Context: an optimization exercise on an open-source flow, tuned for small area. The choices shown serve that exercise and are no tape-out recipe.
In this exercise RTL edits were held to simulation tests only and were not proved equivalent to the original.
Some runs may be left out. An edit can pass the tests and still lose a function that they never use.

--- flow/design.v ---
module	back_ground_draw	(	
					input		logic	CLK,
					input		logic	RESETn,
					input 	logic	[10:0]	oCoord_X,
					input 	logic	[10:0]	oCoord_Y,
					output	logic	[7:0]	mVGA_RGB
);
localparam int	x_frame	=	639;
localparam int	y_frame	=	479;
localparam int	int_frame =	10;
localparam int	top_border = 5;
localparam int	left_border = 4;
localparam int	bottom_border = y_frame - 4;
localparam int	right_border = x_frame - 5;
localparam int	rod_offset = 7;
localparam int	p1_goalkeeper = 43;  
localparam int	p1_defense = 143;
localparam int	p1_attack = 363;
localparam int	p2_goalkeeper = x_frame - 50;  
localparam int	p2_defense = x_frame - 150;
localparam int	p2_attack = x_frame - 370;
localparam int	middle_line = 318;
localparam int	middle_offset = 4;
localparam int	middle_Xcoord = 320;
localparam int	middle_Ycoord = 239;
localparam int	radius_in = 25;
localparam int	radius_out = 27;
logic [2:0] mVGA_R;
logic [2:0] mVGA_G;
logic [1:0] mVGA_B;
assign mVGA_RGB =  {mVGA_R , mVGA_G , mVGA_B} ;
always_comb
begin
				if ( (oCoord_X > 0 && oCoord_X <= x_frame 						&&  oCoord_Y >= 0 &&  oCoord_Y < top_border) ||						  
					  (oCoord_X > 0 && oCoord_X <= left_border 					&&  oCoord_Y >= 0 &&  oCoord_Y < y_frame) ||	  				 
					  (oCoord_X > 0 && oCoord_X <= x_frame - 1 					&&  oCoord_Y >= bottom_border &&  oCoord_Y < y_frame) ||   
					  (oCoord_X > right_border && oCoord_X <= x_frame - 1 	&&  oCoord_Y >= 0 &&  oCoord_Y < y_frame) )   
						begin 
					mVGA_R <= 3'b000 ;	
					mVGA_G <= 3'b000  ;	
					mVGA_B <= 2'b00 ;	
				end
				else if ( (oCoord_X > p1_goalkeeper && oCoord_X <= p1_goalkeeper + rod_offset					 && oCoord_Y >= 0 &&  oCoord_Y < y_frame) ||   
							 (oCoord_X > p1_defense && oCoord_X <= p1_defense + rod_offset 						 && oCoord_Y >= 0 &&  oCoord_Y < y_frame) ||  
							 (oCoord_X > p1_attack && oCoord_X <= p1_attack + rod_offset 							 && oCoord_Y >= 0 &&  oCoord_Y < y_frame) ||  
							 (oCoord_X > p2_goalkeeper && oCoord_X <= p2_goalkeeper + rod_offset 				&& oCoord_Y >= 0 &&  oCoord_Y < y_frame) ||  
							 (oCoord_X > p2_defense && oCoord_X <= p2_defense + rod_offset						   && oCoord_Y >= 0 &&  oCoord_Y < y_frame) ||  
							 (oCoord_X > p2_attack && oCoord_X <= p2_attack + rod_offset 							&& oCoord_Y >= 0 &&  oCoord_Y < y_frame))  
							begin
						mVGA_R <= 3'b110 ;	
						mVGA_G <= 3'b111  ;	
						mVGA_B <= 2'b11 ;	 
				end
				else if ( (oCoord_X > middle_line && oCoord_X <= middle_line + middle_offset &&  oCoord_Y >= 0 &&  oCoord_Y < y_frame) ||	 
							 ((((oCoord_X - middle_Xcoord)*(oCoord_X - middle_Xcoord) 	+ 	(oCoord_Y - middle_Ycoord)*(oCoord_Y - middle_Ycoord)) >= radius_in*radius_in) && 
							 ((oCoord_X - middle_Xcoord)*(oCoord_X - middle_Xcoord) 		+ 	(oCoord_Y - middle_Ycoord)*(oCoord_Y - middle_Ycoord)) <= radius_out*radius_out)) begin 
						mVGA_R <= 3'b111 ;	
						mVGA_G <= 3'b111  ;	
						mVGA_B <= 2'b11 ;	 
				end
				else begin  
					mVGA_R <= 3'b000 ;	
					mVGA_G <= 3'b011  ;	
					mVGA_B <= 2'b01 ;	
				end	  
end 
endmodule
module	player_object	(	
					input		logic	CLK,
					input		logic	RESETn,
					input 	logic	[10:0]	oCoord_X,
					input 	logic	[10:0]	oCoord_Y,
					input 	logic	[10:0]	ObjectStartX,
					input 	logic	[10:0]	ObjectStartY,
					input		logic				right_direction,
					output	logic				drawing_request,
					output	logic	[7:0]		mVGA_RGB,
					output   logic [10:0] bCoord_X,
					output   logic [10:0] bCoord_Y
);
localparam  int object_X_size = 60;
localparam  int object_Y_size = 20;
logic [7:0] player1_colors [0:object_Y_size*object_X_size-1];
initial $readmemh("player_object_player1_colors.hex", player1_colors);
logic [7:0] player2_colors [0:object_Y_size*object_X_size-1];
initial $readmemh("player_object_player2_colors.hex", player2_colors);
logic [0:0] player1_mask [0:object_Y_size*object_X_size-1];
initial $readmemh("player_object_player1_mask.hex", player1_mask);            
logic [0:0] player2_mask [0:object_Y_size*object_X_size-1];
initial $readmemh("player_object_player2_mask.hex", player2_mask);
logic drawing_X ;   
logic drawing_Y ;  
logic mask_bit	;  
parameter num_player = 0;
int objectEndX ;
int objectEndY ;
int objectStartX_new ;
localparam  int StandOffset = 15;
localparam  int HalfSize = object_X_size / 2;
int rod_offset;  
int rod1_offset;  
int  ThreePlayers; 
int  TwoPlayers; 
int  offset;  
assign objectStartX_new	= (right_direction) ? ObjectStartX : ObjectStartX + StandOffset ;
assign objectEndX	= (right_direction) ? (object_X_size + objectStartX_new) : (HalfSize + objectStartX_new) ;
assign objectEndY	= (object_Y_size + ObjectStartY);
assign rod_offset = (num_player) ? -100 : 100;
assign rod1_offset = (num_player) ? -320 : 320;
always_comb begin 
      bCoord_Y = 0 ;  
      bCoord_X = 0 ; 
		drawing_X	=  0;
 		drawing_Y	=  0;
		ThreePlayers = 0;
		TwoPlayers = 0;		
		offset = 0;
		if  ((oCoord_X  >= objectStartX_new) &&  (oCoord_X < objectEndX)) begin  
			drawing_X	=  1;
			bCoord_X	=  oCoord_X - objectStartX_new ;
			ThreePlayers = 0 ;
			TwoPlayers = 0;
			offset = 0;
		end
		if  ((oCoord_X  >= objectStartX_new + rod_offset) &&  (oCoord_X < objectEndX + rod_offset)) begin  
			drawing_X	=  1;
			bCoord_X	=  oCoord_X - (objectStartX_new + rod_offset );
			ThreePlayers = 0 ;
			TwoPlayers = 1;
			offset = 100;
		 end
		if  ((oCoord_X  >= objectStartX_new + rod1_offset) &&  (oCoord_X < objectEndX + rod1_offset)) begin  
			drawing_X	=  1;
			bCoord_X	=  oCoord_X - (objectStartX_new + rod1_offset );
			ThreePlayers = 1 ;
			TwoPlayers = 0;
			offset = 130;
		 end 
		if  ((oCoord_Y  >= ObjectStartY) &&  (oCoord_Y < objectEndY) && ThreePlayers) begin  
			drawing_Y = 1 ; 
			bCoord_Y = oCoord_Y - ObjectStartY;
		end
		if  ((oCoord_Y  >= ObjectStartY-offset) &&  (oCoord_Y < objectEndY-offset) ) begin  
			drawing_Y	= 1 ; 
			bCoord_Y = oCoord_Y - ( ObjectStartY-offset);
		end
		if  ((oCoord_Y  >= ObjectStartY+offset) &&  (oCoord_Y < objectEndY+offset)  ) begin  
			drawing_Y	= 1 ; 
			bCoord_Y = oCoord_Y - (ObjectStartY+offset);
		end
end 
always_ff@(posedge CLK or negedge RESETn)
begin
	if(!RESETn)
	begin
		mVGA_RGB				<=	8'b0;
		drawing_request	<=	1'b0;
		mask_bit				<=	1'b0;
	end
	else
	begin
		if (num_player == 0) begin  
			if (right_direction) begin  
				mVGA_RGB				<= player1_colors[(bCoord_Y)*object_X_size + (bCoord_X)];	 
				drawing_request	<= player1_mask[(bCoord_Y)*object_X_size + (bCoord_X)]&& drawing_X && drawing_Y ;  
				mask_bit				<= player1_mask[(bCoord_Y)*object_X_size + (bCoord_X)];
			end
			else begin  
				mVGA_RGB				<= player1_colors[(bCoord_Y)*object_X_size + (bCoord_X*2)];	 
				drawing_request	<= player1_mask[(bCoord_Y)*object_X_size + (bCoord_X*2)]&& drawing_X && drawing_Y ;  
				mask_bit				<= player1_mask[(bCoord_Y)*object_X_size + (bCoord_X*2)];
			end
		end  
		else begin  
			if (right_direction) begin  
				mVGA_RGB				<= player2_colors[(bCoord_Y)*object_X_size + (bCoord_X)];	 
				drawing_request	<= player2_mask[(bCoord_Y)*object_X_size + (bCoord_X)]&& drawing_X && drawing_Y ;  
				mask_bit				<= player2_mask[(bCoord_Y)*object_X_size + (bCoord_X)];
			end
			else begin  
				mVGA_RGB				<= player2_colors[(bCoord_Y)*object_X_size + (bCoord_X*2)];	 
				drawing_request	<= player2_mask[(bCoord_Y)*object_X_size + (bCoord_X*2)]&& drawing_X && drawing_Y ;  
				mask_bit				<= player2_mask[(bCoord_Y)*object_X_size + (bCoord_X*2)];
			end
		end  
	end
end  
endmodule 
module goal_object (
	   input   logic   CLK,
		input   logic   RESETn,
		input   logic [10:0] oCoord_X,
		input   logic [10:0] oCoord_Y,
		input   logic goal_ena,
		output  logic   drawing_request,
		output  logic [7:0] mVGA_RGB 
);
localparam int object_X_size = 100;
localparam int object_Y_size = 100;
logic [0:0] object_mask [0:object_Y_size*object_X_size-1];
initial $readmemh("goal_object_object_mask.hex", object_mask);
int bCoord_X; 
int bCoord_Y;
logic drawing_X;
logic drawing_Y;  
logic mask_bit;
localparam int ObjectStartX = 270;
localparam int ObjectStartY = 190;
int objectEndX;
int objectEndY;
assign objectEndX    = (object_X_size + ObjectStartX);
assign objectEndY    = (object_Y_size + ObjectStartY);
assign drawing_X  = ((oCoord_X  >= ObjectStartX) &&  (oCoord_X < objectEndX)) ? 1 : 0;
assign drawing_Y = ((oCoord_Y  >= ObjectStartY) &&  (oCoord_Y < objectEndY)) ? 1 : 0;
assign bCoord_X	= (drawing_X == 1 &&  drawing_Y == 1)  ? (oCoord_X - ObjectStartX): 0;
assign bCoord_Y	= (drawing_X == 1 &&  drawing_Y == 1  )  ? (oCoord_Y - ObjectStartY): 0; 
always_ff@ (posedge CLK, negedge RESETn)
begin
    if(!RESETn)
   begin
         mVGA_RGB	<= 8'b0;
         drawing_request     <= 1'b0;
         mask_bit	<=  1'b0;
    end
   else
  begin
			drawing_request	<= object_mask[(bCoord_Y)*object_X_size + (bCoord_X)] && drawing_X && drawing_Y && goal_ena;  
			mask_bit	<= object_mask[(bCoord_Y)*object_X_size + (bCoord_X)]; 
			if (object_mask[(bCoord_Y)*object_X_size + (bCoord_X)])
				mVGA_RGB	<= 8'b11111001;  
	end
end
endmodule		
module game_over_object (
	   	input   logic   CLK,
		input   logic   RESETn,
		input   logic [10:0] oCoord_X,
		input   logic [10:0] oCoord_Y,
		input   logic game_over_ena,
		output  logic   drawing_request,		
		output  logic [7:0] mVGA_RGB 
);
localparam int object_X_size = 120;
localparam int object_Y_size = 120;
logic [0:0] object_mask [0:object_Y_size*object_X_size-1];
initial $readmemh("game_over_object_object_mask.hex", object_mask);
int bCoord_X; 
int bCoord_Y;
logic drawing_X;
logic drawing_Y;  
logic mask_bit;
localparam int ObjectStartX = 260;
localparam int ObjectStartY = 180;
int objectEndX;
int objectEndY;
assign objectEndX    = (object_X_size + ObjectStartX);
assign objectEndY    = (object_Y_size + ObjectStartY);
assign drawing_X  = ((oCoord_X  >= ObjectStartX) &&  (oCoord_X < objectEndX)) ? 1 : 0;
assign drawing_Y = ((oCoord_Y  >= ObjectStartY) &&  (oCoord_Y < objectEndY)) ? 1 : 0;
assign bCoord_X	= (drawing_X == 1 &&  drawing_Y == 1)  ? (oCoord_X - ObjectStartX): 0;
assign bCoord_Y	= (drawing_X == 1 &&  drawing_Y == 1  )  ? (oCoord_Y - ObjectStartY): 0; 
always_ff@ (posedge CLK, negedge RESETn)
begin
    if(!RESETn)
   begin
         mVGA_RGB	<= 8'b0;
         drawing_request     <= 1'b0;
         mask_bit	<=  1'b0;
    end
   else
  begin
			drawing_request	<= object_mask[(bCoord_Y)*object_X_size + (bCoord_X)] && drawing_X && drawing_Y && game_over_ena;  
			mask_bit	<= object_mask[(bCoord_Y)*object_X_size + (bCoord_X)]; 
			if (object_mask[(bCoord_Y)*object_X_size + (bCoord_X)])
				mVGA_RGB <= 8'hE0;  
	end
end
endmodule		
module double_ball_object (
	   input   logic   CLK,
		input   logic   RESETn,
		input   logic [10:0] oCoord_X,
		input   logic [10:0] oCoord_Y,
		input   logic db_enaN,
		output  logic   drawing_request,
		output  logic [7:0] mVGA_RGB 
);
localparam int object_X_size = 40;
localparam int object_Y_size = 7;
logic [7:0] object_colors [0:object_Y_size*object_X_size-1];
initial $readmemh("double_ball_object_object_colors.hex", object_colors);
logic [0:0] object_mask [0:object_Y_size*object_X_size-1];
initial $readmemh("double_ball_object_object_mask.hex", object_mask);
int bCoord_X; 
int bCoord_Y;
logic drawing_X;
logic drawing_Y;  
logic mask_bit;
int objectEndX;
int objectEndY;
localparam int ObjectStartX = 279;
localparam int ObjectStartY = 472;
assign objectEndX    = (object_X_size + ObjectStartX);
assign objectEndY    = (object_Y_size + ObjectStartY);
always_comb begin
	bCoord_Y = 0 ;  
   bCoord_X = 0 ; 
	drawing_X	=  0;
 	drawing_Y	=  0;
	if ((oCoord_X  >= ObjectStartX) &&  (oCoord_X < objectEndX) && (oCoord_Y  >= ObjectStartY) &&  (oCoord_Y < objectEndY)) begin
		drawing_X = 1;
		drawing_Y = 1;
		bCoord_X = oCoord_X - ObjectStartX;
		bCoord_Y = oCoord_Y - ObjectStartY;
	end
	if ((oCoord_X  >= (ObjectStartX + object_X_size)) &&  (oCoord_X < (objectEndX + object_X_size)) && (oCoord_Y  >= ObjectStartY) &&  (oCoord_Y < objectEndY)) begin
		drawing_X = 1;
		drawing_Y = 1;
		bCoord_X = oCoord_X - (ObjectStartX + object_X_size);
		bCoord_Y = oCoord_Y - ObjectStartY;
	end
end
always_ff@ (posedge CLK, negedge RESETn)
begin
    if(!RESETn) begin
         mVGA_RGB	<= 8'b0;
         drawing_request <= 1'b0;
         mask_bit	<=  1'b0;
    end
    else begin
			mVGA_RGB	<=  object_colors[(bCoord_Y)*object_X_size + (bCoord_X)];	 
			drawing_request	<= object_mask[(bCoord_Y)*object_X_size + (bCoord_X)] && drawing_X && drawing_Y && db_enaN;  
			mask_bit	<= object_mask[(bCoord_Y)*object_X_size + (bCoord_X)];
	end
end
endmodule		
module gate_object (
	   input   logic   CLK,
		input   logic   RESETn,
		input   logic [10:0] oCoord_X,
		input   logic [10:0] oCoord_Y,
		output  logic   drawing_request,
		output  logic [7:0] mVGA_RGB 
);
localparam int object_X_size = 15;
localparam int object_Y_size = 140;
logic [7:0] object_colors [0:object_Y_size*object_X_size-1];
initial $readmemh("gate_object_object_colors.hex", object_colors);
logic [0:0] object_mask [0:object_Y_size*object_X_size-1];
initial $readmemh("gate_object_object_mask.hex", object_mask);
int bCoord_X; 
int bCoord_Y;
logic drawing_X;
logic drawing_Y;  
logic mask_bit;
int objectEndX;
int objectEndY;
localparam int ObjectStartX = 0;
localparam int ObjectStartY = 169;
localparam int gate_offset = 624;
localparam int middleOfPlayground = 320;
parameter num_gate = 0;
assign objectEndX    = (object_X_size + ObjectStartX);
assign objectEndY    = (object_Y_size + ObjectStartY);
always_comb begin
	bCoord_Y = 0 ;  
   bCoord_X = 0 ; 
	drawing_X	=  0;
 	drawing_Y	=  0;
	if ((oCoord_X  >= ObjectStartX) &&  (oCoord_X < objectEndX) && (oCoord_Y  >= ObjectStartY) &&  (oCoord_Y < objectEndY) && num_gate == 0) begin  
		drawing_X = 1;
		drawing_Y = 1;
		bCoord_X = oCoord_X - ObjectStartX;
		bCoord_Y = oCoord_Y - ObjectStartY;
	end
	if ((oCoord_X  >= ObjectStartX + gate_offset) &&  (oCoord_X < objectEndX + gate_offset) && (oCoord_Y  >= ObjectStartY) &&  (oCoord_Y < objectEndY) && num_gate	== 1) begin  
		drawing_X = 1;
		drawing_Y = 1;
		bCoord_X = oCoord_X - (ObjectStartX + gate_offset);
		bCoord_Y = oCoord_Y - ObjectStartY;
	end
end
always_ff@ (posedge CLK, negedge RESETn)
begin
    if(!RESETn) begin
         mVGA_RGB	<= 8'b0;
         drawing_request <= 1'b0;
         mask_bit	<=  1'b0;
    end
    else begin
			if (num_gate == 0) begin  
				mVGA_RGB	<=  object_colors[(bCoord_Y)*object_X_size + (bCoord_X)];	 
				drawing_request	<= object_mask[(bCoord_Y)*object_X_size + (bCoord_X)] && drawing_X && drawing_Y ;  
				mask_bit	<= object_mask[(bCoord_Y)*object_X_size + (bCoord_X)]; 
			end
			else begin  
				mVGA_RGB	<=  object_colors[(bCoord_Y)*object_X_size + (object_X_size - 1 - bCoord_X)];	 
				drawing_request	<= object_mask[(bCoord_Y)*object_X_size + (object_X_size - 1 - bCoord_X)] && drawing_X && drawing_Y ;  
				mask_bit	<= object_mask[(bCoord_Y)*object_X_size + (object_X_size - 1 - bCoord_X)]; 
			end
	end
end
endmodule		
module	ball_object	(	
					input		logic	CLK,
					input		logic	RESETn,
					input 	logic	[10:0]	oCoord_X,
					input 	logic	[10:0]	oCoord_Y,
					input 	logic	[10:0]	ObjectStartX,
					input 	logic	[10:0]	ObjectStartY,
					input		logic 			double_ball_ena,
					output	logic				drawing_request,
					output	logic	[7:0]		mVGA_RGB
);
localparam  int object_X_size = 26;
localparam  int object_Y_size = 26;
logic [7:0] object_colors [0:object_Y_size*object_X_size-1];
initial $readmemh("ball_object_object_colors.hex", object_colors);
logic [0:0] object_mask [0:object_Y_size*object_X_size-1];
initial $readmemh("ball_object_object_mask.hex", object_mask);   
int bCoord_X ; 
int bCoord_Y ;
logic drawing_X ;   
logic drawing_Y ;  
logic mask_bit	;  
int objectEndX ;
int objectEndY ;
assign objectEndX	= (object_X_size + ObjectStartX);
assign objectEndY	= (object_Y_size + ObjectStartY);
assign drawing_X	= ((oCoord_X  >= ObjectStartX) &&  (oCoord_X < objectEndX)) ? 1 : 0;
assign drawing_Y	= ((oCoord_Y  >= ObjectStartY) &&  (oCoord_Y < objectEndY)) ? 1 : 0;
assign bCoord_X	= (drawing_X == 1 &&  drawing_Y == 1  )  ? (oCoord_X - ObjectStartX): 0;
assign bCoord_Y	= (drawing_X == 1 &&  drawing_Y == 1  )  ? (oCoord_Y - ObjectStartY): 0;
always_ff@(posedge CLK or negedge RESETn)
begin
	if(!RESETn)
	begin
		mVGA_RGB				<=	8'b0;
		drawing_request	<=	1'b0;
		mask_bit				<=	1'b0;
	end
	else
	begin
		mVGA_RGB				<= object_colors[(bCoord_Y)*object_X_size + (bCoord_X)];	 
		drawing_request	<= object_mask[(bCoord_Y)*object_X_size + (bCoord_X)] && drawing_X && drawing_Y && double_ball_ena;  
		mask_bit				<= object_mask[(bCoord_Y)*object_X_size + (bCoord_X)];
	end
end
endmodule
module hit (
					input		logic	CLK,
					input		logic	RESETn,
					input		logic	b_drawing_request,     
					input		logic	p1_drawing_request,    
					input		logic	p2_drawing_request,    
					input		logic	db_drawing_request,    
					input		logic	gate_drawing_request,  
					input		logic	gate2_drawing_request, 
					input    logic [10:0] bCoord_X,   
					input    logic [10:0] bCoord_Y,
				   input    logic [10:0] bCoord2_X,  
					input    logic [10:0] bCoord2_Y,
					input    logic lie_pos,   
					input    logic lie2_pos,  
					output logic collision,   
					output logic doubleball,  
					output logic goal_left,   
					output logic goal_right,  
					output logic X_direction, 
					output logic Y_direction  
);
localparam  int player_X_size = 60; 
localparam  int player_Y_size = 20; 
always_ff@(posedge CLK or negedge RESETn)
begin
	if(!RESETn)
	begin
			X_direction <= 0;
			Y_direction <= 0;
			collision <= 0;
			doubleball <= 0;
			goal_left <= 0;
			goal_right <= 0;
	end 
	else begin
			if ( b_drawing_request && p1_drawing_request && collision < 1 && !lie_pos) begin  
				collision <= 1;
				if ( bCoord_Y <= ( player_Y_size / 3 )  ) begin  
					Y_direction <= 1; 
					X_direction <= 0;
				end
				else if (bCoord_Y >= ( player_Y_size * (2/3) ) ) begin  
					Y_direction <= 1; 
					X_direction <= 1;
				end
				else begin  
					Y_direction <= 0; 
					X_direction <= 0;
				end
			end
			else if ( b_drawing_request && p2_drawing_request  && collision < 1 && !lie2_pos) begin  
						collision <= 1;
				if ( bCoord2_Y <= ( player_Y_size / 3 )  ) begin  
					Y_direction <= 1; 
					X_direction <= 0;
				end
				else if (bCoord2_Y >= ( player_Y_size * (2/3) ) ) begin  
					Y_direction <= 1; 
					X_direction <= 1;
				end
				else begin  
					Y_direction <= 0; 
					X_direction <= 0;
				end
			end
			else if ( b_drawing_request && db_drawing_request)  
					doubleball <= 1;
			else if ( b_drawing_request && gate_drawing_request)  
					goal_left <= 1;
			else if ( b_drawing_request && gate2_drawing_request)  
					goal_right <= 1;
			else begin
				collision <= 0;
				doubleball <= 0;
				goal_left <= 0;
				goal_right <= 0;
			end
	end
end
endmodule
module	objects_mux	(	
					input		logic	CLK,
					input		logic	RESETn,
					input		logic	b_drawing_request,  
					input		logic	b2_drawing_request,  
					input		logic	p1_drawing_request,  
					input		logic	p2_drawing_request,  
					input		logic	db_drawing_request,  
					input		logic	gate_drawing_request,  
					input		logic	gate2_drawing_request,  
					input		logic	goal_drawing_request,  
					input		logic	game_over_drawing_request,  
					input		logic	[7:0] b_mVGA_RGB,  
					input		logic	[7:0] b2_mVGA_RGB,  
					input		logic	[7:0] p1_mVGA_RGB,  
					input		logic	[7:0] p2_mVGA_RGB,  
					input		logic	[7:0] bckgrnd_mVGA_RGB,  
					input		logic	[7:0] db_mVGA_RGB,  
					input		logic	[7:0] gate_mVGA_RGB,  
					input		logic	[7:0] gate2_mVGA_RGB,  
					input		logic	[7:0] goal_mVGA_RGB,  
					input		logic	[7:0] game_over_mVGA_RGB,  
					output	logic	[7:0] m_mVGA_R, 
					output	logic	[7:0] m_mVGA_G, 
					output	logic	[7:0] m_mVGA_B 
);
logic [7:0] m_mVGA_t;
assign m_mVGA_R	= {m_mVGA_t[7:5], 5'b0};  
assign m_mVGA_G	= {m_mVGA_t[4:2], 5'b0};
assign m_mVGA_B	= {m_mVGA_t[1:0], 6'b0};
always_ff@(posedge CLK or negedge RESETn)
begin
	if(!RESETn)
	begin
			m_mVGA_t	<= 8'b0;
	end
	else
	begin
		if (goal_drawing_request == 1'b1 )  
			m_mVGA_t <= goal_mVGA_RGB;
		else if (game_over_drawing_request == 1'b1 )  
			m_mVGA_t <= game_over_mVGA_RGB;
		else if (p1_drawing_request == 1'b1 )   
			m_mVGA_t <= p1_mVGA_RGB;   
		else if (p2_drawing_request == 1'b1 )   
			m_mVGA_t <= p2_mVGA_RGB;   
		else if (b_drawing_request == 1'b1 )   
			m_mVGA_t <= b_mVGA_RGB;   
		else if (b2_drawing_request == 1'b1 )   
			m_mVGA_t <= b2_mVGA_RGB;   
		else if (db_drawing_request == 1'b1 )
			m_mVGA_t <= db_mVGA_RGB;
		else if (gate_drawing_request == 1'b1 )  
			m_mVGA_t <= gate_mVGA_RGB;	
		else if (gate2_drawing_request == 1'b1 )  
			m_mVGA_t <= gate2_mVGA_RGB;	
		else
			m_mVGA_t <= bckgrnd_mVGA_RGB ;  
		end ; 
	end
endmodule
module foosball_renderer (
	input  logic        clk,
	input  logic        resetN,
	input  logic [10:0] pixel_x,         
	input  logic [10:0] pixel_y,         
	input  logic [10:0] p1_y,            
	input  logic [10:0] p2_y,            
	input  logic        p1_lie,          
	input  logic        p2_lie,          
	input  logic [10:0] ball1_x,
	input  logic [10:0] ball1_y,
	input  logic [10:0] ball2_x,
	input  logic [10:0] ball2_y,
	input  logic        double_ball_ena,
	input  logic        goal_ena,
	input  logic        game_over_ena,
	output logic [7:0]  vga_r,
	output logic [7:0]  vga_g,
	output logic [7:0]  vga_b,
	output logic        collision1,
	output logic        doubleball1,
	output logic        goal_left1,
	output logic        goal_right1,
	output logic        x_dir1,
	output logic        y_dir1,
	output logic        collision2,
	output logic        doubleball2,
	output logic        goal_left2,
	output logic        goal_right2,
	output logic        x_dir2,
	output logic        y_dir2
);
	logic [7:0]  bck_mVGA_RGB;
	logic        player_req, player2_req;
	logic [7:0]  player1_VGA, player2_VGA;
	logic [10:0] bCoord_X, bCoord_Y, bCoord2_X, bCoord2_Y;
	logic        goal_req, game_over_req, doubleball_req, ball_req, ball2_req, gate_req, gate2_req;
	logic [7:0]  goal_VGA, game_over_VGA, doubleball_VGA, ball_VGA, ball2_VGA, gate_VGA, gate2_VGA;
	back_ground_draw background_draw (.CLK(clk), .RESETn(resetN), .oCoord_X(pixel_x), .oCoord_Y(pixel_y), .mVGA_RGB(bck_mVGA_RGB));
	player_object #(.num_player(0)) player1_object (
		.CLK(clk), .RESETn(resetN), .oCoord_X(pixel_x), .oCoord_Y(pixel_y),
		.ObjectStartX(11'd20), .ObjectStartY(p1_y), .right_direction(p1_lie),
		.drawing_request(player_req), .mVGA_RGB(player1_VGA), .bCoord_X(bCoord_X), .bCoord_Y(bCoord_Y));
	player_object #(.num_player(1)) player2_object (
		.CLK(clk), .RESETn(resetN), .oCoord_X(pixel_x), .oCoord_Y(pixel_y),
		.ObjectStartX(11'd559), .ObjectStartY(p2_y), .right_direction(p2_lie),
		.drawing_request(player2_req), .mVGA_RGB(player2_VGA), .bCoord_X(bCoord2_X), .bCoord_Y(bCoord2_Y));
	goal_object inst5 (.CLK(clk), .RESETn(resetN), .oCoord_X(pixel_x), .oCoord_Y(pixel_y),
		.goal_ena(goal_ena), .drawing_request(goal_req), .mVGA_RGB(goal_VGA));
	game_over_object inst31 (.CLK(clk), .RESETn(resetN), .oCoord_X(pixel_x), .oCoord_Y(pixel_y),
		.game_over_ena(game_over_ena), .drawing_request(game_over_req), .mVGA_RGB(game_over_VGA));
	double_ball_object inst11 (.CLK(clk), .RESETn(resetN), .oCoord_X(pixel_x), .oCoord_Y(pixel_y),
		.db_enaN(~double_ball_ena), .drawing_request(doubleball_req), .mVGA_RGB(doubleball_VGA));
	gate_object #(.num_gate(0)) gate1 (.CLK(clk), .RESETn(resetN), .oCoord_X(pixel_x), .oCoord_Y(pixel_y),
		.drawing_request(gate_req), .mVGA_RGB(gate_VGA));
	gate_object #(.num_gate(1)) gate2 (.CLK(clk), .RESETn(resetN), .oCoord_X(pixel_x), .oCoord_Y(pixel_y),
		.drawing_request(gate2_req), .mVGA_RGB(gate2_VGA));
	ball_object ball_draw (.CLK(clk), .RESETn(resetN), .oCoord_X(pixel_x), .oCoord_Y(pixel_y),
		.ObjectStartX(ball1_x), .ObjectStartY(ball1_y), .double_ball_ena(1'b1),
		.drawing_request(ball_req), .mVGA_RGB(ball_VGA));
	ball_object ball2_draw (.CLK(clk), .RESETn(resetN), .oCoord_X(pixel_x), .oCoord_Y(pixel_y),
		.ObjectStartX(ball2_x), .ObjectStartY(ball2_y), .double_ball_ena(double_ball_ena),
		.drawing_request(ball2_req), .mVGA_RGB(ball2_VGA));
	hit hit1 (.CLK(clk), .RESETn(resetN),
		.b_drawing_request(ball_req), .p1_drawing_request(player_req), .p2_drawing_request(player2_req),
		.db_drawing_request(doubleball_req), .gate_drawing_request(gate_req), .gate2_drawing_request(gate2_req),
		.bCoord_X(bCoord_X), .bCoord_Y(bCoord_Y), .bCoord2_X(bCoord2_X), .bCoord2_Y(bCoord2_Y),
		.lie_pos(p1_lie), .lie2_pos(p2_lie),
		.collision(collision1), .doubleball(doubleball1), .goal_left(goal_left1), .goal_right(goal_right1),
		.X_direction(x_dir1), .Y_direction(y_dir1));
	hit hit2 (.CLK(clk), .RESETn(resetN),
		.b_drawing_request(ball2_req), .p1_drawing_request(player_req), .p2_drawing_request(player2_req),
		.db_drawing_request(doubleball_req), .gate_drawing_request(gate_req), .gate2_drawing_request(gate2_req),
		.bCoord_X(bCoord_X), .bCoord_Y(bCoord_Y), .bCoord2_X(bCoord2_X), .bCoord2_Y(bCoord2_Y),
		.lie_pos(p1_lie), .lie2_pos(p2_lie),
		.collision(collision2), .doubleball(doubleball2), .goal_left(goal_left2), .goal_right(goal_right2),
		.X_direction(x_dir2), .Y_direction(y_dir2));
	objects_mux inst6 (.CLK(clk), .RESETn(resetN),
		.b_drawing_request(ball_req), .b2_drawing_request(ball2_req), .p1_drawing_request(player_req),
		.p2_drawing_request(player2_req), .db_drawing_request(doubleball_req), .gate_drawing_request(gate_req),
		.gate2_drawing_request(gate2_req), .goal_drawing_request(goal_req), .game_over_drawing_request(game_over_req),
		.b_mVGA_RGB(ball_VGA), .b2_mVGA_RGB(ball2_VGA), .p1_mVGA_RGB(player1_VGA), .p2_mVGA_RGB(player2_VGA),
		.bckgrnd_mVGA_RGB(bck_mVGA_RGB), .db_mVGA_RGB(doubleball_VGA), .gate_mVGA_RGB(gate_VGA),
		.gate2_mVGA_RGB(gate2_VGA), .goal_mVGA_RGB(goal_VGA), .game_over_mVGA_RGB(game_over_VGA),
		.m_mVGA_R(vga_r), .m_mVGA_G(vga_g), .m_mVGA_B(vga_b));
endmodule
--- flow/ball_object_object_colors.hex ---
00
00
00
92
92
6d
b6
49
00
00
49
49
92
b6
b6
6d
00
00
6d
db
6d
92
92
00
00
00
00
00
49
49
49
92
db
db
db
db
db
ff
ff
ff
ff
ff
ff
92
49
49
b6
b6
db
db
00
00
00
b6
b6
b6
ff
ff
b6
92
24
6d
ff
ff
ff
ff
ff
ff
ff
ff
db
b6
00
00
92
db
b6
00
92
92
6d
49
49
49
24
00
00
00
b6
ff
ff
ff
ff
ff
ff
ff
ff
ff
ff
49
49
92
92
92
49
92
ff
db
24
00
00
00
00
00
49
ff
ff
ff
ff
ff
ff
ff
92
00
b6
ff
49
49
92
49
6d
6d
49
b6
00
00
00
00
00
24
ff
ff
ff
ff
ff
ff
db
24
00
00
00
b6
ff
00
00
6d
ff
ff
db
92
00
00
00
00
24
ff
ff
ff
ff
ff
ff
ff
b6
00
00
00
00
00
db
db
ff
ff
6d
49
ff
6d
00
00
00
24
ff
ff
ff
ff
ff
ff
ff
ff
ff
00
00
00
00
00
24
db
6d
92
ff
db
ff
db
b6
b6
92
db
ff
ff
ff
ff
ff
ff
ff
ff
ff
6d
00
00
00
00
00
b6
b6
ff
00
db
ff
ff
ff
ff
ff
ff
ff
ff
ff
ff
ff
ff
ff
ff
ff
db
00
00
00
00
00
ff
ff
00
92
db
ff
ff
ff
ff
ff
db
ff
ff
ff
ff
ff
ff
ff
ff
ff
ff
49
00
00
00
24
ff
ff
6d
92
db
ff
ff
ff
ff
ff
db
ff
ff
ff
ff
ff
ff
ff
ff
ff
db
ff
ff
b6
6d
92
ff
ff
92
49
db
ff
ff
ff
ff
ff
ff
db
ff
ff
ff
ff
ff
ff
ff
db
ff
ff
ff
ff
ff
ff
ff
ff
b6
00
db
ff
ff
ff
ff
ff
ff
db
ff
ff
ff
ff
ff
ff
db
ff
ff
ff
ff
ff
ff
ff
ff
ff
b6
00
92
ff
ff
ff
ff
ff
ff
6d
00
24
49
6d
b6
db
ff
ff
ff
ff
ff
ff
ff
ff
ff
ff
92
00
49
ff
ff
ff
ff
ff
db
00
00
00
00
00
00
6d
ff
ff
ff
ff
ff
ff
ff
ff
ff
ff
6d
00
00
db
ff
ff
ff
ff
49
00
00
00
00
00
00
24
ff
ff
ff
ff
ff
ff
ff
ff
db
db
00
00
00
6d
ff
ff
ff
b6
00
00
00
00
00
00
00
24
ff
ff
ff
ff
ff
ff
ff
db
00
24
24
00
00
6d
ff
db
ff
b6
00
00
00
00
00
00
00
00
ff
ff
ff
ff
ff
ff
ff
24
00
00
00
ff
ff
6d
ff
ff
ff
ff
6d
00
00
00
00
00
00
00
db
ff
ff
ff
ff
ff
49
00
00
00
00
92
00
00
db
ff
ff
ff
ff
49
00
00
00
00
00
92
ff
db
ff
ff
db
49
00
00
00
00
00
00
92
92
6d
db
ff
ff
ff
ff
6d
00
49
b6
ff
ff
ff
ff
ff
ff
b6
00
00
00
00
00
00
92
92
92
49
6d
db
ff
ff
ff
ff
db
ff
ff
ff
ff
ff
ff
ff
ff
6d
00
00
00
00
00
00
00
b6
db
92
00
00
b6
ff
ff
ff
ff
ff
ff
ff
ff
ff
ff
ff
ff
49
00
00
00
00
00
00
00
00
db
db
b6
db
db
6d
b6
92
92
ff
ff
ff
ff
ff
ff
db
6d
92
49
00
00
00
00
00
00
00
00
92
92
6d
db
49
00
00
00
6d
b6
b6
b6
6d
00
00
db
24
00
00
00
00
00
00
--- flow/ball_object_object_mask.hex ---
0
0
0
0
0
0
0
0
0
0
0
0
0
0
0
0
0
0
0
0
0
0
0
0
0
0
0
0
0
0
0
0
1
1
1
1
1
1
1
1
1
1
1
1
1
1
0
0
0
0
0
0
0
0
0
0
0
1
1
1
1
1
1
1
1
1
1
1
1
1
1
1
1
0
0
0
0
0
0
0
0
0
1
1
1
1
1
1
1
1
1
1
1
1
1
1
1
1
1
1
0
0
0
0
0
0
0
1
1
1
1
1
1
1
1
1
1
1
1
1
1
1
1
1
1
1
1
0
0
0
0
0
1
1
1
1
1
1
1
1
1
1
1
1
1
1
1
1
1
1
1
1
1
1
0
0
0
0
1
1
1
1
1
1
1
1
1
1
1
1
1
1
1
1
1
1
1
1
1
1
1
0
0
1
1
1
1
1
1
1
1
1
1
1
1
1
1
1
1
1
1
1
1
1
1
1
1
1
1
1
1
1
1
1
1
1
1
1
1
1
1
1
1
1
1
1
1
1
1
1
1
1
1
1
1
1
1
1
1
1
1
1
1
1
1
1
1
1
1
1
1
1
1
1
1
1
1
1
1
1
1
1
1
1
1
1
1
1
1
1
1
1
1
1
1
1
1
1
1
1
1
1
1
1
1
1
1
1
1
1
1
1
1
1
1
1
1
1
1
1
1
1
1
1
1
1
1
1
1
1
1
1
1
1
1
1
1
1
1
1
1
1
1
1
1
1
1
1
1
1
1
1
1
1
1
1
1
1
1
1
1
1
1
1
1
1
1
1
1
1
1
1
1
1
1
1
1
1
1
1
1
1
1
1
1
1
1
1
1
1
1
1
1
1
1
1
1
1
1
1
1
1
1
1
1
1
1
1
1
1
1
1
1
1
1
1
1
1
1
1
1
1
1
1
1
1
1
1
1
1
1
1
1
1
1
1
1
1
1
1
1
1
1
1
1
1
1
1
1
1
1
1
1
1
1
1
1
1
1
1
1
1
1
1
1
1
1
1
1
1
1
1
1
1
1
1
1
1
1
1
1
1
1
1
1
1
1
1
1
1
1
1
1
1
1
1
1
1
1
1
1
1
1
1
1
1
1
1
1
1
1
1
1
1
0
1
1
1
1
1
1
1
1
1
1
1
1
1
1
1
1
1
1
1
1
1
1
1
1
0
0
0
1
1
1
1
1
1
1
1
1
1
1
1
1
1
1
1
1
1
1
1
1
1
0
0
0
0
0
1
1
1
1
1
1
1
1
1
1
1
1
1
1
1
1
1
1
1
1
0
0
0
0
0
0
0
1
1
1
1
1
1
1
1
1
1
1
1
1
1
1
1
1
1
0
0
0
0
0
0
0
0
0
1
1
1
1
1
1
1
1
1
1
1
1
1
1
1
1
0
0
0
0
0
0
0
0
0
0
0
1
1
1
1
1
1
1
1
1
1
1
1
1
1
0
0
0
0
0
0
0
0
0
0
0
0
0
0
0
0
0
0
0
0
0
0
0
0
0
0
0
0
0
0
0
0
--- flow/double_ball_object_object_colors.hex ---
93
ae
a5
c5
c5
ad
d6
96
92
6e
49
6d
6d
b2
ae
86
c9
c5
a9
d6
96
72
6a
69
8d
8d
72
92
a5
e5
c5
c9
d7
b6
92
6e
69
8d
6d
91
b2
65
c5
c9
c9
d2
91
96
4d
69
8e
8e
d6
8d
89
a6
a5
c9
f2
8d
92
6e
69
8d
8d
b2
92
89
a5
c5
c9
d2
8e
72
6e
49
8d
8e
b2
b2
a5
a9
c9
cd
d2
8d
91
b6
6d
8d
8d
d2
d2
85
c9
c5
cd
d2
6d
96
b6
8d
8d
8d
d6
b2
85
a9
a5
a9
d6
6d
91
b6
71
6d
ad
d2
d2
89
c5
a5
cd
d1
8d
b2
da
91
b1
8d
f6
ce
a5
c9
a5
cd
d2
8d
92
b6
b1
ad
ad
f2
ae
89
c9
a5
cd
d2
6d
96
b5
91
91
8d
f2
ce
85
aa
a9
cd
b2
8d
b1
d6
ad
ad
b1
d6
ae
a5
c9
a9
cd
d2
8d
92
d2
b1
ad
ad
f2
ae
a5
ca
c9
cd
d2
8d
91
d6
b1
ad
b1
d6
cd
a5
ca
c9
ad
d6
91
92
b2
ad
ad
d1
d1
8d
85
aa
a9
cd
d6
8d
92
b2
ad
ad
b1
f6
ae
85
ca
c9
cd
f2
8d
92
b1
ad
ad
d1
d2
ad
a5
c9
a5
c9
fe
fa
d6
db
f6
d6
f6
fa
d6
d2
d2
f6
f2
fb
d6
d6
d6
d6
d6
d6
d6
da
ae
f3
f2
ce
fa
fa
da
da
d6
d6
f6
f6
fb
d2
f3
f3
f2
fb
--- flow/double_ball_object_object_mask.hex ---
1
1
1
1
1
1
1
1
1
1
1
1
1
1
1
1
1
1
1
1
1
1
1
1
1
1
1
1
1
1
1
1
1
1
1
1
1
1
1
1
1
1
1
1
1
1
1
1
1
1
1
1
1
1
1
1
1
1
1
1
1
1
1
1
1
1
1
1
1
1
1
1
1
1
1
1
1
1
1
1
1
1
1
1
1
1
1
1
1
1
1
1
1
1
1
1
1
1
1
1
1
1
1
1
1
1
1
1
1
1
1
1
1
1
1
1
1
1
1
1
1
1
1
1
1
1
1
1
1
1
1
1
1
1
1
1
1
1
1
1
1
1
1
1
1
1
1
1
1
1
1
1
1
1
1
1
1
1
1
1
1
1
1
1
1
1
1
1
1
1
1
1
1
1
1
1
1
1
1
1
1
1
1
1
1
1
1
1
1
1
1
1
1
1
1
1
1
1
1
1
1
1
1
1
1
1
1
1
1
1
1
1
1
1
1
1
1
1
1
1
1
1
1
1
1
1
1
1
1
1
1
1
1
1
1
1
1
1
1
1
1
1
1
1
1
1
1
1
1
1
1
1
1
1
1
1
1
1
1
1
1
1
1
1
1
1
1
1
1
1
1
1
1
1
1
1
1
1
1
1
--- flow/game_over_object_object_mask.hex ---
0
0
0
0
0
0
0
0
0
0
0
1
1
0
0
0
0
0
0
0
0
0
0
0
1
1
0
0
0
0
0
0
0
0
0
0
0
0
0
0
0
0
0
0
0
0
0
0
0
0
0
0
0
0
0
0
0
0
0
1
0
1
1
1
1
1
1
1
0
1
0
0
0
0
0
0
0
0
0
0
0
0
0
1
0
1
1
1
0
0
0
0
0
0
0
0
0
0
0
0
0
0
0
0
0
0
0
0
0
0
0
0
0
0
0
0
0
0
0
0
0
0
0
0
0
0
0
0
0
0
1
0
1
1
1
1
1
1
1
1
1
1
1
1
1
0
1
0
0
0
0
0
0
0
0
0
0
0
0
0
0
0
0
0
0
0
0
0
0
0
0
0
0
0
0
0
0
0
0
1
0
1
1
1
1
1
1
1
0
1
0
0
0
0
0
0
0
0
0
0
0
0
1
0
1
1
1
1
0
0
0
0
0
0
0
0
0
0
0
0
0
0
0
0
0
0
0
0
0
0
0
0
0
0
0
0
0
0
0
0
0
0
0
0
0
0
0
0
0
0
1
0
1
1
1
1
1
1
1
1
1
1
1
1
1
1
0
1
0
0
0
0
0
0
0
0
0
0
0
0
0
0
0
0
0
0
0
0
0
0
0
0
0
0
0
0
0
0
0
1
0
1
1
1
1
1
1
1
1
0
1
0
0
0
0
0
0
0
0
0
0
0
1
0
1
1
1
1
0
0
0
0
0
0
0
0
0
0
0
0
0
0
0
0
0
0
0
0
0
0
0
0
0
0
0
0
0
0
0
0
0
0
0
0
0
0
0
0
0
1
0
1
1
1
1
1
1
1
1
1
1
1
1
1
1
1
1
0
1
0
0
0
0
0
0
0
0
0
0
0
0
0
0
0
0
0
0
0
0
0
0
0
0
0
0
0
0
0
0
1
0
1
1
1
1
1
1
1
1
0
1
0
0
0
0
0
0
0
0
0
0
1
0
1
1
1
1
1
0
0
0
0
0
0
0
0
0
0
0
0
0
0
0
0
0
0
0
0
0
0
0
0
0
0
0
0
0
0
1
0
0
0
0
0
0
0
0
0
1
0
1
1
1
1
1
1
1
1
1
1
1
1
1
1
1
1
1
1
0
1
0
0
0
0
0
0
0
0
0
0
0
0
0
0
0
1
1
0
0
0
0
0
0
0
0
0
0
0
0
1
0
1
1
1
1
1
1
1
1
1
0
1
0
0
0
0
0
0
0
0
0
1
0
1
1
1
1
1
0
0
0
0
0
0
0
0
0
0
0
0
0
0
0
0
0
0
0
0
0
0
0
0
0
0
1
1
1
1
0
0
0
0
0
0
0
0
0
0
1
0
1
1
1
1
1
1
1
1
1
1
1
1
1
1
1
1
1
1
1
0
1
0
0
0
0
0
0
0
0
0
0
0
0
0
1
0
1
0
0
0
0
0
0
0
0
0
0
0
0
1
0
1
1
1
1
1
1
1
1
1
0
1
0
0
0
0
0
0
0
0
1
0
1
1
1
1
1
1
0
0
0
0
0
0
0
0
0
0
0
0
0
0
0
0
0
0
0
0
0
0
0
1
1
1
0
0
0
0
1
0
0
0
0
0
0
0
0
1
0
1
1
1
1
1
1
1
1
1
1
1
1
1
1
1
1
1
1
1
1
0
1
0
0
0
0
0
0
0
0
0
0
0
0
1
0
1
1
0
0
0
0
0
0
0
0
0
0
0
0
1
0
1
1
1
1
1
1
1
1
1
1
0
1
0
0
0
0
0
0
0
1
0
1
1
1
1
1
1
0
0
0
0
0
0
0
0
0
0
0
0
0
0
0
0
0
0
0
1
1
1
1
0
0
0
1
1
1
1
1
1
0
0
0
0
0
0
0
1
0
1
1
1
1
1
1
1
1
1
1
1
1
1
1
1
1
1
1
1
1
0
1
0
0
0
0
0
0
0
0
0
0
0
1
0
1
1
1
0
1
0
0
0
0
0
0
0
0
0
0
1
0
1
1
1
1
1
1
1
1
1
1
0
1
0
0
0
0
0
0
1
0
1
1
1
1
1
1
1
0
1
0
0
0
0
0
0
0
0
0
0
0
0
0
0
1
1
1
0
0
0
0
1
1
1
1
1
1
1
1
1
0
0
0
0
0
0
1
0
1
1
1
1
1
1
1
1
1
1
1
1
1
1
1
1
1
1
1
1
1
0
1
0
0
0
0
0
0
0
0
0
0
0
0
1
1
1
1
1
0
1
0
0
0
0
0
0
0
0
0
1
0
1
1
1
1
1
1
1
1
1
1
0
1
0
0
0
0
0
0
1
0
1
1
1
1
1
1
1
0
1
0
0
0
0
0
0
0
0
0
0
1
1
1
1
0
0
0
1
1
1
1
1
1
1
1
1
1
1
1
1
0
0
0
0
0
0
1
0
1
1
1
1
1
1
1
1
1
1
1
1
1
1
1
1
1
1
1
1
1
0
1
0
0
0
0
0
0
0
0
0
0
1
0
1
1
1
1
1
1
0
1
0
0
0
0
0
0
0
0
1
0
1
1
1
1
1
1
1
1
1
1
1
0
1
0
0
0
0
1
0
1
1
1
1
1
1
1
1
0
1
0
0
0
0
0
0
0
1
1
1
0
0
0
0
1
1
1
1
1
1
1
1
1
1
1
1
1
1
1
1
0
0
0
0
0
1
0
1
1
1
1
1
1
1
1
1
1
1
1
1
1
1
1
1
1
1
1
1
1
0
1
0
0
0
0
0
0
0
0
0
1
0
1
1
1
1
1
1
1
0
1
0
0
0
0
0
0
0
0
1
0
1
1
1
1
1
1
1
1
1
1
1
0
1
0
0
0
0
1
0
1
1
1
1
1
1
1
1
0
1
0
0
0
1
1
1
0
0
0
0
1
1
1
1
1
1
1
1
1
1
1
1
1
1
1
1
1
1
1
1
0
0
0
0
0
1
0
1
1
1
1
1
1
1
1
1
1
1
1
1
1
1
1
1
1
1
1
1
1
0
1
0
0
0
0
0
0
0
0
0
1
0
1
1
1
1
1
1
1
1
0
1
0
0
0
0
0
0
0
1
0
1
1
1
1
1
1
1
1
1
1
1
1
0
1
0
0
1
0
1
1
1
1
1
1
1
1
1
0
1
0
1
1
0
0
1
0
1
1
1
1
1
1
1
1
1
1
1
1
1
1
1
1
1
1
1
1
1
1
1
0
0
0
0
1
0
1
1
1
1
1
1
1
1
1
1
1
1
1
1
1
1
1
1
1
1
1
1
1
0
1
0
0
0
0
0
0
0
0
1
0
1
1
1
1
1
1
1
1
1
0
1
0
0
0
0
0
0
0
1
0
1
1
1
1
1
1
1
1
1
1
1
1
0
1
0
0
1
0
1
1
1
1
1
1
1
1
1
0
1
1
0
0
1
1
1
1
1
1
1
1
1
1
1
1
1
1
1
1
1
1
1
1
1
1
1
1
1
1
1
0
0
0
0
1
0
1
1
1
1
1
1
1
1
1
1
1
1
1
1
1
1
1
1
1
1
1
1
1
0
1
0
0
0
0
0
0
0
0
1
0
1
1
1
1
1
1
1
1
1
1
0
1
0
0
0
0
0
0
1
0
1
1
1
1
1
1
1
1
1
1
1
1
1
0
1
1
0
1
1
1
1
1
1
1
1
1
1
0
1
1
1
1
1
1
1
1
1
1
1
1
1
1
1
1
1
1
1
1
1
1
1
1
1
1
1
1
1
1
1
0
0
0
1
0
1
1
1
1
1
1
1
1
1
1
1
1
0
1
1
1
1
1
1
1
1
1
1
1
0
1
0
0
0
0
0
0
0
1
0
1
1
1
1
1
1
1
1
1
1
1
1
0
1
0
0
0
0
0
1
0
1
1
1
1
1
1
1
1
1
1
1
1
1
0
1
1
0
1
1
1
1
1
1
1
1
1
1
0
1
1
1
1
1
1
1
1
1
1
1
1
1
1
1
1
1
1
1
1
1
1
1
1
1
1
1
1
1
1
1
0
0
1
0
1
1
1
1
1
1
1
1
1
1
1
1
1
0
1
0
1
1
1
1
1
1
1
1
1
0
1
0
0
0
0
0
0
1
0
1
1
1
1
1
1
1
1
1
1
1
1
1
0
1
0
0
0
0
0
1
0
1
1
1
1
1
1
1
1
1
1
1
1
1
1
0
0
1
1
1
1
1
1
1
1
1
1
1
0
1
1
1
1
1
1
1
1
1
1
1
1
1
1
1
1
1
1
1
1
1
1
1
1
1
1
1
1
1
1
1
0
0
1
0
1
1
1
1
1
1
1
1
1
1
1
1
0
1
1
1
0
1
1
1
1
1
1
1
1
0
1
0
0
0
0
0
0
1
0
1
1
1
1
1
1
1
1
1
1
1
1
1
1
0
1
0
0
0
0
1
0
1
1
1
1
1
1
1
1
1
1
1
1
1
1
1
1
1
1
1
1
1
1
1
1
1
1
1
0
1
1
1
1
1
1
1
1
1
1
1
1
1
1
1
1
1
1
1
1
1
1
1
1
1
1
1
1
1
1
1
0
1
0
1
1
1
1
1
1
1
1
1
1
1
1
1
0
1
0
1
1
1
0
1
1
1
1
1
1
0
1
0
0
0
0
0
1
0
1
1
1
1
1
1
1
1
1
1
1
1
1
1
1
1
0
1
0
0
0
1
0
1
1
1
1
1
1
1
1
1
1
1
1
1
1
1
1
1
1
1
1
1
1
1
1
1
1
1
0
1
1
1
1
1
1
1
1
1
1
1
1
1
1
1
1
1
1
1
1
1
1
1
1
1
1
1
1
1
1
1
0
1
0
1
1
1
1
1
1
1
1
1
1
1
1
0
1
0
0
0
0
1
1
0
0
0
1
1
1
0
0
0
0
0
0
0
1
0
1
1
1
1
1
1
1
1
1
1
1
1
1
1
1
1
0
1
0
0
0
1
0
1
1
1
1
1
1
1
1
1
1
1
1
1
1
1
1
1
1
1
1
1
1
1
1
1
1
1
0
1
1
1
1
1
1
1
1
1
1
1
1
1
1
1
1
1
1
1
1
1
1
1
1
1
1
1
1
1
1
1
1
0
1
1
1
1
1
1
1
1
1
1
1
1
1
0
1
0
0
0
0
0
0
1
1
1
0
0
0
0
0
0
0
0
0
1
0
1
1
1
1
1
1
1
1
1
1
1
1
1
1
1
1
1
1
0
1
0
0
1
0
1
1
1
1
1
1
1
1
1
1
1
1
1
1
1
1
1
1
1
1
1
1
1
1
1
1
1
0
1
1
1
1
1
1
1
1
1
1
1
1
1
1
1
1
1
1
1
1
1
1
1
1
1
1
1
1
1
1
1
1
0
1
1
1
1
1
1
1
1
1
1
1
1
0
1
0
0
0
0
0
0
0
0
0
0
1
1
0
0
0
0
0
0
0
1
0
1
1
1
1
1
1
1
1
1
1
1
1
1
1
1
1
1
1
0
1
0
0
1
0
1
1
1
1
1
1
1
1
1
1
1
1
1
1
1
1
1
1
1
1
1
1
1
1
1
1
1
0
1
1
1
1
1
1
1
1
1
1
1
1
1
1
1
1
1
1
1
1
1
1
1
1
1
1
1
1
1
1
1
0
1
1
1
1
1
1
1
1
1
1
1
1
1
0
1
0
0
0
0
0
0
0
0
0
0
0
1
1
1
0
0
0
0
1
0
1
1
1
1
1
1
1
1
1
1
1
1
1
1
1
1
1
1
1
1
0
1
0
1
0
1
1
1
1
1
1
1
1
1
1
1
1
1
1
1
1
1
1
1
1
1
1
1
1
1
1
1
0
1
1
1
1
1
1
1
1
1
1
1
1
1
1
1
1
1
1
1
1
1
1
1
1
1
1
1
1
1
1
1
0
1
1
1
1
1
1
1
1
1
1
1
1
0
1
0
0
1
1
1
1
1
1
1
1
0
0
0
0
0
0
0
0
0
1
0
1
1
1
1
1
1
1
1
1
1
1
1
1
1
1
1
1
1
1
1
1
0
1
1
0
1
1
1
1
1
1
1
1
1
1
1
1
1
1
1
1
1
1
1
1
1
1
1
1
1
1
1
0
1
1
1
1
1
1
1
1
1
1
1
1
1
1
1
1
1
1
1
1
1
1
1
1
1
1
1
1
1
1
1
1
1
1
1
1
1
1
1
1
1
1
1
1
0
1
0
0
0
0
0
0
0
0
0
0
1
1
1
1
1
1
0
0
1
0
1
1
1
1
1
1
1
1
1
1
1
1
1
1
1
1
1
1
1
1
1
1
0
1
1
0
1
1
1
1
1
1
1
1
1
1
1
1
1
1
1
1
1
1
1
1
1
1
1
1
1
1
1
0
1
1
1
1
1
1
1
1
1
1
1
1
1
1
1
1
1
1
1
1
1
1
1
1
1
1
1
1
1
1
1
1
1
1
1
1
1
1
1
1
1
1
1
0
1
0
1
0
1
1
1
1
1
1
1
1
1
1
1
1
1
1
0
1
1
0
1
1
1
1
1
1
1
1
1
1
1
1
1
1
1
1
1
1
1
1
1
1
1
0
1
0
1
1
1
1
1
1
1
1
1
1
1
1
1
1
1
1
1
1
1
1
1
1
1
1
1
1
1
0
1
1
1
1
1
1
1
1
1
1
1
1
1
1
1
1
1
1
1
1
1
1
1
1
1
1
1
1
1
1
0
1
1
1
1
1
1
1
1
1
1
1
1
0
1
0
1
0
1
1
1
1
1
1
1
1
1
1
1
1
1
1
0
1
1
0
1
1
1
1
1
1
1
1
1
1
1
1
1
1
1
1
1
1
1
1
1
1
1
1
0
0
1
1
1
1
1
1
1
1
1
1
1
1
1
1
1
1
1
1
1
1
1
1
1
1
1
1
1
0
1
1
1
1
1
1
1
1
1
1
1
1
1
1
1
1
1
1
1
1
1
1
1
1
1
1
1
0
0
0
0
1
1
1
1
1
1
1
1
1
1
1
1
0
1
0
1
0
1
1
1
1
1
1
1
1
1
1
1
1
1
1
0
1
1
0
1
1
1
1
1
1
1
1
1
1
1
1
1
1
1
1
1
1
1
1
1
1
1
1
0
0
1
1
1
1
1
1
1
1
1
1
1
1
1
1
1
1
1
1
1
1
1
1
1
1
1
1
1
0
1
1
1
1
1
1
1
1
1
1
1
1
1
1
1
1
1
1
1
1
1
1
0
0
0
0
0
0
0
0
0
1
1
1
1
1
1
1
1
1
1
1
1
0
1
0
1
0
1
1
1
1
1
1
1
1
1
1
1
1
1
1
0
1
0
1
1
1
1
1
1
1
1
1
1
1
1
1
1
1
1
1
1
1
1
1
1
1
1
1
0
0
1
1
1
1
1
1
1
1
1
1
1
1
1
1
1
1
1
1
1
1
1
1
1
1
1
1
1
0
1
1
1
1
1
1
1
1
1
1
1
1
1
1
1
1
1
0
0
0
0
0
0
0
0
0
0
0
0
0
0
1
1
1
1
1
1
1
1
1
1
1
1
0
1
0
1
0
1
1
1
1
1
1
1
1
1
1
1
1
1
1
0
1
0
1
1
1
1
1
1
1
1
1
1
1
1
1
1
1
1
1
1
1
1
1
1
1
1
1
0
0
1
1
1
1
1
1
1
1
1
1
1
1
1
1
1
1
1
1
1
1
1
1
1
1
1
1
1
0
1
1
1
1
1
1
1
1
1
1
1
1
1
1
1
1
1
1
1
1
1
0
0
0
0
0
0
0
0
0
0
1
1
1
1
1
1
1
1
1
1
1
1
0
1
0
1
0
1
1
1
1
1
1
1
1
1
1
1
1
1
1
0
1
0
1
1
1
1
1
1
1
1
1
1
1
1
1
1
1
1
1
1
1
1
1
1
1
1
1
0
0
1
1
1
1
1
1
1
1
1
1
1
1
1
1
1
1
1
1
1
1
1
1
1
1
1
1
1
0
1
1
1
1
1
1
1
1
1
1
1
1
1
1
1
1
1
1
1
1
1
1
1
1
0
0
0
0
0
0
0
1
1
1
1
1
1
1
1
1
1
1
1
0
1
0
1
0
1
1
1
1
1
1
1
1
1
1
1
1
1
1
0
1
0
1
1
1
1
1
1
1
1
1
1
1
1
1
1
1
1
1
1
1
1
1
1
1
1
1
0
0
1
1
1
1
1
1
1
1
1
1
1
1
1
1
1
1
1
1
1
1
1
1
1
1
1
1
1
0
1
1
1
1
1
1
1
1
1
1
1
1
1
1
1
1
1
1
1
1
1
1
1
1
1
0
0
0
0
0
0
1
1
1
1
1
1
1
1
1
1
1
1
0
1
0
1
0
1
1
1
1
1
1
1
1
1
1
1
1
1
1
0
1
0
1
1
1
1
1
1
1
1
1
1
1
1
0
1
1
1
1
1
1
1
1
1
1
1
1
0
0
1
1
1
1
1
1
1
1
1
1
1
1
1
1
1
1
1
1
1
1
1
1
1
1
1
1
1
0
1
1
1
1
1
1
1
1
1
1
1
1
1
1
1
1
1
1
1
1
1
1
1
1
1
0
0
0
0
0
0
1
1
1
1
1
1
1
1
1
1
1
1
0
1
0
1
0
1
1
1
1
1
1
1
1
1
1
1
1
1
1
0
0
1
1
1
1
1
1
1
1
1
1
1
0
0
0
1
1
1
1
1
1
1
1
1
1
1
1
0
0
1
1
1
1
1
1
1
1
1
1
1
1
1
1
1
1
1
1
1
1
1
1
1
1
1
1
1
0
1
1
1
1
1
1
1
1
1
1
1
1
1
1
1
1
1
1
1
1
1
1
1
1
1
0
0
0
0
0
0
1
1
1
1
1
1
1
1
1
1
1
1
0
1
0
1
0
1
1
1
1
1
1
1
1
1
1
1
1
1
1
0
0
1
1
1
1
1
1
1
1
1
1
1
0
0
0
0
1
1
1
1
1
1
1
1
1
1
1
1
0
0
1
1
1
1
1
1
1
1
1
1
1
1
1
1
1
1
1
1
1
1
1
1
1
1
1
1
0
1
1
1
1
1
1
1
1
1
1
1
1
1
1
1
1
1
1
1
1
1
1
1
1
1
0
0
0
0
0
0
1
1
1
1
1
1
1
1
1
1
1
1
0
1
0
0
0
0
0
0
1
1
1
1
1
1
1
1
1
1
1
0
0
1
1
1
1
1
1
1
1
1
1
1
0
0
0
1
1
1
1
1
1
1
1
1
1
1
1
0
0
1
1
1
1
1
1
1
1
1
1
1
1
1
1
1
1
1
1
1
1
1
1
1
1
1
1
1
0
1
1
1
1
1
1
1
1
1
1
1
1
1
1
1
1
1
1
1
1
1
1
1
1
1
0
0
0
0
0
0
1
1
1
1
1
1
1
1
1
1
1
1
0
1
0
0
0
1
1
1
0
1
0
1
1
1
1
1
1
1
1
0
0
1
1
1
1
1
1
1
1
1
1
1
0
0
0
1
1
1
1
1
1
1
1
1
1
1
1
0
0
1
1
1
1
1
1
1
1
1
1
1
1
1
1
1
1
1
1
1
1
1
1
1
1
1
1
1
0
1
1
1
1
1
1
1
1
1
1
1
1
1
1
1
1
1
1
1
1
1
1
1
1
1
0
0
0
0
0
0
1
1
1
1
1
1
1
1
1
1
1
1
1
0
1
1
0
0
0
1
1
1
0
1
1
1
1
1
1
1
1
0
1
1
1
1
1
1
1
1
1
1
1
1
0
0
0
1
1
1
1
1
1
1
1
1
1
1
1
0
0
1
1
1
1
1
1
1
1
1
1
1
1
1
1
1
1
1
1
1
1
1
1
1
1
1
1
1
0
1
1
1
1
1
1
1
1
1
1
1
1
1
1
1
1
1
1
1
1
1
1
1
1
1
0
0
0
0
0
0
1
1
1
1
1
1
1
1
1
1
1
1
1
1
0
1
1
1
1
1
1
1
0
1
1
1
1
1
1
1
1
0
1
1
1
1
1
1
1
1
1
1
1
1
0
0
0
1
1
1
1
1
1
1
1
1
1
1
1
0
0
1
1
1
1
1
1
1
1
1
1
1
1
1
1
1
1
1
1
1
1
1
1
1
1
1
1
1
0
1
1
1
1
1
1
1
1
1
1
1
1
1
1
1
1
1
1
1
1
1
1
1
1
1
0
0
0
0
0
0
1
1
1
1
1
1
1
1
1
1
1
1
1
1
1
1
0
1
0
0
0
1
0
1
1
1
1
1
1
1
1
0
1
1
1
1
1
1
1
1
1
1
1
1
1
1
1
1
1
1
1
1
1
1
1
1
1
1
1
0
0
1
1
1
1
1
1
1
1
1
1
1
1
1
1
1
1
1
1
1
1
1
1
1
1
1
1
1
0
1
1
1
1
1
1
1
1
1
1
1
1
1
1
1
1
1
1
1
1
1
1
1
1
1
0
0
0
0
0
0
1
1
1
1
1
1
1
1
1
1
1
1
1
1
1
1
1
1
1
1
1
1
1
1
1
1
1
1
1
1
1
0
1
1
1
1
1
1
1
1
1
1
1
1
1
1
1
1
1
1
1
1
1
1
1
1
1
1
1
0
0
1
1
1
1
1
1
1
1
1
1
1
1
1
1
1
1
1
1
1
0
1
1
1
1
1
1
1
0
1
1
1
1
1
1
1
1
1
1
1
1
1
1
1
1
1
1
1
1
1
1
1
1
0
0
0
0
0
0
0
1
1
1
1
1
1
1
1
1
1
1
1
1
1
1
1
1
1
1
1
1
1
1
1
1
1
1
1
1
1
1
0
1
1
1
1
1
1
1
1
1
1
1
1
1
1
1
1
1
1
1
1
1
1
1
1
1
1
1
0
0
1
1
1
1
1
1
1
1
1
1
1
1
1
1
1
1
1
1
1
0
1
1
1
1
1
1
1
0
1
1
1
1
1
1
1
1
1
1
1
1
1
1
1
1
1
1
1
1
1
1
1
1
0
0
0
0
0
0
0
1
1
1
1
1
1
1
1
1
1
1
1
1
1
1
1
1
1
1
1
1
1
1
1
1
1
1
1
1
1
1
1
1
1
1
1
1
1
1
1
1
1
1
1
1
1
1
1
1
1
1
1
1
1
1
1
1
1
1
0
1
1
1
1
1
1
1
1
1
1
1
1
1
1
1
1
1
1
1
1
0
1
1
1
1
1
1
1
0
1
1
1
1
1
1
1
1
1
1
1
1
1
1
1
1
1
1
1
1
1
0
0
0
0
0
0
0
0
0
0
1
1
1
1
1
1
1
1
1
1
1
1
1
1
1
1
1
1
1
1
1
1
1
1
1
1
1
1
1
1
1
1
1
1
1
1
1
1
1
1
1
1
1
1
1
1
1
1
1
1
1
1
1
1
1
1
1
1
1
0
1
1
1
1
1
1
1
1
1
1
0
1
1
1
1
1
1
1
1
0
0
1
1
1
1
1
1
1
0
1
1
1
1
1
1
1
1
1
1
1
1
1
1
1
1
1
1
0
1
0
0
0
0
0
0
0
0
0
0
0
1
1
1
1
1
1
1
1
1
1
1
1
1
1
1
1
1
1
1
1
1
1
1
1
1
1
1
1
1
1
1
1
1
1
1
1
1
1
1
1
1
1
1
1
1
1
1
1
1
1
1
1
1
1
1
1
1
1
1
0
1
1
1
1
1
1
1
1
1
1
0
1
1
1
1
1
1
1
0
1
0
1
1
1
1
1
1
1
0
1
1
1
1
1
1
1
1
1
1
1
1
1
1
1
0
0
0
0
0
0
0
0
0
0
0
0
0
0
0
0
1
1
1
1
1
1
1
1
1
1
1
1
1
1
1
1
1
1
1
1
1
1
1
1
1
1
1
1
1
1
1
1
1
1
1
1
1
1
1
1
1
1
1
1
1
1
1
1
1
1
1
1
1
1
1
1
1
1
1
0
1
1
1
1
1
1
1
1
1
1
0
1
1
1
1
1
1
1
0
1
0
1
1
1
1
1
1
1
0
1
1
1
1
1
1
1
1
1
1
1
1
1
1
1
0
0
0
0
0
0
0
0
0
0
0
0
0
0
0
0
1
1
1
1
1
1
1
1
1
1
1
1
1
1
1
1
1
1
1
1
1
1
1
1
1
1
1
1
1
1
1
1
1
1
1
1
1
1
1
1
1
1
1
1
1
1
1
1
1
1
1
1
1
1
1
1
1
1
1
0
1
1
1
1
1
1
1
1
1
1
0
0
1
1
1
1
1
0
1
1
0
1
1
1
1
1
1
1
0
1
1
1
1
1
1
1
1
1
1
1
1
1
1
1
1
1
1
1
1
1
1
1
1
1
1
1
1
0
0
0
0
1
1
1
1
1
1
1
1
1
1
1
1
1
1
1
1
1
1
1
1
1
1
1
1
1
1
1
1
1
1
1
1
1
1
1
1
1
1
1
1
1
1
1
1
1
1
1
1
1
1
1
1
1
1
1
1
1
1
0
1
1
1
1
1
1
1
1
1
1
0
0
1
1
1
1
1
0
1
1
0
1
1
1
1
1
1
1
0
1
1
1
1
1
1
1
1
1
1
1
1
1
1
1
1
1
1
1
1
1
1
1
1
1
1
1
1
1
0
1
0
1
1
1
1
1
1
1
1
1
1
1
1
1
1
1
1
1
1
1
1
1
1
1
1
1
1
1
1
1
1
1
1
1
1
1
1
1
1
1
1
1
1
1
1
1
1
1
1
1
1
1
1
1
1
1
1
1
1
0
1
1
1
1
1
1
1
1
1
1
0
0
1
1
1
1
0
1
0
1
0
1
1
1
1
1
1
1
0
1
1
1
1
1
1
1
1
1
1
1
1
1
1
1
1
1
1
1
1
1
1
1
1
1
1
1
1
1
0
1
1
0
1
1
1
1
1
1
1
1
1
1
1
1
1
1
1
1
1
1
1
1
1
1
1
1
1
1
1
1
1
1
1
1
1
1
1
1
1
1
1
1
1
1
1
1
1
1
1
1
1
1
1
1
1
1
1
1
1
0
1
1
1
1
1
1
1
1
1
0
0
1
0
1
1
1
0
1
0
1
0
1
1
1
1
1
1
1
0
1
1
1
1
1
1
1
1
1
1
1
1
1
1
1
1
1
1
1
1
1
1
1
1
1
1
1
1
1
0
1
1
0
1
1
1
1
1
1
1
1
1
1
1
1
1
1
1
1
1
1
1
1
1
1
1
1
1
1
1
1
1
1
1
1
1
1
1
1
1
1
1
1
1
1
1
1
1
1
1
1
1
1
1
1
1
1
1
1
1
1
1
1
1
1
1
1
1
1
1
0
1
1
0
1
1
1
0
1
0
1
0
1
1
1
1
1
1
1
0
1
1
1
1
1
1
1
1
1
1
1
1
1
1
1
1
1
1
1
1
1
1
1
1
1
1
1
1
1
0
1
0
1
0
1
1
1
1
1
1
1
1
1
1
1
1
1
1
1
1
1
1
1
1
1
1
1
1
1
1
1
1
1
1
1
1
1
1
1
1
1
1
1
1
1
1
1
1
1
1
1
1
1
1
1
1
1
1
1
1
1
1
1
1
1
1
1
1
1
1
0
1
0
0
1
1
0
0
0
0
1
0
1
1
1
1
1
1
1
0
1
1
1
1
1
1
1
1
1
1
1
1
1
1
1
1
1
1
1
1
1
1
1
1
1
1
1
1
1
0
1
0
0
1
0
1
1
1
1
1
1
1
1
1
1
1
1
1
1
1
1
1
1
1
1
1
1
1
1
1
1
1
1
1
1
1
1
1
1
1
1
1
1
1
1
1
1
1
1
1
1
1
1
1
1
1
1
1
1
1
1
1
1
1
1
1
1
1
1
1
0
1
0
0
0
1
1
0
0
0
1
0
1
1
1
1
1
1
1
0
1
1
1
1
1
1
1
1
1
1
1
1
1
1
1
1
1
1
1
1
1
1
1
1
1
1
1
1
1
0
1
0
0
1
0
1
1
1
1
1
1
1
1
1
1
1
1
1
1
1
1
1
1
1
1
1
1
1
1
0
1
1
1
1
1
1
1
1
1
1
1
1
1
1
1
1
0
1
1
1
1
1
1
1
1
1
1
1
1
1
1
1
1
1
1
1
1
1
1
1
0
1
0
0
0
1
0
0
0
0
1
0
1
1
1
1
1
1
1
0
1
1
1
1
1
1
1
1
1
1
1
1
1
1
1
1
1
1
1
1
1
1
1
1
1
1
1
1
1
0
1
0
0
0
1
0
1
1
1
1
1
1
1
1
1
1
1
1
1
1
1
1
1
1
1
1
1
1
1
0
1
1
1
1
1
1
1
1
1
1
1
1
1
1
0
1
0
1
1
1
1
1
1
1
1
1
1
1
1
1
1
1
1
1
1
1
1
1
1
1
0
1
0
0
0
0
0
0
0
0
1
0
1
1
1
1
1
1
1
0
1
1
1
1
1
1
1
1
1
1
1
1
1
1
1
1
1
1
1
1
1
1
1
1
1
1
1
1
1
0
1
0
0
0
1
0
1
1
1
1
1
1
1
1
1
1
1
1
1
1
1
1
1
1
1
1
1
1
1
1
1
1
1
1
1
1
1
1
1
1
1
1
1
1
0
1
0
1
1
1
1
1
1
1
1
1
1
1
1
1
1
1
1
1
1
1
1
1
1
1
0
1
0
0
0
0
0
0
0
0
1
0
1
1
1
1
1
1
1
0
1
1
1
1
1
1
1
1
1
1
1
1
1
1
1
1
1
1
1
1
1
1
1
1
1
1
1
1
1
0
1
0
0
0
0
1
0
1
1
1
1
1
1
1
1
1
1
1
1
1
1
1
1
1
1
1
1
1
0
1
1
1
1
1
1
1
1
1
1
1
1
1
1
0
1
1
0
1
1
1
1
1
1
1
1
1
1
1
1
1
1
1
1
1
1
1
1
1
1
1
0
1
0
0
0
0
0
0
0
0
1
0
1
1
1
1
1
1
1
0
1
1
1
1
1
1
1
1
1
1
1
1
1
1
1
1
1
1
1
1
1
1
1
1
1
1
1
1
1
0
1
0
0
0
0
1
0
1
1
1
1
1
1
1
1
1
1
1
1
1
1
1
1
1
1
1
1
1
0
1
1
1
1
1
1
1
1
1
1
1
1
1
1
0
1
1
0
1
1
1
1
1
1
1
1
1
1
1
1
1
1
1
1
1
1
1
1
1
1
1
0
1
0
0
0
0
0
0
0
0
1
0
1
1
1
1
1
1
1
0
1
1
1
1
1
1
1
1
1
1
1
1
1
1
1
1
1
1
1
1
1
1
1
1
1
1
1
1
1
0
1
0
0
0
0
0
1
0
1
1
1
1
1
1
1
1
1
1
1
1
1
1
1
1
1
1
1
1
0
1
1
1
1
1
1
1
1
1
1
1
1
1
1
0
1
1
0
1
1
1
1
1
1
1
1
1
1
1
1
1
1
1
1
1
1
1
1
1
1
0
0
0
0
0
0
0
0
0
0
0
1
0
1
1
1
1
1
1
1
0
1
1
0
1
1
1
1
1
1
1
1
1
1
1
1
1
1
1
1
1
1
1
1
1
1
1
1
1
1
0
1
0
0
0
0
0
0
1
0
1
1
1
1
1
1
1
1
1
1
1
1
1
1
1
1
1
1
0
0
1
1
1
1
1
1
1
1
1
1
1
1
1
0
1
0
1
0
1
1
1
1
1
1
1
1
1
1
1
1
1
1
1
1
1
1
1
1
1
1
0
1
0
0
0
0
0
0
0
0
0
0
0
1
1
1
1
1
1
1
0
1
1
0
1
1
1
1
1
1
1
1
1
1
1
1
1
1
1
1
1
1
1
1
1
1
1
1
1
1
0
1
0
0
0
0
0
0
1
0
1
1
1
1
1
1
1
1
1
1
1
1
1
1
1
1
1
1
0
1
0
0
0
0
0
0
0
0
0
0
0
1
0
0
0
0
0
0
0
1
1
1
1
1
1
1
1
1
1
1
1
0
0
1
1
1
1
1
1
1
0
0
0
0
0
0
0
0
0
0
0
0
0
1
0
0
0
0
0
0
0
0
0
0
1
1
1
1
1
1
1
1
1
1
1
1
1
1
1
1
1
1
1
1
1
1
1
1
1
1
0
0
0
0
0
0
0
0
0
0
1
0
1
0
1
1
1
1
1
1
1
1
1
0
1
0
0
1
0
0
1
1
1
1
1
1
1
0
1
1
1
1
1
0
1
0
0
0
1
0
0
0
0
0
0
0
0
0
0
0
0
1
1
0
0
0
0
0
0
0
0
0
0
0
0
0
0
0
0
1
1
1
1
0
0
0
1
1
1
1
1
0
1
0
0
0
0
0
0
0
0
0
0
0
0
0
0
0
0
0
0
1
1
1
0
1
0
0
0
0
0
0
0
0
0
0
0
0
0
0
1
1
0
1
1
1
1
1
1
1
1
1
1
0
1
1
1
1
0
0
0
0
1
1
1
0
1
1
1
1
1
1
1
0
1
0
0
1
0
1
1
1
0
1
1
1
1
1
1
1
0
0
0
1
1
1
1
1
1
0
0
0
0
0
0
0
0
1
1
0
0
1
0
1
1
1
1
1
1
1
1
0
1
0
1
1
1
1
1
1
1
1
1
1
1
1
1
0
0
1
1
1
1
1
0
1
1
1
1
0
0
0
0
0
0
0
0
0
0
0
0
1
0
1
1
1
1
1
1
1
1
1
1
1
0
1
0
0
0
0
0
1
1
0
1
1
1
1
1
1
1
1
1
0
1
0
0
1
0
1
1
1
1
0
1
0
0
0
0
0
0
0
0
0
0
0
0
0
0
0
0
0
1
1
1
1
0
0
0
1
1
1
1
1
1
1
1
1
1
1
1
0
1
0
0
0
0
0
0
0
0
1
1
1
1
0
1
1
1
1
1
1
1
1
1
0
1
0
0
0
0
0
0
0
0
0
0
0
0
0
1
0
1
1
1
1
1
1
1
1
1
1
1
1
1
0
1
0
0
0
1
0
1
1
1
1
1
1
1
1
1
1
1
0
0
1
0
1
0
1
1
1
1
1
0
1
0
0
0
0
0
0
0
0
0
0
0
0
0
1
1
1
1
0
0
0
1
1
1
1
1
1
1
1
1
1
1
1
1
1
1
0
1
0
0
0
0
0
0
0
1
1
0
0
1
1
1
1
1
1
1
1
1
1
1
0
1
0
0
0
0
0
0
0
0
0
0
0
0
0
1
0
1
1
1
1
1
1
1
1
1
1
1
1
1
0
1
0
0
1
0
1
1
1
1
1
1
1
1
1
1
1
1
1
0
1
0
1
0
1
1
1
1
1
1
0
1
0
0
0
0
0
0
0
0
1
1
1
1
0
0
0
1
1
1
1
1
1
1
1
1
1
1
1
1
1
1
1
1
1
1
0
1
0
0
0
0
1
1
0
0
1
1
1
1
1
1
1
1
1
1
1
1
1
1
1
0
1
0
0
0
0
0
0
0
0
0
0
0
1
0
1
1
1
1
1
1
1
1
1
1
1
1
1
1
1
0
1
1
0
1
1
1
1
1
1
1
1
1
1
1
1
1
1
0
1
0
1
0
1
1
1
1
1
1
1
0
1
0
0
0
0
1
1
1
1
0
0
0
1
1
1
1
1
1
1
1
1
1
1
1
1
1
1
1
1
1
1
1
1
1
0
1
0
0
1
1
1
0
1
1
1
1
1
1
1
1
1
1
1
1
1
1
1
1
1
1
0
1
0
0
0
0
0
0
0
0
0
0
1
0
1
1
1
1
1
1
1
1
1
1
1
1
1
1
1
0
1
1
0
1
1
1
1
1
1
1
1
1
1
1
1
1
1
0
1
0
1
0
1
1
1
1
1
1
1
1
0
1
0
1
1
0
0
0
1
1
1
1
1
1
1
1
1
1
1
1
1
1
1
1
1
1
1
1
1
1
1
1
1
1
0
1
1
1
1
0
1
1
1
1
1
1
1
1
1
1
1
1
1
1
1
1
1
1
1
1
0
1
0
0
0
0
0
0
0
0
0
1
0
1
1
1
1
1
1
1
1
1
1
1
1
1
1
1
1
1
0
1
0
1
1
1
1
1
1
1
1
1
1
1
1
1
1
0
1
0
1
0
1
1
1
1
1
1
1
1
1
0
1
0
0
1
1
1
1
1
1
1
1
1
1
1
1
1
1
1
1
1
1
1
1
1
1
1
1
1
1
1
1
1
0
1
1
0
1
1
1
1
1
1
1
1
1
1
1
1
1
1
1
1
1
1
1
1
1
1
1
0
1
0
0
0
0
0
0
0
1
0
1
1
1
1
1
1
1
1
1
1
1
1
1
1
1
1
1
1
0
1
1
0
1
1
1
1
1
1
1
1
1
1
1
1
1
0
1
0
1
0
1
1
1
1
1
1
1
1
1
1
0
1
1
1
1
1
1
1
1
1
1
1
1
1
1
1
1
1
1
1
1
1
1
1
1
1
1
1
1
1
1
1
0
0
1
1
1
1
1
1
1
1
1
1
1
1
1
1
1
1
1
1
1
1
1
1
1
1
1
0
1
0
0
0
0
0
0
0
1
0
1
1
1
1
1
1
1
1
1
1
1
1
1
1
1
1
1
1
1
0
1
0
1
1
1
1
1
1
1
1
1
1
1
1
1
0
1
1
0
1
1
1
1
1
1
1
1
1
1
1
0
1
1
1
1
1
1
1
1
1
1
1
1
1
1
1
1
1
1
1
1
1
1
1
1
1
1
1
1
1
1
1
0
1
1
1
1
1
1
1
1
1
1
1
1
1
1
1
1
1
1
1
1
1
1
1
1
1
1
1
0
1
0
0
0
0
0
1
0
1
1
1
1
1
1
1
1
1
1
1
1
1
1
1
1
1
1
1
1
1
0
0
1
1
1
1
1
1
1
1
1
1
1
1
1
1
0
1
0
1
1
1
1
1
1
1
1
1
1
1
1
1
1
1
1
1
1
1
1
1
1
1
1
1
1
1
1
1
1
1
1
1
1
1
1
1
1
1
1
1
1
1
1
1
1
1
1
1
1
1
1
1
1
1
1
1
1
1
1
1
1
1
1
1
1
1
1
1
1
1
0
1
0
0
0
0
0
1
0
1
1
1
1
1
1
1
1
1
1
1
1
1
1
1
1
1
1
1
1
1
0
0
1
1
1
1
1
1
1
1
1
1
1
1
1
1
0
1
0
1
1
1
1
1
1
1
1
1
1
1
1
1
1
1
1
1
1
1
1
1
1
1
1
1
1
1
1
1
1
1
1
1
1
1
1
1
1
1
1
1
1
1
1
1
1
1
1
1
1
1
1
1
1
1
1
1
1
1
1
1
1
1
1
1
1
1
1
1
1
1
1
0
1
0
0
0
1
0
1
1
1
1
1
1
1
1
1
1
1
1
1
1
1
1
1
1
1
1
1
1
1
0
0
1
1
1
1
1
1
1
1
1
1
1
1
1
0
1
0
1
1
1
1
1
1
1
1
1
1
1
1
1
1
1
1
1
1
1
1
1
1
1
1
1
1
1
1
1
1
1
1
1
1
1
1
1
1
1
1
1
1
1
1
1
1
1
1
1
1
1
1
1
1
1
1
1
1
1
1
1
1
1
1
1
1
1
1
1
1
1
1
0
1
0
0
0
1
0
1
1
1
1
1
1
1
1
1
1
1
1
1
1
1
1
1
1
1
1
1
1
1
0
0
1
1
1
1
1
1
1
1
1
1
1
1
1
0
1
0
1
1
1
1
1
1
1
1
1
1
1
1
1
1
1
1
1
1
1
1
1
1
1
1
1
1
1
1
1
1
1
1
1
1
1
1
1
1
1
1
1
1
1
1
1
1
1
1
1
1
1
1
1
1
1
1
1
1
1
1
1
1
1
1
1
1
1
1
1
1
1
1
1
0
0
0
1
0
1
1
1
1
1
1
1
1
1
1
1
1
1
1
1
1
1
1
1
1
1
1
1
1
1
0
1
1
1
1
1
1
1
1
1
1
1
1
1
0
1
0
1
1
1
1
1
1
1
1
1
1
1
1
1
1
1
1
1
1
1
1
1
1
1
1
1
1
1
1
1
1
1
1
1
1
1
1
1
1
1
1
1
1
1
1
1
1
1
1
1
1
1
1
1
1
1
1
1
1
1
1
1
1
1
1
1
1
1
1
1
1
1
1
1
1
0
0
1
0
1
1
1
1
1
1
1
1
1
1
1
1
0
1
1
1
1
1
1
1
1
1
1
1
1
1
1
1
1
1
1
1
1
1
1
1
1
1
1
0
1
0
1
1
1
1
1
1
1
1
1
1
1
1
1
1
1
1
1
1
1
1
1
1
1
1
1
1
1
1
1
1
1
1
1
1
1
1
1
1
1
1
1
1
1
1
1
1
1
1
1
1
1
1
1
1
1
1
1
1
1
1
1
1
1
1
1
1
1
1
1
1
1
1
1
1
0
1
0
1
1
1
1
1
1
1
1
1
1
1
1
1
0
0
1
1
1
1
1
1
1
1
1
1
1
1
0
1
1
1
1
1
1
1
1
1
1
1
1
0
1
0
1
1
1
1
1
1
1
1
1
1
1
1
1
1
1
1
1
1
1
1
1
1
1
1
1
1
1
1
1
1
1
1
1
1
1
1
1
1
1
1
1
1
1
1
1
1
1
1
1
1
1
1
1
1
1
1
1
1
1
1
1
1
1
1
1
1
1
1
1
1
1
1
1
1
0
1
0
1
1
1
1
1
1
1
1
1
1
1
1
0
1
0
1
1
1
1
1
1
1
1
1
1
1
1
1
1
1
1
1
1
1
1
1
1
1
1
1
0
1
0
1
1
1
1
1
1
1
1
1
1
1
1
0
1
1
1
1
1
1
1
1
1
1
1
1
1
1
1
1
1
1
1
1
1
1
1
1
1
1
1
1
1
1
1
1
1
1
1
1
1
1
1
1
1
1
1
1
1
1
1
1
1
1
1
1
1
1
1
1
1
1
1
1
1
1
0
1
1
1
1
1
1
1
1
1
1
1
1
1
0
1
0
1
1
1
1
1
1
1
1
1
1
1
1
1
1
1
1
1
1
1
1
1
1
1
1
1
1
0
0
1
1
1
1
1
1
1
1
1
1
1
1
0
1
1
1
1
1
1
1
1
1
1
1
1
1
1
1
1
1
1
1
1
1
1
1
1
1
1
1
1
1
1
1
1
1
1
1
1
1
1
1
1
1
1
1
0
1
1
1
1
1
1
1
1
1
1
1
1
1
1
1
1
1
1
0
1
1
1
1
1
1
1
1
1
1
1
1
0
1
1
0
0
1
1
1
1
1
1
1
1
1
1
1
1
1
1
1
1
1
1
1
1
1
1
1
1
1
0
0
1
1
1
1
1
1
1
1
1
1
1
1
0
1
1
1
1
1
1
1
1
1
1
1
1
1
1
1
1
1
1
1
1
1
1
1
1
1
1
1
1
1
0
1
1
1
1
1
1
1
1
1
1
1
1
1
0
0
1
1
1
1
1
1
1
1
1
1
1
1
1
1
1
1
0
1
1
1
1
1
1
1
1
1
1
1
1
1
0
1
0
1
0
1
1
1
1
1
1
1
1
1
1
1
1
0
1
1
1
1
1
1
1
1
1
1
1
1
0
0
1
1
1
1
1
1
1
1
1
1
1
1
0
1
1
1
1
1
1
1
1
1
1
1
1
1
1
1
1
1
1
1
1
1
1
1
0
0
0
0
0
1
0
1
1
1
1
1
1
1
1
1
1
1
1
1
0
1
0
1
1
1
1
1
1
1
1
1
1
1
1
1
1
1
0
1
1
1
1
1
1
1
1
1
1
1
1
0
1
0
0
1
0
1
1
1
1
1
1
1
1
1
1
1
1
0
1
1
1
1
1
1
1
1
1
1
1
1
0
0
1
1
1
1
1
1
1
1
1
1
1
1
0
1
1
1
1
1
1
1
1
1
1
1
1
1
1
1
1
1
1
0
0
0
0
1
1
1
1
1
1
1
0
1
1
1
1
1
1
1
1
1
1
1
1
1
0
1
1
0
1
1
1
1
1
1
1
1
1
1
1
1
1
1
1
1
1
1
1
1
1
1
1
1
1
1
1
0
0
0
0
1
0
1
1
1
1
1
1
1
1
1
1
1
1
0
1
1
1
1
1
1
1
1
1
1
1
1
0
1
1
1
1
1
1
1
1
1
1
1
1
0
0
1
1
1
1
1
1
1
1
1
1
1
1
1
1
1
1
1
0
1
0
0
0
0
0
0
0
0
0
1
0
1
1
1
1
1
1
1
1
1
1
1
1
1
0
1
0
1
0
1
1
1
1
1
1
1
1
1
1
1
1
1
1
1
1
1
1
1
1
1
1
1
1
1
0
1
0
0
0
0
1
0
1
1
1
1
1
1
1
1
1
1
1
0
1
1
1
1
1
1
1
1
1
1
1
1
0
1
1
1
1
1
1
1
1
1
1
1
1
0
0
1
1
1
1
1
1
1
1
1
1
1
1
1
1
1
1
1
1
1
1
1
1
1
1
0
1
0
0
1
0
1
1
1
1
1
1
1
1
1
1
1
1
1
0
1
0
1
0
1
1
1
1
1
1
1
1
1
1
1
1
1
1
1
1
1
1
1
1
1
1
1
1
1
0
1
0
0
0
0
1
0
1
1
1
1
1
1
1
1
1
1
1
0
1
1
1
1
1
1
1
1
1
1
1
1
0
1
1
1
1
1
1
1
1
1
1
1
1
0
0
1
1
1
1
1
1
1
1
1
1
1
1
1
1
1
1
1
1
1
1
1
1
1
1
0
1
0
0
1
0
1
1
1
1
1
1
1
1
1
1
1
1
1
0
1
0
1
0
1
1
1
1
1
1
1
1
1
1
1
1
1
1
1
1
1
1
1
1
1
1
1
1
1
0
1
0
0
0
0
1
0
1
1
1
1
1
1
1
1
1
1
1
0
0
1
1
1
1
1
1
1
1
1
1
1
0
1
1
1
1
1
1
1
1
1
1
1
1
0
0
1
1
1
1
1
1
1
1
1
1
1
1
1
1
1
1
1
1
1
1
1
1
1
1
0
1
0
0
1
0
1
1
1
1
1
1
1
1
1
1
1
1
1
0
1
0
1
0
1
1
1
1
1
1
1
1
1
1
1
1
1
1
1
1
1
1
1
1
1
1
1
1
1
1
0
1
0
0
1
0
1
1
1
1
1
1
1
1
1
1
1
1
0
0
1
1
1
1
1
1
1
1
1
1
1
1
1
1
1
1
1
1
1
1
1
1
1
0
1
0
1
1
1
1
1
1
1
1
1
1
1
1
1
1
1
1
1
1
1
1
1
1
1
1
0
1
0
0
1
0
1
1
1
1
1
1
1
1
1
1
1
1
1
0
1
0
1
0
1
1
1
1
1
1
1
1
1
1
1
1
1
1
1
1
1
1
1
1
1
1
1
1
1
1
0
1
0
0
1
0
1
1
1
1
1
1
1
1
1
1
1
1
0
0
1
1
1
1
1
1
1
1
1
1
1
1
1
1
1
1
1
1
1
1
1
1
1
0
1
0
1
1
1
1
1
1
1
1
1
1
1
1
1
1
1
1
1
1
1
1
1
1
1
1
0
1
0
0
1
0
1
1
1
1
1
1
1
1
1
1
1
1
1
0
1
0
1
0
1
1
1
1
1
1
1
1
1
1
1
1
1
1
1
1
1
1
1
1
1
1
1
1
1
1
1
0
1
0
1
0
1
1
1
1
1
1
1
1
1
1
1
1
0
0
1
1
1
1
1
1
1
1
1
1
1
1
1
1
1
1
1
1
1
1
1
1
1
0
1
0
1
1
1
1
1
1
1
1
1
1
1
1
1
1
1
1
1
1
1
1
1
1
1
1
0
1
0
0
1
0
1
1
1
1
1
1
1
1
1
1
1
1
1
0
1
0
1
0
1
1
1
1
1
1
1
1
1
1
1
1
0
1
1
1
1
1
1
1
1
1
1
1
1
1
1
0
1
1
0
1
1
1
1
1
1
1
1
1
1
1
1
1
0
1
0
1
1
1
1
1
1
1
1
1
1
1
1
1
1
1
1
1
1
1
1
1
1
0
1
0
1
1
1
1
1
1
1
1
1
1
1
1
1
1
1
1
1
1
1
1
1
1
1
1
0
1
0
0
1
0
1
1
1
1
1
1
1
1
1
1
1
1
1
0
1
0
1
0
1
1
1
1
1
1
1
1
1
1
1
1
0
1
1
1
1
1
1
1
1
1
1
1
1
1
1
1
0
1
0
1
1
1
1
1
1
1
1
1
1
1
1
1
0
1
0
1
1
1
1
1
1
1
1
1
1
1
1
1
1
1
1
1
1
1
1
1
1
0
1
0
1
1
1
1
1
1
1
1
1
1
1
1
1
1
1
1
1
1
1
1
1
1
1
1
0
1
0
0
1
0
1
1
1
1
1
1
1
1
1
1
1
1
1
0
1
0
1
0
1
1
1
1
1
1
1
1
1
1
1
0
1
1
1
1
1
1
1
1
1
1
1
1
1
1
1
1
1
1
0
1
1
1
1
1
1
1
1
1
1
1
1
1
0
1
0
1
1
1
1
1
1
1
1
1
1
1
1
1
1
1
1
1
1
1
1
1
0
1
1
0
1
1
1
1
1
1
1
1
1
1
1
1
1
1
1
1
1
1
1
1
1
1
1
1
0
1
0
0
1
0
1
1
1
1
1
1
1
1
1
1
1
1
1
0
1
1
1
0
1
1
1
1
1
1
1
1
1
1
0
1
0
1
1
1
1
1
1
1
1
1
1
1
1
1
1
1
1
0
1
1
1
1
1
1
1
1
1
1
1
1
1
1
0
1
0
1
1
1
1
1
1
1
1
1
1
1
1
1
1
1
1
1
1
1
1
1
0
1
1
0
0
1
1
1
1
1
1
1
1
1
1
1
1
1
1
1
1
1
1
1
1
1
1
1
0
1
0
0
1
0
1
1
1
1
1
1
1
1
1
1
1
1
1
0
1
1
0
1
1
1
1
1
1
1
1
1
1
1
0
1
0
1
1
1
1
1
1
1
1
1
1
1
1
1
1
1
1
1
1
1
1
1
1
1
1
1
1
1
1
1
1
1
0
1
1
0
1
1
1
1
1
1
1
1
1
1
1
1
1
1
1
1
1
1
1
1
0
1
0
1
0
1
1
1
1
1
1
1
1
1
1
1
1
1
1
1
1
1
1
1
1
1
1
1
0
1
0
0
1
0
1
1
1
1
1
1
1
1
1
1
1
1
1
0
1
1
1
1
1
1
1
1
1
1
1
1
1
0
1
0
0
1
1
1
1
1
1
1
1
1
1
1
1
1
1
1
1
1
1
1
1
1
1
1
1
1
1
1
1
1
1
1
0
1
1
0
1
1
1
1
1
1
1
1
1
1
1
1
1
1
1
1
1
1
1
1
0
1
0
1
0
1
1
1
1
1
1
1
1
1
1
1
1
1
1
1
1
1
1
1
1
1
1
0
0
0
0
0
1
0
1
1
1
1
1
1
1
1
1
1
1
1
1
1
1
1
1
1
1
1
1
1
1
1
1
1
1
0
1
0
0
0
1
1
1
1
1
1
1
1
1
1
1
1
1
1
1
1
1
1
1
1
1
1
1
1
1
1
1
1
1
1
0
1
1
0
1
1
1
1
1
1
1
1
1
1
1
1
1
1
1
1
1
1
1
0
1
0
0
1
0
1
1
1
1
1
1
1
1
1
1
1
1
1
1
1
1
1
1
1
1
1
0
1
0
0
0
0
1
0
1
1
1
1
1
1
1
1
1
1
1
1
1
1
1
1
1
1
1
1
1
1
1
1
1
1
0
1
0
0
0
0
1
1
1
1
1
1
1
1
1
1
1
1
1
1
1
1
1
1
1
1
1
1
1
1
1
1
1
1
1
1
0
1
1
0
1
1
1
1
1
1
1
1
1
1
1
1
1
1
1
1
1
1
1
0
1
0
0
1
0
1
1
1
1
1
1
1
1
1
1
1
1
1
1
1
1
1
0
1
0
1
1
0
0
0
0
0
1
0
1
1
1
1
1
1
1
1
1
1
1
1
1
1
1
1
1
1
1
1
1
1
1
1
1
1
0
0
0
0
0
1
0
1
1
1
1
1
1
1
1
1
1
1
1
1
1
1
1
1
1
1
1
1
1
1
1
1
1
1
1
1
0
1
0
1
0
1
1
1
1
1
1
1
1
1
1
1
1
1
1
1
1
1
1
0
1
0
0
1
0
1
1
1
1
1
1
1
1
1
1
1
1
1
1
1
0
0
1
1
1
1
0
0
0
0
0
0
1
0
1
1
1
1
1
1
1
1
1
1
1
1
1
1
1
1
1
1
1
1
1
1
1
1
1
0
1
0
0
0
0
1
0
1
1
1
1
1
1
1
1
1
1
1
1
1
1
1
1
1
1
1
1
1
1
1
1
1
1
1
1
0
1
0
0
1
0
1
1
1
1
1
1
1
1
1
1
1
1
1
1
1
1
1
1
0
1
0
0
1
0
1
1
1
1
1
1
1
1
1
1
1
1
1
0
1
1
1
1
1
1
1
1
1
1
1
1
1
0
1
0
1
1
1
1
1
1
1
1
1
1
1
1
1
1
1
1
1
1
1
1
1
1
1
0
1
0
0
0
0
0
0
1
0
1
1
1
1
1
1
1
1
1
1
1
1
1
1
1
1
1
1
1
1
1
1
1
1
1
1
1
0
1
0
0
1
0
1
1
1
1
1
1
1
1
1
1
1
1
1
1
1
1
1
0
1
0
0
0
1
0
1
1
1
1
1
1
1
1
1
1
1
1
1
1
1
1
0
0
0
0
0
0
0
0
0
0
0
0
1
0
1
1
1
1
1
1
1
1
1
1
1
1
1
1
1
1
1
1
1
1
1
1
1
0
1
0
0
0
0
0
0
1
0
1
1
1
1
1
1
1
1
1
1
1
1
1
1
1
1
1
1
1
1
1
1
1
1
1
1
0
1
0
0
0
1
0
1
1
1
1
1
1
1
1
1
1
1
1
1
1
1
1
1
0
1
0
0
0
1
0
1
1
1
1
1
1
1
1
1
1
1
1
1
1
1
1
1
1
1
1
1
1
1
1
1
1
1
0
1
0
1
1
1
1
1
1
1
1
1
1
1
1
1
1
1
1
1
1
1
1
1
1
0
1
0
0
0
0
0
0
0
0
1
0
1
1
1
1
1
1
1
1
1
1
1
1
1
1
1
1
1
1
1
1
1
1
1
1
1
0
1
0
0
0
0
0
0
1
1
1
1
1
1
1
1
1
1
1
1
1
1
1
1
0
1
0
0
0
1
0
1
1
1
1
1
1
1
1
1
1
1
1
1
1
1
1
1
1
1
1
1
1
1
1
1
1
1
0
1
0
1
1
1
1
1
1
1
1
1
1
1
1
1
1
1
1
1
1
1
1
1
1
0
1
0
0
0
0
0
0
0
0
1
0
1
1
1
1
1
1
1
1
1
1
1
1
1
1
1
1
1
1
1
1
1
1
1
1
0
1
0
0
0
0
0
1
0
1
1
1
1
1
1
1
1
1
1
1
1
1
1
1
1
0
1
0
0
0
1
0
1
1
1
1
1
1
1
1
1
1
1
1
1
1
1
1
1
1
1
1
1
1
1
1
1
1
1
0
1
0
1
1
1
1
1
1
1
1
1
1
1
1
1
1
1
1
1
1
1
1
1
1
0
1
0
0
0
0
0
0
0
0
0
1
0
1
1
1
1
1
1
1
1
1
1
1
1
1
1
1
1
1
1
1
1
1
1
1
0
0
0
0
0
0
0
1
0
1
1
1
1
1
1
1
1
1
1
1
1
1
1
1
1
0
1
0
0
0
1
0
1
1
1
1
1
1
1
1
1
1
1
1
1
1
1
1
1
1
1
1
1
1
1
1
1
1
1
0
1
0
1
1
1
1
1
1
1
1
1
1
1
1
1
1
1
1
1
1
1
1
1
1
1
0
1
0
0
0
0
0
0
0
0
1
0
1
1
1
1
1
1
1
1
1
1
1
1
1
1
1
1
1
1
1
1
1
1
0
1
0
0
0
0
0
0
1
0
1
1
1
1
1
1
1
1
1
1
1
1
1
1
1
0
1
0
0
0
0
1
0
1
1
1
1
1
1
1
1
1
1
1
1
1
1
1
1
1
1
1
1
1
1
1
1
1
1
1
0
1
0
1
1
1
1
1
1
1
1
1
1
1
1
1
1
1
1
1
1
1
1
1
1
1
1
0
1
1
0
0
0
0
0
0
0
1
0
1
1
1
1
1
1
1
1
1
1
1
1
1
1
1
1
1
1
1
1
0
1
0
0
0
0
0
0
0
1
0
1
1
1
1
1
1
1
1
1
1
1
1
1
1
1
0
1
0
0
0
0
1
0
1
1
1
1
1
1
1
1
1
1
1
1
1
1
1
1
1
1
1
1
1
1
1
1
1
1
1
1
1
0
1
1
1
1
1
1
1
1
1
1
1
1
1
1
1
1
1
1
1
1
1
1
1
1
1
0
1
1
0
0
0
0
0
0
1
0
1
1
1
1
1
1
1
1
1
1
1
1
1
1
1
1
1
1
1
1
0
1
0
0
0
0
0
0
0
0
1
0
1
1
1
1
1
1
1
1
1
1
1
1
1
1
0
1
0
0
0
0
1
0
1
1
1
1
1
1
1
1
1
1
1
1
1
1
1
1
1
1
1
1
1
1
1
1
1
1
1
1
1
0
1
1
1
1
1
1
1
1
1
1
1
1
1
1
1
1
1
1
1
1
1
1
1
1
1
1
1
0
1
0
0
0
0
0
0
1
0
1
1
1
1
1
1
1
1
1
1
1
1
1
1
1
1
1
1
0
1
0
0
0
0
0
0
0
0
0
1
0
1
1
1
1
1
1
1
1
1
1
1
1
1
1
0
1
0
0
0
0
1
0
1
1
1
1
1
1
1
1
1
1
1
1
1
1
1
1
1
1
1
1
1
1
1
1
1
1
1
1
1
0
1
1
1
1
1
1
1
1
1
1
1
1
1
1
1
1
1
1
1
1
1
1
1
1
1
1
1
1
0
1
0
0
0
0
0
0
0
0
1
1
1
1
1
1
1
1
1
1
1
1
1
1
1
1
1
0
1
0
0
0
0
0
0
0
0
0
1
0
1
1
1
1
1
1
1
1
1
1
1
1
1
0
1
0
0
0
0
0
0
0
0
1
1
1
1
1
1
1
1
1
1
1
1
1
1
1
1
1
1
1
1
1
1
1
1
1
1
1
1
0
1
1
1
1
1
1
1
1
1
1
1
1
1
1
1
1
1
1
1
1
1
1
1
1
1
1
1
1
1
0
0
0
0
0
0
0
1
0
1
1
1
1
1
1
1
1
1
1
1
1
1
1
1
1
0
1
0
0
0
0
0
0
0
0
0
0
1
0
1
1
1
1
1
1
1
1
1
1
1
1
1
0
1
0
0
0
0
0
0
1
0
1
1
1
1
1
1
1
1
1
1
1
1
1
1
1
1
1
1
1
1
1
1
1
1
1
1
1
1
0
1
1
1
1
1
1
1
1
1
1
1
1
1
1
1
1
1
1
1
1
1
1
1
1
1
1
1
1
1
0
0
0
0
0
0
0
0
1
0
1
1
1
1
1
1
1
1
1
1
1
1
1
1
0
1
0
0
0
0
0
0
0
0
0
0
0
0
1
0
1
1
1
1
1
1
1
1
1
1
1
1
0
1
0
0
0
0
0
0
1
0
1
1
1
1
1
1
1
1
1
1
1
1
1
1
1
1
1
1
1
1
1
1
1
1
1
1
0
1
0
1
1
1
1
1
1
1
1
1
1
1
1
1
1
1
1
1
1
1
1
1
1
1
1
1
1
1
1
1
1
0
0
0
0
0
0
0
0
0
1
1
1
1
1
1
1
1
1
1
1
1
1
1
0
1
0
0
0
0
0
0
0
0
0
0
0
0
1
0
1
1
1
1
1
1
1
1
1
1
1
1
0
1
0
0
0
0
0
0
1
0
1
1
1
1
1
1
1
1
1
1
1
1
1
1
1
1
1
1
1
1
1
1
1
1
1
1
0
1
0
1
1
1
1
1
1
1
1
1
1
1
1
1
1
1
1
1
1
1
1
1
1
1
1
1
1
1
1
1
1
0
0
0
0
0
0
0
0
0
1
0
0
0
0
0
0
0
0
0
0
0
0
1
0
0
0
0
0
0
0
0
0
0
0
0
0
0
1
0
1
1
1
1
1
1
1
1
1
1
1
1
0
1
0
0
0
0
0
0
1
0
1
1
1
1
1
1
1
1
1
1
1
1
1
1
1
1
1
1
1
1
1
1
1
1
1
1
0
1
0
1
1
1
1
1
1
1
1
1
1
1
1
1
1
1
1
1
1
1
1
1
1
1
1
1
1
1
1
1
1
0
0
0
0
0
0
0
0
0
1
1
1
1
1
1
1
1
1
1
1
1
1
1
0
0
0
0
0
0
0
0
0
0
0
0
0
0
1
0
1
1
1
1
1
1
1
1
1
1
1
0
1
0
0
0
0
0
0
0
0
0
1
1
1
1
1
1
1
1
1
1
1
1
1
1
1
1
1
1
1
1
1
1
1
1
1
1
0
1
0
1
1
1
1
1
1
1
1
1
1
1
1
0
1
1
1
1
1
1
1
1
1
1
1
1
1
1
1
1
1
0
0
0
0
0
0
0
0
0
0
0
0
0
0
0
0
0
0
0
0
0
0
0
0
0
0
0
0
0
0
0
0
0
0
0
0
0
0
1
0
1
1
1
1
1
1
1
1
1
1
0
1
0
0
0
0
0
0
0
0
0
0
0
0
0
0
0
0
0
0
0
0
0
0
0
0
0
0
0
0
0
0
0
0
0
0
0
0
1
0
1
1
1
1
1
1
1
1
1
1
1
1
0
0
1
1
1
1
1
1
1
1
1
1
1
1
1
1
1
1
0
0
0
0
0
0
0
0
0
0
0
0
0
0
0
0
0
0
0
0
0
0
0
0
0
0
0
0
0
0
0
0
0
0
0
0
0
0
1
0
1
1
1
1
1
1
1
1
1
1
0
1
0
0
0
0
0
0
0
0
0
0
1
1
1
1
1
1
1
1
1
1
1
1
1
1
1
1
1
1
1
1
1
1
1
1
1
0
1
0
1
1
1
1
1
1
1
1
1
1
1
0
1
1
0
1
1
1
1
1
1
1
1
1
1
1
1
1
1
1
0
0
0
0
0
0
0
0
0
0
0
0
0
0
0
0
0
0
0
0
0
0
0
0
0
0
0
0
0
0
0
0
0
0
0
0
0
0
1
0
1
1
1
1
1
1
1
1
1
1
0
1
0
0
0
0
0
0
0
0
0
0
0
0
0
0
0
0
0
0
0
0
0
0
0
0
0
0
0
0
0
0
0
0
0
0
0
0
1
0
1
1
1
1
1
1
1
1
1
1
1
0
1
0
1
0
1
1
1
1
1
1
1
1
1
1
1
1
1
1
0
0
0
0
0
0
0
0
0
0
0
0
0
0
0
0
0
0
0
0
0
0
0
0
0
0
0
0
0
0
0
0
0
0
0
0
0
0
1
0
1
1
1
1
1
1
1
1
1
0
1
0
0
0
0
0
0
0
0
0
0
0
0
0
0
0
0
0
0
0
0
0
0
0
0
0
0
0
0
0
0
0
0
0
0
0
0
0
1
0
1
1
1
1
1
1
1
1
1
1
1
0
1
0
0
1
0
1
1
1
1
1
1
1
1
1
1
1
1
1
0
0
0
0
0
0
0
0
0
0
0
0
0
0
0
0
0
0
0
0
0
0
0
0
0
0
0
0
0
0
0
0
0
0
0
0
0
0
0
1
0
1
1
1
1
1
1
1
1
0
1
0
0
0
0
0
0
0
0
0
0
0
0
0
0
0
0
0
0
0
0
0
0
0
0
0
0
0
0
0
0
0
0
0
0
0
0
0
1
0
1
1
1
1
1
1
1
1
1
1
0
1
0
0
0
0
1
0
1
1
1
1
1
1
1
1
1
1
1
1
0
0
0
0
0
0
0
0
0
0
0
0
0
0
0
0
0
0
0
0
0
0
0
0
0
0
0
0
0
0
0
0
0
0
0
0
0
0
0
1
0
1
1
1
1
1
1
1
1
0
1
0
0
0
0
0
0
0
0
0
0
0
0
0
0
0
0
0
0
0
0
0
0
0
0
0
0
0
0
0
0
0
0
0
0
0
0
0
0
1
0
1
1
1
1
1
1
1
1
1
0
1
0
0
0
0
0
1
0
0
0
0
0
0
0
0
0
0
0
0
--- flow/gate_object_object_colors.hex ---
ff
ff
ff
ff
ff
ff
ff
ff
ff
ff
ff
ff
ff
ff
ff
ff
ff
ff
ff
ff
ff
ff
ff
ff
ff
ff
ff
ff
ff
ff
ff
ff
db
db
db
db
db
db
db
db
db
b6
db
db
ff
ff
b6
b6
b6
b6
b6
b6
b6
b6
b6
92
6d
92
b6
db
db
b6
b6
b6
b6
b6
b6
b6
b6
b6
92
24
6d
b6
db
db
b6
b6
b6
b6
b6
b6
b6
b6
bb
6d
24
6d
b6
db
db
b6
ff
db
ff
ff
db
ff
db
ff
ff
db
ff
db
ff
db
db
ff
db
ff
ff
db
ff
db
ff
ff
ff
ff
db
ff
db
db
db
ff
db
ff
ff
db
ff
db
ff
ff
db
ff
df
db
db
db
ff
db
ff
ff
db
ff
db
ff
ff
db
ff
ff
db
db
df
ff
ff
ff
db
db
ff
db
ff
ff
db
ff
ff
db
db
ff
db
ff
ff
db
ff
db
ff
df
ff
ff
db
ff
db
db
ff
db
ff
ff
db
ff
db
ff
db
ff
ff
db
ff
db
db
ff
db
ff
ff
db
ff
db
ff
df
ff
ff
db
ff
db
db
db
ff
db
ff
db
db
ff
db
ff
ff
db
ff
ff
db
db
db
ff
db
ff
ff
b6
ff
b6
ff
ff
db
ff
ff
ff
db
ff
db
db
db
df
ff
ff
ff
db
db
db
ff
ff
df
db
ff
db
ff
db
db
ff
db
ff
db
db
ff
db
ff
db
db
ff
db
ff
db
db
ff
db
ff
db
db
ff
db
ff
df
db
ff
db
ff
db
db
ff
ff
ff
db
db
db
db
ff
ff
db
db
ff
db
db
ff
db
ff
db
ff
db
db
ff
ff
ff
db
db
ff
db
df
ff
db
ff
db
ff
db
db
ff
ff
ff
db
ff
db
db
db
ff
df
ff
db
db
db
db
ff
ff
df
db
ff
db
ff
db
db
ff
db
ff
db
db
ff
db
ff
ff
db
ff
db
ff
db
db
ff
db
ff
db
db
ff
db
ff
ff
db
ff
db
db
db
ff
ff
ff
db
db
db
db
ff
ff
ff
db
db
ff
db
db
ff
db
ff
db
df
df
db
ff
ff
ff
db
db
ff
db
ff
ff
db
ff
db
ff
ff
db
ff
ff
db
db
ff
db
ff
ff
db
db
db
ff
df
db
ff
db
ff
db
db
ff
db
ff
df
db
ff
ba
ff
db
db
ff
db
ff
db
db
ff
db
ff
df
db
ff
db
ff
ff
db
ff
db
ff
df
db
db
ff
db
ff
db
df
db
db
ff
ff
ff
db
ff
db
db
db
ff
db
ff
ff
db
ff
db
ff
ff
db
ff
ff
db
db
db
ff
db
ff
db
db
ff
db
ff
ff
db
ff
db
df
db
ff
ff
ff
ff
db
db
db
db
ff
ff
ff
df
ff
ff
db
ff
db
ff
ff
db
ff
db
ff
db
ff
ff
db
ff
ff
db
ff
db
ff
ff
db
ff
db
ff
db
ff
ff
db
ff
ff
db
ff
ff
ff
ff
db
db
db
db
ff
ff
ff
df
ff
df
db
db
ff
db
ff
db
db
ff
db
ff
ff
db
ff
db
df
db
db
ff
db
ff
ff
db
ff
db
ff
ff
db
ff
ff
ff
df
ff
db
ff
db
db
ff
db
ff
db
db
ff
ff
ff
ff
db
ff
ba
ff
db
db
ff
db
ff
db
db
ff
db
ff
ff
db
ff
db
ff
db
df
ff
db
ff
db
db
ff
db
ff
ff
ff
ff
db
db
ff
ff
ff
ff
db
ff
db
db
ff
ff
ff
ff
db
ff
db
ff
ff
db
ff
db
ff
db
db
ff
ff
ff
db
df
ff
db
db
ff
db
ff
db
db
ff
db
ff
ff
ff
db
ff
db
db
db
ff
ff
db
ff
db
db
ff
ff
ff
ff
db
ff
db
ff
df
db
ff
db
ff
db
db
ff
db
ff
ff
df
ff
db
ff
df
db
ff
db
ff
db
db
ff
db
ff
ff
ff
df
df
db
db
ff
db
ff
db
db
db
db
ff
ff
ff
ff
db
ff
db
db
ff
db
ff
db
ff
db
bb
ff
ff
ff
ff
db
ff
db
df
ff
db
ff
db
df
df
db
ff
ff
ff
ff
ff
db
ff
ff
db
ff
db
ff
db
db
ff
db
ff
ff
db
ff
db
ff
ff
db
ff
b6
ff
db
db
ff
db
ff
ff
ff
ff
db
ff
ff
db
ff
db
ff
ff
ff
ff
db
ff
ff
ff
db
ff
db
ff
ff
db
ff
db
ff
ff
db
ff
ff
ff
ff
db
ff
db
ff
ff
db
ff
db
ff
ff
db
ff
ff
ff
ff
db
ff
df
ff
db
db
df
db
ff
ff
ff
ff
ff
ff
ff
ff
db
ff
ff
db
ff
db
ff
ff
ff
ff
db
ff
ff
db
ff
db
ff
df
db
ff
bb
ff
db
ff
ff
db
ff
ff
db
ff
ff
ff
df
ff
df
db
ff
ff
ff
ff
db
ff
ff
db
db
ff
db
ff
ff
db
ff
db
ff
ff
db
ff
ff
ff
db
db
ff
db
ff
ff
db
ff
db
ff
ff
db
ff
db
ff
db
df
ff
db
ff
ff
db
ff
db
ff
ff
db
ff
ff
ff
db
ff
db
ff
ff
db
ff
db
ff
db
db
ff
db
ff
ff
db
ff
db
ff
db
df
ff
db
ff
db
db
ff
db
ff
ff
db
ff
db
db
db
ff
ff
ff
ff
db
db
db
ff
ff
ff
df
db
ff
db
db
ff
db
ff
db
ff
df
db
ff
ff
ff
ff
db
ff
db
df
ff
db
ff
db
ff
db
db
ff
ff
ff
db
ff
db
db
db
ff
ff
ff
db
db
db
db
ff
ff
ff
db
ff
db
ff
db
db
ff
db
ff
db
db
ff
db
ff
ff
db
ff
db
ff
db
db
ff
db
ff
db
db
ff
db
ff
ff
ff
ff
db
db
db
ff
ff
ff
ff
db
db
df
ff
ff
ff
db
db
ff
db
db
ff
db
ff
db
db
db
db
ff
ff
ff
db
db
ff
db
df
ff
db
ff
db
db
ff
db
ff
ff
ff
db
ff
ff
db
db
ff
ff
ff
db
db
db
db
ff
ff
ff
db
ff
db
ff
db
db
ff
db
ff
db
db
ff
db
ff
ff
db
ff
db
ff
ff
db
ff
ba
ff
db
db
ff
db
ff
df
db
df
ff
ff
ff
db
db
db
ff
ff
ff
ff
db
ff
df
db
db
ff
db
ff
ff
db
ff
db
ff
ff
db
ff
ff
ff
db
db
ff
ff
ff
ff
db
ff
db
ff
ff
db
ff
db
df
db
db
ff
ff
ff
db
db
db
ff
ff
ff
ff
db
ff
db
db
ff
db
ff
ff
db
ff
db
ff
df
ff
ff
db
ff
db
db
ff
db
ff
ff
db
ff
db
ff
ff
ff
ff
db
ff
db
db
ff
ff
ff
ff
db
db
df
db
ff
ff
db
ff
ff
db
db
db
ff
db
ff
db
db
ff
db
ff
ff
db
ff
ff
db
db
db
ff
db
ff
df
db
ff
db
ff
ff
db
ff
ff
ff
db
ff
ff
ff
ff
ff
db
db
db
ff
ff
ff
db
ff
db
db
ff
db
ff
df
db
ff
ba
ff
db
db
ff
db
ff
ff
db
ff
db
ff
db
db
ff
db
ff
db
db
ff
db
ff
ff
db
ff
db
db
db
ff
ff
ff
db
db
db
db
ff
ff
ff
db
db
ff
db
db
ff
db
ff
db
ff
db
db
ff
ff
df
db
db
ff
db
db
ff
db
ff
db
ff
df
db
ff
ff
ff
db
ff
db
db
db
ff
ff
ff
ff
db
df
db
db
ff
ff
db
ff
db
ff
db
df
ff
db
ff
db
db
ff
db
ff
df
db
ff
db
ff
db
db
ff
db
ff
db
db
ff
db
ff
ff
db
ff
db
db
db
ff
ff
ff
db
db
db
db
ff
ff
df
db
db
ff
db
ff
ff
db
ff
db
ff
db
db
ff
ff
df
db
db
ff
db
ff
ff
db
ff
db
ff
db
db
ff
ff
ff
db
ff
db
db
db
ff
ff
ff
ff
db
db
db
ff
ff
db
db
ff
db
ff
db
db
ff
db
ff
db
db
ff
db
ff
db
db
ff
db
ff
ff
db
ff
db
ff
df
db
ff
db
ff
db
db
db
ff
ff
ff
ff
db
df
db
ff
ff
ff
ff
ff
db
db
db
ff
db
ff
ff
db
ff
db
ff
ff
db
ff
ff
db
db
db
ff
df
ff
ff
db
ff
db
ff
ff
db
ff
ff
db
db
ff
db
ff
ff
db
ff
db
ff
ff
ff
ff
db
ff
db
db
ff
db
ff
ff
db
ff
db
ff
ff
db
ff
db
ff
db
db
ff
db
ff
ff
db
ff
db
ff
ff
ff
ff
db
ff
db
db
db
ff
db
ff
ff
db
ff
db
ff
ff
db
ff
ff
db
db
db
ff
db
ff
ff
db
ff
db
ff
ff
db
ff
ff
db
db
db
ff
db
ff
db
db
ff
db
ff
ff
db
ff
ff
db
db
ff
db
ff
ff
db
ff
db
ff
ff
df
ff
db
ff
db
db
ff
db
ff
ff
db
ff
b6
ff
db
db
ff
db
ff
db
db
ff
db
ff
db
df
ff
db
ff
db
db
ff
db
ff
db
db
df
ff
db
db
ff
db
ff
db
df
db
db
ff
ff
db
db
db
ff
db
ff
ff
db
ff
db
ff
db
db
ff
ff
db
db
ff
df
db
ff
ff
ff
ff
db
db
db
db
ff
ff
db
db
ff
db
ff
db
ff
ff
db
ff
db
db
db
ff
ff
db
db
ff
db
ff
db
ff
ff
db
ff
db
db
ff
db
ff
db
db
ff
db
ff
db
ff
ff
db
ff
db
db
ff
db
ff
db
db
ff
ff
db
db
ff
db
ff
db
db
db
db
ff
ff
db
db
db
ff
db
ff
ff
db
ff
db
ff
db
db
ff
ff
db
db
ff
ff
db
ff
ff
df
ff
db
ff
db
db
ff
ff
db
db
ff
db
ff
db
db
ff
db
ff
db
db
ff
db
ff
db
db
ff
db
ff
db
df
ff
db
ff
db
db
ff
db
ff
db
b6
ff
ff
ff
df
ff
db
db
ff
ff
ff
db
db
ff
db
b6
db
ff
db
ff
ff
db
ff
db
ff
ff
db
ff
ff
db
db
db
ff
db
ff
df
db
ff
db
ff
ff
db
ff
db
db
b6
ff
ff
ff
ff
db
db
ff
db
ff
ff
ff
db
ff
db
b6
ff
db
ff
df
db
df
db
ff
db
ff
ff
db
ff
db
b6
ff
db
ff
ff
db
ff
db
ff
ff
ff
ff
db
ff
db
bb
ff
df
ff
ff
db
ff
db
db
ff
db
ff
ff
ff
db
b7
db
ff
db
ff
db
db
ff
db
ff
ff
ff
ff
db
db
b6
db
ff
ff
ff
ff
db
ff
db
ff
ff
db
db
ff
db
b6
b6
b6
b6
b6
b6
b6
b6
b6
92
92
92
b6
db
db
92
92
b6
92
b6
92
b6
b6
b6
92
6d
6d
92
db
ff
b6
92
92
92
92
b6
92
92
b6
6d
24
49
b6
db
ff
db
db
db
db
db
db
db
db
db
b6
6d
b6
db
ff
ff
ff
ff
ff
ff
ff
ff
ff
ff
ff
ff
ff
ff
ff
ff
ff
ff
ff
ff
ff
ff
ff
ff
ff
ff
ff
ff
ff
ff
ff
--- flow/gate_object_object_mask.hex ---
0
0
0
0
0
0
0
0
0
0
0
0
0
0
0
0
0
0
0
0
0
0
0
0
0
0
0
0
0
0
0
1
1
1
1
1
1
1
1
1
1
1
1
1
1
0
0
0
0
1
1
1
0
0
0
1
1
1
1
1
0
1
1
1
0
0
0
1
1
1
0
0
0
1
1
0
0
0
0
1
1
1
0
0
0
1
1
1
1
1
0
1
1
1
0
0
0
1
1
1
0
0
0
1
1
0
0
0
0
1
1
1
0
0
0
1
1
1
1
1
0
1
1
1
0
0
0
1
1
1
0
0
0
1
1
0
0
0
0
1
1
1
0
0
0
1
1
1
1
1
0
1
1
1
0
0
0
1
1
1
0
0
0
1
1
0
0
0
0
1
1
1
0
0
0
1
1
1
1
1
0
1
1
1
0
0
0
1
1
1
0
0
0
1
1
0
0
0
0
1
1
1
0
0
0
1
1
1
1
1
0
1
1
1
0
0
0
1
1
1
0
0
0
1
1
0
0
0
0
1
1
1
0
0
0
1
1
1
1
1
0
1
1
1
0
0
0
1
1
1
0
0
0
1
1
0
0
0
0
1
1
1
0
0
0
1
1
1
1
1
0
1
1
1
0
0
0
1
1
1
0
0
0
1
1
0
0
0
0
1
1
1
0
0
0
1
1
1
1
1
0
1
1
1
0
0
0
1
1
1
0
0
0
1
1
0
0
0
0
1
1
1
0
0
0
1
1
1
1
1
0
1
1
1
0
0
0
1
1
1
0
0
0
1
1
0
0
0
0
1
1
1
0
0
0
1
1
1
1
1
0
1
1
1
0
0
0
1
1
1
0
0
0
1
1
0
0
0
0
1
1
1
0
0
0
1
1
1
1
1
0
1
1
1
0
0
0
1
1
1
0
0
0
1
1
0
0
0
0
1
1
1
0
0
0
1
1
1
1
1
0
1
1
1
0
0
0
1
1
1
0
0
0
1
1
0
0
0
0
1
1
1
0
0
0
1
1
1
1
1
0
1
1
1
0
0
0
1
1
1
0
0
0
1
1
0
0
0
0
1
1
1
0
0
0
1
1
1
1
1
0
1
1
1
0
0
0
1
1
1
0
0
0
1
1
0
0
0
0
1
1
1
0
0
0
1
1
1
1
1
0
1
1
1
0
0
0
1
1
1
0
0
0
1
1
0
0
0
0
1
1
1
0
0
0
1
1
1
1
1
0
1
1
1
0
0
0
1
1
1
0
0
0
1
1
0
0
0
0
1
1
1
0
0
0
1
1
1
1
1
0
1
1
1
0
0
0
1
1
1
0
0
0
1
1
0
0
0
0
1
1
1
0
0
0
1
1
1
1
1
0
1
1
1
0
0
0
1
1
1
0
0
0
1
1
0
0
0
0
1
1
1
0
0
0
1
1
1
1
1
0
1
1
1
0
0
0
1
1
1
0
0
0
1
1
0
0
0
0
1
1
1
0
0
0
1
1
1
1
1
0
1
1
1
0
0
0
1
1
1
0
0
0
1
1
0
0
0
0
1
1
1
0
0
0
1
1
1
1
1
0
1
1
1
0
0
0
1
1
1
0
0
0
1
1
0
0
0
0
1
1
1
0
0
0
1
1
1
1
1
0
1
1
1
0
0
0
1
1
1
0
0
0
1
1
0
0
0
0
1
1
1
0
0
0
1
1
1
1
1
0
1
1
1
0
0
0
1
1
1
0
0
0
1
1
0
0
0
0
1
1
1
0
0
0
1
1
1
1
1
0
1
1
1
0
0
0
1
1
1
0
0
0
1
1
0
0
0
0
1
1
1
0
0
0
1
1
1
1
1
0
1
1
1
0
0
0
1
1
1
0
0
0
1
1
0
0
0
0
1
1
1
0
0
0
1
1
1
1
1
0
1
1
1
0
0
0
1
1
1
0
0
0
1
1
0
0
0
0
1
1
1
0
0
0
1
1
1
1
1
0
1
1
1
0
0
0
1
1
1
0
0
0
1
1
0
0
0
0
1
1
1
0
0
0
1
1
1
1
1
0
1
1
1
0
0
0
1
1
1
0
0
0
1
1
0
0
0
0
1
1
1
0
0
0
1
1
1
1
1
0
1
1
1
0
0
0
1
1
1
0
0
0
1
1
0
0
0
0
1
1
1
0
0
0
1
1
1
1
1
0
1
1
1
0
0
0
1
1
1
0
0
0
1
1
0
0
0
0
1
1
1
0
0
0
1
1
1
1
1
0
1
1
1
0
0
0
1
1
1
0
0
0
1
1
0
0
0
0
1
1
1
0
0
0
1
1
1
1
1
0
1
1
1
0
0
0
1
1
1
0
0
0
1
1
0
0
0
0
1
1
1
0
0
0
1
1
1
1
1
0
1
1
1
0
0
0
1
1
1
0
0
0
1
1
0
0
0
0
1
1
1
0
0
0
1
1
1
1
1
0
1
1
1
0
0
0
1
1
1
0
0
0
1
1
0
0
0
0
1
1
1
0
0
0
1
1
1
1
1
0
1
1
1
0
0
0
1
1
1
0
0
0
1
1
0
0
0
0
1
1
1
0
0
0
1
1
1
1
1
0
1
1
1
0
0
0
1
1
1
0
0
0
1
1
0
0
0
0
1
1
1
0
0
0
1
1
1
1
1
0
1
1
1
0
0
0
1
1
1
0
0
0
1
1
0
0
0
0
1
1
1
0
0
0
1
1
1
1
1
0
1
1
1
0
0
0
1
1
1
0
0
0
1
1
0
0
0
0
1
1
1
0
0
0
1
1
1
1
1
0
1
1
1
0
0
0
1
1
1
0
0
0
1
1
0
0
0
0
1
1
1
0
0
0
1
1
1
1
1
0
1
1
1
0
0
0
1
1
1
0
0
0
1
1
0
0
0
0
1
1
1
0
0
0
1
1
1
1
1
0
1
1
1
0
0
0
1
1
1
0
0
0
1
1
0
0
0
0
1
1
1
0
0
0
1
1
1
1
1
0
1
1
1
0
0
0
1
1
1
0
0
0
1
1
0
0
0
0
1
1
1
0
0
0
1
1
1
1
1
0
1
1
1
0
0
0
1
1
1
0
0
0
1
1
0
0
0
0
1
1
1
0
0
0
1
1
1
1
1
0
1
1
1
0
0
0
1
1
1
0
0
0
1
1
0
0
0
0
1
1
1
0
0
0
1
1
1
1
1
0
1
1
1
0
0
0
1
1
1
0
0
0
1
1
0
0
0
0
1
1
1
0
0
0
1
1
1
1
1
0
1
1
1
0
0
0
1
1
1
0
0
0
1
1
0
0
0
0
1
1
1
0
0
0
1
1
1
1
1
0
1
1
1
0
0
0
1
1
1
0
0
0
1
1
0
0
0
0
1
1
1
0
0
0
1
1
1
1
1
0
1
1
1
0
0
0
1
1
1
0
0
0
1
1
0
0
0
0
1
1
1
0
0
0
1
1
1
1
1
0
1
1
1
0
0
0
1
1
1
0
0
0
1
1
0
0
0
0
1
1
1
0
0
0
1
1
1
1
1
0
1
1
1
0
0
0
1
1
1
0
0
0
1
1
0
0
0
0
1
1
1
0
0
0
1
1
1
1
1
0
1
1
1
0
0
0
1
1
1
0
0
0
1
1
0
0
0
0
1
1
1
0
0
0
1
1
1
1
1
0
1
1
1
0
0
0
1
1
1
0
0
0
1
1
0
0
0
0
1
1
1
0
0
0
1
1
1
1
1
0
1
1
1
0
0
0
1
1
1
0
0
0
1
1
0
0
0
0
1
1
1
0
0
0
1
1
1
1
1
0
1
1
1
0
0
0
1
1
1
0
0
0
1
1
0
0
0
0
1
1
1
0
0
0
1
1
1
1
1
0
1
1
1
0
0
0
1
1
1
0
0
0
1
1
0
0
0
0
1
1
1
0
0
0
1
1
1
1
1
0
1
1
1
0
0
0
1
1
1
0
0
0
1
1
0
0
0
0
1
1
1
0
0
0
1
1
1
1
1
0
1
1
1
0
0
0
1
1
1
0
0
0
1
1
0
0
0
0
1
1
1
0
0
0
1
1
1
1
1
0
1
1
1
0
0
0
1
1
1
0
0
0
1
1
0
0
0
0
1
1
1
0
0
0
1
1
1
1
1
0
1
1
1
0
0
0
1
1
1
0
0
0
1
1
0
0
0
0
1
1
1
0
0
0
1
1
1
1
1
0
1
1
1
0
0
0
1
1
1
0
0
0
1
1
0
0
0
0
1
1
1
0
0
0
1
1
1
1
1
0
1
1
1
0
0
0
1
1
1
0
0
0
1
1
0
0
0
0
1
1
1
0
0
0
1
1
1
1
1
0
1
1
1
0
0
0
1
1
1
0
0
0
1
1
0
0
0
0
1
1
1
0
0
0
1
1
1
1
1
0
1
1
1
0
0
0
1
1
1
0
0
0
1
1
0
0
0
0
1
1
1
0
0
0
1
1
1
1
1
0
1
1
1
0
0
0
1
1
1
0
0
0
1
1
0
0
0
0
1
1
1
0
0
0
1
1
1
1
1
0
1
1
1
0
0
0
1
1
1
0
0
0
1
1
0
0
0
0
1
1
1
0
0
0
1
1
1
1
1
0
1
1
1
0
0
0
1
1
1
0
0
0
1
1
0
1
1
1
1
1
1
1
1
1
1
1
1
1
1
0
0
0
0
0
0
0
0
0
0
0
0
0
0
0
0
0
0
0
0
0
0
0
0
0
0
0
0
0
0
--- flow/goal_object_object_mask.hex ---
0
0
0
0
0
0
0
0
0
0
0
0
0
0
0
0
0
0
0
0
0
0
0
0
0
0
0
0
0
0
0
0
0
0
0
0
0
0
0
0
0
0
0
0
0
0
0
0
0
0
0
0
0
0
0
0
0
0
0
0
0
0
0
0
0
0
0
0
0
0
0
0
0
0
0
0
0
0
0
0
0
0
0
0
0
0
0
0
0
0
0
0
0
0
0
0
0
0
0
0
0
0
0
0
0
0
0
0
0
0
0
0
0
0
0
0
0
0
0
0
0
0
0
0
0
0
0
0
0
0
0
0
0
0
0
0
0
0
0
0
0
0
0
0
0
0
0
0
0
0
0
0
0
0
0
0
0
0
0
0
0
0
0
0
0
0
0
0
0
0
0
0
0
0
0
0
0
0
0
0
0
0
0
0
0
0
0
0
0
0
0
0
0
0
0
0
0
0
0
0
0
0
0
0
0
0
0
0
0
0
0
0
0
0
0
0
0
0
0
0
0
0
0
0
0
0
0
0
0
0
0
0
0
0
0
0
0
0
0
0
0
0
0
0
0
0
0
0
0
0
0
0
0
0
0
0
0
0
0
0
0
0
0
0
0
0
0
0
0
0
0
0
0
0
0
0
0
0
0
0
0
0
0
0
0
0
0
0
0
0
0
0
0
0
0
0
0
0
0
0
0
0
0
0
0
0
0
0
0
0
0
0
0
0
0
0
0
0
0
0
0
0
0
0
0
0
0
0
0
0
0
0
0
0
0
0
0
0
0
0
0
0
0
0
0
0
0
0
0
0
0
0
0
0
0
0
0
0
0
0
0
0
0
0
0
0
0
0
0
0
0
0
0
0
0
0
0
0
0
0
0
0
0
0
0
0
0
0
0
0
0
0
0
0
0
0
0
0
0
0
0
0
0
0
0
0
0
0
0
0
0
0
0
0
0
0
0
0
0
0
0
0
0
0
0
0
0
0
0
0
0
0
0
0
0
0
0
0
0
0
0
0
0
0
0
0
0
0
0
0
0
0
0
0
0
0
0
0
0
0
0
0
0
0
0
0
0
0
0
0
0
0
0
0
0
0
0
0
0
0
0
0
0
0
0
0
0
0
0
0
0
0
0
0
0
0
0
0
0
0
0
0
0
0
0
0
0
0
0
0
0
0
0
0
0
0
0
0
0
0
0
0
0
0
0
0
0
0
0
0
0
0
0
0
0
0
0
0
0
0
0
0
0
0
0
0
0
0
0
0
0
0
0
0
0
0
0
0
0
0
0
0
0
0
0
0
0
0
0
0
0
0
0
0
0
0
0
0
0
0
0
0
0
0
0
0
0
0
0
0
0
0
0
0
0
0
0
0
0
0
0
0
0
0
0
0
0
0
0
0
0
0
0
0
0
0
0
0
0
0
0
0
0
0
0
0
0
0
0
0
0
0
0
0
0
0
0
0
0
0
0
0
0
0
0
0
0
0
0
0
0
0
0
0
0
0
0
0
0
0
0
0
1
1
1
1
0
0
0
0
0
0
0
0
0
0
0
0
0
0
0
0
0
0
0
0
0
0
0
0
0
0
0
0
0
0
0
0
0
0
0
0
0
0
0
0
0
0
0
0
0
0
0
0
0
0
0
0
0
0
0
0
0
0
0
0
0
0
0
0
0
0
0
0
0
0
0
0
0
0
0
0
0
0
0
0
0
0
0
0
0
0
0
0
0
0
0
0
0
0
1
1
0
0
0
1
1
0
0
0
0
0
0
0
0
0
0
0
0
0
0
0
0
0
0
0
0
0
0
0
0
0
0
0
0
0
0
0
0
0
0
0
0
0
0
0
0
0
0
0
0
0
0
0
0
0
0
0
0
0
0
0
0
0
0
0
0
0
0
0
0
0
0
0
0
0
0
0
0
0
0
0
0
1
1
1
1
0
0
0
0
0
0
0
0
0
0
0
0
1
1
0
1
1
1
1
0
1
0
0
0
0
0
0
0
0
0
0
0
0
0
0
0
0
0
0
0
0
0
0
0
0
0
0
0
0
0
0
0
0
0
0
0
0
0
0
0
0
0
0
0
0
0
0
0
0
0
0
0
0
0
0
0
0
0
0
0
0
0
0
0
0
0
0
0
0
0
0
0
0
0
0
1
0
0
0
1
1
0
0
0
0
0
0
0
0
0
0
1
1
0
1
1
1
1
1
1
0
1
0
0
0
0
0
0
0
0
0
0
0
0
0
0
0
0
0
0
0
0
0
0
0
0
0
0
0
0
0
0
0
0
0
0
0
0
0
0
0
0
0
0
0
0
0
0
0
0
0
0
0
0
0
0
0
0
0
0
0
0
0
0
0
0
0
0
0
0
0
0
0
0
1
0
1
1
1
1
0
1
1
0
0
0
0
0
0
0
1
0
1
1
1
1
1
1
1
1
1
0
1
0
0
0
0
0
0
0
0
0
0
0
0
1
0
0
0
0
0
0
0
0
0
0
0
0
0
0
0
0
0
0
0
0
0
0
0
0
0
0
0
0
0
0
0
0
0
0
0
0
0
0
0
0
0
0
0
0
0
0
0
0
0
0
0
0
0
0
0
0
0
1
0
1
1
1
1
1
1
0
0
1
1
0
0
0
0
1
0
1
1
1
1
1
1
1
1
1
1
1
0
1
0
0
0
0
0
0
0
0
1
1
1
0
1
1
0
0
0
0
0
0
0
0
0
0
0
0
0
0
0
0
0
0
0
0
0
0
0
0
0
0
0
0
0
0
0
0
0
0
0
0
0
0
0
0
0
0
0
0
0
0
0
0
0
0
0
0
0
0
1
0
1
1
1
1
1
1
1
1
1
0
1
1
1
0
1
0
1
1
1
1
1
1
0
1
1
1
1
1
1
0
1
0
0
0
0
1
1
1
0
0
0
1
1
1
1
0
0
0
0
0
0
0
0
0
0
0
0
0
0
0
0
0
0
0
0
0
0
0
0
0
0
0
0
0
0
0
0
0
0
0
0
0
0
0
0
0
0
0
0
0
0
0
0
0
0
0
0
0
1
0
1
1
1
1
1
1
1
1
1
1
1
0
1
1
0
1
1
1
1
1
1
0
1
0
1
1
1
1
1
1
1
1
1
1
1
0
0
0
1
1
1
1
1
1
0
1
0
0
0
0
0
0
0
0
0
0
0
0
0
0
0
0
0
0
0
0
0
0
0
0
0
0
0
0
0
0
0
0
0
0
0
0
0
0
0
0
0
0
0
0
0
0
0
0
0
0
0
1
0
1
1
1
1
1
1
1
1
1
1
1
1
1
1
0
1
1
1
1
1
1
0
1
0
1
0
1
1
1
1
1
0
1
1
0
0
1
1
1
1
1
1
1
1
1
1
0
1
0
0
0
0
0
0
0
0
0
0
0
0
0
0
0
0
0
0
0
0
0
0
0
0
0
0
0
0
0
0
0
0
0
0
0
0
0
0
1
0
0
0
0
0
0
0
0
0
0
1
0
1
1
1
1
1
0
1
0
1
1
1
1
1
1
1
1
1
1
1
1
1
0
1
0
0
0
1
0
1
1
1
1
1
0
1
1
1
1
1
1
1
1
1
1
1
1
1
0
1
0
0
0
0
0
0
0
0
0
0
0
0
0
0
0
0
0
0
0
0
0
0
0
0
0
0
0
0
0
0
0
0
0
0
0
0
0
1
0
1
1
1
1
1
0
0
0
0
0
1
0
1
1
1
1
1
0
1
1
1
0
1
1
1
1
1
1
1
1
1
1
0
1
0
0
0
0
0
1
0
1
1
1
1
1
1
1
1
1
1
1
1
1
1
1
1
1
1
0
1
0
0
0
0
0
0
0
0
0
0
0
0
0
0
0
0
0
0
0
0
0
0
0
0
0
0
0
0
0
0
0
0
0
0
0
0
1
0
1
1
0
0
0
0
1
1
1
1
1
0
1
1
1
1
1
0
1
0
0
1
1
1
0
1
1
1
1
1
1
1
0
1
0
0
0
0
0
0
0
1
0
1
1
1
1
1
1
1
1
1
1
1
1
0
1
1
1
1
0
1
0
0
0
0
0
0
0
0
0
0
0
0
0
0
0
0
0
0
0
0
0
0
0
0
0
0
0
0
0
0
0
0
0
0
0
0
1
1
1
1
1
1
1
1
0
0
0
0
1
0
1
1
1
1
0
1
0
0
0
0
0
1
1
0
0
1
1
1
1
0
1
0
0
0
0
0
0
0
0
1
1
0
1
1
1
1
1
1
1
1
0
0
1
0
1
1
1
1
1
0
1
0
0
0
0
0
0
0
0
0
0
0
0
0
0
0
0
0
0
0
0
0
0
0
0
0
0
0
0
0
0
0
0
0
1
0
1
1
1
1
1
1
1
1
1
1
1
1
0
1
1
1
1
1
0
1
0
0
0
0
0
0
0
1
1
0
0
0
1
1
0
0
0
0
0
0
0
0
0
0
1
1
1
1
1
1
1
0
0
1
1
1
1
1
0
1
1
1
1
0
1
0
0
0
0
0
0
0
0
0
0
0
0
0
0
0
0
0
0
0
0
0
0
0
0
0
0
0
0
0
0
0
0
0
1
0
1
1
1
1
1
1
1
1
1
1
1
1
1
1
1
1
1
0
1
0
0
0
0
0
0
0
0
0
0
1
1
1
1
0
0
0
0
0
0
0
0
0
0
0
0
1
1
0
0
0
1
1
1
0
0
0
0
1
0
1
1
1
1
0
1
0
0
0
0
0
0
0
0
0
0
0
0
0
0
0
0
0
0
0
0
0
0
0
0
0
0
0
0
0
0
0
0
1
0
1
1
1
1
1
1
1
1
1
1
1
1
1
1
1
1
1
1
0
1
0
0
0
0
0
0
0
0
0
0
0
0
0
0
0
0
0
0
0
0
0
0
0
0
0
0
0
0
1
1
1
0
0
0
0
0
0
0
1
0
1
1
1
1
0
1
0
0
0
0
0
0
0
0
0
0
0
0
0
0
0
0
0
0
0
0
0
0
0
0
0
0
0
0
0
0
0
0
1
0
1
1
1
1
0
1
0
0
1
1
1
1
1
1
1
1
1
0
1
0
0
0
0
0
0
0
0
0
0
0
0
0
0
0
0
0
0
0
0
0
0
0
0
0
0
0
0
0
0
0
0
0
0
0
0
0
0
0
1
0
1
1
1
1
1
0
1
0
0
0
0
0
0
0
0
0
0
0
0
0
0
0
0
0
0
0
0
0
0
0
0
0
0
0
0
0
0
0
1
0
1
1
1
1
0
1
1
1
0
0
0
0
1
1
1
1
0
1
0
0
0
0
0
0
0
0
0
0
0
0
0
0
0
0
0
0
0
0
0
0
0
0
0
0
0
0
0
0
0
0
0
1
1
1
0
0
0
0
0
1
0
1
1
1
1
0
1
1
1
0
0
0
0
0
0
0
0
0
0
0
0
0
0
0
0
0
0
0
0
0
0
0
0
0
0
0
0
0
0
0
1
1
1
1
0
1
0
0
1
1
1
1
0
0
0
1
1
0
0
0
0
0
0
0
0
0
0
0
0
0
0
0
0
0
0
0
0
0
0
0
0
0
0
0
0
0
0
0
0
0
1
1
0
1
1
0
0
0
0
1
0
1
1
1
1
1
1
1
0
1
1
1
1
0
0
0
0
0
0
0
0
0
0
0
0
0
0
0
0
0
0
0
0
0
0
0
0
1
0
1
1
1
1
1
0
1
0
0
0
0
0
0
1
1
1
1
0
0
0
0
0
0
0
0
0
0
0
0
0
0
0
0
0
0
0
0
0
0
0
0
0
0
0
0
0
0
0
0
0
1
0
1
1
1
0
1
0
0
0
1
0
1
1
1
1
1
1
1
1
0
0
0
1
1
1
0
0
0
0
0
0
0
0
0
0
0
0
0
0
0
0
0
0
0
0
0
0
1
0
1
1
1
1
0
1
0
0
0
0
0
0
0
0
0
0
0
0
0
0
0
0
0
0
0
0
0
0
0
0
0
0
0
0
0
0
0
0
0
0
0
0
0
0
0
0
0
0
0
1
0
1
1
1
1
1
0
1
0
0
0
0
0
1
1
1
1
1
1
1
1
1
1
1
0
0
1
0
0
0
0
0
0
0
0
0
0
0
0
0
0
0
0
0
1
1
1
1
1
0
1
1
1
1
0
1
0
0
0
0
0
0
0
0
0
0
0
0
0
0
0
0
0
0
0
0
0
0
0
0
0
0
0
0
0
0
0
0
0
0
0
0
0
0
0
0
0
0
0
1
0
1
1
1
1
1
0
1
0
0
0
1
0
1
1
1
1
1
1
1
1
1
1
1
1
1
0
1
0
0
0
0
0
0
0
0
0
0
1
1
1
1
1
1
0
0
0
1
0
1
1
1
1
1
0
1
0
0
0
0
0
0
0
0
0
0
0
0
0
0
0
0
0
0
0
0
0
0
0
0
0
0
0
0
0
0
0
0
0
0
0
0
0
0
0
0
0
0
0
0
1
0
1
1
1
1
0
1
0
0
0
0
1
1
0
0
1
1
1
1
1
1
1
1
1
1
1
0
0
0
0
0
0
0
0
0
0
1
1
0
0
0
0
0
1
1
1
1
1
1
1
1
1
1
0
1
0
0
0
0
0
0
0
0
0
0
0
0
0
0
0
0
0
0
0
0
0
0
0
0
0
0
0
0
0
0
0
0
0
1
1
1
1
0
0
0
0
0
0
0
1
0
1
1
1
1
1
0
1
0
0
0
0
1
1
1
0
1
0
1
1
1
1
1
1
1
1
1
0
0
0
0
0
0
0
0
1
0
1
1
1
1
1
1
1
1
1
1
1
1
1
1
1
0
1
0
0
0
0
0
0
0
0
0
0
0
0
0
0
0
0
0
0
0
0
0
0
0
0
0
0
0
0
0
0
0
0
0
0
0
0
0
1
0
0
0
0
0
0
0
0
1
0
1
1
1
1
0
1
0
0
0
0
0
0
0
1
1
1
0
0
1
0
1
1
1
1
1
0
0
0
0
0
0
0
1
0
1
1
1
1
1
1
1
1
1
1
1
1
1
1
1
1
0
1
0
0
0
0
0
0
0
0
0
0
0
0
0
0
0
0
0
0
0
0
0
0
0
0
0
0
0
0
0
0
0
0
1
0
1
1
1
1
0
1
0
0
0
0
0
0
1
0
1
1
1
1
1
0
1
0
0
0
0
0
0
0
0
0
1
1
1
0
1
1
1
1
0
0
0
0
0
0
0
0
1
0
1
1
1
1
1
1
1
1
1
1
1
1
1
1
1
0
1
0
0
0
0
0
0
0
0
0
0
0
0
0
0
0
0
0
0
0
0
0
0
0
0
0
0
0
0
0
0
0
0
1
0
1
1
1
1
1
0
1
0
0
0
0
0
0
0
1
0
1
1
1
1
0
1
0
0
0
0
0
0
0
0
0
0
1
0
1
1
1
1
1
0
0
0
0
0
0
0
0
1
0
1
1
1
1
1
1
1
1
1
1
0
0
0
0
1
1
0
0
0
0
0
0
0
0
0
0
0
0
0
0
0
0
0
0
0
0
0
0
0
0
0
0
1
1
0
0
0
0
0
0
1
0
1
1
1
1
0
1
0
0
0
0
0
0
0
1
0
1
1
1
1
0
1
0
0
0
0
0
0
0
0
0
0
0
0
1
1
1
1
0
1
0
0
0
0
0
0
0
1
0
1
1
1
1
0
1
0
0
0
0
1
1
1
1
1
0
0
0
0
0
0
0
0
0
0
0
0
0
0
0
0
0
0
0
0
0
0
0
0
0
1
1
0
0
1
0
0
0
0
0
1
0
1
1
1
1
1
0
1
0
0
0
0
0
0
1
0
1
1
1
1
1
0
1
0
0
0
0
0
0
0
0
1
0
1
1
1
1
1
0
1
0
0
0
0
0
0
0
1
0
1
1
1
1
0
1
1
1
1
1
0
0
0
0
0
0
0
0
0
0
0
0
0
0
0
0
0
0
0
0
0
0
0
0
0
0
0
0
0
0
0
1
1
1
1
1
0
0
0
0
1
0
1
1
1
1
1
0
1
0
0
0
0
0
0
0
1
0
1
1
1
1
0
1
0
0
0
0
0
0
0
0
1
0
1
1
1
1
0
1
0
0
0
0
0
0
0
0
1
0
1
1
1
1
0
1
0
0
0
0
0
0
0
0
0
0
0
0
0
0
0
0
0
0
0
0
0
0
0
0
0
0
0
0
0
0
0
0
1
0
1
1
1
1
1
0
1
0
0
0
0
1
0
1
1
1
1
1
0
1
0
0
0
0
0
0
1
0
1
1
1
1
1
0
1
0
0
0
0
0
0
1
0
1
1
1
1
1
0
1
0
0
0
0
0
0
0
0
1
0
1
1
1
1
0
1
0
0
0
0
0
0
0
0
0
0
0
0
0
0
0
0
0
0
0
0
0
0
0
0
0
0
0
0
0
0
0
0
1
0
1
1
1
1
1
1
0
1
0
0
0
1
0
1
1
1
1
1
0
1
0
0
0
0
0
0
0
1
0
1
1
1
1
0
1
0
0
0
0
0
0
0
0
1
1
1
1
0
1
0
0
0
0
0
0
0
0
0
1
0
1
1
1
1
0
1
0
0
0
0
0
0
0
0
0
0
0
0
0
0
0
0
0
0
0
0
0
0
0
0
0
0
0
0
0
0
0
0
1
0
1
1
1
1
1
1
1
0
1
0
0
0
1
0
1
1
1
1
1
0
1
0
0
0
0
0
0
1
0
1
1
1
1
0
1
0
0
0
0
0
1
0
1
1
1
1
1
0
1
0
0
0
0
0
0
0
0
0
1
0
1
1
1
1
1
0
1
0
0
0
0
0
0
0
0
0
0
0
0
0
0
0
0
0
0
0
0
0
0
0
0
0
0
0
0
0
0
0
1
0
1
1
1
1
1
1
1
1
0
1
0
0
1
0
1
1
1
1
1
0
1
0
0
0
0
0
0
0
1
0
1
1
1
1
0
1
0
0
0
0
1
0
1
1
1
1
0
1
0
0
0
0
0
0
0
0
0
0
1
0
1
1
1
1
1
0
1
0
0
0
0
0
0
0
0
0
0
0
0
0
0
0
0
0
0
0
1
1
1
0
1
1
1
0
0
0
0
0
1
0
1
1
1
1
1
1
1
1
1
0
1
0
0
1
0
1
1
1
1
0
1
0
0
0
0
0
0
0
1
0
1
1
1
1
0
1
0
0
0
0
1
0
1
1
1
1
0
1
0
0
0
0
0
0
0
0
0
0
1
0
1
1
1
1
1
0
1
0
0
0
0
0
0
0
0
0
0
0
0
0
0
0
0
0
1
1
0
0
0
0
0
0
1
1
0
0
0
0
1
0
1
1
1
1
1
1
1
1
1
1
1
1
0
1
0
1
1
1
1
1
0
1
0
0
0
0
0
0
0
0
0
1
1
0
1
1
0
0
0
0
1
0
1
1
1
1
1
0
1
0
0
0
0
0
0
0
0
0
0
1
0
1
1
1
1
0
1
0
0
0
0
0
0
0
0
0
0
0
0
0
0
0
0
1
1
0
1
1
1
1
1
1
1
0
1
0
0
0
1
0
1
1
1
1
1
1
1
1
1
1
0
1
0
1
0
1
1
1
1
1
0
1
0
0
0
0
0
0
0
0
1
1
0
1
1
0
0
0
0
0
0
1
0
1
1
1
1
0
1
0
0
0
0
0
0
0
0
0
0
1
1
1
1
1
1
0
1
0
0
0
0
0
0
0
0
0
0
0
0
0
0
0
1
0
1
1
1
1
1
1
1
1
1
1
0
1
0
0
0
0
0
1
1
1
1
0
1
1
1
1
1
0
1
0
1
0
1
1
1
1
1
0
1
0
0
0
0
1
1
1
1
0
1
1
1
1
0
1
0
0
0
1
0
1
1
1
0
1
0
0
0
0
0
0
1
0
0
1
0
1
1
1
1
1
1
0
1
0
0
0
0
0
0
0
0
0
0
0
0
0
0
1
0
1
1
1
1
1
1
1
1
1
1
1
1
0
1
0
0
1
0
1
1
1
1
0
0
1
1
1
1
1
0
1
1
0
1
1
1
1
1
0
1
0
0
1
1
1
0
0
1
0
1
1
1
1
0
1
0
0
0
0
1
1
0
1
1
1
1
1
0
0
1
1
0
1
1
1
0
1
1
1
1
1
0
1
0
0
0
0
0
0
0
0
0
0
0
0
0
0
1
0
1
1
1
1
1
1
1
1
1
1
1
1
1
1
0
1
0
1
0
1
1
1
1
0
0
1
1
1
1
1
1
0
1
1
0
1
1
1
1
1
0
1
1
0
0
1
1
1
1
0
1
1
1
1
0
1
0
0
0
0
0
1
1
1
0
0
0
1
1
1
0
0
1
1
0
1
0
1
1
1
1
0
1
0
0
0
0
0
0
0
1
1
1
1
1
0
0
0
1
0
1
1
1
1
1
0
0
0
0
1
1
1
1
1
0
1
0
1
0
1
1
1
1
0
0
0
1
1
1
1
1
1
0
1
0
1
1
1
1
1
0
1
0
1
1
1
1
1
1
1
0
1
1
1
0
0
0
0
0
0
0
0
0
1
0
1
1
1
0
0
1
1
1
1
0
0
1
0
0
0
1
1
0
0
0
0
0
0
1
1
0
0
0
0
1
1
0
0
1
0
1
1
1
1
0
0
0
0
0
0
1
1
1
1
0
1
0
1
0
1
1
1
1
0
0
0
0
1
1
1
1
1
1
0
1
0
1
1
1
1
0
1
1
1
1
1
1
1
1
1
1
1
0
1
0
0
0
0
0
0
0
0
1
0
1
1
1
1
1
1
1
1
1
1
1
0
1
1
1
1
1
0
0
0
0
0
1
1
0
0
1
1
1
1
1
0
1
1
0
1
1
1
1
1
0
0
0
0
0
0
1
1
1
1
1
0
1
1
0
1
1
1
1
0
0
0
1
1
1
1
1
1
1
0
1
0
1
1
1
1
1
1
1
1
1
1
1
1
1
0
1
1
1
0
0
0
0
0
0
0
0
0
1
0
1
1
1
1
1
1
1
1
1
1
0
1
0
0
0
0
0
0
0
0
0
1
1
0
1
1
1
1
1
1
1
1
0
1
1
0
1
1
1
1
0
0
0
0
0
0
1
1
1
1
1
0
1
1
0
1
1
1
1
0
1
1
1
1
1
1
1
1
1
1
0
1
1
1
1
1
1
1
1
1
1
1
0
0
1
0
0
0
0
0
0
0
0
0
0
0
0
1
1
1
0
1
1
1
1
1
1
1
1
0
1
0
0
0
0
0
0
0
0
0
1
0
1
1
1
1
1
1
1
1
1
1
1
0
1
0
1
1
1
1
0
0
0
0
0
0
0
1
1
1
1
1
0
1
0
1
1
1
1
1
1
1
1
1
1
1
1
1
1
1
1
0
0
1
1
1
1
1
1
1
0
1
1
1
1
0
0
0
0
0
0
0
0
0
0
1
1
1
0
1
1
1
1
1
1
1
1
1
1
1
0
1
0
0
0
0
0
0
0
1
0
1
1
1
1
1
1
1
1
1
1
1
1
1
0
0
1
1
1
1
1
0
0
0
0
0
0
1
1
1
1
1
0
1
0
1
1
1
1
1
1
1
1
1
1
0
1
1
1
1
1
1
0
1
1
1
1
1
0
0
1
1
0
0
0
0
0
0
0
0
0
0
0
1
1
1
0
1
1
1
1
1
1
1
1
1
1
1
1
1
0
1
0
0
0
0
0
0
0
1
0
1
1
1
1
1
1
1
1
1
1
1
1
1
0
0
0
1
1
1
1
0
0
0
0
0
0
0
1
1
1
1
1
0
0
1
1
1
1
1
1
1
1
0
0
1
0
1
1
1
1
1
0
1
0
0
0
1
1
1
0
0
0
0
0
0
0
0
0
0
0
0
1
1
0
1
1
1
1
1
1
1
1
1
0
0
1
1
1
1
1
0
1
0
0
0
0
0
1
0
1
1
1
1
1
0
0
1
1
1
1
1
1
1
0
0
0
1
1
1
1
1
0
0
0
0
0
0
1
1
1
1
1
0
1
0
1
1
1
1
0
1
1
0
0
0
1
0
1
1
1
1
0
1
1
1
1
1
0
0
0
0
0
0
0
0
0
0
0
0
0
1
0
1
1
1
1
1
1
1
1
1
0
1
1
1
0
1
1
1
1
1
1
0
0
0
0
0
1
0
1
1
1
1
1
0
0
0
0
1
1
1
1
1
1
0
0
1
1
1
1
1
0
0
0
0
0
0
0
1
1
1
1
0
1
0
1
1
1
1
0
1
1
0
0
0
0
1
0
1
1
0
0
0
0
0
0
0
0
0
0
0
0
0
0
0
0
0
0
0
1
0
1
1
1
1
1
1
1
1
0
0
1
1
0
1
0
1
1
1
1
1
0
1
0
0
0
0
1
0
1
1
1
1
1
0
0
0
0
0
1
1
1
1
0
0
0
0
1
1
1
1
1
0
0
0
0
0
0
1
1
1
1
1
0
0
1
1
1
1
0
1
0
0
0
0
0
0
1
0
1
1
0
0
0
0
0
0
0
0
0
0
0
0
0
0
0
0
0
1
0
1
1
1
1
1
1
1
1
0
1
1
0
0
0
0
1
0
1
1
1
1
1
0
1
0
0
0
1
0
1
1
1
1
1
0
0
0
0
0
0
0
0
0
0
0
0
0
1
1
1
1
1
0
0
0
0
0
0
1
1
1
1
1
0
0
1
1
1
1
0
1
0
0
0
0
0
0
0
1
1
0
0
0
0
0
0
0
0
0
0
0
0
0
0
0
0
0
0
1
0
1
1
1
1
1
1
0
1
1
0
0
0
0
0
0
0
1
0
1
1
1
1
0
1
0
0
0
0
0
0
1
1
1
1
0
0
0
0
0
1
1
1
1
1
1
0
1
0
1
1
1
1
0
0
0
0
0
0
0
1
1
1
1
0
0
1
1
1
1
1
0
1
0
0
0
0
0
0
0
0
0
0
0
0
0
0
0
0
0
0
0
0
0
0
0
0
0
0
1
0
1
1
1
1
0
1
1
0
0
0
0
0
0
0
0
0
1
0
1
1
1
1
1
0
1
0
0
0
1
0
1
1
1
1
1
0
0
0
1
1
1
1
1
1
1
1
0
0
1
1
1
1
1
0
0
0
0
0
0
1
1
1
1
0
0
1
1
1
1
0
1
0
0
0
0
0
0
0
0
0
0
0
0
0
0
0
0
0
0
0
0
0
0
0
0
0
0
0
1
0
1
1
1
1
1
0
1
0
0
0
0
0
0
0
0
0
0
1
0
1
1
1
1
0
1
0
0
0
1
0
1
1
1
1
1
0
0
0
1
1
1
1
1
1
1
1
0
1
0
1
1
1
1
1
0
0
0
0
1
1
1
1
1
0
1
0
1
1
0
0
0
0
0
0
0
0
0
0
0
0
0
0
0
0
0
0
0
0
0
0
0
0
0
0
0
0
0
0
1
0
1
1
1
1
1
0
1
0
0
0
0
0
0
0
0
0
0
1
0
1
1
1
1
0
1
0
0
0
0
1
0
1
1
1
1
1
0
0
1
1
1
1
1
1
1
1
1
0
0
1
1
1
1
1
1
1
1
1
1
1
1
1
0
1
0
1
1
0
1
0
0
0
0
0
0
0
0
0
0
0
0
0
0
0
0
0
0
0
0
0
0
0
0
0
0
0
0
0
1
0
1
1
1
1
1
0
1
0
0
0
0
0
0
0
0
0
1
0
1
1
1
1
1
0
1
0
0
0
0
1
0
1
1
1
1
1
0
0
1
1
1
0
1
1
1
1
1
0
1
0
1
1
1
1
1
1
1
1
1
1
1
1
0
1
0
0
1
1
0
0
0
0
0
0
0
0
0
0
0
0
0
0
0
0
0
0
0
0
0
0
0
0
0
0
0
0
0
0
0
1
0
1
1
1
1
0
1
0
0
0
0
0
0
0
0
0
1
0
1
1
1
1
0
0
0
0
0
0
0
0
1
0
1
1
1
1
0
0
1
1
1
1
0
1
1
1
1
0
1
0
1
1
1
1
1
1
1
1
1
1
1
0
1
0
0
0
0
0
0
0
0
0
0
0
0
0
0
0
0
0
0
0
0
0
0
0
0
0
0
0
0
0
0
0
0
0
0
0
0
1
0
1
1
1
1
0
1
0
0
0
0
0
0
0
0
1
0
1
1
1
1
1
0
1
0
0
0
0
0
0
1
0
1
1
1
1
1
0
1
1
1
1
0
1
1
1
1
1
0
1
0
1
1
1
1
1
1
1
1
0
1
1
0
0
0
0
0
0
0
0
0
0
0
0
0
0
0
0
0
0
0
0
0
0
0
0
0
0
0
0
0
0
0
0
0
0
0
0
0
1
0
1
1
1
1
0
1
0
0
0
0
0
0
0
0
1
0
1
1
1
1
0
1
0
0
0
0
0
0
0
1
0
1
1
1
1
1
0
0
0
0
0
0
1
1
1
1
1
0
1
1
1
0
1
1
1
1
0
0
1
1
0
0
0
0
0
0
0
0
0
0
0
0
0
0
0
0
0
0
0
0
0
0
0
0
0
0
0
0
0
0
0
0
0
0
1
1
1
1
1
0
1
1
1
1
0
1
0
0
0
0
0
0
0
1
0
1
1
1
1
1
0
1
0
0
0
0
0
0
0
0
1
0
1
1
1
1
1
0
0
0
0
0
1
1
1
1
1
0
1
0
1
1
1
0
0
1
1
1
0
0
0
0
0
0
0
0
0
0
0
0
0
0
0
0
0
0
0
0
0
0
0
0
0
0
0
0
0
0
0
1
1
1
1
1
0
0
0
0
1
0
1
1
1
1
0
1
0
0
0
0
0
0
0
1
0
1
1
1
1
0
0
0
0
0
0
0
0
0
0
0
1
0
1
1
1
1
1
0
0
0
0
1
1
1
1
1
0
1
0
0
0
0
1
1
1
0
0
0
0
0
0
0
0
0
0
0
0
0
0
0
0
0
0
0
0
0
0
0
0
0
0
0
0
0
0
0
0
0
1
1
0
0
0
0
1
1
1
1
1
1
1
1
1
1
0
1
0
0
0
0
0
0
0
0
1
1
1
1
1
0
1
0
0
0
0
0
0
0
0
0
0
1
0
1
1
1
1
1
1
1
1
1
1
1
1
1
0
1
0
0
0
0
0
0
0
0
0
0
0
0
0
0
0
0
0
0
0
0
0
0
0
0
0
0
0
0
0
0
0
0
0
0
0
0
0
0
0
1
0
1
1
1
1
1
1
1
1
1
1
1
1
1
1
1
0
1
0
0
0
0
0
0
0
0
1
1
1
1
0
1
1
1
0
0
0
0
0
0
0
0
0
1
0
1
1
1
1
1
1
1
1
1
1
1
1
0
1
0
0
0
0
0
0
0
0
0
0
0
0
0
0
0
0
0
0
0
0
0
0
0
0
0
0
0
0
0
0
0
0
0
0
0
0
0
0
0
1
0
1
1
1
1
1
1
1
1
1
1
1
1
1
1
1
1
0
1
0
0
0
0
0
0
0
1
1
1
1
1
0
1
0
0
1
1
1
0
0
0
0
0
0
0
1
0
1
1
1
1
1
1
1
1
1
1
0
1
0
0
0
0
0
0
0
0
0
0
0
0
0
0
0
0
0
0
0
0
0
0
0
0
0
0
0
0
0
0
0
0
0
0
0
0
0
0
0
0
1
0
1
1
1
1
1
1
1
1
1
1
1
1
1
1
1
0
1
0
0
0
0
0
0
0
0
1
1
1
1
1
1
1
1
1
0
1
0
1
1
1
0
0
0
0
0
1
0
1
1
1
1
1
1
1
0
1
1
0
0
0
0
0
0
0
0
0
0
0
0
0
0
0
0
0
0
0
0
0
0
0
0
0
0
0
0
0
0
0
0
0
0
0
0
0
0
0
0
1
0
1
1
1
1
1
1
1
1
1
1
0
0
0
0
0
1
1
0
0
0
0
0
0
0
0
0
0
1
1
1
1
1
1
1
1
1
1
1
0
0
1
1
0
0
0
0
0
1
0
0
0
0
0
0
0
1
1
0
0
0
0
0
0
0
0
0
0
0
0
0
0
0
0
0
0
0
0
0
0
0
0
0
0
0
0
0
0
0
0
0
0
0
0
0
0
0
0
0
1
0
1
1
1
1
1
0
1
0
0
0
1
1
1
1
1
1
0
0
0
0
0
0
0
0
0
0
1
0
1
1
1
1
1
1
1
1
1
1
1
1
1
0
1
0
0
0
0
0
0
1
1
1
1
1
1
0
0
0
0
0
0
0
0
0
0
0
0
0
0
0
0
0
0
0
0
0
0
0
0
0
0
0
0
0
0
0
0
0
0
0
0
0
0
0
0
0
0
0
1
0
1
1
1
1
0
1
1
1
1
1
0
0
0
0
0
0
0
0
0
0
0
0
0
0
0
0
0
1
0
0
1
1
1
1
1
1
1
1
1
1
1
0
0
0
0
0
0
0
0
0
0
0
0
0
0
0
0
0
0
0
0
0
0
0
0
0
0
0
0
0
0
0
0
0
0
0
0
0
0
0
0
0
0
0
0
0
0
0
0
0
0
0
0
0
0
0
0
0
1
0
1
1
1
1
0
1
0
0
0
0
0
0
0
0
0
0
0
0
0
0
0
0
0
0
0
0
0
0
1
1
1
0
0
0
1
1
1
1
1
1
1
1
0
1
0
0
0
0
0
0
0
0
0
0
0
0
0
0
0
0
0
0
0
0
0
0
0
0
0
0
0
0
0
0
0
0
0
0
0
0
0
0
0
0
0
0
0
1
1
1
1
0
0
0
0
0
0
1
0
1
1
1
1
1
0
1
0
0
0
0
0
0
0
0
0
0
0
0
0
0
0
0
0
0
0
0
0
0
0
0
1
1
1
1
0
1
1
1
1
1
1
1
0
1
0
0
0
0
0
0
0
0
0
0
0
0
0
0
0
0
0
0
0
0
0
0
0
0
0
0
0
0
0
0
0
0
0
0
0
0
0
0
0
0
0
0
1
1
0
0
0
1
1
1
1
0
0
1
0
1
1
1
1
0
0
0
0
0
0
0
0
0
0
0
0
0
0
0
0
0
0
0
0
0
0
0
0
0
0
0
0
0
0
0
1
1
1
0
1
1
1
1
0
1
0
0
0
0
0
0
0
0
0
0
0
0
0
0
0
0
0
0
0
0
0
0
0
0
0
0
0
0
0
0
0
0
0
0
0
0
0
0
0
0
0
1
0
1
1
1
1
0
0
0
0
1
1
1
0
1
1
1
1
0
1
0
0
0
0
0
0
0
0
0
0
0
0
0
0
0
0
0
0
0
0
0
0
0
0
0
0
0
0
0
0
0
1
0
1
1
1
1
1
0
1
0
0
0
0
0
0
0
0
0
0
0
0
0
0
0
0
0
0
0
0
0
0
0
0
0
0
0
0
0
0
0
0
0
0
0
0
0
0
0
1
0
1
1
1
1
1
1
1
1
1
0
0
1
0
1
1
1
1
0
1
0
0
0
0
0
0
0
0
0
0
0
0
0
0
0
0
0
0
0
0
0
0
0
0
0
0
0
0
0
0
0
0
1
0
1
1
1
1
0
1
0
0
0
0
0
0
0
1
1
1
0
0
0
0
0
0
0
0
0
0
0
0
0
0
0
0
0
0
0
0
0
0
0
0
0
0
0
0
1
0
1
1
1
1
1
1
1
1
1
1
1
1
1
1
1
1
1
1
0
1
0
0
0
0
0
0
0
0
0
0
0
0
0
0
0
0
0
0
0
0
0
0
0
0
0
0
0
0
0
0
0
0
1
0
1
1
1
1
0
1
0
0
0
0
1
1
1
0
0
0
1
1
0
0
0
0
0
0
0
0
0
0
0
0
1
1
1
1
0
0
0
0
0
0
0
0
0
0
1
0
1
1
1
1
1
1
1
1
1
1
1
1
1
1
1
1
1
0
1
0
0
0
0
0
0
0
0
0
0
0
0
0
0
0
0
0
0
0
0
0
0
0
0
0
0
0
0
0
0
0
0
0
1
0
1
1
1
1
0
1
1
1
1
1
0
0
1
1
1
1
1
1
1
0
0
0
0
0
0
0
0
0
0
1
1
0
0
0
1
1
0
0
0
0
0
0
0
1
0
1
1
1
1
1
0
1
1
1
1
1
1
1
1
1
1
1
1
0
1
0
0
0
0
0
0
0
0
0
0
0
0
0
0
0
0
0
0
0
0
0
0
0
0
0
0
0
0
0
0
0
0
0
1
0
1
1
1
1
1
0
1
0
0
1
1
1
1
1
1
1
1
0
1
1
0
0
0
0
0
0
0
0
1
0
1
1
1
1
0
0
1
1
0
0
0
0
0
1
0
1
1
1
1
0
1
0
0
0
0
1
1
1
1
1
1
1
1
0
0
0
0
0
0
0
0
0
0
0
0
0
0
0
0
0
0
0
0
0
0
0
0
0
0
0
0
0
0
0
0
0
0
0
0
1
0
1
1
1
1
0
1
1
1
1
1
1
1
1
1
1
1
1
0
1
0
0
0
0
0
0
0
1
0
1
1
1
1
1
1
1
0
1
1
1
0
0
1
0
1
1
1
1
1
0
1
1
1
1
1
0
0
0
0
1
1
0
1
0
0
0
0
0
0
0
0
0
0
0
0
0
0
0
0
0
0
0
0
0
0
0
0
0
0
0
0
0
0
0
0
0
0
0
0
1
0
1
1
1
1
1
1
1
1
1
1
1
1
1
1
1
1
1
1
0
1
0
0
0
0
0
1
0
1
1
1
1
1
1
1
1
1
1
0
1
1
1
0
1
1
1
1
1
0
1
0
0
0
0
0
1
1
1
1
1
0
1
0
0
0
0
0
0
0
0
0
0
0
0
0
0
0
0
0
0
0
0
0
0
0
0
0
0
0
0
0
0
0
0
0
0
0
0
0
1
0
1
1
1
1
1
1
1
1
1
1
1
1
1
0
1
1
1
1
1
0
1
0
0
0
1
0
1
1
1
1
1
1
1
1
1
1
1
1
1
0
1
0
1
1
1
1
1
0
1
0
0
0
0
0
0
0
0
0
0
1
0
0
0
0
0
0
0
0
0
0
0
0
0
0
0
0
0
0
0
0
0
0
0
0
0
0
0
0
0
0
0
0
0
0
0
0
0
0
1
0
1
1
1
1
1
1
1
1
1
1
0
0
1
1
0
1
1
1
1
1
0
1
0
1
0
1
1
1
1
1
1
0
1
1
1
1
1
1
1
1
1
1
1
1
1
1
0
1
0
0
0
0
0
0
0
0
0
0
0
0
0
0
0
0
0
0
0
0
0
0
0
0
0
0
0
0
0
0
0
0
0
0
0
0
0
0
0
0
0
0
0
0
0
0
0
0
0
0
0
1
0
1
1
1
1
1
1
0
0
0
1
1
1
1
1
1
1
1
1
1
1
0
1
0
1
1
1
1
1
1
0
1
1
0
1
1
1
1
1
1
1
1
1
1
1
0
1
0
0
0
0
0
0
0
0
0
0
0
0
0
0
0
0
0
0
0
0
0
0
0
0
0
0
0
0
0
0
0
0
0
0
0
0
0
0
0
0
0
0
0
0
0
0
0
0
0
0
0
0
0
1
1
1
1
0
0
0
1
1
1
0
0
0
0
1
0
1
1
1
1
1
1
0
1
1
1
1
1
1
0
1
0
1
1
1
0
1
1
1
1
1
1
1
1
1
0
1
0
0
0
0
0
0
0
0
0
0
0
0
0
0
0
0
0
0
0
0
0
0
0
0
0
0
0
0
0
0
0
0
0
0
0
0
0
0
0
0
0
0
0
0
0
0
0
0
0
0
0
0
0
0
1
1
0
1
1
1
0
0
0
0
0
0
0
0
1
0
1
1
1
1
1
1
1
1
1
1
1
0
1
0
0
0
0
1
1
0
0
1
1
1
1
1
1
0
1
0
0
0
0
0
0
0
0
0
0
0
0
0
0
0
0
0
0
0
0
0
0
0
0
0
0
0
0
0
0
0
0
0
0
0
0
0
0
0
0
0
0
0
0
0
0
0
0
0
0
0
0
0
0
0
0
0
1
0
0
0
0
0
0
0
0
0
0
0
0
1
0
1
1
1
1
1
1
1
1
1
0
1
0
0
0
0
0
0
0
1
1
0
1
1
1
1
0
1
0
0
0
0
0
0
0
0
0
0
0
0
0
0
0
0
0
0
0
0
0
0
0
0
0
0
0
0
0
0
0
0
0
0
0
0
0
0
0
0
0
0
0
0
0
0
0
0
0
0
0
0
0
0
0
0
0
0
0
0
0
0
0
0
0
0
0
0
0
0
0
0
1
0
1
1
1
1
1
1
0
1
1
0
0
0
0
0
0
0
0
0
0
1
1
0
0
0
1
0
0
0
0
0
0
0
0
0
0
0
0
0
0
0
0
0
0
0
0
0
0
0
0
0
0
0
0
0
0
0
0
0
0
0
0
0
0
0
0
0
0
0
0
0
0
0
0
0
0
0
0
0
0
0
0
0
0
0
0
0
0
0
0
0
0
0
0
0
0
0
0
0
0
1
0
1
1
1
1
0
1
1
0
0
0
0
0
0
0
0
0
0
0
0
1
1
1
1
0
0
0
0
0
0
0
0
0
0
0
0
0
0
0
0
0
0
0
0
0
0
0
0
0
0
0
0
0
0
0
0
0
0
0
0
0
0
0
0
0
0
0
0
0
0
0
0
0
0
0
0
0
0
0
0
0
0
0
0
0
0
0
0
0
0
0
0
0
0
0
0
0
0
0
0
1
1
0
0
0
1
1
0
0
0
0
0
0
0
0
0
0
0
0
0
0
0
0
0
0
0
0
0
0
0
0
0
0
0
0
0
0
0
0
0
0
0
0
0
0
0
0
0
0
0
0
0
0
0
0
0
0
0
0
0
0
0
0
0
0
0
0
0
0
0
0
0
0
0
0
0
0
0
0
0
0
0
0
0
0
0
0
0
0
0
0
0
0
0
0
0
0
0
0
0
0
1
1
1
1
0
0
0
0
0
0
0
0
0
0
0
0
0
0
0
0
0
0
0
0
0
0
0
0
0
0
0
0
0
0
0
0
0
0
0
0
0
0
0
0
0
0
0
0
0
0
0
0
0
0
0
0
0
0
0
0
0
0
0
0
0
0
0
0
0
0
0
0
0
0
0
0
0
0
0
0
0
0
0
0
0
0
0
0
0
0
0
0
0
0
0
0
0
0
0
0
0
0
0
0
0
0
0
0
0
0
0
0
0
0
0
0
0
0
0
0
0
0
0
0
0
0
0
0
0
0
0
0
0
0
0
0
0
0
0
0
0
0
0
0
0
0
0
0
0
0
0
0
0
0
0
0
0
0
0
0
0
0
0
0
0
0
0
0
0
0
0
0
0
0
0
0
0
0
0
0
0
0
0
0
0
0
0
0
0
0
0
0
0
0
0
0
0
0
0
0
0
0
0
0
0
0
0
0
0
0
0
0
0
0
0
0
0
0
0
0
0
0
0
0
0
0
0
0
0
0
0
0
0
0
0
0
0
0
0
0
0
0
0
0
0
0
0
0
0
0
0
0
0
0
0
0
0
0
0
0
0
0
0
0
0
0
0
0
0
0
0
0
0
0
0
0
0
0
0
0
0
0
0
0
0
0
0
0
0
0
0
0
0
0
0
0
0
0
0
0
0
0
0
0
0
0
0
0
0
0
0
0
0
0
0
0
0
0
0
0
0
0
0
0
0
0
0
0
0
0
0
0
0
0
0
0
0
0
0
0
0
0
0
0
0
0
0
0
0
0
0
0
0
0
0
0
0
0
0
0
0
0
0
0
0
0
0
0
0
0
0
0
0
0
0
0
0
0
0
0
0
0
0
0
0
0
0
0
0
0
0
0
0
0
0
0
0
0
0
0
0
0
0
0
0
0
0
0
0
0
0
0
0
0
0
0
0
0
0
0
0
0
0
0
0
0
0
0
0
0
0
0
0
0
0
0
0
0
0
0
0
0
0
0
0
0
0
0
0
0
0
0
0
0
0
0
0
0
0
0
0
0
0
0
0
0
0
0
0
0
0
0
0
0
0
0
0
0
0
0
0
0
0
0
0
0
0
0
0
0
0
0
0
0
0
0
0
0
0
0
0
0
0
0
0
0
0
0
0
0
0
0
0
0
0
0
0
0
0
0
0
0
0
0
0
0
0
0
0
0
0
0
0
0
0
0
0
0
0
0
0
0
0
0
0
0
0
0
0
0
0
0
0
0
0
0
0
0
0
0
0
0
0
0
0
0
0
0
0
0
0
0
0
0
0
0
0
0
0
0
0
0
0
0
0
0
0
0
0
0
0
0
0
0
0
0
0
0
0
0
0
0
0
0
0
0
0
0
0
0
0
0
0
0
0
0
0
0
0
0
0
0
0
0
0
0
0
0
0
0
0
0
0
0
0
0
0
0
0
0
0
0
0
0
0
0
0
0
0
0
0
0
0
0
0
0
0
0
0
0
0
0
0
0
0
0
--- flow/player_object_player1_colors.hex ---
00
00
00
00
00
00
00
00
00
00
00
00
00
00
00
00
00
00
00
00
00
00
00
00
00
00
00
00
00
00
00
00
00
00
00
00
00
00
00
00
00
00
00
00
00
00
00
00
00
00
00
00
00
00
00
00
00
00
00
24
00
00
00
00
00
00
00
00
00
00
00
00
00
00
00
00
00
00
00
00
00
00
00
00
00
00
00
00
00
00
00
00
00
00
00
00
00
00
00
00
00
00
00
00
00
00
00
00
00
00
00
00
00
00
00
00
00
00
00
24
00
00
00
00
00
00
00
00
00
00
00
00
00
00
00
00
00
00
00
00
00
00
00
00
00
00
00
00
00
00
00
00
00
00
00
00
00
00
00
00
00
00
00
00
00
00
00
00
00
00
00
00
00
00
00
00
00
00
00
24
00
00
00
00
00
00
00
00
00
00
00
00
00
00
00
00
00
00
00
24
29
29
29
29
6d
20
00
00
00
00
00
00
00
00
00
00
00
00
00
00
00
00
00
00
00
00
00
00
00
00
00
00
00
00
00
00
00
00
00
24
00
00
00
00
00
00
00
00
00
20
49
04
00
00
00
00
00
00
24
77
57
57
57
57
77
97
92
4d
00
00
00
00
00
00
00
00
00
00
00
00
00
00
00
00
00
00
00
00
49
49
49
29
00
00
00
00
00
00
00
24
00
00
00
00
24
48
49
69
49
8d
f6
fa
d6
00
00
00
00
00
52
53
52
52
52
52
52
53
57
77
52
52
4e
49
49
49
49
49
49
49
6d
6d
00
00
00
00
00
00
00
6d
92
49
49
49
49
49
6d
49
25
24
00
24
00
00
00
24
8d
69
b1
b1
b1
b1
b1
f5
f6
d1
b1
69
00
4d
77
52
52
52
52
52
53
52
52
52
53
53
57
96
ff
ff
ff
ff
ff
ff
fa
fa
d6
b2
b6
92
6d
6d
b6
b6
6d
49
49
49
49
49
49
49
49
6d
00
00
00
00
00
69
48
69
f5
f6
f6
f6
f6
f6
f5
f6
fa
fa
b1
92
32
53
52
52
52
52
52
52
52
52
52
52
52
92
db
db
db
db
db
db
f6
f5
f6
f6
fb
97
ff
ff
ff
db
6e
49
49
49
49
49
49
49
29
49
00
24
00
00
6d
69
68
48
ad
f6
f5
f6
f6
f6
f6
f6
f6
f5
f6
f5
b1
52
53
52
52
52
52
52
53
53
53
53
53
96
db
db
db
db
db
db
f6
f5
f6
f5
da
77
db
db
db
db
6d
29
49
49
49
49
49
49
25
49
24
00
00
00
48
68
68
44
8d
fa
f6
f5
f5
f6
f6
f5
f5
d1
d1
d1
d1
4d
52
53
52
52
52
53
52
52
52
4e
4e
72
b6
96
96
96
96
96
d1
f1
d1
f1
b6
72
b7
bb
bb
b7
6d
25
25
25
25
25
25
25
24
49
24
00
00
00
69
44
44
44
ad
f6
f5
d1
d1
f6
f5
d1
d1
d1
d1
ad
4d
52
53
52
52
52
53
53
4e
4d
4d
4d
4d
72
96
96
96
96
96
96
d1
d1
d1
cd
b6
52
96
96
96
96
6d
24
25
25
24
24
24
25
24
49
00
00
00
00
49
8d
20
69
d1
d1
cd
cd
cd
d1
d1
d1
d1
d2
49
4d
52
53
52
53
53
53
52
4e
4d
4d
4d
4d
2d
4d
96
96
96
96
96
96
d2
f1
d2
f6
92
6e
92
96
92
72
49
24
24
24
24
24
24
24
24
49
00
00
00
00
00
49
8d
45
65
69
69
65
89
d1
d1
6d
00
00
00
00
52
53
53
52
52
4e
4d
4d
4d
2d
4d
4d
4d
72
96
96
96
96
96
96
b6
6d
49
24
00
00
00
00
92
6d
49
24
24
25
25
25
49
49
49
49
00
24
00
00
00
00
00
24
20
24
24
b2
ad
44
00
00
00
00
00
00
72
57
2e
4d
2d
2d
4d
4d
4d
6d
6d
49
24
24
24
24
24
24
00
00
00
00
00
00
00
00
00
00
00
6d
6d
24
49
24
49
49
24
00
00
00
00
24
00
00
00
00
00
00
00
00
00
00
00
00
00
00
00
00
00
00
24
96
72
4d
4e
52
49
00
00
00
00
00
00
00
00
00
00
00
00
00
00
00
00
00
00
00
00
00
00
00
00
00
00
00
00
00
00
00
00
00
00
24
00
00
00
00
00
00
00
00
00
00
00
00
00
00
00
00
00
00
00
00
24
24
24
24
00
00
00
00
00
00
00
00
00
00
00
00
00
00
00
00
00
00
00
00
00
00
00
00
00
00
00
00
00
00
00
00
00
00
00
24
00
00
00
00
00
00
00
00
00
00
00
00
00
00
00
00
00
00
00
00
00
00
00
00
00
00
00
00
00
00
00
00
00
00
00
00
00
00
00
00
00
00
00
00
00
00
00
00
00
00
00
00
00
00
00
00
00
00
00
24
00
00
00
00
00
00
00
00
00
00
00
00
00
00
00
00
00
00
00
00
00
00
00
00
00
00
00
00
00
00
00
00
00
00
00
00
00
00
00
00
00
00
00
00
00
00
00
00
00
00
00
00
00
00
00
00
00
00
00
24
00
00
00
00
00
00
00
00
00
00
00
00
00
00
00
00
00
00
00
00
00
00
00
00
00
00
00
00
00
00
00
00
00
00
00
00
00
00
00
00
00
00
00
00
00
00
00
00
00
00
00
00
00
00
00
00
00
00
00
24
00
00
00
00
00
00
00
00
00
00
00
00
00
00
00
00
00
00
00
00
00
00
00
00
00
00
00
00
00
00
00
00
00
00
00
00
00
00
00
00
00
00
00
00
00
00
00
00
00
00
00
00
00
00
00
00
00
00
00
24
--- flow/player_object_player1_mask.hex ---
0
0
0
0
0
0
0
0
0
0
0
0
0
0
0
0
0
0
0
0
0
0
0
0
0
0
0
0
0
0
0
0
0
0
0
0
0
0
0
0
0
0
0
0
0
0
0
0
0
0
0
0
0
0
0
0
0
0
0
0
0
0
0
0
0
0
0
0
0
0
0
0
0
0
0
0
0
0
0
0
0
0
0
0
0
0
0
0
0
0
0
0
0
0
0
0
0
0
0
0
0
0
0
0
0
0
0
0
0
0
0
0
0
0
0
0
0
0
0
0
0
0
0
0
0
0
0
0
0
0
0
0
0
0
0
0
0
0
0
0
0
0
0
0
0
0
0
0
0
0
0
0
0
0
0
0
0
0
0
0
0
0
0
0
0
0
0
0
0
0
0
0
0
0
0
0
0
0
0
0
0
0
0
0
0
0
0
0
0
0
0
0
0
0
0
0
0
0
0
0
1
1
1
1
1
0
0
0
0
0
0
0
0
0
0
0
0
0
0
0
0
0
0
0
0
0
0
0
0
0
0
0
0
0
0
0
0
0
0
0
0
0
0
0
0
0
0
0
0
0
0
0
0
0
0
0
0
0
0
1
1
1
1
1
1
1
1
1
0
0
0
0
0
0
0
0
0
0
0
0
0
0
0
0
0
0
0
0
1
1
1
1
1
0
0
0
0
0
0
0
0
0
0
0
1
1
1
1
1
1
1
1
1
0
0
0
0
0
1
1
1
1
1
1
1
1
1
1
1
1
1
0
0
0
0
0
0
0
0
0
0
0
0
0
0
0
0
1
1
1
1
1
1
1
1
1
1
1
0
0
0
0
0
1
1
1
1
1
1
1
1
1
1
1
1
1
1
1
1
1
1
1
1
1
1
1
1
1
1
1
1
1
1
1
1
1
1
1
1
1
1
1
1
1
1
1
1
1
1
1
1
1
1
1
1
1
1
1
0
0
0
0
1
1
1
1
1
1
1
1
1
1
1
1
1
1
1
1
1
1
1
1
1
1
1
1
1
1
1
1
1
1
1
1
1
1
1
1
1
1
1
1
1
1
1
1
1
1
1
1
1
1
1
1
1
1
1
1
0
0
0
0
1
1
1
1
1
1
1
1
1
1
1
1
1
1
1
1
1
1
1
1
1
1
1
1
1
1
1
1
1
1
1
1
1
1
1
1
1
1
1
1
1
1
1
1
1
1
1
1
1
1
1
1
1
1
1
1
0
0
0
0
1
1
1
1
1
1
1
1
1
1
1
1
1
1
1
1
1
1
1
1
1
1
1
1
1
1
1
1
1
1
1
1
1
1
1
1
1
1
1
1
1
1
1
1
1
1
1
1
1
1
1
1
1
1
1
1
0
0
0
0
1
1
1
1
1
1
1
1
1
1
1
1
1
1
1
1
1
1
1
1
1
1
1
1
1
1
1
1
1
1
1
1
1
1
1
1
1
1
1
1
1
1
1
1
1
1
1
1
1
1
1
1
1
1
1
1
0
0
0
0
0
1
1
1
1
1
1
1
1
1
1
1
1
1
1
1
1
1
1
1
1
1
1
1
1
1
1
1
1
1
1
1
1
1
1
1
1
1
1
1
1
1
1
1
1
1
1
1
1
1
1
1
1
1
1
1
0
0
0
0
0
1
1
1
1
1
1
1
1
1
1
0
0
0
0
0
1
1
1
1
1
1
1
1
1
1
1
1
1
1
1
1
1
1
1
1
1
1
0
0
0
0
0
0
1
1
1
1
1
1
1
1
1
1
1
1
0
0
0
0
0
0
0
0
0
0
0
0
0
0
0
0
0
0
0
0
1
1
1
1
1
1
1
1
1
1
1
1
0
0
0
0
0
0
0
0
0
0
0
0
0
0
0
0
0
1
1
1
1
1
1
1
0
0
0
0
0
0
0
0
0
0
0
0
0
0
0
0
0
0
0
0
0
0
0
0
1
1
1
1
1
1
1
0
0
0
0
0
0
0
0
0
0
0
0
0
0
0
0
0
0
0
0
0
0
0
0
0
0
0
0
0
0
0
0
0
0
0
0
0
0
0
0
0
0
0
0
0
0
0
0
0
0
0
0
0
0
1
1
1
1
0
0
0
0
0
0
0
0
0
0
0
0
0
0
0
0
0
0
0
0
0
0
0
0
0
0
0
0
0
0
0
0
0
0
0
0
0
0
0
0
0
0
0
0
0
0
0
0
0
0
0
0
0
0
0
0
0
0
0
0
0
0
0
0
0
0
0
0
0
0
0
0
0
0
0
0
0
0
0
0
0
0
0
0
0
0
0
0
0
0
0
0
0
0
0
0
0
0
0
0
0
0
0
0
0
0
0
0
0
0
0
0
0
0
0
0
0
0
0
0
0
0
0
0
0
0
0
0
0
0
0
0
0
0
0
0
0
0
0
0
0
0
0
0
0
0
0
0
0
0
0
0
0
0
0
0
0
0
0
0
0
0
0
0
0
0
0
0
0
0
0
0
0
0
0
0
0
0
0
0
0
0
0
0
0
0
0
0
0
0
0
0
0
0
0
0
0
0
0
0
0
0
0
0
0
0
0
0
0
0
0
0
0
0
0
0
0
0
0
0
0
0
0
0
0
0
0
0
0
0
0
0
0
0
0
0
0
0
0
0
0
0
0
0
0
0
0
0
0
0
0
0
0
0
0
0
0
0
0
0
0
0
0
0
0
0
0
0
0
0
0
0
0
0
0
0
0
--- flow/player_object_player2_colors.hex ---
00
00
00
00
00
00
00
00
00
00
00
00
00
00
00
00
00
00
00
00
00
00
00
00
00
00
00
00
00
00
00
00
00
00
00
00
00
00
00
00
00
00
00
00
00
00
00
00
00
00
00
00
00
00
00
00
00
00
00
00
00
00
00
00
00
00
00
00
00
00
00
00
00
00
00
00
00
00
00
00
00
00
00
00
00
00
00
00
00
00
00
00
00
00
00
69
6d
8d
6d
24
00
00
00
00
00
00
00
00
00
00
00
00
00
00
00
00
00
00
00
00
00
00
00
00
00
00
00
00
00
00
00
00
00
00
00
00
00
00
00
00
00
00
00
00
00
00
00
00
00
00
00
00
49
49
6d
8e
69
69
69
89
8d
00
00
00
00
00
00
00
00
24
00
00
00
00
00
00
00
00
00
00
00
00
00
00
00
00
24
00
00
24
24
00
00
00
00
00
00
00
00
00
00
00
00
24
24
04
00
00
00
24
24
6d
b2
8e
69
69
69
69
69
a9
ed
69
00
00
00
00
00
6d
b2
d2
92
49
49
24
00
00
00
00
00
00
00
00
24
49
49
49
45
25
25
25
25
49
24
24
00
00
00
00
00
00
00
6d
b2
b6
d6
b6
b6
b6
92
8d
6d
69
69
69
69
69
69
89
cd
ed
ed
ad
00
00
00
00
b2
d2
ad
64
45
49
49
45
69
24
00
00
00
00
00
24
49
24
24
24
24
24
24
24
24
69
6d
92
6d
20
24
24
44
69
8d
b2
b2
b2
b2
b2
b2
b2
6d
69
69
69
69
69
89
cd
cd
cd
ed
cd
cd
ed
24
00
6d
b1
d2
ad
ad
89
89
89
89
89
44
44
00
00
00
00
00
24
49
24
24
24
24
24
24
24
24
6d
b2
b2
d6
b2
8e
d2
ad
ad
ad
ad
b2
b2
b2
b2
b2
b2
8d
69
69
69
69
69
cd
ed
ed
ed
cd
cd
ed
a9
92
b2
d1
ad
ad
d1
d1
ad
ad
ad
cd
ad
44
44
44
00
00
00
00
24
49
24
25
24
24
24
25
24
25
6d
d6
b6
b6
b2
8d
b1
ad
ad
ad
b1
b6
b6
b6
b6
b6
b6
8d
69
69
69
69
a9
ed
cd
cd
cd
cd
ed
a9
8d
ad
ad
ad
ad
cd
f1
d1
ad
ad
d1
f1
68
44
44
69
44
00
00
00
24
49
24
25
25
25
25
25
25
25
6d
d6
d6
d6
d2
ae
d2
ad
ad
cd
b1
b6
b2
b2
b2
b2
b2
8d
69
89
89
a9
cd
ed
cd
cd
cd
ed
cd
89
ad
ad
ad
ad
d1
d1
f1
d1
d1
d1
f1
f1
68
44
68
68
44
00
00
00
24
49
25
49
49
29
29
29
29
29
6d
fb
fb
fb
f6
d2
d6
d0
d1
d1
d1
da
d6
d6
d6
fa
d6
ad
c9
cd
cd
ed
ed
cd
cd
cd
cd
ed
a9
8d
d1
d1
d1
d1
f1
f1
f1
f1
f1
f1
f1
f1
68
68
68
69
49
00
00
00
24
49
49
49
49
49
49
49
49
49
92
fb
fb
fb
f6
f2
f6
f0
f1
f0
f5
fb
fb
fb
fb
fb
fb
d1
ed
ed
ed
cd
cd
cd
cd
cd
cd
cd
ed
a9
ad
f1
f1
d1
f1
f1
f1
f1
d1
d1
d1
f1
68
48
48
8d
24
00
00
00
24
49
49
49
49
49
49
49
49
49
92
fb
fb
ff
fa
f2
f6
f0
d1
d0
f5
fb
fb
fb
fb
fb
fb
d1
ed
cd
cd
cd
cd
cd
cd
cd
cd
cd
ed
cd
a9
ad
d1
f1
d0
d1
f1
f1
f1
f1
f1
f1
d1
68
69
6d
00
00
00
00
24
49
25
49
49
49
49
49
49
49
92
d6
db
b2
8d
8d
8d
d1
f5
f1
f5
fb
fb
fb
fb
fb
da
ad
c9
cd
cd
cd
cd
cd
cd
cd
cd
cd
cd
cd
ed
24
00
b1
f5
f1
d1
d1
d1
cd
cd
cd
ad
68
6d
00
00
00
00
00
00
6d
49
49
49
49
49
49
49
49
6e
92
49
00
00
00
00
04
6d
8d
d6
ff
ff
ff
ff
ff
ff
d6
ed
ed
ed
c9
cd
cd
cd
cd
cd
cd
cd
ed
d1
00
00
00
49
b2
f1
cc
88
69
69
69
69
69
20
00
00
00
00
00
00
00
24
24
49
49
49
49
49
49
92
6d
00
00
00
00
00
00
00
00
00
49
6d
6d
6d
6d
6d
6d
6d
8d
cd
f1
ed
e9
cd
cd
cd
cd
c9
ed
6d
00
00
00
00
00
b1
fa
f5
b2
49
49
49
00
00
00
00
00
00
00
00
00
00
00
00
00
00
00
00
24
49
00
00
00
00
00
00
00
00
00
00
00
00
00
00
00
00
00
00
00
00
24
69
d6
ed
c9
c9
c9
ed
d2
00
00
00
00
00
00
00
49
49
00
00
00
00
00
00
00
00
00
00
00
00
00
00
00
00
00
00
00
00
00
00
00
00
00
00
00
00
00
00
00
00
00
00
00
00
00
00
00
00
00
00
00
00
24
8d
f2
f2
d2
ad
24
00
00
00
00
00
00
00
00
00
00
00
00
00
00
00
00
00
00
00
00
00
00
00
00
00
00
00
00
00
00
00
00
00
00
00
00
00
00
00
00
00
00
00
00
00
00
00
00
00
00
00
00
00
00
00
24
24
04
00
00
00
00
00
00
00
00
00
00
00
00
00
00
00
00
00
00
00
00
00
00
00
00
00
00
00
00
00
00
00
00
00
00
00
00
00
00
00
00
00
00
00
00
00
00
00
00
00
00
00
00
00
00
00
00
00
00
00
00
00
00
00
00
00
00
00
00
00
00
00
00
00
00
00
00
00
00
00
00
00
00
00
00
00
00
00
00
00
00
00
00
00
00
00
00
00
00
00
00
00
00
00
00
00
00
00
00
00
00
00
00
00
00
00
00
00
00
00
00
00
00
00
00
00
00
00
00
00
00
00
00
00
00
00
00
00
00
00
00
00
--- flow/player_object_player2_mask.hex ---
0
0
0
0
0
0
0
0
0
0
0
0
0
0
0
0
0
0
0
0
0
0
0
0
0
0
0
0
0
0
0
0
0
0
0
0
0
0
0
0
0
0
0
0
0
0
0
0
0
0
0
0
0
0
0
0
0
0
0
0
0
0
0
0
0
0
0
0
0
0
0
0
0
0
0
0
0
0
0
0
0
0
0
0
0
0
0
0
0
0
0
0
0
0
0
0
0
0
0
0
0
0
0
0
0
0
0
0
0
0
0
0
0
0
0
0
0
0
0
0
0
0
0
0
0
0
0
0
0
0
0
0
0
0
0
0
0
0
0
0
0
0
0
0
0
0
0
0
0
0
0
0
0
0
0
0
0
0
0
0
0
0
0
0
0
0
0
0
0
0
0
0
0
0
0
0
0
0
0
0
0
0
0
0
0
0
0
0
0
0
0
0
0
0
0
0
0
0
0
0
0
0
0
0
0
0
0
0
0
0
0
1
1
1
1
1
1
1
1
1
1
1
0
0
0
0
0
0
0
0
0
0
0
0
0
0
0
0
0
0
0
0
0
0
0
1
1
1
1
1
1
1
0
0
0
0
0
0
0
0
0
0
0
0
0
0
0
0
1
1
1
1
1
1
1
1
1
1
1
1
1
1
0
0
0
0
0
0
0
0
0
0
0
0
0
0
0
0
0
0
0
0
1
1
1
1
1
1
1
1
1
1
1
0
0
0
0
0
0
0
0
0
0
0
0
1
1
1
1
1
1
1
1
1
1
1
1
1
1
1
1
1
0
0
0
0
0
1
1
1
1
1
1
1
1
1
0
0
0
0
0
0
1
1
1
1
1
1
1
1
1
1
1
1
1
1
1
1
1
1
1
1
1
1
1
1
1
1
1
1
1
1
1
1
1
1
1
1
1
1
1
1
1
1
1
1
1
1
1
1
1
1
1
1
1
1
1
0
0
0
0
0
1
1
1
1
1
1
1
1
1
1
1
1
1
1
1
1
1
1
1
1
1
1
1
1
1
1
1
1
1
1
1
1
1
1
1
1
1
1
1
1
1
1
1
1
1
1
1
1
1
1
1
1
1
1
1
1
0
0
0
0
1
1
1
1
1
1
1
1
1
1
1
1
1
1
1
1
1
1
1
1
1
1
1
1
1
1
1
1
1
1
1
1
1
1
1
1
1
1
1
1
1
1
1
1
1
1
1
1
1
1
1
1
1
1
1
1
0
0
0
0
1
1
1
1
1
1
1
1
1
1
1
1
1
1
1
1
1
1
1
1
1
1
1
1
1
1
1
1
1
1
1
1
1
1
1
1
1
1
1
1
1
1
1
1
1
1
1
1
1
1
1
1
1
1
1
1
0
0
0
0
1
1
1
1
1
1
1
1
1
1
1
1
1
1
1
1
1
1
1
1
1
1
1
1
1
1
1
1
1
1
1
1
1
1
1
1
1
1
1
1
1
1
1
1
1
1
1
1
1
1
1
1
1
1
1
1
0
0
0
0
1
1
1
1
1
1
1
1
1
1
1
1
1
1
1
1
1
1
1
1
1
1
1
1
1
1
1
1
1
1
1
1
1
1
1
1
1
1
1
1
1
1
1
1
1
1
1
1
1
1
1
1
1
1
1
1
0
0
0
0
1
1
1
1
1
1
1
1
1
1
1
1
1
1
1
1
1
1
1
1
1
1
1
1
1
1
1
1
1
1
1
1
1
1
1
1
1
1
1
1
0
0
0
0
0
1
1
1
1
1
1
1
1
1
1
0
0
0
0
0
0
0
0
1
1
1
1
1
1
1
1
0
0
0
0
0
0
0
0
0
0
0
0
0
1
1
1
1
1
1
1
1
1
1
1
1
1
1
1
1
0
0
0
0
0
0
0
0
0
0
0
0
0
0
0
0
0
0
0
0
0
0
0
0
0
0
0
0
0
0
0
0
0
0
0
0
0
0
0
0
0
0
0
0
0
0
0
1
1
1
1
1
1
1
1
1
1
1
1
1
0
0
0
0
0
0
0
0
0
0
0
0
0
0
0
0
0
0
0
0
0
0
0
0
0
0
0
0
0
0
0
0
0
0
0
0
0
0
0
0
0
0
0
0
0
0
0
0
0
0
1
1
1
1
1
1
1
1
1
1
0
0
0
0
0
0
0
0
0
0
0
0
0
0
0
0
0
0
0
0
0
0
0
0
0
0
0
0
0
0
0
0
0
0
0
0
0
0
0
0
0
0
0
0
0
0
0
0
0
0
0
0
0
0
0
0
0
0
0
0
0
0
0
0
0
0
0
0
0
0
0
0
0
0
0
0
0
0
0
0
0
0
0
0
0
0
0
0
0
0
0
0
0
0
0
0
0
0
0
0
0
0
0
0
0
0
0
0
0
0
0
0
0
0
0
0
0
0
0
0
0
0
0
0
0
0
0
0
0
0
0
0
0
0
0
0
0
0
0
0
0
0
0
0
0
0
0
0
0
0
0
0
0
0
0
0
0
0
0
0
0
0
0
0
0
0
0
0
0
0
0
0
0
0
0
0
0
0
0
0
0
0
0
0
0
0
0
0
0
0
0
0
0
0
0
0
0
0
0
0
0
0
0
0
0
0
0
0
0
0
0
0
0
0
0
0
0
0
0
0
0
0
0
0
0
0
0
0
0
0
0
0
0
0
0
0
0
0
0
0
0
0
0
0
0
0
0
0
0
0
0
0
0
0
0
0
0
0
--- flow/run.sh ---
#!/bin/bash
# synth_recipe.tcl (not shown) runs the flow's synth.tcl, then flattens the netlist and writes it again
# the make line also repeats each setting of config.mk as NAME=value (left out here)
make -C /OpenROAD-flow-scripts/flow DESIGN_CONFIG=/design/flow/config.mk WORK_HOME=/design/flow/orfs CLKGATE_MAP_FILE= SYNTH_SCRIPT=/design/flow/synth_recipe.tcl finish
--- flow/config.mk ---
export PLATFORM = sky130hd
export DESIGN_NAME = foosball_renderer
export DESIGN_NICKNAME = foosball_renderer
export VERILOG_FILES = /design/flow/design.v
export SDC_FILE = /design/flow/constraint.sdc
export NUM_CORES = 8
export LEC_CHECK = 0
export CAP_MARGIN = 20
export CORE_MARGIN = 2
export CORE_UTILIZATION = 40
export SLEW_MARGIN = 20
export SYNTH_MEMORY_MAX_BITS = 32768
--- flow/constraint.sdc ---
create_clock -name core_clock -period 20.0 [get_ports {clk}]
set_input_delay 4.0000 -clock core_clock [delete_from_list [all_inputs] [get_ports {clk}]]
set_output_delay 4.0000 -clock core_clock [all_outputs]
set_load 0.01 [all_outputs]
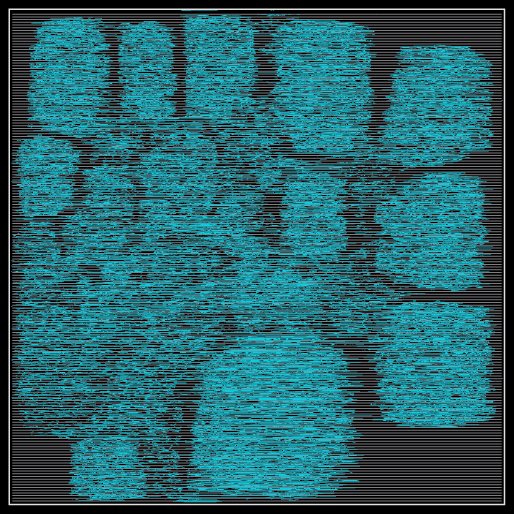
run_1/met1.png
(1 px per um) Supply wires on this layer in gray.
The layer holds 38% of the routed length. The layer carries 196 mm of wire.

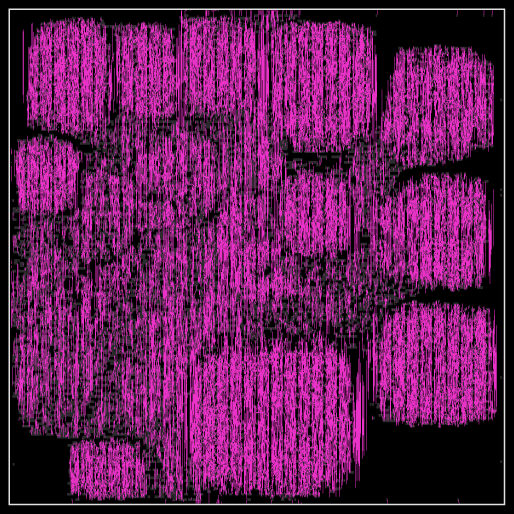
run_1/met2.png
(1 px per um)
The wires run mostly vertical. The layer holds 40% of the routed length.
DR vias: 118000
met2 Track Usage GR: 0.580
DRT Wirelength: 513000 um

==> results.toml, run 1 <==
[place]
dp_slack_ns = 2.32

[clock_network]
cts_resized = 0
cts_buffer_depth = 2
root_buffer = "clkbuf_16"
clock_latency_ns = 0.38
cts.sinks = 73

[layout]
nets = 15500
drive_gt1_frac = 0.0523

[yosys]
yosys_warnings = 11
synthCells = 14400
synth_top_area_cell = "fa_1"
syn_avg_cell_area_sq_um = 6.68
ys_seq_elements = 73

[global_routing]
grtUsageTotal = 0.402
grt_max_degree = 194
grt-ovfl-total = 0

[floorplanning]
die_area_sq_um = 244000
core-area_sq_um = 238000

[worst_setup_path]
path_buf_inv = 11
cp.arrival_ns = 17.71
ff2ff_path_depth = 8

[run]
maxCapViolCount = 0

[timing]
rsz0062_at_grt = "no"
fmax_ghz = 0.0575

[route]
post_drt_wl_per_cell_um = 30.3

[run_status]
status = "finished clean"
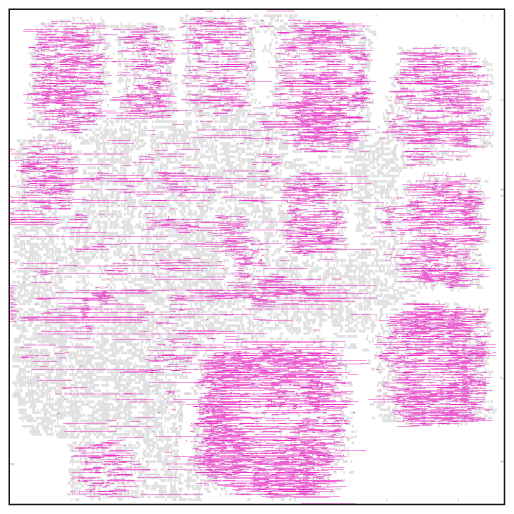
run_1/met3.png
(1 px per um)
The wires run mostly horizontal. The layer carries 69.6 mm of wire. 2333 nets have wire on it. The longest straight run is 214 um. The layer holds 14% of the routed length.
met3 usage: 0.127

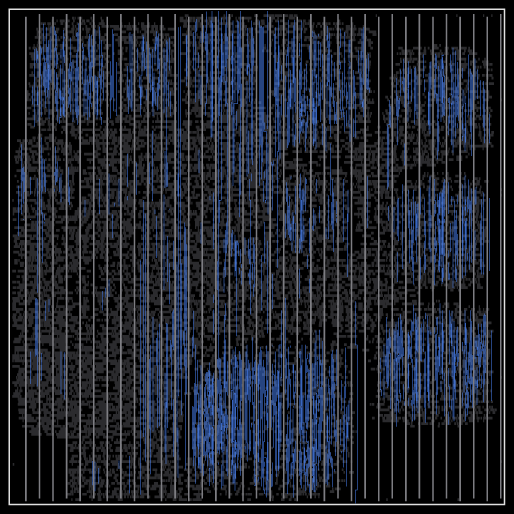
run_1/met4.png
(1 px per um) Supply wires on this layer in gray.
The layer holds 7.7% of the routed length. The layer carries 39.6 mm of wire.

==> run 1: layer usage <==
layer  GRT usage  vias up  wire [um]  part of all wire
li1            -    50600          -                 -
met1       0.523    55200     196000              0.38
met2       0.580     9687     207000              0.40
met3       0.127     2420      69600              0.14
met4       0.233       36      39600             0.077
met5     0.00294        -        315           0.00061
==> run 1: area by class of cell <==
cell class                      instances  area [sq um]  share of cell area
Sequential cell                        73          1830              0.0181
Multi-Input combinational cell      11900         86000               0.854
Timing Repair Buffer                  501          3960              0.0393
Inverter                             1219          4580              0.0454
Clock buffer                           10           229             0.00227
Antenna cell                           30          75.1            0.000745
Tap cell                             3167          3960              0.0393
Clock inverter                          6          92.6            0.000919
==> run 1: kinds of logic after synthesis <==
group,count (synthesis),synth area share
other cells,2,0.0000783
buf+inv,2412,0.0958
mux,89,0.0123
flops,73,0.0190
fa+ha+maj,1698,0.275
compound gates,5205,0.347
simple gates,4356,0.202
xor+xnor,531,0.0489
--- run 2: outline of the changes from run 1 ---
flow/design.v: 677 -> 3825 lines; modules unchanged: 0
  back_ground_draw: edited, 67 -> 23 lines
  ring_rom: new, 76 lines
  player_object: edited, 121 -> 48 lines
  player_rows: new, 20 lines
  player_rom: new, 940 lines
  static_rom: new, 1540 lines
  double_ball_object: edited, 58 -> 11 lines
  db_rom: new, 388 lines
  gate_object: edited, 67 -> 16 lines
  gate_rom: new, 330 lines
  ball_object: edited, 46 -> 18 lines
  ball_mask_rom: new, 44 lines
  ball_color_rom: new, 229 lines
  hit: edited, 81 -> 31 lines
  objects_mux: edited, 61 -> 19 lines
  foosball_renderer: edited, 86 -> 92 lines
  removed: goal_object, game_over_object
==> module ball_mask_rom as of run 2 <==
module ball_mask_rom (
	input wire [9:0] a,
	output wire m
);
wire n0 = a[3] ? 1'b1 : 1'b0;
wire n1 = a[2] ? 1'b1 : n0;
wire n2 = a[1] ? n1 : n0;
wire n3 = a[3] ? 1'b0 : 1'b1;
wire n4 = a[2] ? 1'b0 : n3;
wire n5 = a[4] ? n4 : n2;
wire n6 = a[5] ? n5 : 1'b0;
wire n7 = a[0] ? n1 : n2;
wire n8 = a[1] ? n4 : n3;
wire n9 = a[0] ? n4 : n8;
wire n10 = a[4] ? n9 : n7;
wire n11 = a[4] ? n8 : n1;
wire n12 = a[5] ? n11 : n10;
wire n13 = a[6] ? n12 : n6;
wire n14 = a[1] ? 1'b1 : n1;
wire n15 = a[0] ? n14 : n1;
wire n16 = a[0] ? n8 : n3;
wire n17 = a[4] ? n16 : n15;
wire n18 = a[4] ? n3 : n14;
wire n19 = a[5] ? n18 : n17;
wire n20 = a[0] ? n3 : 1'b1;
wire n21 = a[4] ? n20 : n14;
wire n22 = a[0] ? 1'b1 : n14;
wire n23 = a[4] ? 1'b1 : n22;
wire n24 = a[5] ? n23 : n21;
wire n25 = a[6] ? n24 : n19;
wire n26 = a[7] ? n25 : n13;
wire n27 = a[8] ? 1'b1 : n26;
wire n28 = a[4] ? n20 : n22;
wire n29 = a[5] ? n28 : 1'b1;
wire n30 = a[6] ? n29 : 1'b1;
wire n31 = a[5] ? n17 : n18;
wire n32 = a[5] ? n10 : n11;
wire n33 = a[6] ? n32 : n31;
wire n34 = a[7] ? n33 : n30;
wire n35 = a[5] ? 1'b0 : n5;
wire n36 = a[8] ? n35 : n34;
wire n37 = a[9] ? n36 : n27;
assign m = n37;
endmodule
==> module gate_object as of run 2 <==
module gate_object (
	input  logic [9:0] x,
	input  logic [8:0] y,
	output logic       req1,
	output logic       req2,
	output logic [7:0] rgb
);
	wire iny   = (y >= 9'd169) & (y <= 9'd308);
	wire left  = (x[9:4] == 6'd0)  & (x[3:0] != 4'd15);
	wire right = (x[9:4] == 6'd39) & (x[3:0] != 4'd15);
	wire [3:0] col = right ? 4'd14 - x[3:0] : x[3:0];
	wire m;
	gate_rom u_rom (.a({y[8], y[6:0], col}), .m(m), .c(rgb));
	assign req1 = iny & left & m;
	assign req2 = iny & right & m;
endmodule
==> module player_rows as of run 2 <==
module player_rows (
	input  logic [8:0] y,
	input  logic [8:0] py,
	input  logic       two,
	input  logic       three,
	output logic       in,
	output logic [4:0] row
);
	wire [9:0] d = {1'b0, y} - {1'b0, py};
	logic [9:0] s;
	always_comb begin
		if (two)                 s = d[9] ? 10'd924 : 10'd100;    
		else if (three & d[9])   s = 10'd894;                     
		else if (three & d[7])   s = 10'd130;
		else                     s = 10'd0;
	end
	wire [9:0] v = d - s;
	assign in  = (v < 10'd20);
	assign row = v[4:0];
endmodule
==> module foosball_renderer as of run 2 <==
module foosball_renderer (
	input  logic        clk,
	input  logic        resetN,
	input  logic [10:0] pixel_x,         
	input  logic [10:0] pixel_y,         
	input  logic [10:0] p1_y,            
	input  logic [10:0] p2_y,            
	input  logic        p1_lie,          
	input  logic        p2_lie,          
	input  logic [10:0] ball1_x,
	input  logic [10:0] ball1_y,
	input  logic [10:0] ball2_x,
	input  logic [10:0] ball2_y,
	input  logic        double_ball_ena,
	input  logic        goal_ena,
	input  logic        game_over_ena,
	output logic [7:0]  vga_r,
	output logic [7:0]  vga_g,
	output logic [7:0]  vga_b,
	output logic        collision1,
	output logic        doubleball1,
	output logic        goal_left1,
	output logic        goal_right1,
	output logic        x_dir1,
	output logic        y_dir1,
	output logic        collision2,
	output logic        doubleball2,
	output logic        goal_left2,
	output logic        goal_right2,
	output logic        x_dir2,
	output logic        y_dir2
);
	wire [9:0] x = pixel_x[9:0];
	wire [8:0] y = pixel_y[8:0];
	wire st_in = (x[9:7] == 3'b010) & (y[8] ^ y[7]);
	wire goal_m, go_m;
	static_rom u_static (.a({y[8], y[6:0], x[6:0]}), .goal(goal_m), .go(go_m));
	wire goal_req = st_in & goal_m & goal_ena;
	wire go_req   = st_in & go_m & game_over_ena;
	wire [7:0] bck_rgb;
	back_ground_draw u_bck (.x(x), .y(y),  .rgb(bck_rgb));
	wire p1_req, p2_req, xd1, xd2;
	wire [7:0] p_rgb;
	player_object u_players (.x(x), .y(y), .p1_y(p1_y[8:0]), .p2_y(p2_y[8:0]),
		.lie1(p1_lie), .lie2(p2_lie),
		.p1_req(p1_req), .p2_req(p2_req), .rgb(p_rgb), .xdir1(xd1), .xdir2(xd2));
	wire b1_req, b2_req;
	wire [9:0] b1_pos, b2_pos;
	ball_object u_ball1 (.x(x), .y(y), .bx(ball1_x[9:0]), .by(ball1_y[8:0]), .ena(1'b1),
		.req(b1_req), .pos(b1_pos));
	ball_object u_ball2 (.x(x), .y(y), .bx(ball2_x[9:0]), .by(ball2_y[8:0]), .ena(double_ball_ena),
		.req(b2_req), .pos(b2_pos));
	wire [2:0] ball_g;
	ball_color_rom u_ball_color (.a(b1_req ? b1_pos : b2_pos), .g(ball_g));
	wire db_req;
	wire [7:0] db_rgb;
	double_ball_object u_db (.x(x), .y(y), .ena(~double_ball_ena), .req(db_req), .rgb(db_rgb));
	wire g1_req, g2_req;
	wire [7:0] g_rgb;
	gate_object u_gates (.x(x), .y(y), .req1(g1_req), .req2(g2_req), .rgb(g_rgb));
	logic       any_r;
	logic [7:0] rgb_r;
	logic       b1_r, b2_r, p1_r, p2_r, db_r, g1_r, g2_r;
	wire any = goal_req | go_req | p1_req | p2_req | b1_req | b2_req | db_req | g1_req | g2_req;
	wire [7:0] obj_rgb =
		goal_req            ? 8'hF9 :
		go_req              ? 8'hE0 :
		(p1_req | p2_req)   ? p_rgb :
		(b1_req | b2_req)   ? {ball_g, ball_g, ball_g[2:1]} :
		db_req              ? db_rgb : g_rgb;
	always_ff @(posedge clk or negedge resetN) begin
		if (!resetN) begin
			any_r <= 1'b0; b1_r <= 1'b0; b2_r <= 1'b0;
		end else begin
			any_r <= any; b1_r <= b1_req; b2_r <= b2_req;
		end
	end
	always_ff @(posedge clk) begin
		rgb_r <= obj_rgb;
		p1_r <= p1_req; p2_r <= p2_req; db_r <= db_req; g1_r <= g1_req; g2_r <= g2_req;
	end
	objects_mux u_mux (.clk(clk), .resetN(resetN), .obj(any_r), .obj_rgb(rgb_r), .bck_rgb(bck_rgb),
		.vga_r(vga_r), .vga_g(vga_g), .vga_b(vga_b));
	hit hit1 (.clk(clk), .resetN(resetN), .b(b1_r), .p1(p1_r), .p2(p2_r), .db(db_r), .g1(g1_r), .g2(g2_r),
		.lie1(p1_lie), .lie2(p2_lie), .xd1(xd1), .xd2(xd2),
		.collision(collision1), .doubleball(doubleball1), .goal_left(goal_left1), .goal_right(goal_right1),
		.x_dir(x_dir1), .y_dir(y_dir1));
	hit hit2 (.clk(clk), .resetN(resetN), .b(b2_r), .p1(p1_r), .p2(p2_r), .db(db_r), .g1(g1_r), .g2(g2_r),
		.lie1(p1_lie), .lie2(p2_lie), .xd1(xd1), .xd2(xd2),
		.collision(collision2), .doubleball(doubleball2), .goal_left(goal_left2), .goal_right(goal_right2),
		.x_dir(x_dir2), .y_dir(y_dir2));
endmodule
==> module ball_color_rom as of run 2 <==
module ball_color_rom (
	input wire [9:0] a,
	output wire [2:0] g
);
wire n0 = a[1] ? 1'b1 : 1'b0;
wire n1 = a[2] ? 1'b1 : 1'b0;
wire n2 = a[2] ? 1'b0 : 1'b1;
wire n3 = a[1] ? n2 : n1;
wire n4 = a[0] ? n3 : n0;
wire n5 = a[5] ? 1'b1 : n4;
wire n6 = a[5] ? 1'b0 : n1;
wire n7 = a[6] ? n6 : n5;
wire n8 = a[1] ? n1 : 1'b1;
wire n9 = a[0] ? 1'b1 : n8;
wire n10 = a[5] ? n8 : n9;
wire n11 = a[1] ? 1'b1 : n2;
wire n12 = a[0] ? 1'b1 : n11;
wire n13 = a[0] ? n11 : 1'b1;
wire n14 = a[5] ? n13 : n12;
wire n15 = a[6] ? n14 : n10;
wire n16 = a[4] ? n15 : n7;
wire n17 = a[1] ? 1'b1 : n1;
wire n18 = a[6] ? n17 : 1'b1;
wire n19 = a[3] ? n18 : n16;
wire n20 = a[0] ? 1'b1 : n17;
wire n21 = a[5] ? n20 : 1'b1;
wire n22 = a[6] ? 1'b1 : n21;
wire n23 = a[1] ? 1'b0 : n2;
wire n24 = a[1] ? n1 : 1'b0;
wire n25 = a[0] ? n24 : n23;
wire n26 = a[1] ? n1 : n2;
wire n27 = a[0] ? n26 : n23;
wire n28 = a[5] ? n27 : n25;
wire n29 = a[5] ? n13 : n27;
wire n30 = a[6] ? n29 : n28;
wire n31 = a[4] ? n30 : n22;
wire n32 = a[0] ? 1'b0 : n2;
wire n33 = a[5] ? n32 : n2;
wire n34 = a[5] ? n2 : n32;
wire n35 = a[6] ? n34 : n33;
wire n36 = a[4] ? n35 : 1'b1;
wire n37 = a[3] ? n36 : n31;
wire n38 = a[8] ? n37 : n19;
wire n39 = a[0] ? n2 : n23;
wire n40 = a[6] ? n33 : n39;
wire n41 = a[1] ? n2 : 1'b1;
wire n42 = a[0] ? n8 : n41;
wire n43 = a[1] ? 1'b0 : n1;
wire n44 = a[0] ? n43 : n26;
wire n45 = a[5] ? n44 : n42;
wire n46 = a[0] ? n24 : n26;
wire n47 = a[5] ? n25 : n46;
wire n48 = a[6] ? n47 : n45;
wire n49 = a[4] ? n48 : n40;
wire n50 = a[0] ? n17 : n1;
wire n51 = a[5] ? n17 : n50;
wire n52 = a[5] ? 1'b1 : n20;
wire n53 = a[6] ? n52 : n51;
wire n54 = a[4] ? n21 : n53;
wire n55 = a[3] ? n54 : n49;
wire n56 = a[5] ? n17 : n20;
wire n57 = a[6] ? n56 : n20;
wire n58 = a[4] ? 1'b1 : n57;
wire n59 = a[0] ? n1 : n24;
wire n60 = a[0] ? n24 : 1'b0;
wire n61 = a[5] ? n60 : n59;
wire n62 = a[6] ? n61 : 1'b1;
wire n63 = a[4] ? n40 : n62;
wire n64 = a[3] ? n63 : n58;
wire n65 = a[8] ? n64 : n55;
wire n66 = a[7] ? n65 : n38;
wire n67 = a[0] ? n3 : n17;
wire n68 = a[0] ? n3 : n1;
wire n69 = a[5] ? n68 : n67;
wire n70 = a[0] ? n41 : n1;
wire n71 = a[5] ? n70 : n68;
wire n72 = a[6] ? n71 : n69;
wire n73 = a[0] ? n41 : 1'b1;
wire n74 = a[5] ? n73 : 1'b1;
wire n75 = a[0] ? n2 : n41;
wire n76 = a[5] ? n75 : n41;
wire n77 = a[6] ? n76 : n74;
wire n78 = a[4] ? n77 : n72;
wire n79 = a[0] ? n43 : n41;
wire n80 = a[5] ? n17 : n79;
wire n81 = a[6] ? n67 : n80;
wire n82 = a[4] ? n81 : n60;
wire n83 = a[3] ? n82 : n78;
wire n84 = a[8] ? n19 : n83;
wire n85 = a[0] ? n26 : n2;
wire n86 = a[6] ? n85 : n2;
wire n87 = a[4] ? n86 : n15;
wire n88 = a[0] ? n1 : n8;
wire n89 = a[5] ? n88 : n24;
wire n90 = a[6] ? 1'b1 : n89;
wire n91 = a[3] ? n90 : n87;
wire n92 = a[7] ? n91 : n84;
wire n93 = a[9] ? n92 : n66;
wire n94 = a[0] ? n1 : n41;
wire n95 = a[0] ? n0 : 1'b1;
wire n96 = a[5] ? n95 : n94;
wire n97 = a[1] ? 1'b0 : 1'b1;
wire n98 = a[0] ? n97 : n2;
wire n99 = a[5] ? n41 : n98;
wire n100 = a[6] ? n99 : n96;
wire n101 = a[0] ? n17 : n8;
wire n102 = a[5] ? 1'b1 : n101;
wire n103 = a[5] ? n50 : n20;
wire n104 = a[6] ? n103 : n102;
wire n105 = a[3] ? n104 : n100;
wire n106 = a[0] ? n11 : n2;
wire n107 = a[5] ? n20 : n106;
wire n108 = a[6] ? n20 : n107;
wire n109 = a[5] ? n27 : n23;
wire n110 = a[0] ? 1'b1 : n2;
wire n111 = a[5] ? n110 : n85;
wire n112 = a[6] ? n111 : n109;
wire n113 = a[4] ? n112 : n108;
wire n114 = a[0] ? n23 : n3;
wire n115 = a[1] ? n2 : 1'b0;
wire n116 = a[0] ? n115 : n23;
wire n117 = a[5] ? n116 : n114;
wire n118 = a[0] ? n0 : n2;
wire n119 = a[5] ? n118 : n23;
wire n120 = a[6] ? n119 : n117;
wire n121 = a[4] ? n120 : 1'b1;
wire n122 = a[3] ? n121 : n113;
wire n123 = a[8] ? n122 : n105;
wire n124 = a[0] ? n97 : n26;
wire n125 = a[0] ? 1'b0 : n26;
wire n126 = a[5] ? n125 : n124;
wire n127 = a[5] ? n25 : n24;
wire n128 = a[6] ? n127 : n126;
wire n129 = a[4] ? n128 : n35;
wire n130 = a[6] ? n52 : n17;
wire n131 = a[4] ? n25 : n130;
wire n132 = a[3] ? n131 : n129;
wire n133 = a[5] ? n20 : n17;
wire n134 = a[6] ? n133 : n21;
wire n135 = a[4] ? 1'b1 : n134;
wire n136 = a[0] ? n0 : n8;
wire n137 = a[5] ? n24 : n136;
wire n138 = a[6] ? n137 : 1'b1;
wire n139 = a[5] ? n27 : n88;
wire n140 = a[6] ? n139 : n101;
wire n141 = a[4] ? n140 : n138;
wire n142 = a[3] ? n141 : n135;
wire n143 = a[8] ? n142 : n132;
wire n144 = a[7] ? n143 : n123;
wire n145 = a[5] ? n3 : n17;
wire n146 = a[5] ? 1'b1 : n3;
wire n147 = a[6] ? n146 : n145;
wire n148 = a[6] ? n41 : n74;
wire n149 = a[4] ? n148 : n147;
wire n150 = a[3] ? n82 : n149;
wire n151 = a[5] ? n20 : n50;
wire n152 = a[6] ? 1'b1 : n151;
wire n153 = a[4] ? n45 : n152;
wire n154 = a[8] ? n153 : n150;
wire n155 = a[5] ? n85 : n75;
wire n156 = a[6] ? n2 : n155;
wire n157 = a[4] ? n156 : n140;
wire n158 = a[0] ? 1'b1 : n26;
wire n159 = a[5] ? n158 : n25;
wire n160 = a[6] ? 1'b1 : n159;
wire n161 = a[3] ? n160 : n157;
wire n162 = a[7] ? n161 : n154;
wire n163 = a[9] ? n162 : n144;
wire n164 = a[6] ? n126 : 1'b0;
wire n165 = a[5] ? n13 : n39;
wire n166 = a[6] ? n165 : n25;
wire n167 = a[4] ? n166 : n164;
wire n168 = a[5] ? n17 : 1'b1;
wire n169 = a[6] ? n168 : n50;
wire n170 = a[3] ? n169 : n167;
wire n171 = a[5] ? n25 : n27;
wire n172 = a[0] ? n17 : n41;
wire n173 = a[5] ? n172 : n26;
wire n174 = a[6] ? n173 : n171;
wire n175 = a[4] ? n174 : n81;
wire n176 = a[4] ? n33 : 1'b1;
wire n177 = a[3] ? n176 : n175;
wire n178 = a[8] ? n177 : n170;
wire n179 = a[0] ? n97 : n24;
wire n180 = a[5] ? n179 : n97;
wire n181 = a[0] ? 1'b0 : n23;
wire n182 = a[5] ? n125 : n181;
wire n183 = a[6] ? n182 : n180;
wire n184 = a[4] ? n183 : n120;
wire n185 = a[3] ? n153 : n184;
wire n186 = a[5] ? n67 : n17;
wire n187 = a[6] ? n186 : n17;
wire n188 = a[6] ? 1'b1 : n52;
wire n189 = a[4] ? n188 : n187;
wire n190 = a[0] ? n41 : n17;
wire n191 = a[5] ? n190 : n20;
wire n192 = a[5] ? n24 : n94;
wire n193 = a[6] ? n192 : n191;
wire n194 = a[5] ? n12 : n8;
wire n195 = a[5] ? n11 : n136;
wire n196 = a[6] ? n195 : n194;
wire n197 = a[4] ? n196 : n193;
wire n198 = a[3] ? n197 : n189;
wire n199 = a[8] ? n198 : n185;
wire n200 = a[7] ? n199 : n178;
wire n201 = a[5] ? n67 : n68;
wire n202 = a[6] ? n5 : n201;
wire n203 = a[5] ? n41 : n73;
wire n204 = a[5] ? n75 : n73;
wire n205 = a[6] ? n204 : n203;
wire n206 = a[4] ? n205 : n202;
wire n207 = a[5] ? 1'b0 : n60;
wire n208 = a[6] ? n207 : n24;
wire n209 = a[4] ? n7 : n208;
wire n210 = a[3] ? n209 : n206;
wire n211 = a[8] ? n105 : n210;
wire n212 = a[0] ? n23 : n115;
wire n213 = a[5] ? n2 : n212;
wire n214 = a[5] ? n98 : n2;
wire n215 = a[6] ? n214 : n213;
wire n216 = a[4] ? n215 : n196;
wire n217 = a[5] ? n8 : n60;
wire n218 = a[5] ? 1'b1 : n9;
wire n219 = a[6] ? n218 : n217;
wire n220 = a[3] ? n219 : n216;
wire n221 = a[7] ? n220 : n211;
wire n222 = a[9] ? n221 : n200;
assign g = {n93, n163, n222};
endmodule
==> module hit as of run 2 <==
module hit (
	input  logic clk,
	input  logic resetN,
	input  logic b, p1, p2, db, g1, g2,
	input  logic lie1, lie2, xd1, xd2,
	output logic collision,
	output logic doubleball,
	output logic goal_left,
	output logic goal_right,
	output logic x_dir,
	output logic y_dir
);
	always_ff @(posedge clk or negedge resetN) begin
		if (!resetN) begin
			collision <= 1'b0; doubleball <= 1'b0; goal_left <= 1'b0; goal_right <= 1'b0;
			x_dir <= 1'b0; y_dir <= 1'b0;
		end else if (b && p1 && !collision && !lie1) begin
			collision <= 1'b1; y_dir <= 1'b1; x_dir <= xd1;
		end else if (b && p2 && !collision && !lie2) begin
			collision <= 1'b1; y_dir <= 1'b1; x_dir <= xd2;
		end else if (b && db)
			doubleball <= 1'b1;
		else if (b && g1)
			goal_left <= 1'b1;
		else if (b && g2)
			goal_right <= 1'b1;
		else begin
			collision <= 1'b0; doubleball <= 1'b0; goal_left <= 1'b0; goal_right <= 1'b0;
		end
	end
endmodule
==> flow/flow/run.sh (new file) <==
#!/bin/bash
# Own layout flow: the standard ORFS flow (standard.sh) with two changes
# in synthesis only:
#  - ABC maps the logic with flow/area.abc (area-oriented &nf mapping with
#    mfs2 resynthesis) instead of ORFS's abc_area.script;
#  - no full/half-adder extraction (ADDER_MAP_FILE empty), so adders are
#    mapped by ABC like the rest of the logic.
# Registers, their names and cell types come from the same Yosys steps as the
# standard synthesis. Everything after synthesis is the standard flow.
set -euo pipefail
W=$(pwd)

# ORFS synth.tcl, with the abc call pointed at our script
sed 's#log_cmd abc {\*}\$abc_args#log_cmd abc {*}[lreplace $abc_args 1 1 '"$W"'/flow/area.abc]#' \
	"$FLOW_HOME/scripts/synth.tcl" > "$W/own_synth.tcl"
grep -q "flow/area.abc" "$W/own_synth.tcl"

# The standard flow's synthesis wrapper, sourcing that synth.tcl
sed 's#source \$::env(SCRIPTS_DIR)/synth.tcl#source '"$W"'/own_synth.tcl#' synth_recipe.tcl > "$W/own_synth_recipe.tcl"
grep -q "own_synth.tcl" "$W/own_synth_recipe.tcl"

# standard.sh with that synthesis script, no adder extraction and the extra
# make variables in flow/make_vars (one NAME=VALUE per line)
EXTRA="ADDER_MAP_FILE="
if [[ -f flow/make_vars ]]; then EXTRA="$EXTRA $(grep -v '^#' flow/make_vars | tr '\n' ' ')"; fi
sed 's#SYNTH_SCRIPT=[^ ]*#SYNTH_SCRIPT='"$W"'/own_synth_recipe.tcl '"$EXTRA"'#' standard.sh > "$W/own_standard.sh"
grep -q "own_synth_recipe.tcl ADDER_MAP_FILE=" "$W/own_standard.sh"

# ORFS writes each step's log under orfs/logs/; make's own output goes here
bash "$W/own_standard.sh" > "$W/own_standard.log" 2>&1
==> flow/flow/area.abc (new file) <==
strash
&get -n
&deepsyn -T 300
&put
strash
&get -n
&dch -f
&nf -R 1000
&put
mfs2
strash
&get -n
&dch -f
&nf -R 1000
&put
mfs2
strash
&get -n
&dch -f
&nf -R 1000
&put
==> flow/flow/make_vars (new file) <==
RECOVER_POWER=100
==> flow/standard.sh (new file) <==
#!/bin/bash
# synth_recipe.tcl (not shown) runs the flow's synth.tcl, then flattens the netlist and writes it again
# the make line also repeats each setting of config.mk as NAME=value (left out here)
make -C /OpenROAD-flow-scripts/flow DESIGN_CONFIG=/design/flow/config.mk WORK_HOME=/design/flow/orfs CLKGATE_MAP_FILE= SYNTH_SCRIPT=/design/flow/synth_recipe.tcl "${@:-finish}"
--- a/flow/config.mk
+++ b/flow/config.mk
@@ -6,7 +6,10 @@
 export NUM_CORES = 8
 export LEC_CHECK = 0
+export ABC_AREA = 1
 export CAP_MARGIN = 20
 export CORE_MARGIN = 2
-export CORE_UTILIZATION = 40
+export CORE_UTILIZATION = 25
+export GPL_TIMING_DRIVEN = 0
+export PLACE_DENSITY = 0.35
 export SLEW_MARGIN = 20
 export SYNTH_MEMORY_MAX_BITS = 32768
removed: flow/ball_object_object_colors.hex
removed: flow/ball_object_object_mask.hex
removed: flow/double_ball_object_object_colors.hex
removed: flow/double_ball_object_object_mask.hex
removed: flow/game_over_object_object_mask.hex
removed: flow/gate_object_object_colors.hex
removed: flow/gate_object_object_mask.hex
removed: flow/goal_object_object_mask.hex
removed: flow/player_object_player1_colors.hex
removed: flow/player_object_player1_mask.hex
removed: flow/player_object_player2_colors.hex
removed: flow/player_object_player2_mask.hex
removed: flow/run.sh
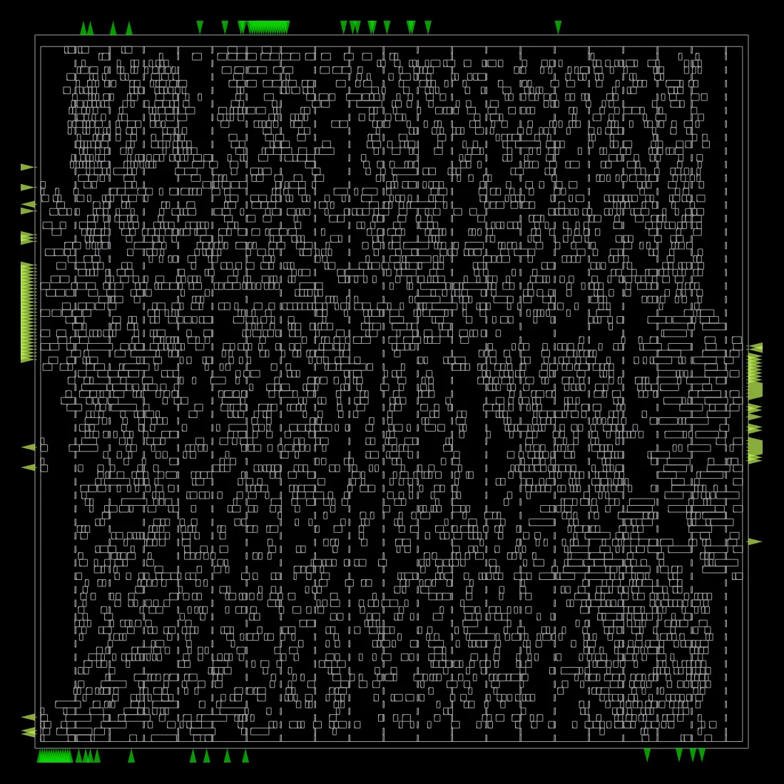
run_2/final_placement.png
FILL cells: 9184
Core Util, Final: 0.315
Row Count: 103

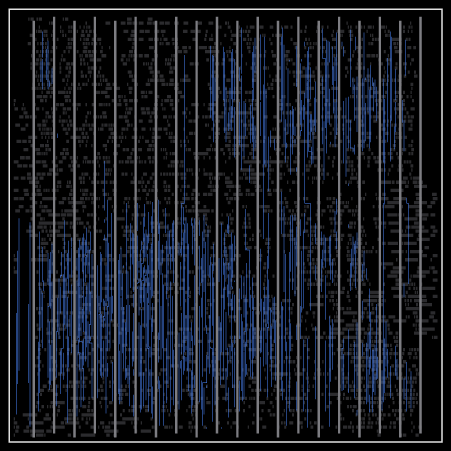
run_2/met4.png
(1.5 px per um) Supply wires on this layer in gray.
The layer carries 15800 um of wire. The layer holds 7.6% of the routed length. The wires run mostly vertical.

==> run 2 against run 1 <==
Now fails the layout checks on max-capacitance violations, max-slew violations. Setup slack worse by 1.5 ns. Non-clock buffer count is 296 lower. Global-route usage is 7.7 points higher. Worst hold slack worse by 0.046 ns. Largest cell class unchanged.
==> results.toml, run 2 <==
[layout]
multiInputGateArea_sq_um = 19700
seq_area_sq_um = 836
nets = 3889

[clock_network]
cts_buffer_depth = 2
cts_resized = 0
cts.sinks = 36
clock_latency_ns = 0.28

[global_routing]
grt_max_degree = 103
grt.busiest_layer = "met2"
grt-ovfl-total = 0

[route]
dr_wl_met2_um = 76500
routed_wl_um = 208000
dr.max_layer_used = "met5"
met3_length_um = 36800

[yosys]
synth-compound-area-share = 0.510
synth_top_area_cell = "o21ai_0"
yosys.area_share.simple = 0.364
yosys_warnings = 5

[run_status]
violations = "max-capacitance violations, max-slew violations"
status = "finished with violations"

[worst_setup_path]
cp.arrival_ns = 19.08

[floorplanning]
die_area_sq_um = 82700
core-area_sq_um = 79300

[timing]
finalMaxSlewViolations = 27
rsz0062_at_grt = "no"

[run]
maxCapViolCount = 2
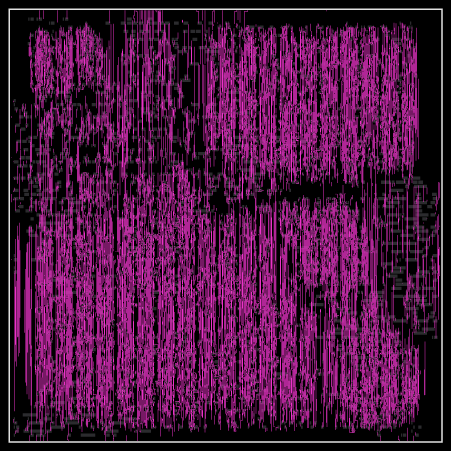
run_2/met2.png
(1.5 px per um)
The layer carries 76.5 mm of wire. The wires run mostly vertical. The longest straight run is 100 um.

run 2: worst paths after layout:
check | cells after the start | endpoint | startpoint
max in group asynchronous | 1 | hit2.x_dir | resetN
hold / removal | 2 | u_mux.t[6] | rgb_r[6]
setup / recovery | 37 | rgb_r[2] | pixel_x[1]
setup reg to reg | 4 | u_mux.t[6] | any_r
min in group asynchronous | 1 | u_mux.t[6] | resetN
hold reg to reg | 2 | u_mux.t[6] | rgb_r[6]
run 2: critical path: cells and delay by family:
family / cells / cell delay (ns)
buffers and inverters: 8 / 3.13
AO/OA/AOI/OAI: 9 / 3.18
AND/OR/NAND/NOR: 18 / 7.00
XOR/XNOR: 2 / 1.55
run 2: cell type report:
| cell class | instances | share of cell area |
|---|---|---|
| clock buffers | 8 | 0.00713 |
| plain buffers | 16 | 0.00482 |
| multi-input cells | 3514 | 0.788 |
| repair buffers | 189 | 0.107 |
| diodes | 13 | 0.00131 |
| inverters | 32 | 0.00512 |
| flip-flops and latches | 36 | 0.0335 |
| well taps | 1050 | 0.0527 |
==> run 3, diff against run 2 <==
--- a/flow/config.mk
+++ b/flow/config.mk
@@ -6,10 +6,10 @@
 export NUM_CORES = 8
 export LEC_CHECK = 0
 export ABC_AREA = 1
-export CAP_MARGIN = 20
+export CAP_MARGIN = 10
 export CORE_MARGIN = 2
 export CORE_UTILIZATION = 25
 export GPL_TIMING_DRIVEN = 0
 export PLACE_DENSITY = 0.35
-export SLEW_MARGIN = 20
+export SLEW_MARGIN = 10
 export SYNTH_MEMORY_MAX_BITS = 32768
removed: flow/flow/make_vars
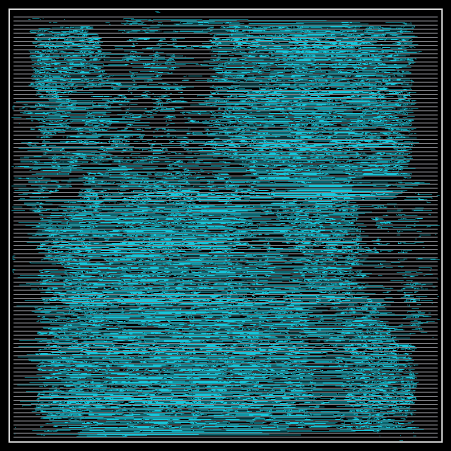
run_3/met1.png
(1.5 px per um) Supply wires on this layer in gray.
The layer carries 78.5 mm of wire. The wires run mostly horizontal. The layer holds 38% of the routed length.
DRT Wirelength: 208000 um
met1 Track Usage GR: 0.604
DR vias: 37300

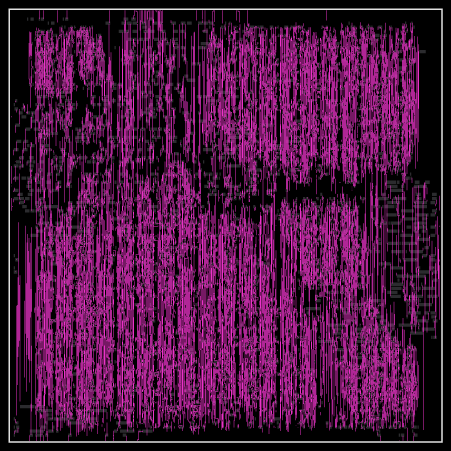
run_3/met2.png
(1.5 px per um)
The layer holds 37% of the routed length. The layer carries 76.4 mm of wire. The wires run mostly vertical. 3134 nets have wire on it.

==> run 3 against run 2 <==
Die area did not move. Sequential cell count did not move. Still fails the layout checks on max-capacitance violations, max-slew violations. Clock-buffer cell count fell by 2. Critical path depth did not move.
==> results.toml, run 3 <==
[place]
dp_slack_ns = 2.69
io_buffers = 101

[worst_setup_path]
cp-endpoint = "rgb_r[3]"
cp.arrival_ns = 18.50
r2r_start = "any_r"
r2r-end = "u_mux.t[4]"
ff2ff_path_depth = 4
startpoint = "pixel_x[0]"
cpMaxStageDelayCell = "nor2_4"

[yosys]
yosys_warnings = 5
synth-compound-area-share = 0.510
ys_seq_elements = 36
synth_top_area_cell = "o21ai_0"
yosys.area_share.simple = 0.364
ys.flop_type = "dfrtp_1"
synth-xor-area-share = 0.0601
syn_avg_cell_area_sq_um = 5.61
synthMuxAreaShare = 0.00672
synthCells = 3583
synthAdderAreaFrac = 0.00548

[route]
post_drt_wl_per_cell_um = 42.8

[clock_network]
clock_latency_ns = 0.27
post_cts_buffers = 0
tritoncts = "yes"
root_buffer = "clkbuf_16"
cts_buffer_depth = 2
cts_resized = 0

[layout]
seq_area_sq_um = 836
final_util = 0.311
nets = 3885
filler_cell_count = 9141
drive_gt1_frac = 0.0575
fin_cells = 4853

[global_routing]
grt_pass1_wl_um = 281000
grtUsageTotal = 0.479
grt-ovfl-total = 0

[floorplanning]
std_cell_rows = 103
core-area_sq_um = 79300
die_area_sq_um = 82700

[timing]
fmax_ghz = 0.0545
rsz0062_at_grt = "no"
finalMaxSlewViolations = 6

[run]
maxCapViolCount = 2

[hold_path]
min_to = "u_mux.t[6]"
hold_path_startpoint = "rgb_r[6]"

[run_status]
status = "finished with violations"
violations = "max-capacitance violations, max-slew violations"
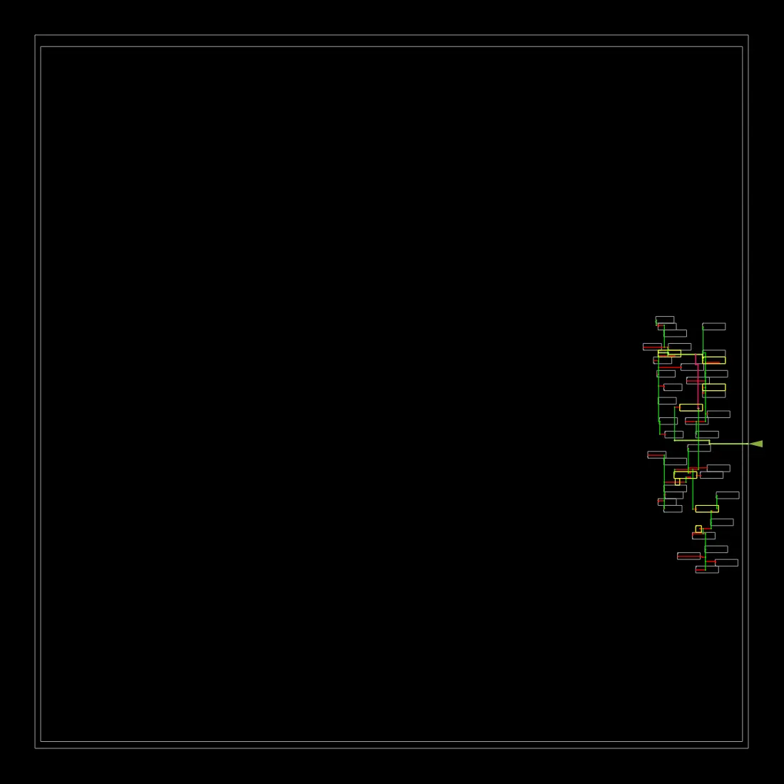
run_3/final_clocks.png
CTS Sinks: 36
clock buf count: 6
total CTS buffers: 5

run 3: metal layers:
layer	global-route usage	wire length, um	vias up
met5	0.0192	362	-
met4	0.249	15400	30
met3	0.265	36900	1103
met2	0.636	76400	4063
met1	0.604	78500	17700
li1	-	-	14400
run 3: critical path: cells and delay by family:
| family | cells | cell delay (ns) |
|---|---|---|
| XOR/XNOR | 2 | 1.50 |
| buffers and inverters | 3 | 0.88 |
| AND/OR/NAND/NOR | 19 | 7.77 |
| AO/OA/AOI/OAI | 13 | 4.25 |
run 3: per-stage QoR:
stage / cell area (sq um) / hold WS (ns)
floorplan: 20200 / 0.398
global placement: 22500 / 0.410
detailed placement: 24400 / 0.415
CTS: 24500 / 0.424
global route: 24600 / 0.443
finish: 24600 / 0.420
run 3: layout make-up:
cell class / count / share of cell area
Multi-Input combinational cell: 3514 / 0.793
Clock inverter: 2 / 0.000457
Inverter: 32 / 0.00503
Sequential cell: 36 / 0.0339
Buffer: 16 / 0.00487
Tap cell: 1050 / 0.0533
Clock buffer: 6 / 0.00609
Timing Repair Buffer: 185 / 0.102
Antenna cell: 12 / 0.00122
==> run 4, diff against run 3 <==
--- a/flow/flow/run.sh
+++ b/flow/flow/run.sh
@@ -19,11 +19,8 @@
 sed 's#source \$::env(SCRIPTS_DIR)/synth.tcl#source '"$W"'/own_synth.tcl#' synth_recipe.tcl > "$W/own_synth_recipe.tcl"
 grep -q "own_synth.tcl" "$W/own_synth_recipe.tcl"
 
-# standard.sh with that synthesis script, no adder extraction and the extra
-# make variables in flow/make_vars (one NAME=VALUE per line)
-EXTRA="ADDER_MAP_FILE="
-if [[ -f flow/make_vars ]]; then EXTRA="$EXTRA $(grep -v '^#' flow/make_vars | tr '\n' ' ')"; fi
-sed 's#SYNTH_SCRIPT=[^ ]*#SYNTH_SCRIPT='"$W"'/own_synth_recipe.tcl '"$EXTRA"'#' standard.sh > "$W/own_standard.sh"
+# standard.sh with that synthesis script and no adder extraction
+sed 's#SYNTH_SCRIPT=[^ ]*#SYNTH_SCRIPT='"$W"'/own_synth_recipe.tcl ADDER_MAP_FILE=#' standard.sh > "$W/own_standard.sh"
 grep -q "own_synth_recipe.tcl ADDER_MAP_FILE=" "$W/own_standard.sh"
 
 # ORFS writes each step's log under orfs/logs/; make's own output goes here
==> flow/flow/area.abc (replaced) <==
strash
&get -n
&dch -f
&nf -R 1000
&put
mfs2
strash
&get -n
&dch -f
&nf -R 1000
&put
mfs2
strash
&get -n
&dch -f
&nf -R 1000
&put
mfs2
strash
&get -n
&dch -f
&nf -R 1000
&put
mfs2
strash
&get -n
&dch -f
&nf -R 1000
&put
--- a/flow/config.mk
+++ b/flow/config.mk
@@ -6,10 +6,10 @@
 export NUM_CORES = 8
 export LEC_CHECK = 0
 export ABC_AREA = 1
-export CAP_MARGIN = 10
+export CAP_MARGIN = 20
 export CORE_MARGIN = 2
 export CORE_UTILIZATION = 25
 export GPL_TIMING_DRIVEN = 0
 export PLACE_DENSITY = 0.35
-export SLEW_MARGIN = 10
+export SLEW_MARGIN = 20
 export SYNTH_MEMORY_MAX_BITS = 32768
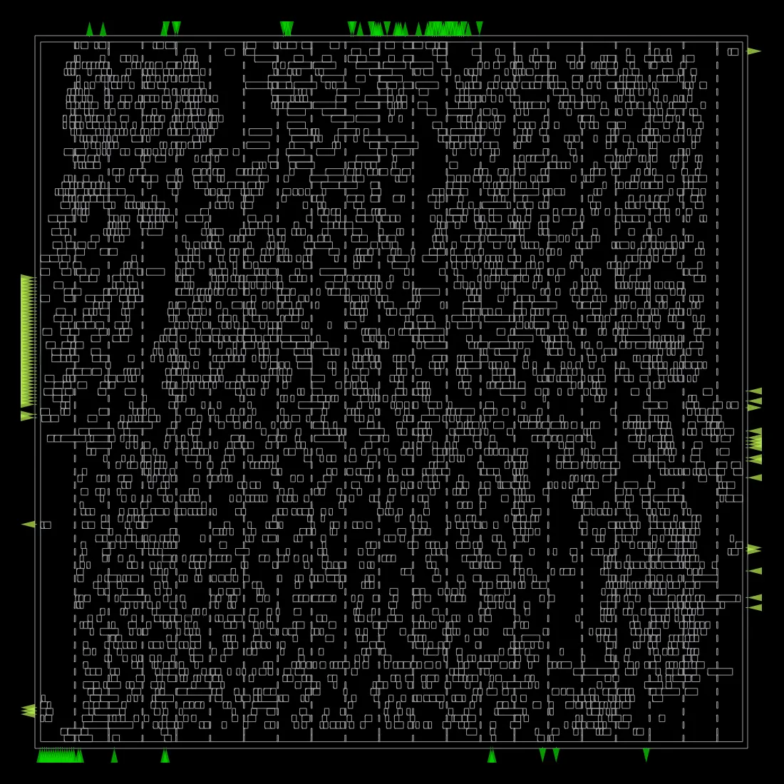
run_4/final_placement.png
Core Util, Final: 0.309
FFs & Latches: 36
fin cells: 4994
sequential cell area share: 0.0331

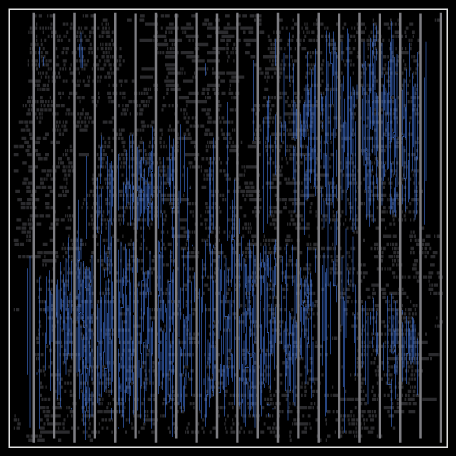
run_4/met4.png
(1.5 px per um) Supply wires on this layer in gray.
The layer carries 19300 um of wire. The longest straight run is 116 um.
DR vias: 38600
DRT Wirelength: 211000 um

==> run 4 against run 3 <==
Now clean on timing, DRC and antenna. Design area grew 2.6%. Sequential cell count is the same. Critical path depth grew 1. Clock-buffer cell count grew 1.
==> results.toml, run 4 <==
[floorplanning]
die_area_sq_um = 84600
core-area_sq_um = 81800

[yosys]
yosys.area_share.simple = 0.340
synthMuxAreaShare = 0.00499
ys_seq_elements = 36
synth-xor-area-share = 0.0518
synth-compound-area-share = 0.541
syn_avg_cell_area_sq_um = 5.56
yosys_warnings = 5
ys.flop_type = "dfrtp_1"
synthCells = 3703
synth_top_family_by_area = "compound AO/OA/AOI/OAI gates"
synthAdderAreaFrac = 0.0107

[worst_setup_path]
ff2ff_path_depth = 6
cpMaxStageDelayCell = "nor2_4"
r2r_start = "hit2.collision"
startpoint = "pixel_x[0]"
cp.arrival_ns = 17.82

[hold_path]
hold_depth = 2
min_to = "u_mux.t[6]"
hold_path_startpoint = "rgb_r[6]"

[place]
dpl_cell_area_sq_um = 25000
io_buffers = 101
dp_slack_ns = 2.69

[layout]
filler_cell_count = 9490
nets = 4006
seq_area_sq_um = 836
drive_gt1_frac = 0.0647

[clock_network]
tritoncts = "yes"
cts.sinks = 36
cts_buffers = 5
cts_resized = 0
clock_latency_ns = 0.28
post_cts_buffers = 0
root_buffer = "clkbuf_16"

[timing]
rsz0062_at_grt = "no"
fmax_ghz = 0.0566
holdWs_ns = 0.422

[run_status]
status = "finished clean"

[route]
post_drt_wl_per_cell_um = 42.2

[global_routing]
grtUsageTotal = 0.472
grt_pass1_wl_um = 288000
grt-ovfl-total = 0
grt_max_degree = 99

[run]
maxCapViolCount = 0
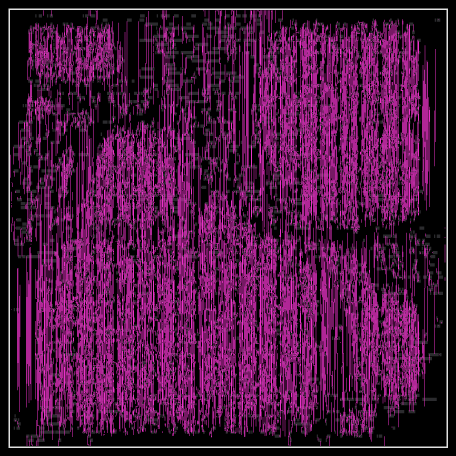
run_4/met2.png
(1.5 px per um)
The layer holds 37% of the routed length. The longest straight run is 115 um. The wires run mostly vertical.

==> run 4: cell families (layout without fill, tap and decap cells) <==
group,after synthesis,in the layout
AO/OA/AOI/OAI,1855,1855
XOR/XNOR,120,120
adder cells (fa/ha/maj),22,22
buffers and inverters,46,240
flip-flops,36,36
multiplexers,10,10
other,1,28
AND/OR/NAND/NOR,1613,1613
==> run 4: layer usage <==
layer  wire [um]  vias up  global-route usage
li1            -    14900                   -
met1       76600    18100               0.564
met2       78300     4208               0.642
met3       36200     1345               0.261
met4       19300       18               0.295
met5         610        -              0.0335
==> run 4: layout make-up <==
type,count,area share
well taps,1070,0.0530
inverters,30,0.00490
plain buffers,16,0.00475
repair buffers,186,0.101
clock buffers,7,0.00609
flip-flops and latches,36,0.0331
multi-input cells,3636,0.796
diodes,12,0.00119
clock inverters,1,0.000198
==> run 4: critical path: cells and delay by family <==
kind	cells	cell delay (ns)
compound gates	13	4.03
xor+xnor	2	1.33
fa+ha+maj	1	0.43
buf+inv	6	2.13
mux	2	0.66
simple gates	14	5.10
==> run 5, diff against run 4 <==
--- a/flow/design.v
+++ b/flow/design.v
@@ -29,73 +29,84 @@
 wire n1 = a[8] ? n0 : 1'b0;
 wire n2 = a[7] ? 1'b0 : n1;
 wire n3 = a[6] ? n2 : 1'b0;
-wire n4 = a[6] ? 1'b0 : n2;
-wire n5 = a[0] ? n4 : n2;
-wire n6 = a[1] ? n4 : n5;
-wire n7 = a[5] ? n6 : n3;
-wire n8 = a[0] ? n2 : n3;
-wire n9 = a[1] ? n8 : n3;
-wire n10 = a[5] ? n4 : n9;
-wire n11 = a[2] ? n10 : n7;
-wire n12 = a[8] ? 1'b0 : n0;
-wire n13 = a[7] ? n12 : 1'b0;
-wire n14 = a[6] ? n13 : n2;
-wire n15 = a[6] ? n13 : 1'b0;
-wire n16 = a[0] ? n15 : n14;
-wire n17 = a[1] ? n16 : n4;
-wire n18 = a[5] ? n17 : n4;
-wire n19 = a[0] ? n13 : n15;
-wire n20 = a[1] ? n19 : n16;
-wire n21 = a[6] ? 1'b0 : n13;
-wire n22 = a[0] ? n21 : n13;
-wire n23 = a[1] ? n22 : n15;
-wire n24 = a[5] ? n23 : n20;
-wire n25 = a[2] ? n24 : n18;
-wire n26 = a[3] ? n25 : n11;
-wire n27 = a[7] ? 1'b0 : n12;
-wire n28 = a[6] ? n27 : n13;
-wire n29 = a[6] ? n27 : 1'b0;
-wire n30 = a[0] ? n29 : n28;
-wire n31 = a[1] ? n30 : n21;
-wire n32 = a[0] ? n29 : n21;
-wire n33 = a[0] ? n27 : n29;
-wire n34 = a[1] ? n33 : n32;
-wire n35 = a[5] ? n34 : n31;
-wire n36 = a[9] ? 1'b0 : 1'b1;
-wire n37 = a[8] ? n36 : 1'b0;
+wire n4 = a[0] ? 1'b0 : n0;
+wire n5 = a[8] ? n4 : 1'b0;
+wire n6 = a[7] ? 1'b0 : n5;
+wire n7 = a[6] ? n6 : n2;
+wire n8 = a[6] ? 1'b0 : n2;
+wire n9 = a[1] ? n8 : n7;
+wire n10 = a[5] ? n9 : n3;
+wire n11 = a[0] ? n0 : 1'b0;
+wire n12 = a[8] ? n11 : 1'b0;
+wire n13 = a[7] ? 1'b0 : n12;
+wire n14 = a[6] ? n2 : n13;
+wire n15 = a[1] ? n14 : n3;
+wire n16 = a[5] ? n8 : n15;
+wire n17 = a[2] ? n16 : n10;
+wire n18 = a[8] ? 1'b0 : n0;
+wire n19 = a[7] ? n18 : 1'b0;
+wire n20 = a[6] ? 1'b0 : n19;
+wire n21 = a[8] ? 1'b0 : n4;
+wire n22 = a[7] ? n21 : 1'b0;
+wire n23 = a[7] ? 1'b0 : n18;
+wire n24 = a[6] ? n23 : n22;
+wire n25 = a[1] ? n24 : n20;
+wire n26 = a[8] ? 1'b0 : n11;
+wire n27 = a[7] ? 1'b0 : n26;
+wire n28 = a[6] ? n27 : n22;
+wire n29 = a[6] ? n23 : n27;
+wire n30 = a[1] ? n29 : n28;
+wire n31 = a[5] ? n30 : n25;
+wire n32 = a[9] ? 1'b0 : 1'b1;
+wire n33 = a[0] ? n32 : 1'b0;
+wire n34 = a[8] ? n33 : 1'b0;
+wire n35 = a[7] ? n34 : n21;
+wire n36 = a[6] ? n35 : n23;
+wire n37 = a[8] ? n32 : 1'b0;
 wire n38 = a[7] ? n37 : 1'b0;
-wire n39 = a[6] ? n38 : n27;
-wire n40 = a[0] ? n39 : n27;
-wire n41 = a[6] ? n37 : n38;
-wire n42 = a[0] ? n41 : n38;
-wire n43 = a[1] ? n42 : n40;
-wire n44 = a[6] ? n38 : 1'b0;
-wire n45 = a[0] ? n44 : n39;
-wire n46 = a[7] ? 1'b0 : n37;
+wire n39 = a[7] ? n37 : n34;
+wire n40 = a[6] ? n39 : n38;
+wire n41 = a[1] ? n40 : n36;
+wire n42 = a[7] ? 1'b0 : n21;
+wire n43 = a[6] ? n38 : n42;
+wire n44 = a[0] ? 1'b0 : n32;
+wire n45 = a[8] ? n44 : 1'b0;
+wire n46 = a[7] ? n45 : n34;
 wire n47 = a[6] ? n46 : n38;
-wire n48 = a[0] ? n47 : n38;
-wire n49 = a[1] ? n48 : n45;
-wire n50 = a[5] ? n49 : n43;
-wire n51 = a[2] ? n50 : n35;
-wire n52 = a[6] ? n46 : n37;
-wire n53 = a[8] ? 1'b0 : n36;
-wire n54 = a[7] ? n53 : n36;
-wire n55 = a[0] ? n54 : n52;
-wire n56 = a[7] ? 1'b0 : n53;
-wire n57 = a[6] ? 1'b0 : n56;
-wire n58 = a[0] ? n57 : n53;
-wire n59 = a[1] ? n58 : n55;
-wire n60 = a[7] ? n53 : n37;
-wire n61 = a[6] ? n60 : n46;
-wire n62 = a[6] ? n53 : n54;
-wire n63 = a[0] ? n62 : n61;
-wire n64 = a[0] ? 1'b0 : n53;
-wire n65 = a[1] ? n64 : n63;
-wire n66 = a[5] ? n65 : n59;
-wire n67 = a[2] ? 1'b0 : n66;
-wire n68 = a[3] ? n67 : n51;
-wire n69 = a[4] ? n68 : n26;
-assign r = n69;
+wire n48 = a[1] ? n47 : n43;
+wire n49 = a[5] ? n48 : n41;
+wire n50 = a[2] ? n49 : n31;
+wire n51 = a[4] ? n50 : n17;
+wire n52 = a[6] ? n19 : n6;
+wire n53 = a[1] ? n52 : n8;
+wire n54 = a[5] ? n53 : n8;
+wire n55 = a[7] ? n26 : 1'b0;
+wire n56 = a[6] ? n19 : n55;
+wire n57 = a[1] ? n56 : n52;
+wire n58 = a[6] ? n19 : 1'b0;
+wire n59 = a[6] ? n22 : n19;
+wire n60 = a[1] ? n59 : n58;
+wire n61 = a[5] ? n60 : n57;
+wire n62 = a[2] ? n61 : n54;
+wire n63 = a[8] ? n32 : n33;
+wire n64 = a[8] ? n44 : n33;
+wire n65 = a[7] ? n64 : n63;
+wire n66 = a[8] ? 1'b0 : n33;
+wire n67 = a[7] ? n66 : n63;
+wire n68 = a[6] ? n67 : n65;
+wire n69 = a[8] ? 1'b0 : n32;
+wire n70 = a[8] ? 1'b0 : n44;
+wire n71 = a[7] ? n70 : n69;
+wire n72 = a[6] ? n70 : n71;
+wire n73 = a[1] ? n72 : n68;
+wire n74 = a[7] ? n69 : n64;
+wire n75 = a[6] ? n74 : n67;
+wire n76 = a[1] ? n70 : n75;
+wire n77 = a[5] ? n76 : n73;
+wire n78 = a[2] ? 1'b0 : n77;
+wire n79 = a[4] ? n78 : n62;
+wire n80 = a[3] ? n79 : n51;
+assign r = n80;
 endmodule
 module player_object (
 	input  logic [9:0] x,
@@ -134,27 +145,13 @@
 	wire dx1 = (r1 | r2 | r3) & inx;
 	wire dx2 = psel & inx;
 	wire [5:0] col = lie ? u : {u[4:0], 1'b0};
-	wire dy1, dy2;
-	wire [4:0] row1, row2;
-	player_rows u_rows1 (.y(y), .py(p1_y), .two(r2 & dx1), .three(r3 & dx1), .in(dy1), .row(row1));
-	player_rows u_rows2 (.y(y), .py(p2_y), .two(r5 & dx2), .three(r6 & dx2), .in(dy2), .row(row2));
-	assign xdir1 = dy1 & (row1 > 5'd6);
-	assign xdir2 = dy2 & (row2 > 5'd6);
-	wire m;
-	player_rom u_rom (.a({psel, psel ? row2 : row1, col}), .m(m), .c(rgb));
-	assign p1_req = dx1 & dy1 & m;
-	assign p2_req = dx2 & dy2 & m;
-endmodule
-module player_rows (
-	input  logic [8:0] y,
-	input  logic [8:0] py,
-	input  logic       two,
-	input  logic       three,
-	output logic       in,
-	output logic [4:0] row
-);
-	wire [9:0] d = {1'b0, y} - {1'b0, py};
-	logic [9:0] s;
+	wire [9:0] d1 = {1'b0, y} - {1'b0, p1_y};    
+	wire [9:0] d2 = {1'b0, y} - {1'b0, p2_y};
+	wire [9:0] d  = psel ? d2 : d1;
+	wire dxs   = psel ? dx2 : dx1;
+	wire two   = (r2 | r5) & dxs;
+	wire three = (r3 | r6) & dxs;
+	logic [9:0] s;                                 
 	always_comb begin
 		if (two)                 s = d[9] ? 10'd924 : 10'd100;    
 		else if (three & d[9])   s = 10'd894;                     
@@ -162,8 +159,17 @@
 		else                     s = 10'd0;
 	end
 	wire [9:0] v = d - s;
-	assign in  = (v < 10'd20);
-	assign row = v[4:0];
+	wire iny = (v < 10'd20);
+	wire [4:0] row = v[4:0];
+	wire up = iny & (row > 5'd6);
+	wire o1 = (d1 >= 10'd7) & (d1 < 10'd20);
+	wire o2 = (d2 >= 10'd7) & (d2 < 10'd20);
+	assign xdir1 = psel ? o1 : up;
+	assign xdir2 = psel ? up : o2;
+	wire m;
+	player_rom u_rom (.a({psel, row, col}), .m(m), .c(rgb));
+	assign p1_req = dx1 & iny & m;
+	assign p2_req = dx2 & iny & m;
 endmodule
 module player_rom (
 	input wire [11:0] a,
--- a/flow/flow/run.sh
+++ b/flow/flow/run.sh
@@ -19,8 +19,11 @@
 sed 's#source \$::env(SCRIPTS_DIR)/synth.tcl#source '"$W"'/own_synth.tcl#' synth_recipe.tcl > "$W/own_synth_recipe.tcl"
 grep -q "own_synth.tcl" "$W/own_synth_recipe.tcl"
 
-# standard.sh with that synthesis script and no adder extraction
-sed 's#SYNTH_SCRIPT=[^ ]*#SYNTH_SCRIPT='"$W"'/own_synth_recipe.tcl ADDER_MAP_FILE=#' standard.sh > "$W/own_standard.sh"
+# standard.sh with that synthesis script, no adder extraction and the extra
+# make variables in flow/make_vars (one NAME=VALUE per line)
+EXTRA="ADDER_MAP_FILE="
+if [[ -f flow/make_vars ]]; then EXTRA="$EXTRA $(grep -v '^#' flow/make_vars | tr '\n' ' ')"; fi
+sed 's#SYNTH_SCRIPT=[^ ]*#SYNTH_SCRIPT='"$W"'/own_synth_recipe.tcl '"$EXTRA"'#' standard.sh > "$W/own_standard.sh"
 grep -q "own_synth_recipe.tcl ADDER_MAP_FILE=" "$W/own_standard.sh"
 
 # ORFS writes each step's log under orfs/logs/; make's own output goes here
==> flow/flow/area.abc (replaced) <==
strash
&get -n
&deepsyn -T 300
&put
strash
&get -n
&dch -f
&nf -R 1000
&put
mfs2
strash
&get -n
&dch -f
&nf -R 1000
&put
mfs2
strash
&get -n
&dch -f
&nf -R 1000
&put
==> flow/flow/make_vars (new file) <==
'BUFFER_PORTS_ARGS=-buffer_cell sky130_fd_sc_hd__buf_1'
--- a/flow/config.mk
+++ b/flow/config.mk
@@ -9,6 +9,8 @@
 export CAP_MARGIN = 20
 export CORE_MARGIN = 2
 export CORE_UTILIZATION = 25
+export CTS_BUF_LIST = sky130_fd_sc_hd__clkbuf_2 sky130_fd_sc_hd__clkbuf_4 sky130_fd_sc_hd__clkbuf_8
+export CTS_CLUSTER_SIZE = 40
 export GPL_TIMING_DRIVEN = 0
 export PLACE_DENSITY = 0.35
 export SLEW_MARGIN = 20
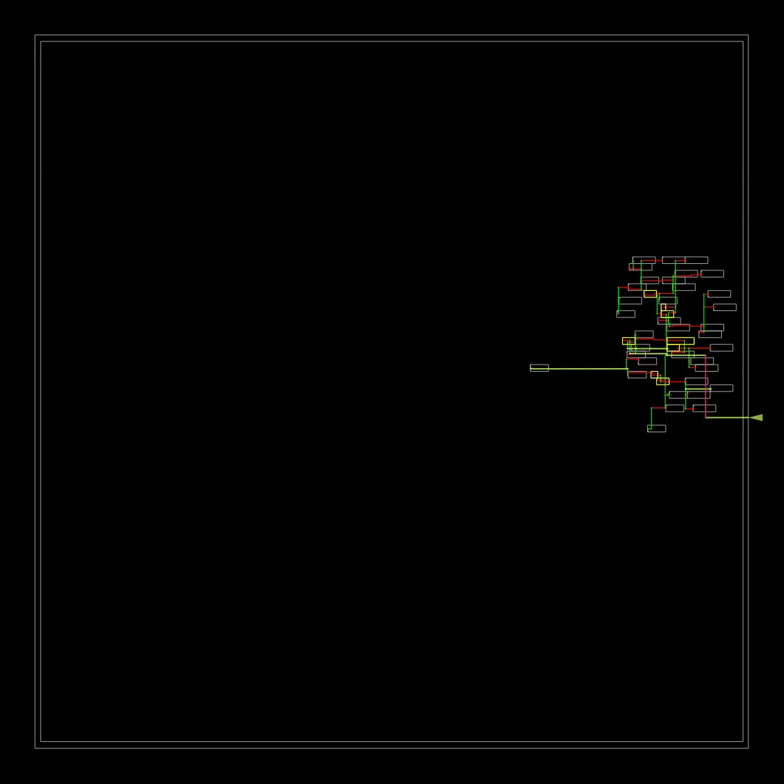
run_5/final_clocks.png
Layout Skew: 0.0157 ns
Worst-Skew Late Latency: 0.29 ns

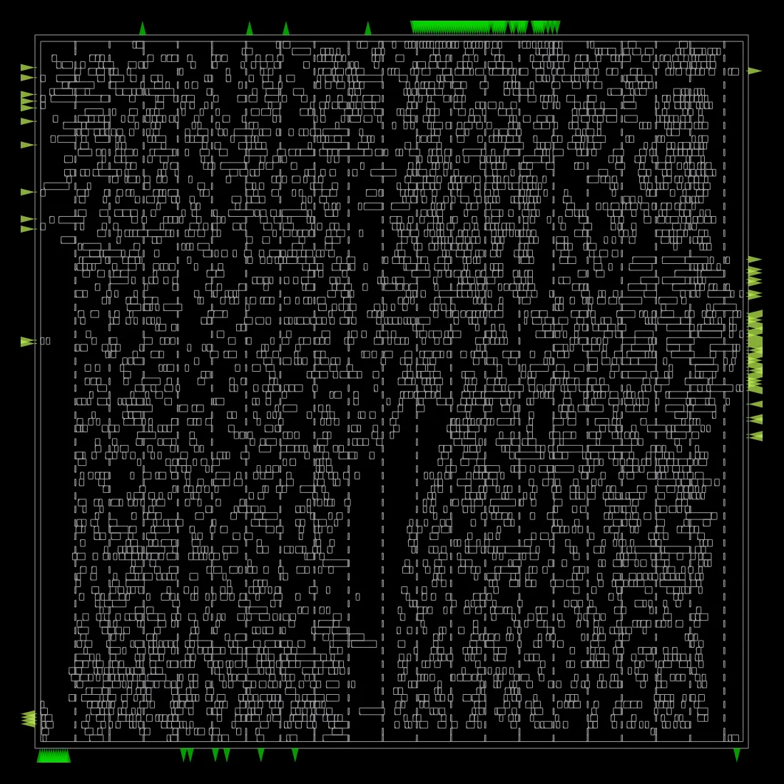
run_5/final_placement.png
Row Count: 104
# Taps: 1060

==> run 5 against run 4 <==
Synthesized cell count shrank 3.1%. Sequential share of layout area is essentially flat. Register-to-register slack lost 0.29 ns. Routed wire length grew 3.0%. Largest cell class unchanged. Highest routed layer unchanged.
==> results.toml, run 5 <==
[layout]
final_util = 0.311
fin_cells = 4919
seq_cells = 36
buffer_area_frac = 0.107
multiInputGateArea_sq_um = 19800
filler_cell_count = 9335
nets = 3930
final_area_sq_um = 24900
num-clock-buffers = 6
sh_seq_area = 0.0335
num-nonclk-buffers = 242
antenna_cells = 23
inv_count = 29
seq_area_sq_um = 836

[hold_path]
hold_depth = 2

[yosys]
ys_seq_elements = 36
syn_avg_cell_area_sq_um = 5.63
synth_top_area_cell = "o21ai_0"
synthMuxAreaShare = 0.00979

[route]
met3_length_um = 33000
dr.max_layer_used = "met5"

[place]
io_buffers = 101
dp_slack_ns = 2.93

[clock_network]
root_buffer = "clkbuf_8"
cts.sinks = 36
cts_buffers = 5
post_cts_buffers = 0

[run_status]
status = "finished clean"

[timing]
fmax_ghz = 0.0561

[global_routing]
grt-ovfl-total = 0
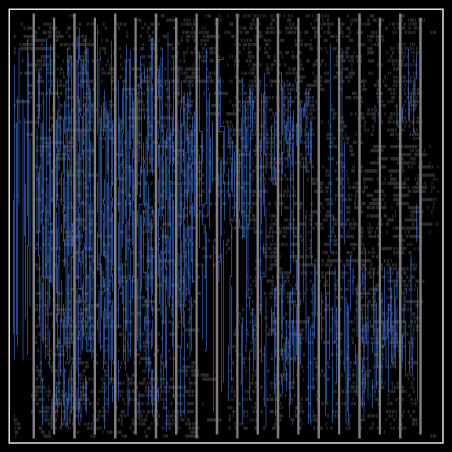
run_5/met4.png
(1.5 px per um) Supply wires on this layer in gray.
The layer carries 23.3 mm of wire. 385 nets have wire on it.
DRT Wirelength: 217000 um
DR vias: 37600

## run 5: critical path: cells and delay by family
kind | cells | cell delay [ns]
simple gates | 20 | 9.09
mux | 1 | 0.93
compound gates | 10 | 2.21
xor+xnor | 1 | 0.39
buf+inv | 4 | 1.22
## run 5: routing by layer
metal,vias to the layer above,GRT usage
met5,-,0.00227
met4,28,0.418
met3,1281,0.269
met2,3993,0.702
met1,17700,0.585
li1,14600,-
## run 5: path summary, 6_finish.rpt
kind                       slack (ns)        from    endpoint
min in group asynchronous        3.67      resetN  hit1.y_dir
hold reg to reg                  0.43    rgb_r[6]  u_mux.t[6]
setup / recovery                 2.18  pixel_x[0]    rgb_r[6]
hold / removal                   0.43    rgb_r[6]  u_mux.t[6]
setup reg to reg                17.98       any_r  u_mux.t[1]
max in group asynchronous       15.98      resetN  u_mux.t[0]
==> run 6, diff against run 5 <==
--- a/flow/config.mk
+++ b/flow/config.mk
@@ -11,7 +11,6 @@
 export CORE_UTILIZATION = 25
 export CTS_BUF_LIST = sky130_fd_sc_hd__clkbuf_2 sky130_fd_sc_hd__clkbuf_4 sky130_fd_sc_hd__clkbuf_8
 export CTS_CLUSTER_SIZE = 40
-export GPL_TIMING_DRIVEN = 0
 export PLACE_DENSITY = 0.35
 export SLEW_MARGIN = 20
 export SYNTH_MEMORY_MAX_BITS = 32768
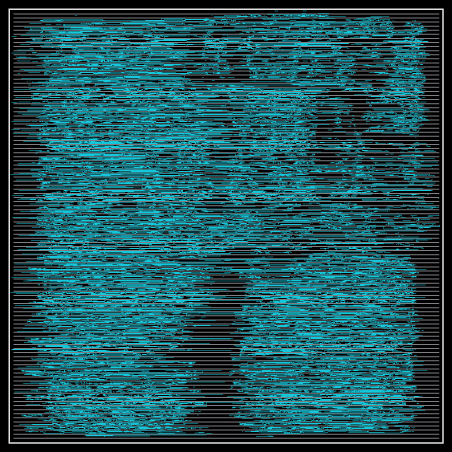
run_6/met1.png
(1.5 px per um) Supply wires on this layer in gray.
The longest straight run is 133 um. The wires run mostly horizontal. The layer holds 35% of the routed length.
met1 Track Usage GR: 0.591
DRT Wirelength: 220000 um
DR vias: 38300

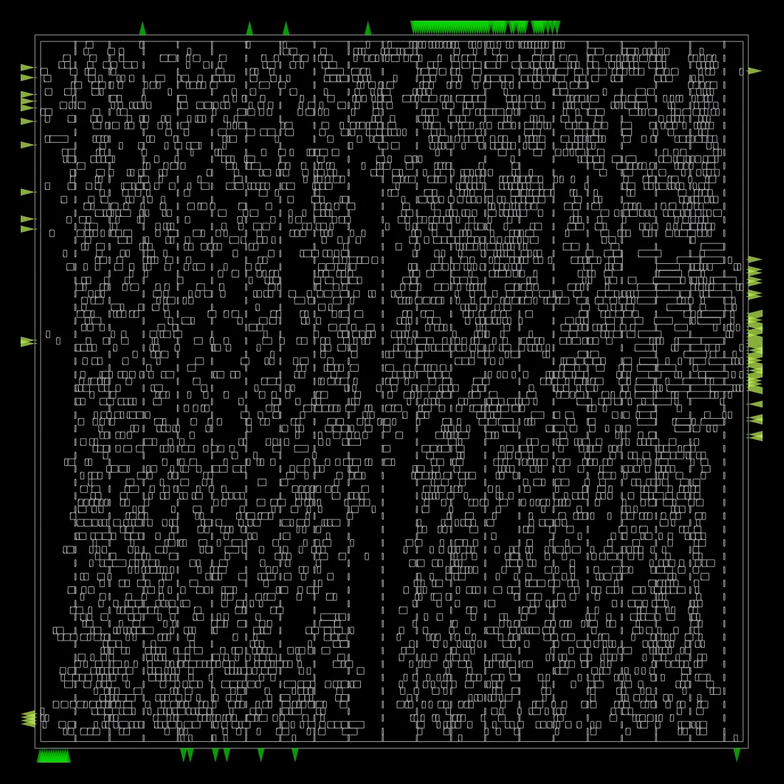
run_6/final_placement.png
Core Area: 80300 sq um
fin cells: 5032

==> run 6 against run 5 <==
Sequential cell count is the same. Clock skew down 0.014 ns. Sequential share of layout area grew 0.12 points. Setup slack improved by 2.9 ns. Via count up 1.9%. Register-to-register slack worse by 0.09 ns. Final cell count increased by 2.3%. Synthesized cell count did not move. Worst hold slack got worse by 0.0036 ns. Core utilization is 1.1 points lower. Area after synthesis stayed put. Critical path type unchanged.
==> results.toml, run 6 <==
[run_status]
status = "finished clean"

[global_routing]
grt_pass1_wl_um = 296000
grt_max_degree = 97
grtUsageTotal = 0.509
grt-ovfl-total = 0

[yosys]
yosys_warnings = 4
synthMuxAreaShare = 0.00979
syn_avg_cell_area_sq_um = 5.63
synth-compound-area-share = 0.533
synth_top_area_cell = "o21ai_0"
synthCells = 3587
synth_common_cells = "nor2_1 (574), nand2_1 (536), o21ai_0 (492), a21oi_1 (491), nor3_1 (159)"
yosys.area_share.simple = 0.346
synth_top_family_by_area = "compound AO/OA/AOI/OAI gates"
ys_seq_elements = 36
synth-xor-area-share = 0.0538
synthAdderAreaFrac = 0.00446
ys.flop_type = "dfrtp_1"

[run]
maxCapViolCount = 0

[hold_path]
min_to = "u_mux.t[5]"
hold_path_startpoint = "rgb_r[5]"
hold_depth = 2

[clock_network]
cts.sinks = 36
cts_resized = 0
post_cts_buffers = 0
cts_buffers = 5
tritoncts = "yes"
clock_latency_ns = 0.28
cts_buffer_depth = 2
root_buffer = "clkbuf_8"

[timing]
setup_violations = 0
tightest_slew_ns = 1.33
rsz0062_at_grt = "no"
holdWs_ns = 0.429
finalMaxSlewViolations = 0
fmax_ghz = 0.0670

[worst_setup_path]
cp_num_cells = 41
r2r-end = "u_mux.t[7]"
crit_family = "simple AND/OR/NAND/NOR gates"
cp-endpoint = "rgb_r[5]"
cp.arrival_ns = 15.16
ff2ff_setup_slack_ns = 17.89
r2r_start = "any_r"
cpMaxStageDelayCell = "nor2_1"
path_buf_inv = 8
ff2ff_path_depth = 4
startpoint = "pixel_x[2]"

[layout]
final_util = 0.300
largestRegisters = "rgb_r x8, u_mux.t x8"
nets = 4028
final_area_sq_um = 24100
drive_gt1_frac = 0.0765

[floorplanning]
std_cell_rows = 104
die_area_sq_um = 83100

[place]
dp_slack_ns = 5.14
dpl_cell_area_sq_um = 23800

[route]
post_drt_wl_per_cell_um = 43.8
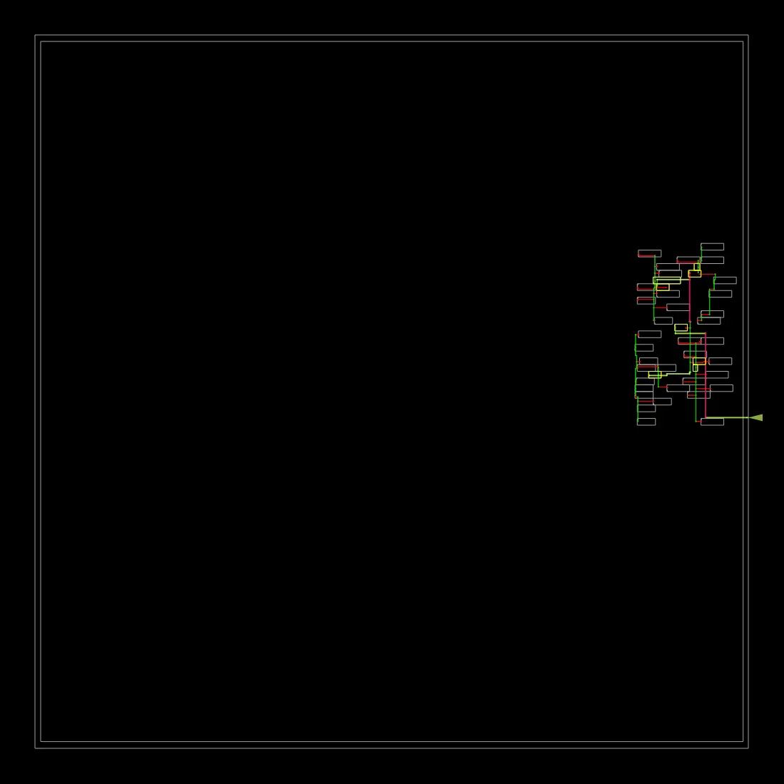
run_6/final_clocks.png
Layout Skew: 0.00215 ns

run 6: cell counts after synthesis:
Identical to the previous run, type by type.
run 6: routing by layer:
metal,GRT usage,up-vias,routed length (um)
met5,0,-,100
met2,0.701,4180,85400
li1,-,14800,-
met4,0.414,14,23100
met3,0.250,1404,33500
met1,0.591,17900,78200
run 6: cell type report:
cell class / instances / area [sq um]
Timing Repair Buffer: 340 / 2230
Multi-Input combinational cell: 3521 / 19400
Antenna cell: 38 / 95.1
Fill cell: 9345 / 56200
Sequential cell: 36 / 836
Clock inverter: 3 / 41.3
Inverter: 29 / 109
Clock buffer: 5 / 68.8
Tap cell: 1060 / 1330
run 6: worst register-to-register path: cells and delay by family, from the launching register on:
kind | cells | cell delay, ns
AOI/OAI and AO/OA | 3 | 1.24
DFF | 1 | 0.61
and+or+nand+nor | 1 | 0.12

==> layout pictures side by side <==
The clock network.
image #1
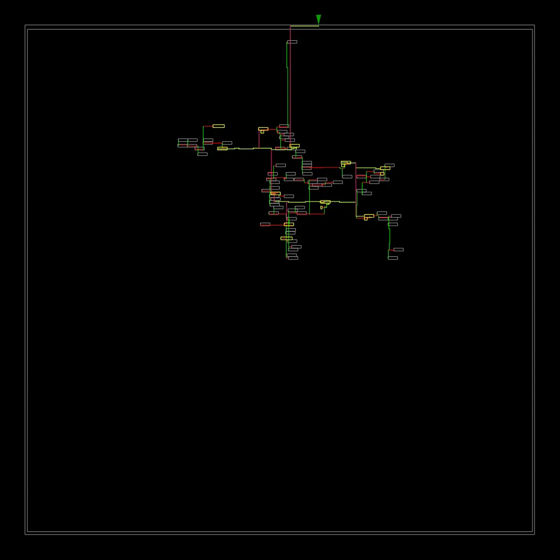
image #2
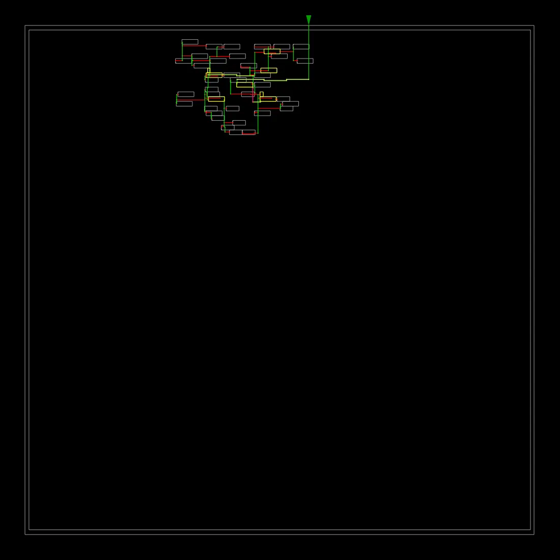
image #3
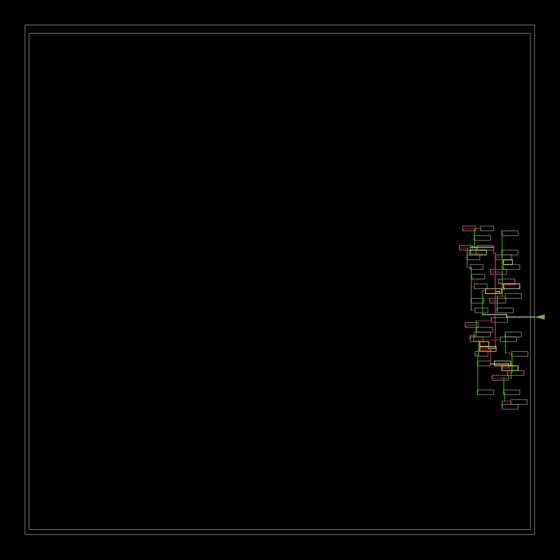
run 2 -> image #3
run 1 -> image #1
run 4 -> image #2

-- separate check: timing with driven ports --
Ports are ideal in the flow. The routed layouts listed here were re-timed in OpenROAD.
Step 1 assumes that a clkbuf_16 drives the clock port and a buf_2 every other input.
Step 2 times the ports against the registers' clock, not the clock port: input delays grow and output delays shrink by t, the midpoint of the rising clock arrivals with the driver on.
Slacks: ideal ports / drivers / drivers and shift; pairs: ideal ports / drivers.
| run | shift t [ns] | setup WS [ns] | worst setup path at the end | worst register clock-pin slew, ns | pins driven straight from the clock port |
|---|---|---|---|---|---|
| run 1 | 0.421 | 2.605 / 2.511 / 2.090 | input to register | 0.08 / 0.08 | 1 |
| run 2 | 0.306 | 1.065 / 1.064 / 0.758 | input to register | 0.05 / 0.05 | 1 |
| run 3 | 0.302 | 1.663 / 1.669 / 1.367 | input to register | 0.05 / 0.05 | 1 |
| run 4 | 0.307 | 2.327 / 2.336 / 2.029 | input to register | 0.06 / 0.06 | 1 |
| run 5 | 0.314 | 2.183 / 2.193 / 1.879 | input to register | 0.09 / 0.09 | 1 |
| run 6 | 0.308 | 5.067 / 5.076 / 4.768 | input to register | 0.07 / 0.07 | 1 |
For run 1, which loses most, drivers alone change the setup slack by -0.094 ns; drivers and shift together by -0.515 ns.
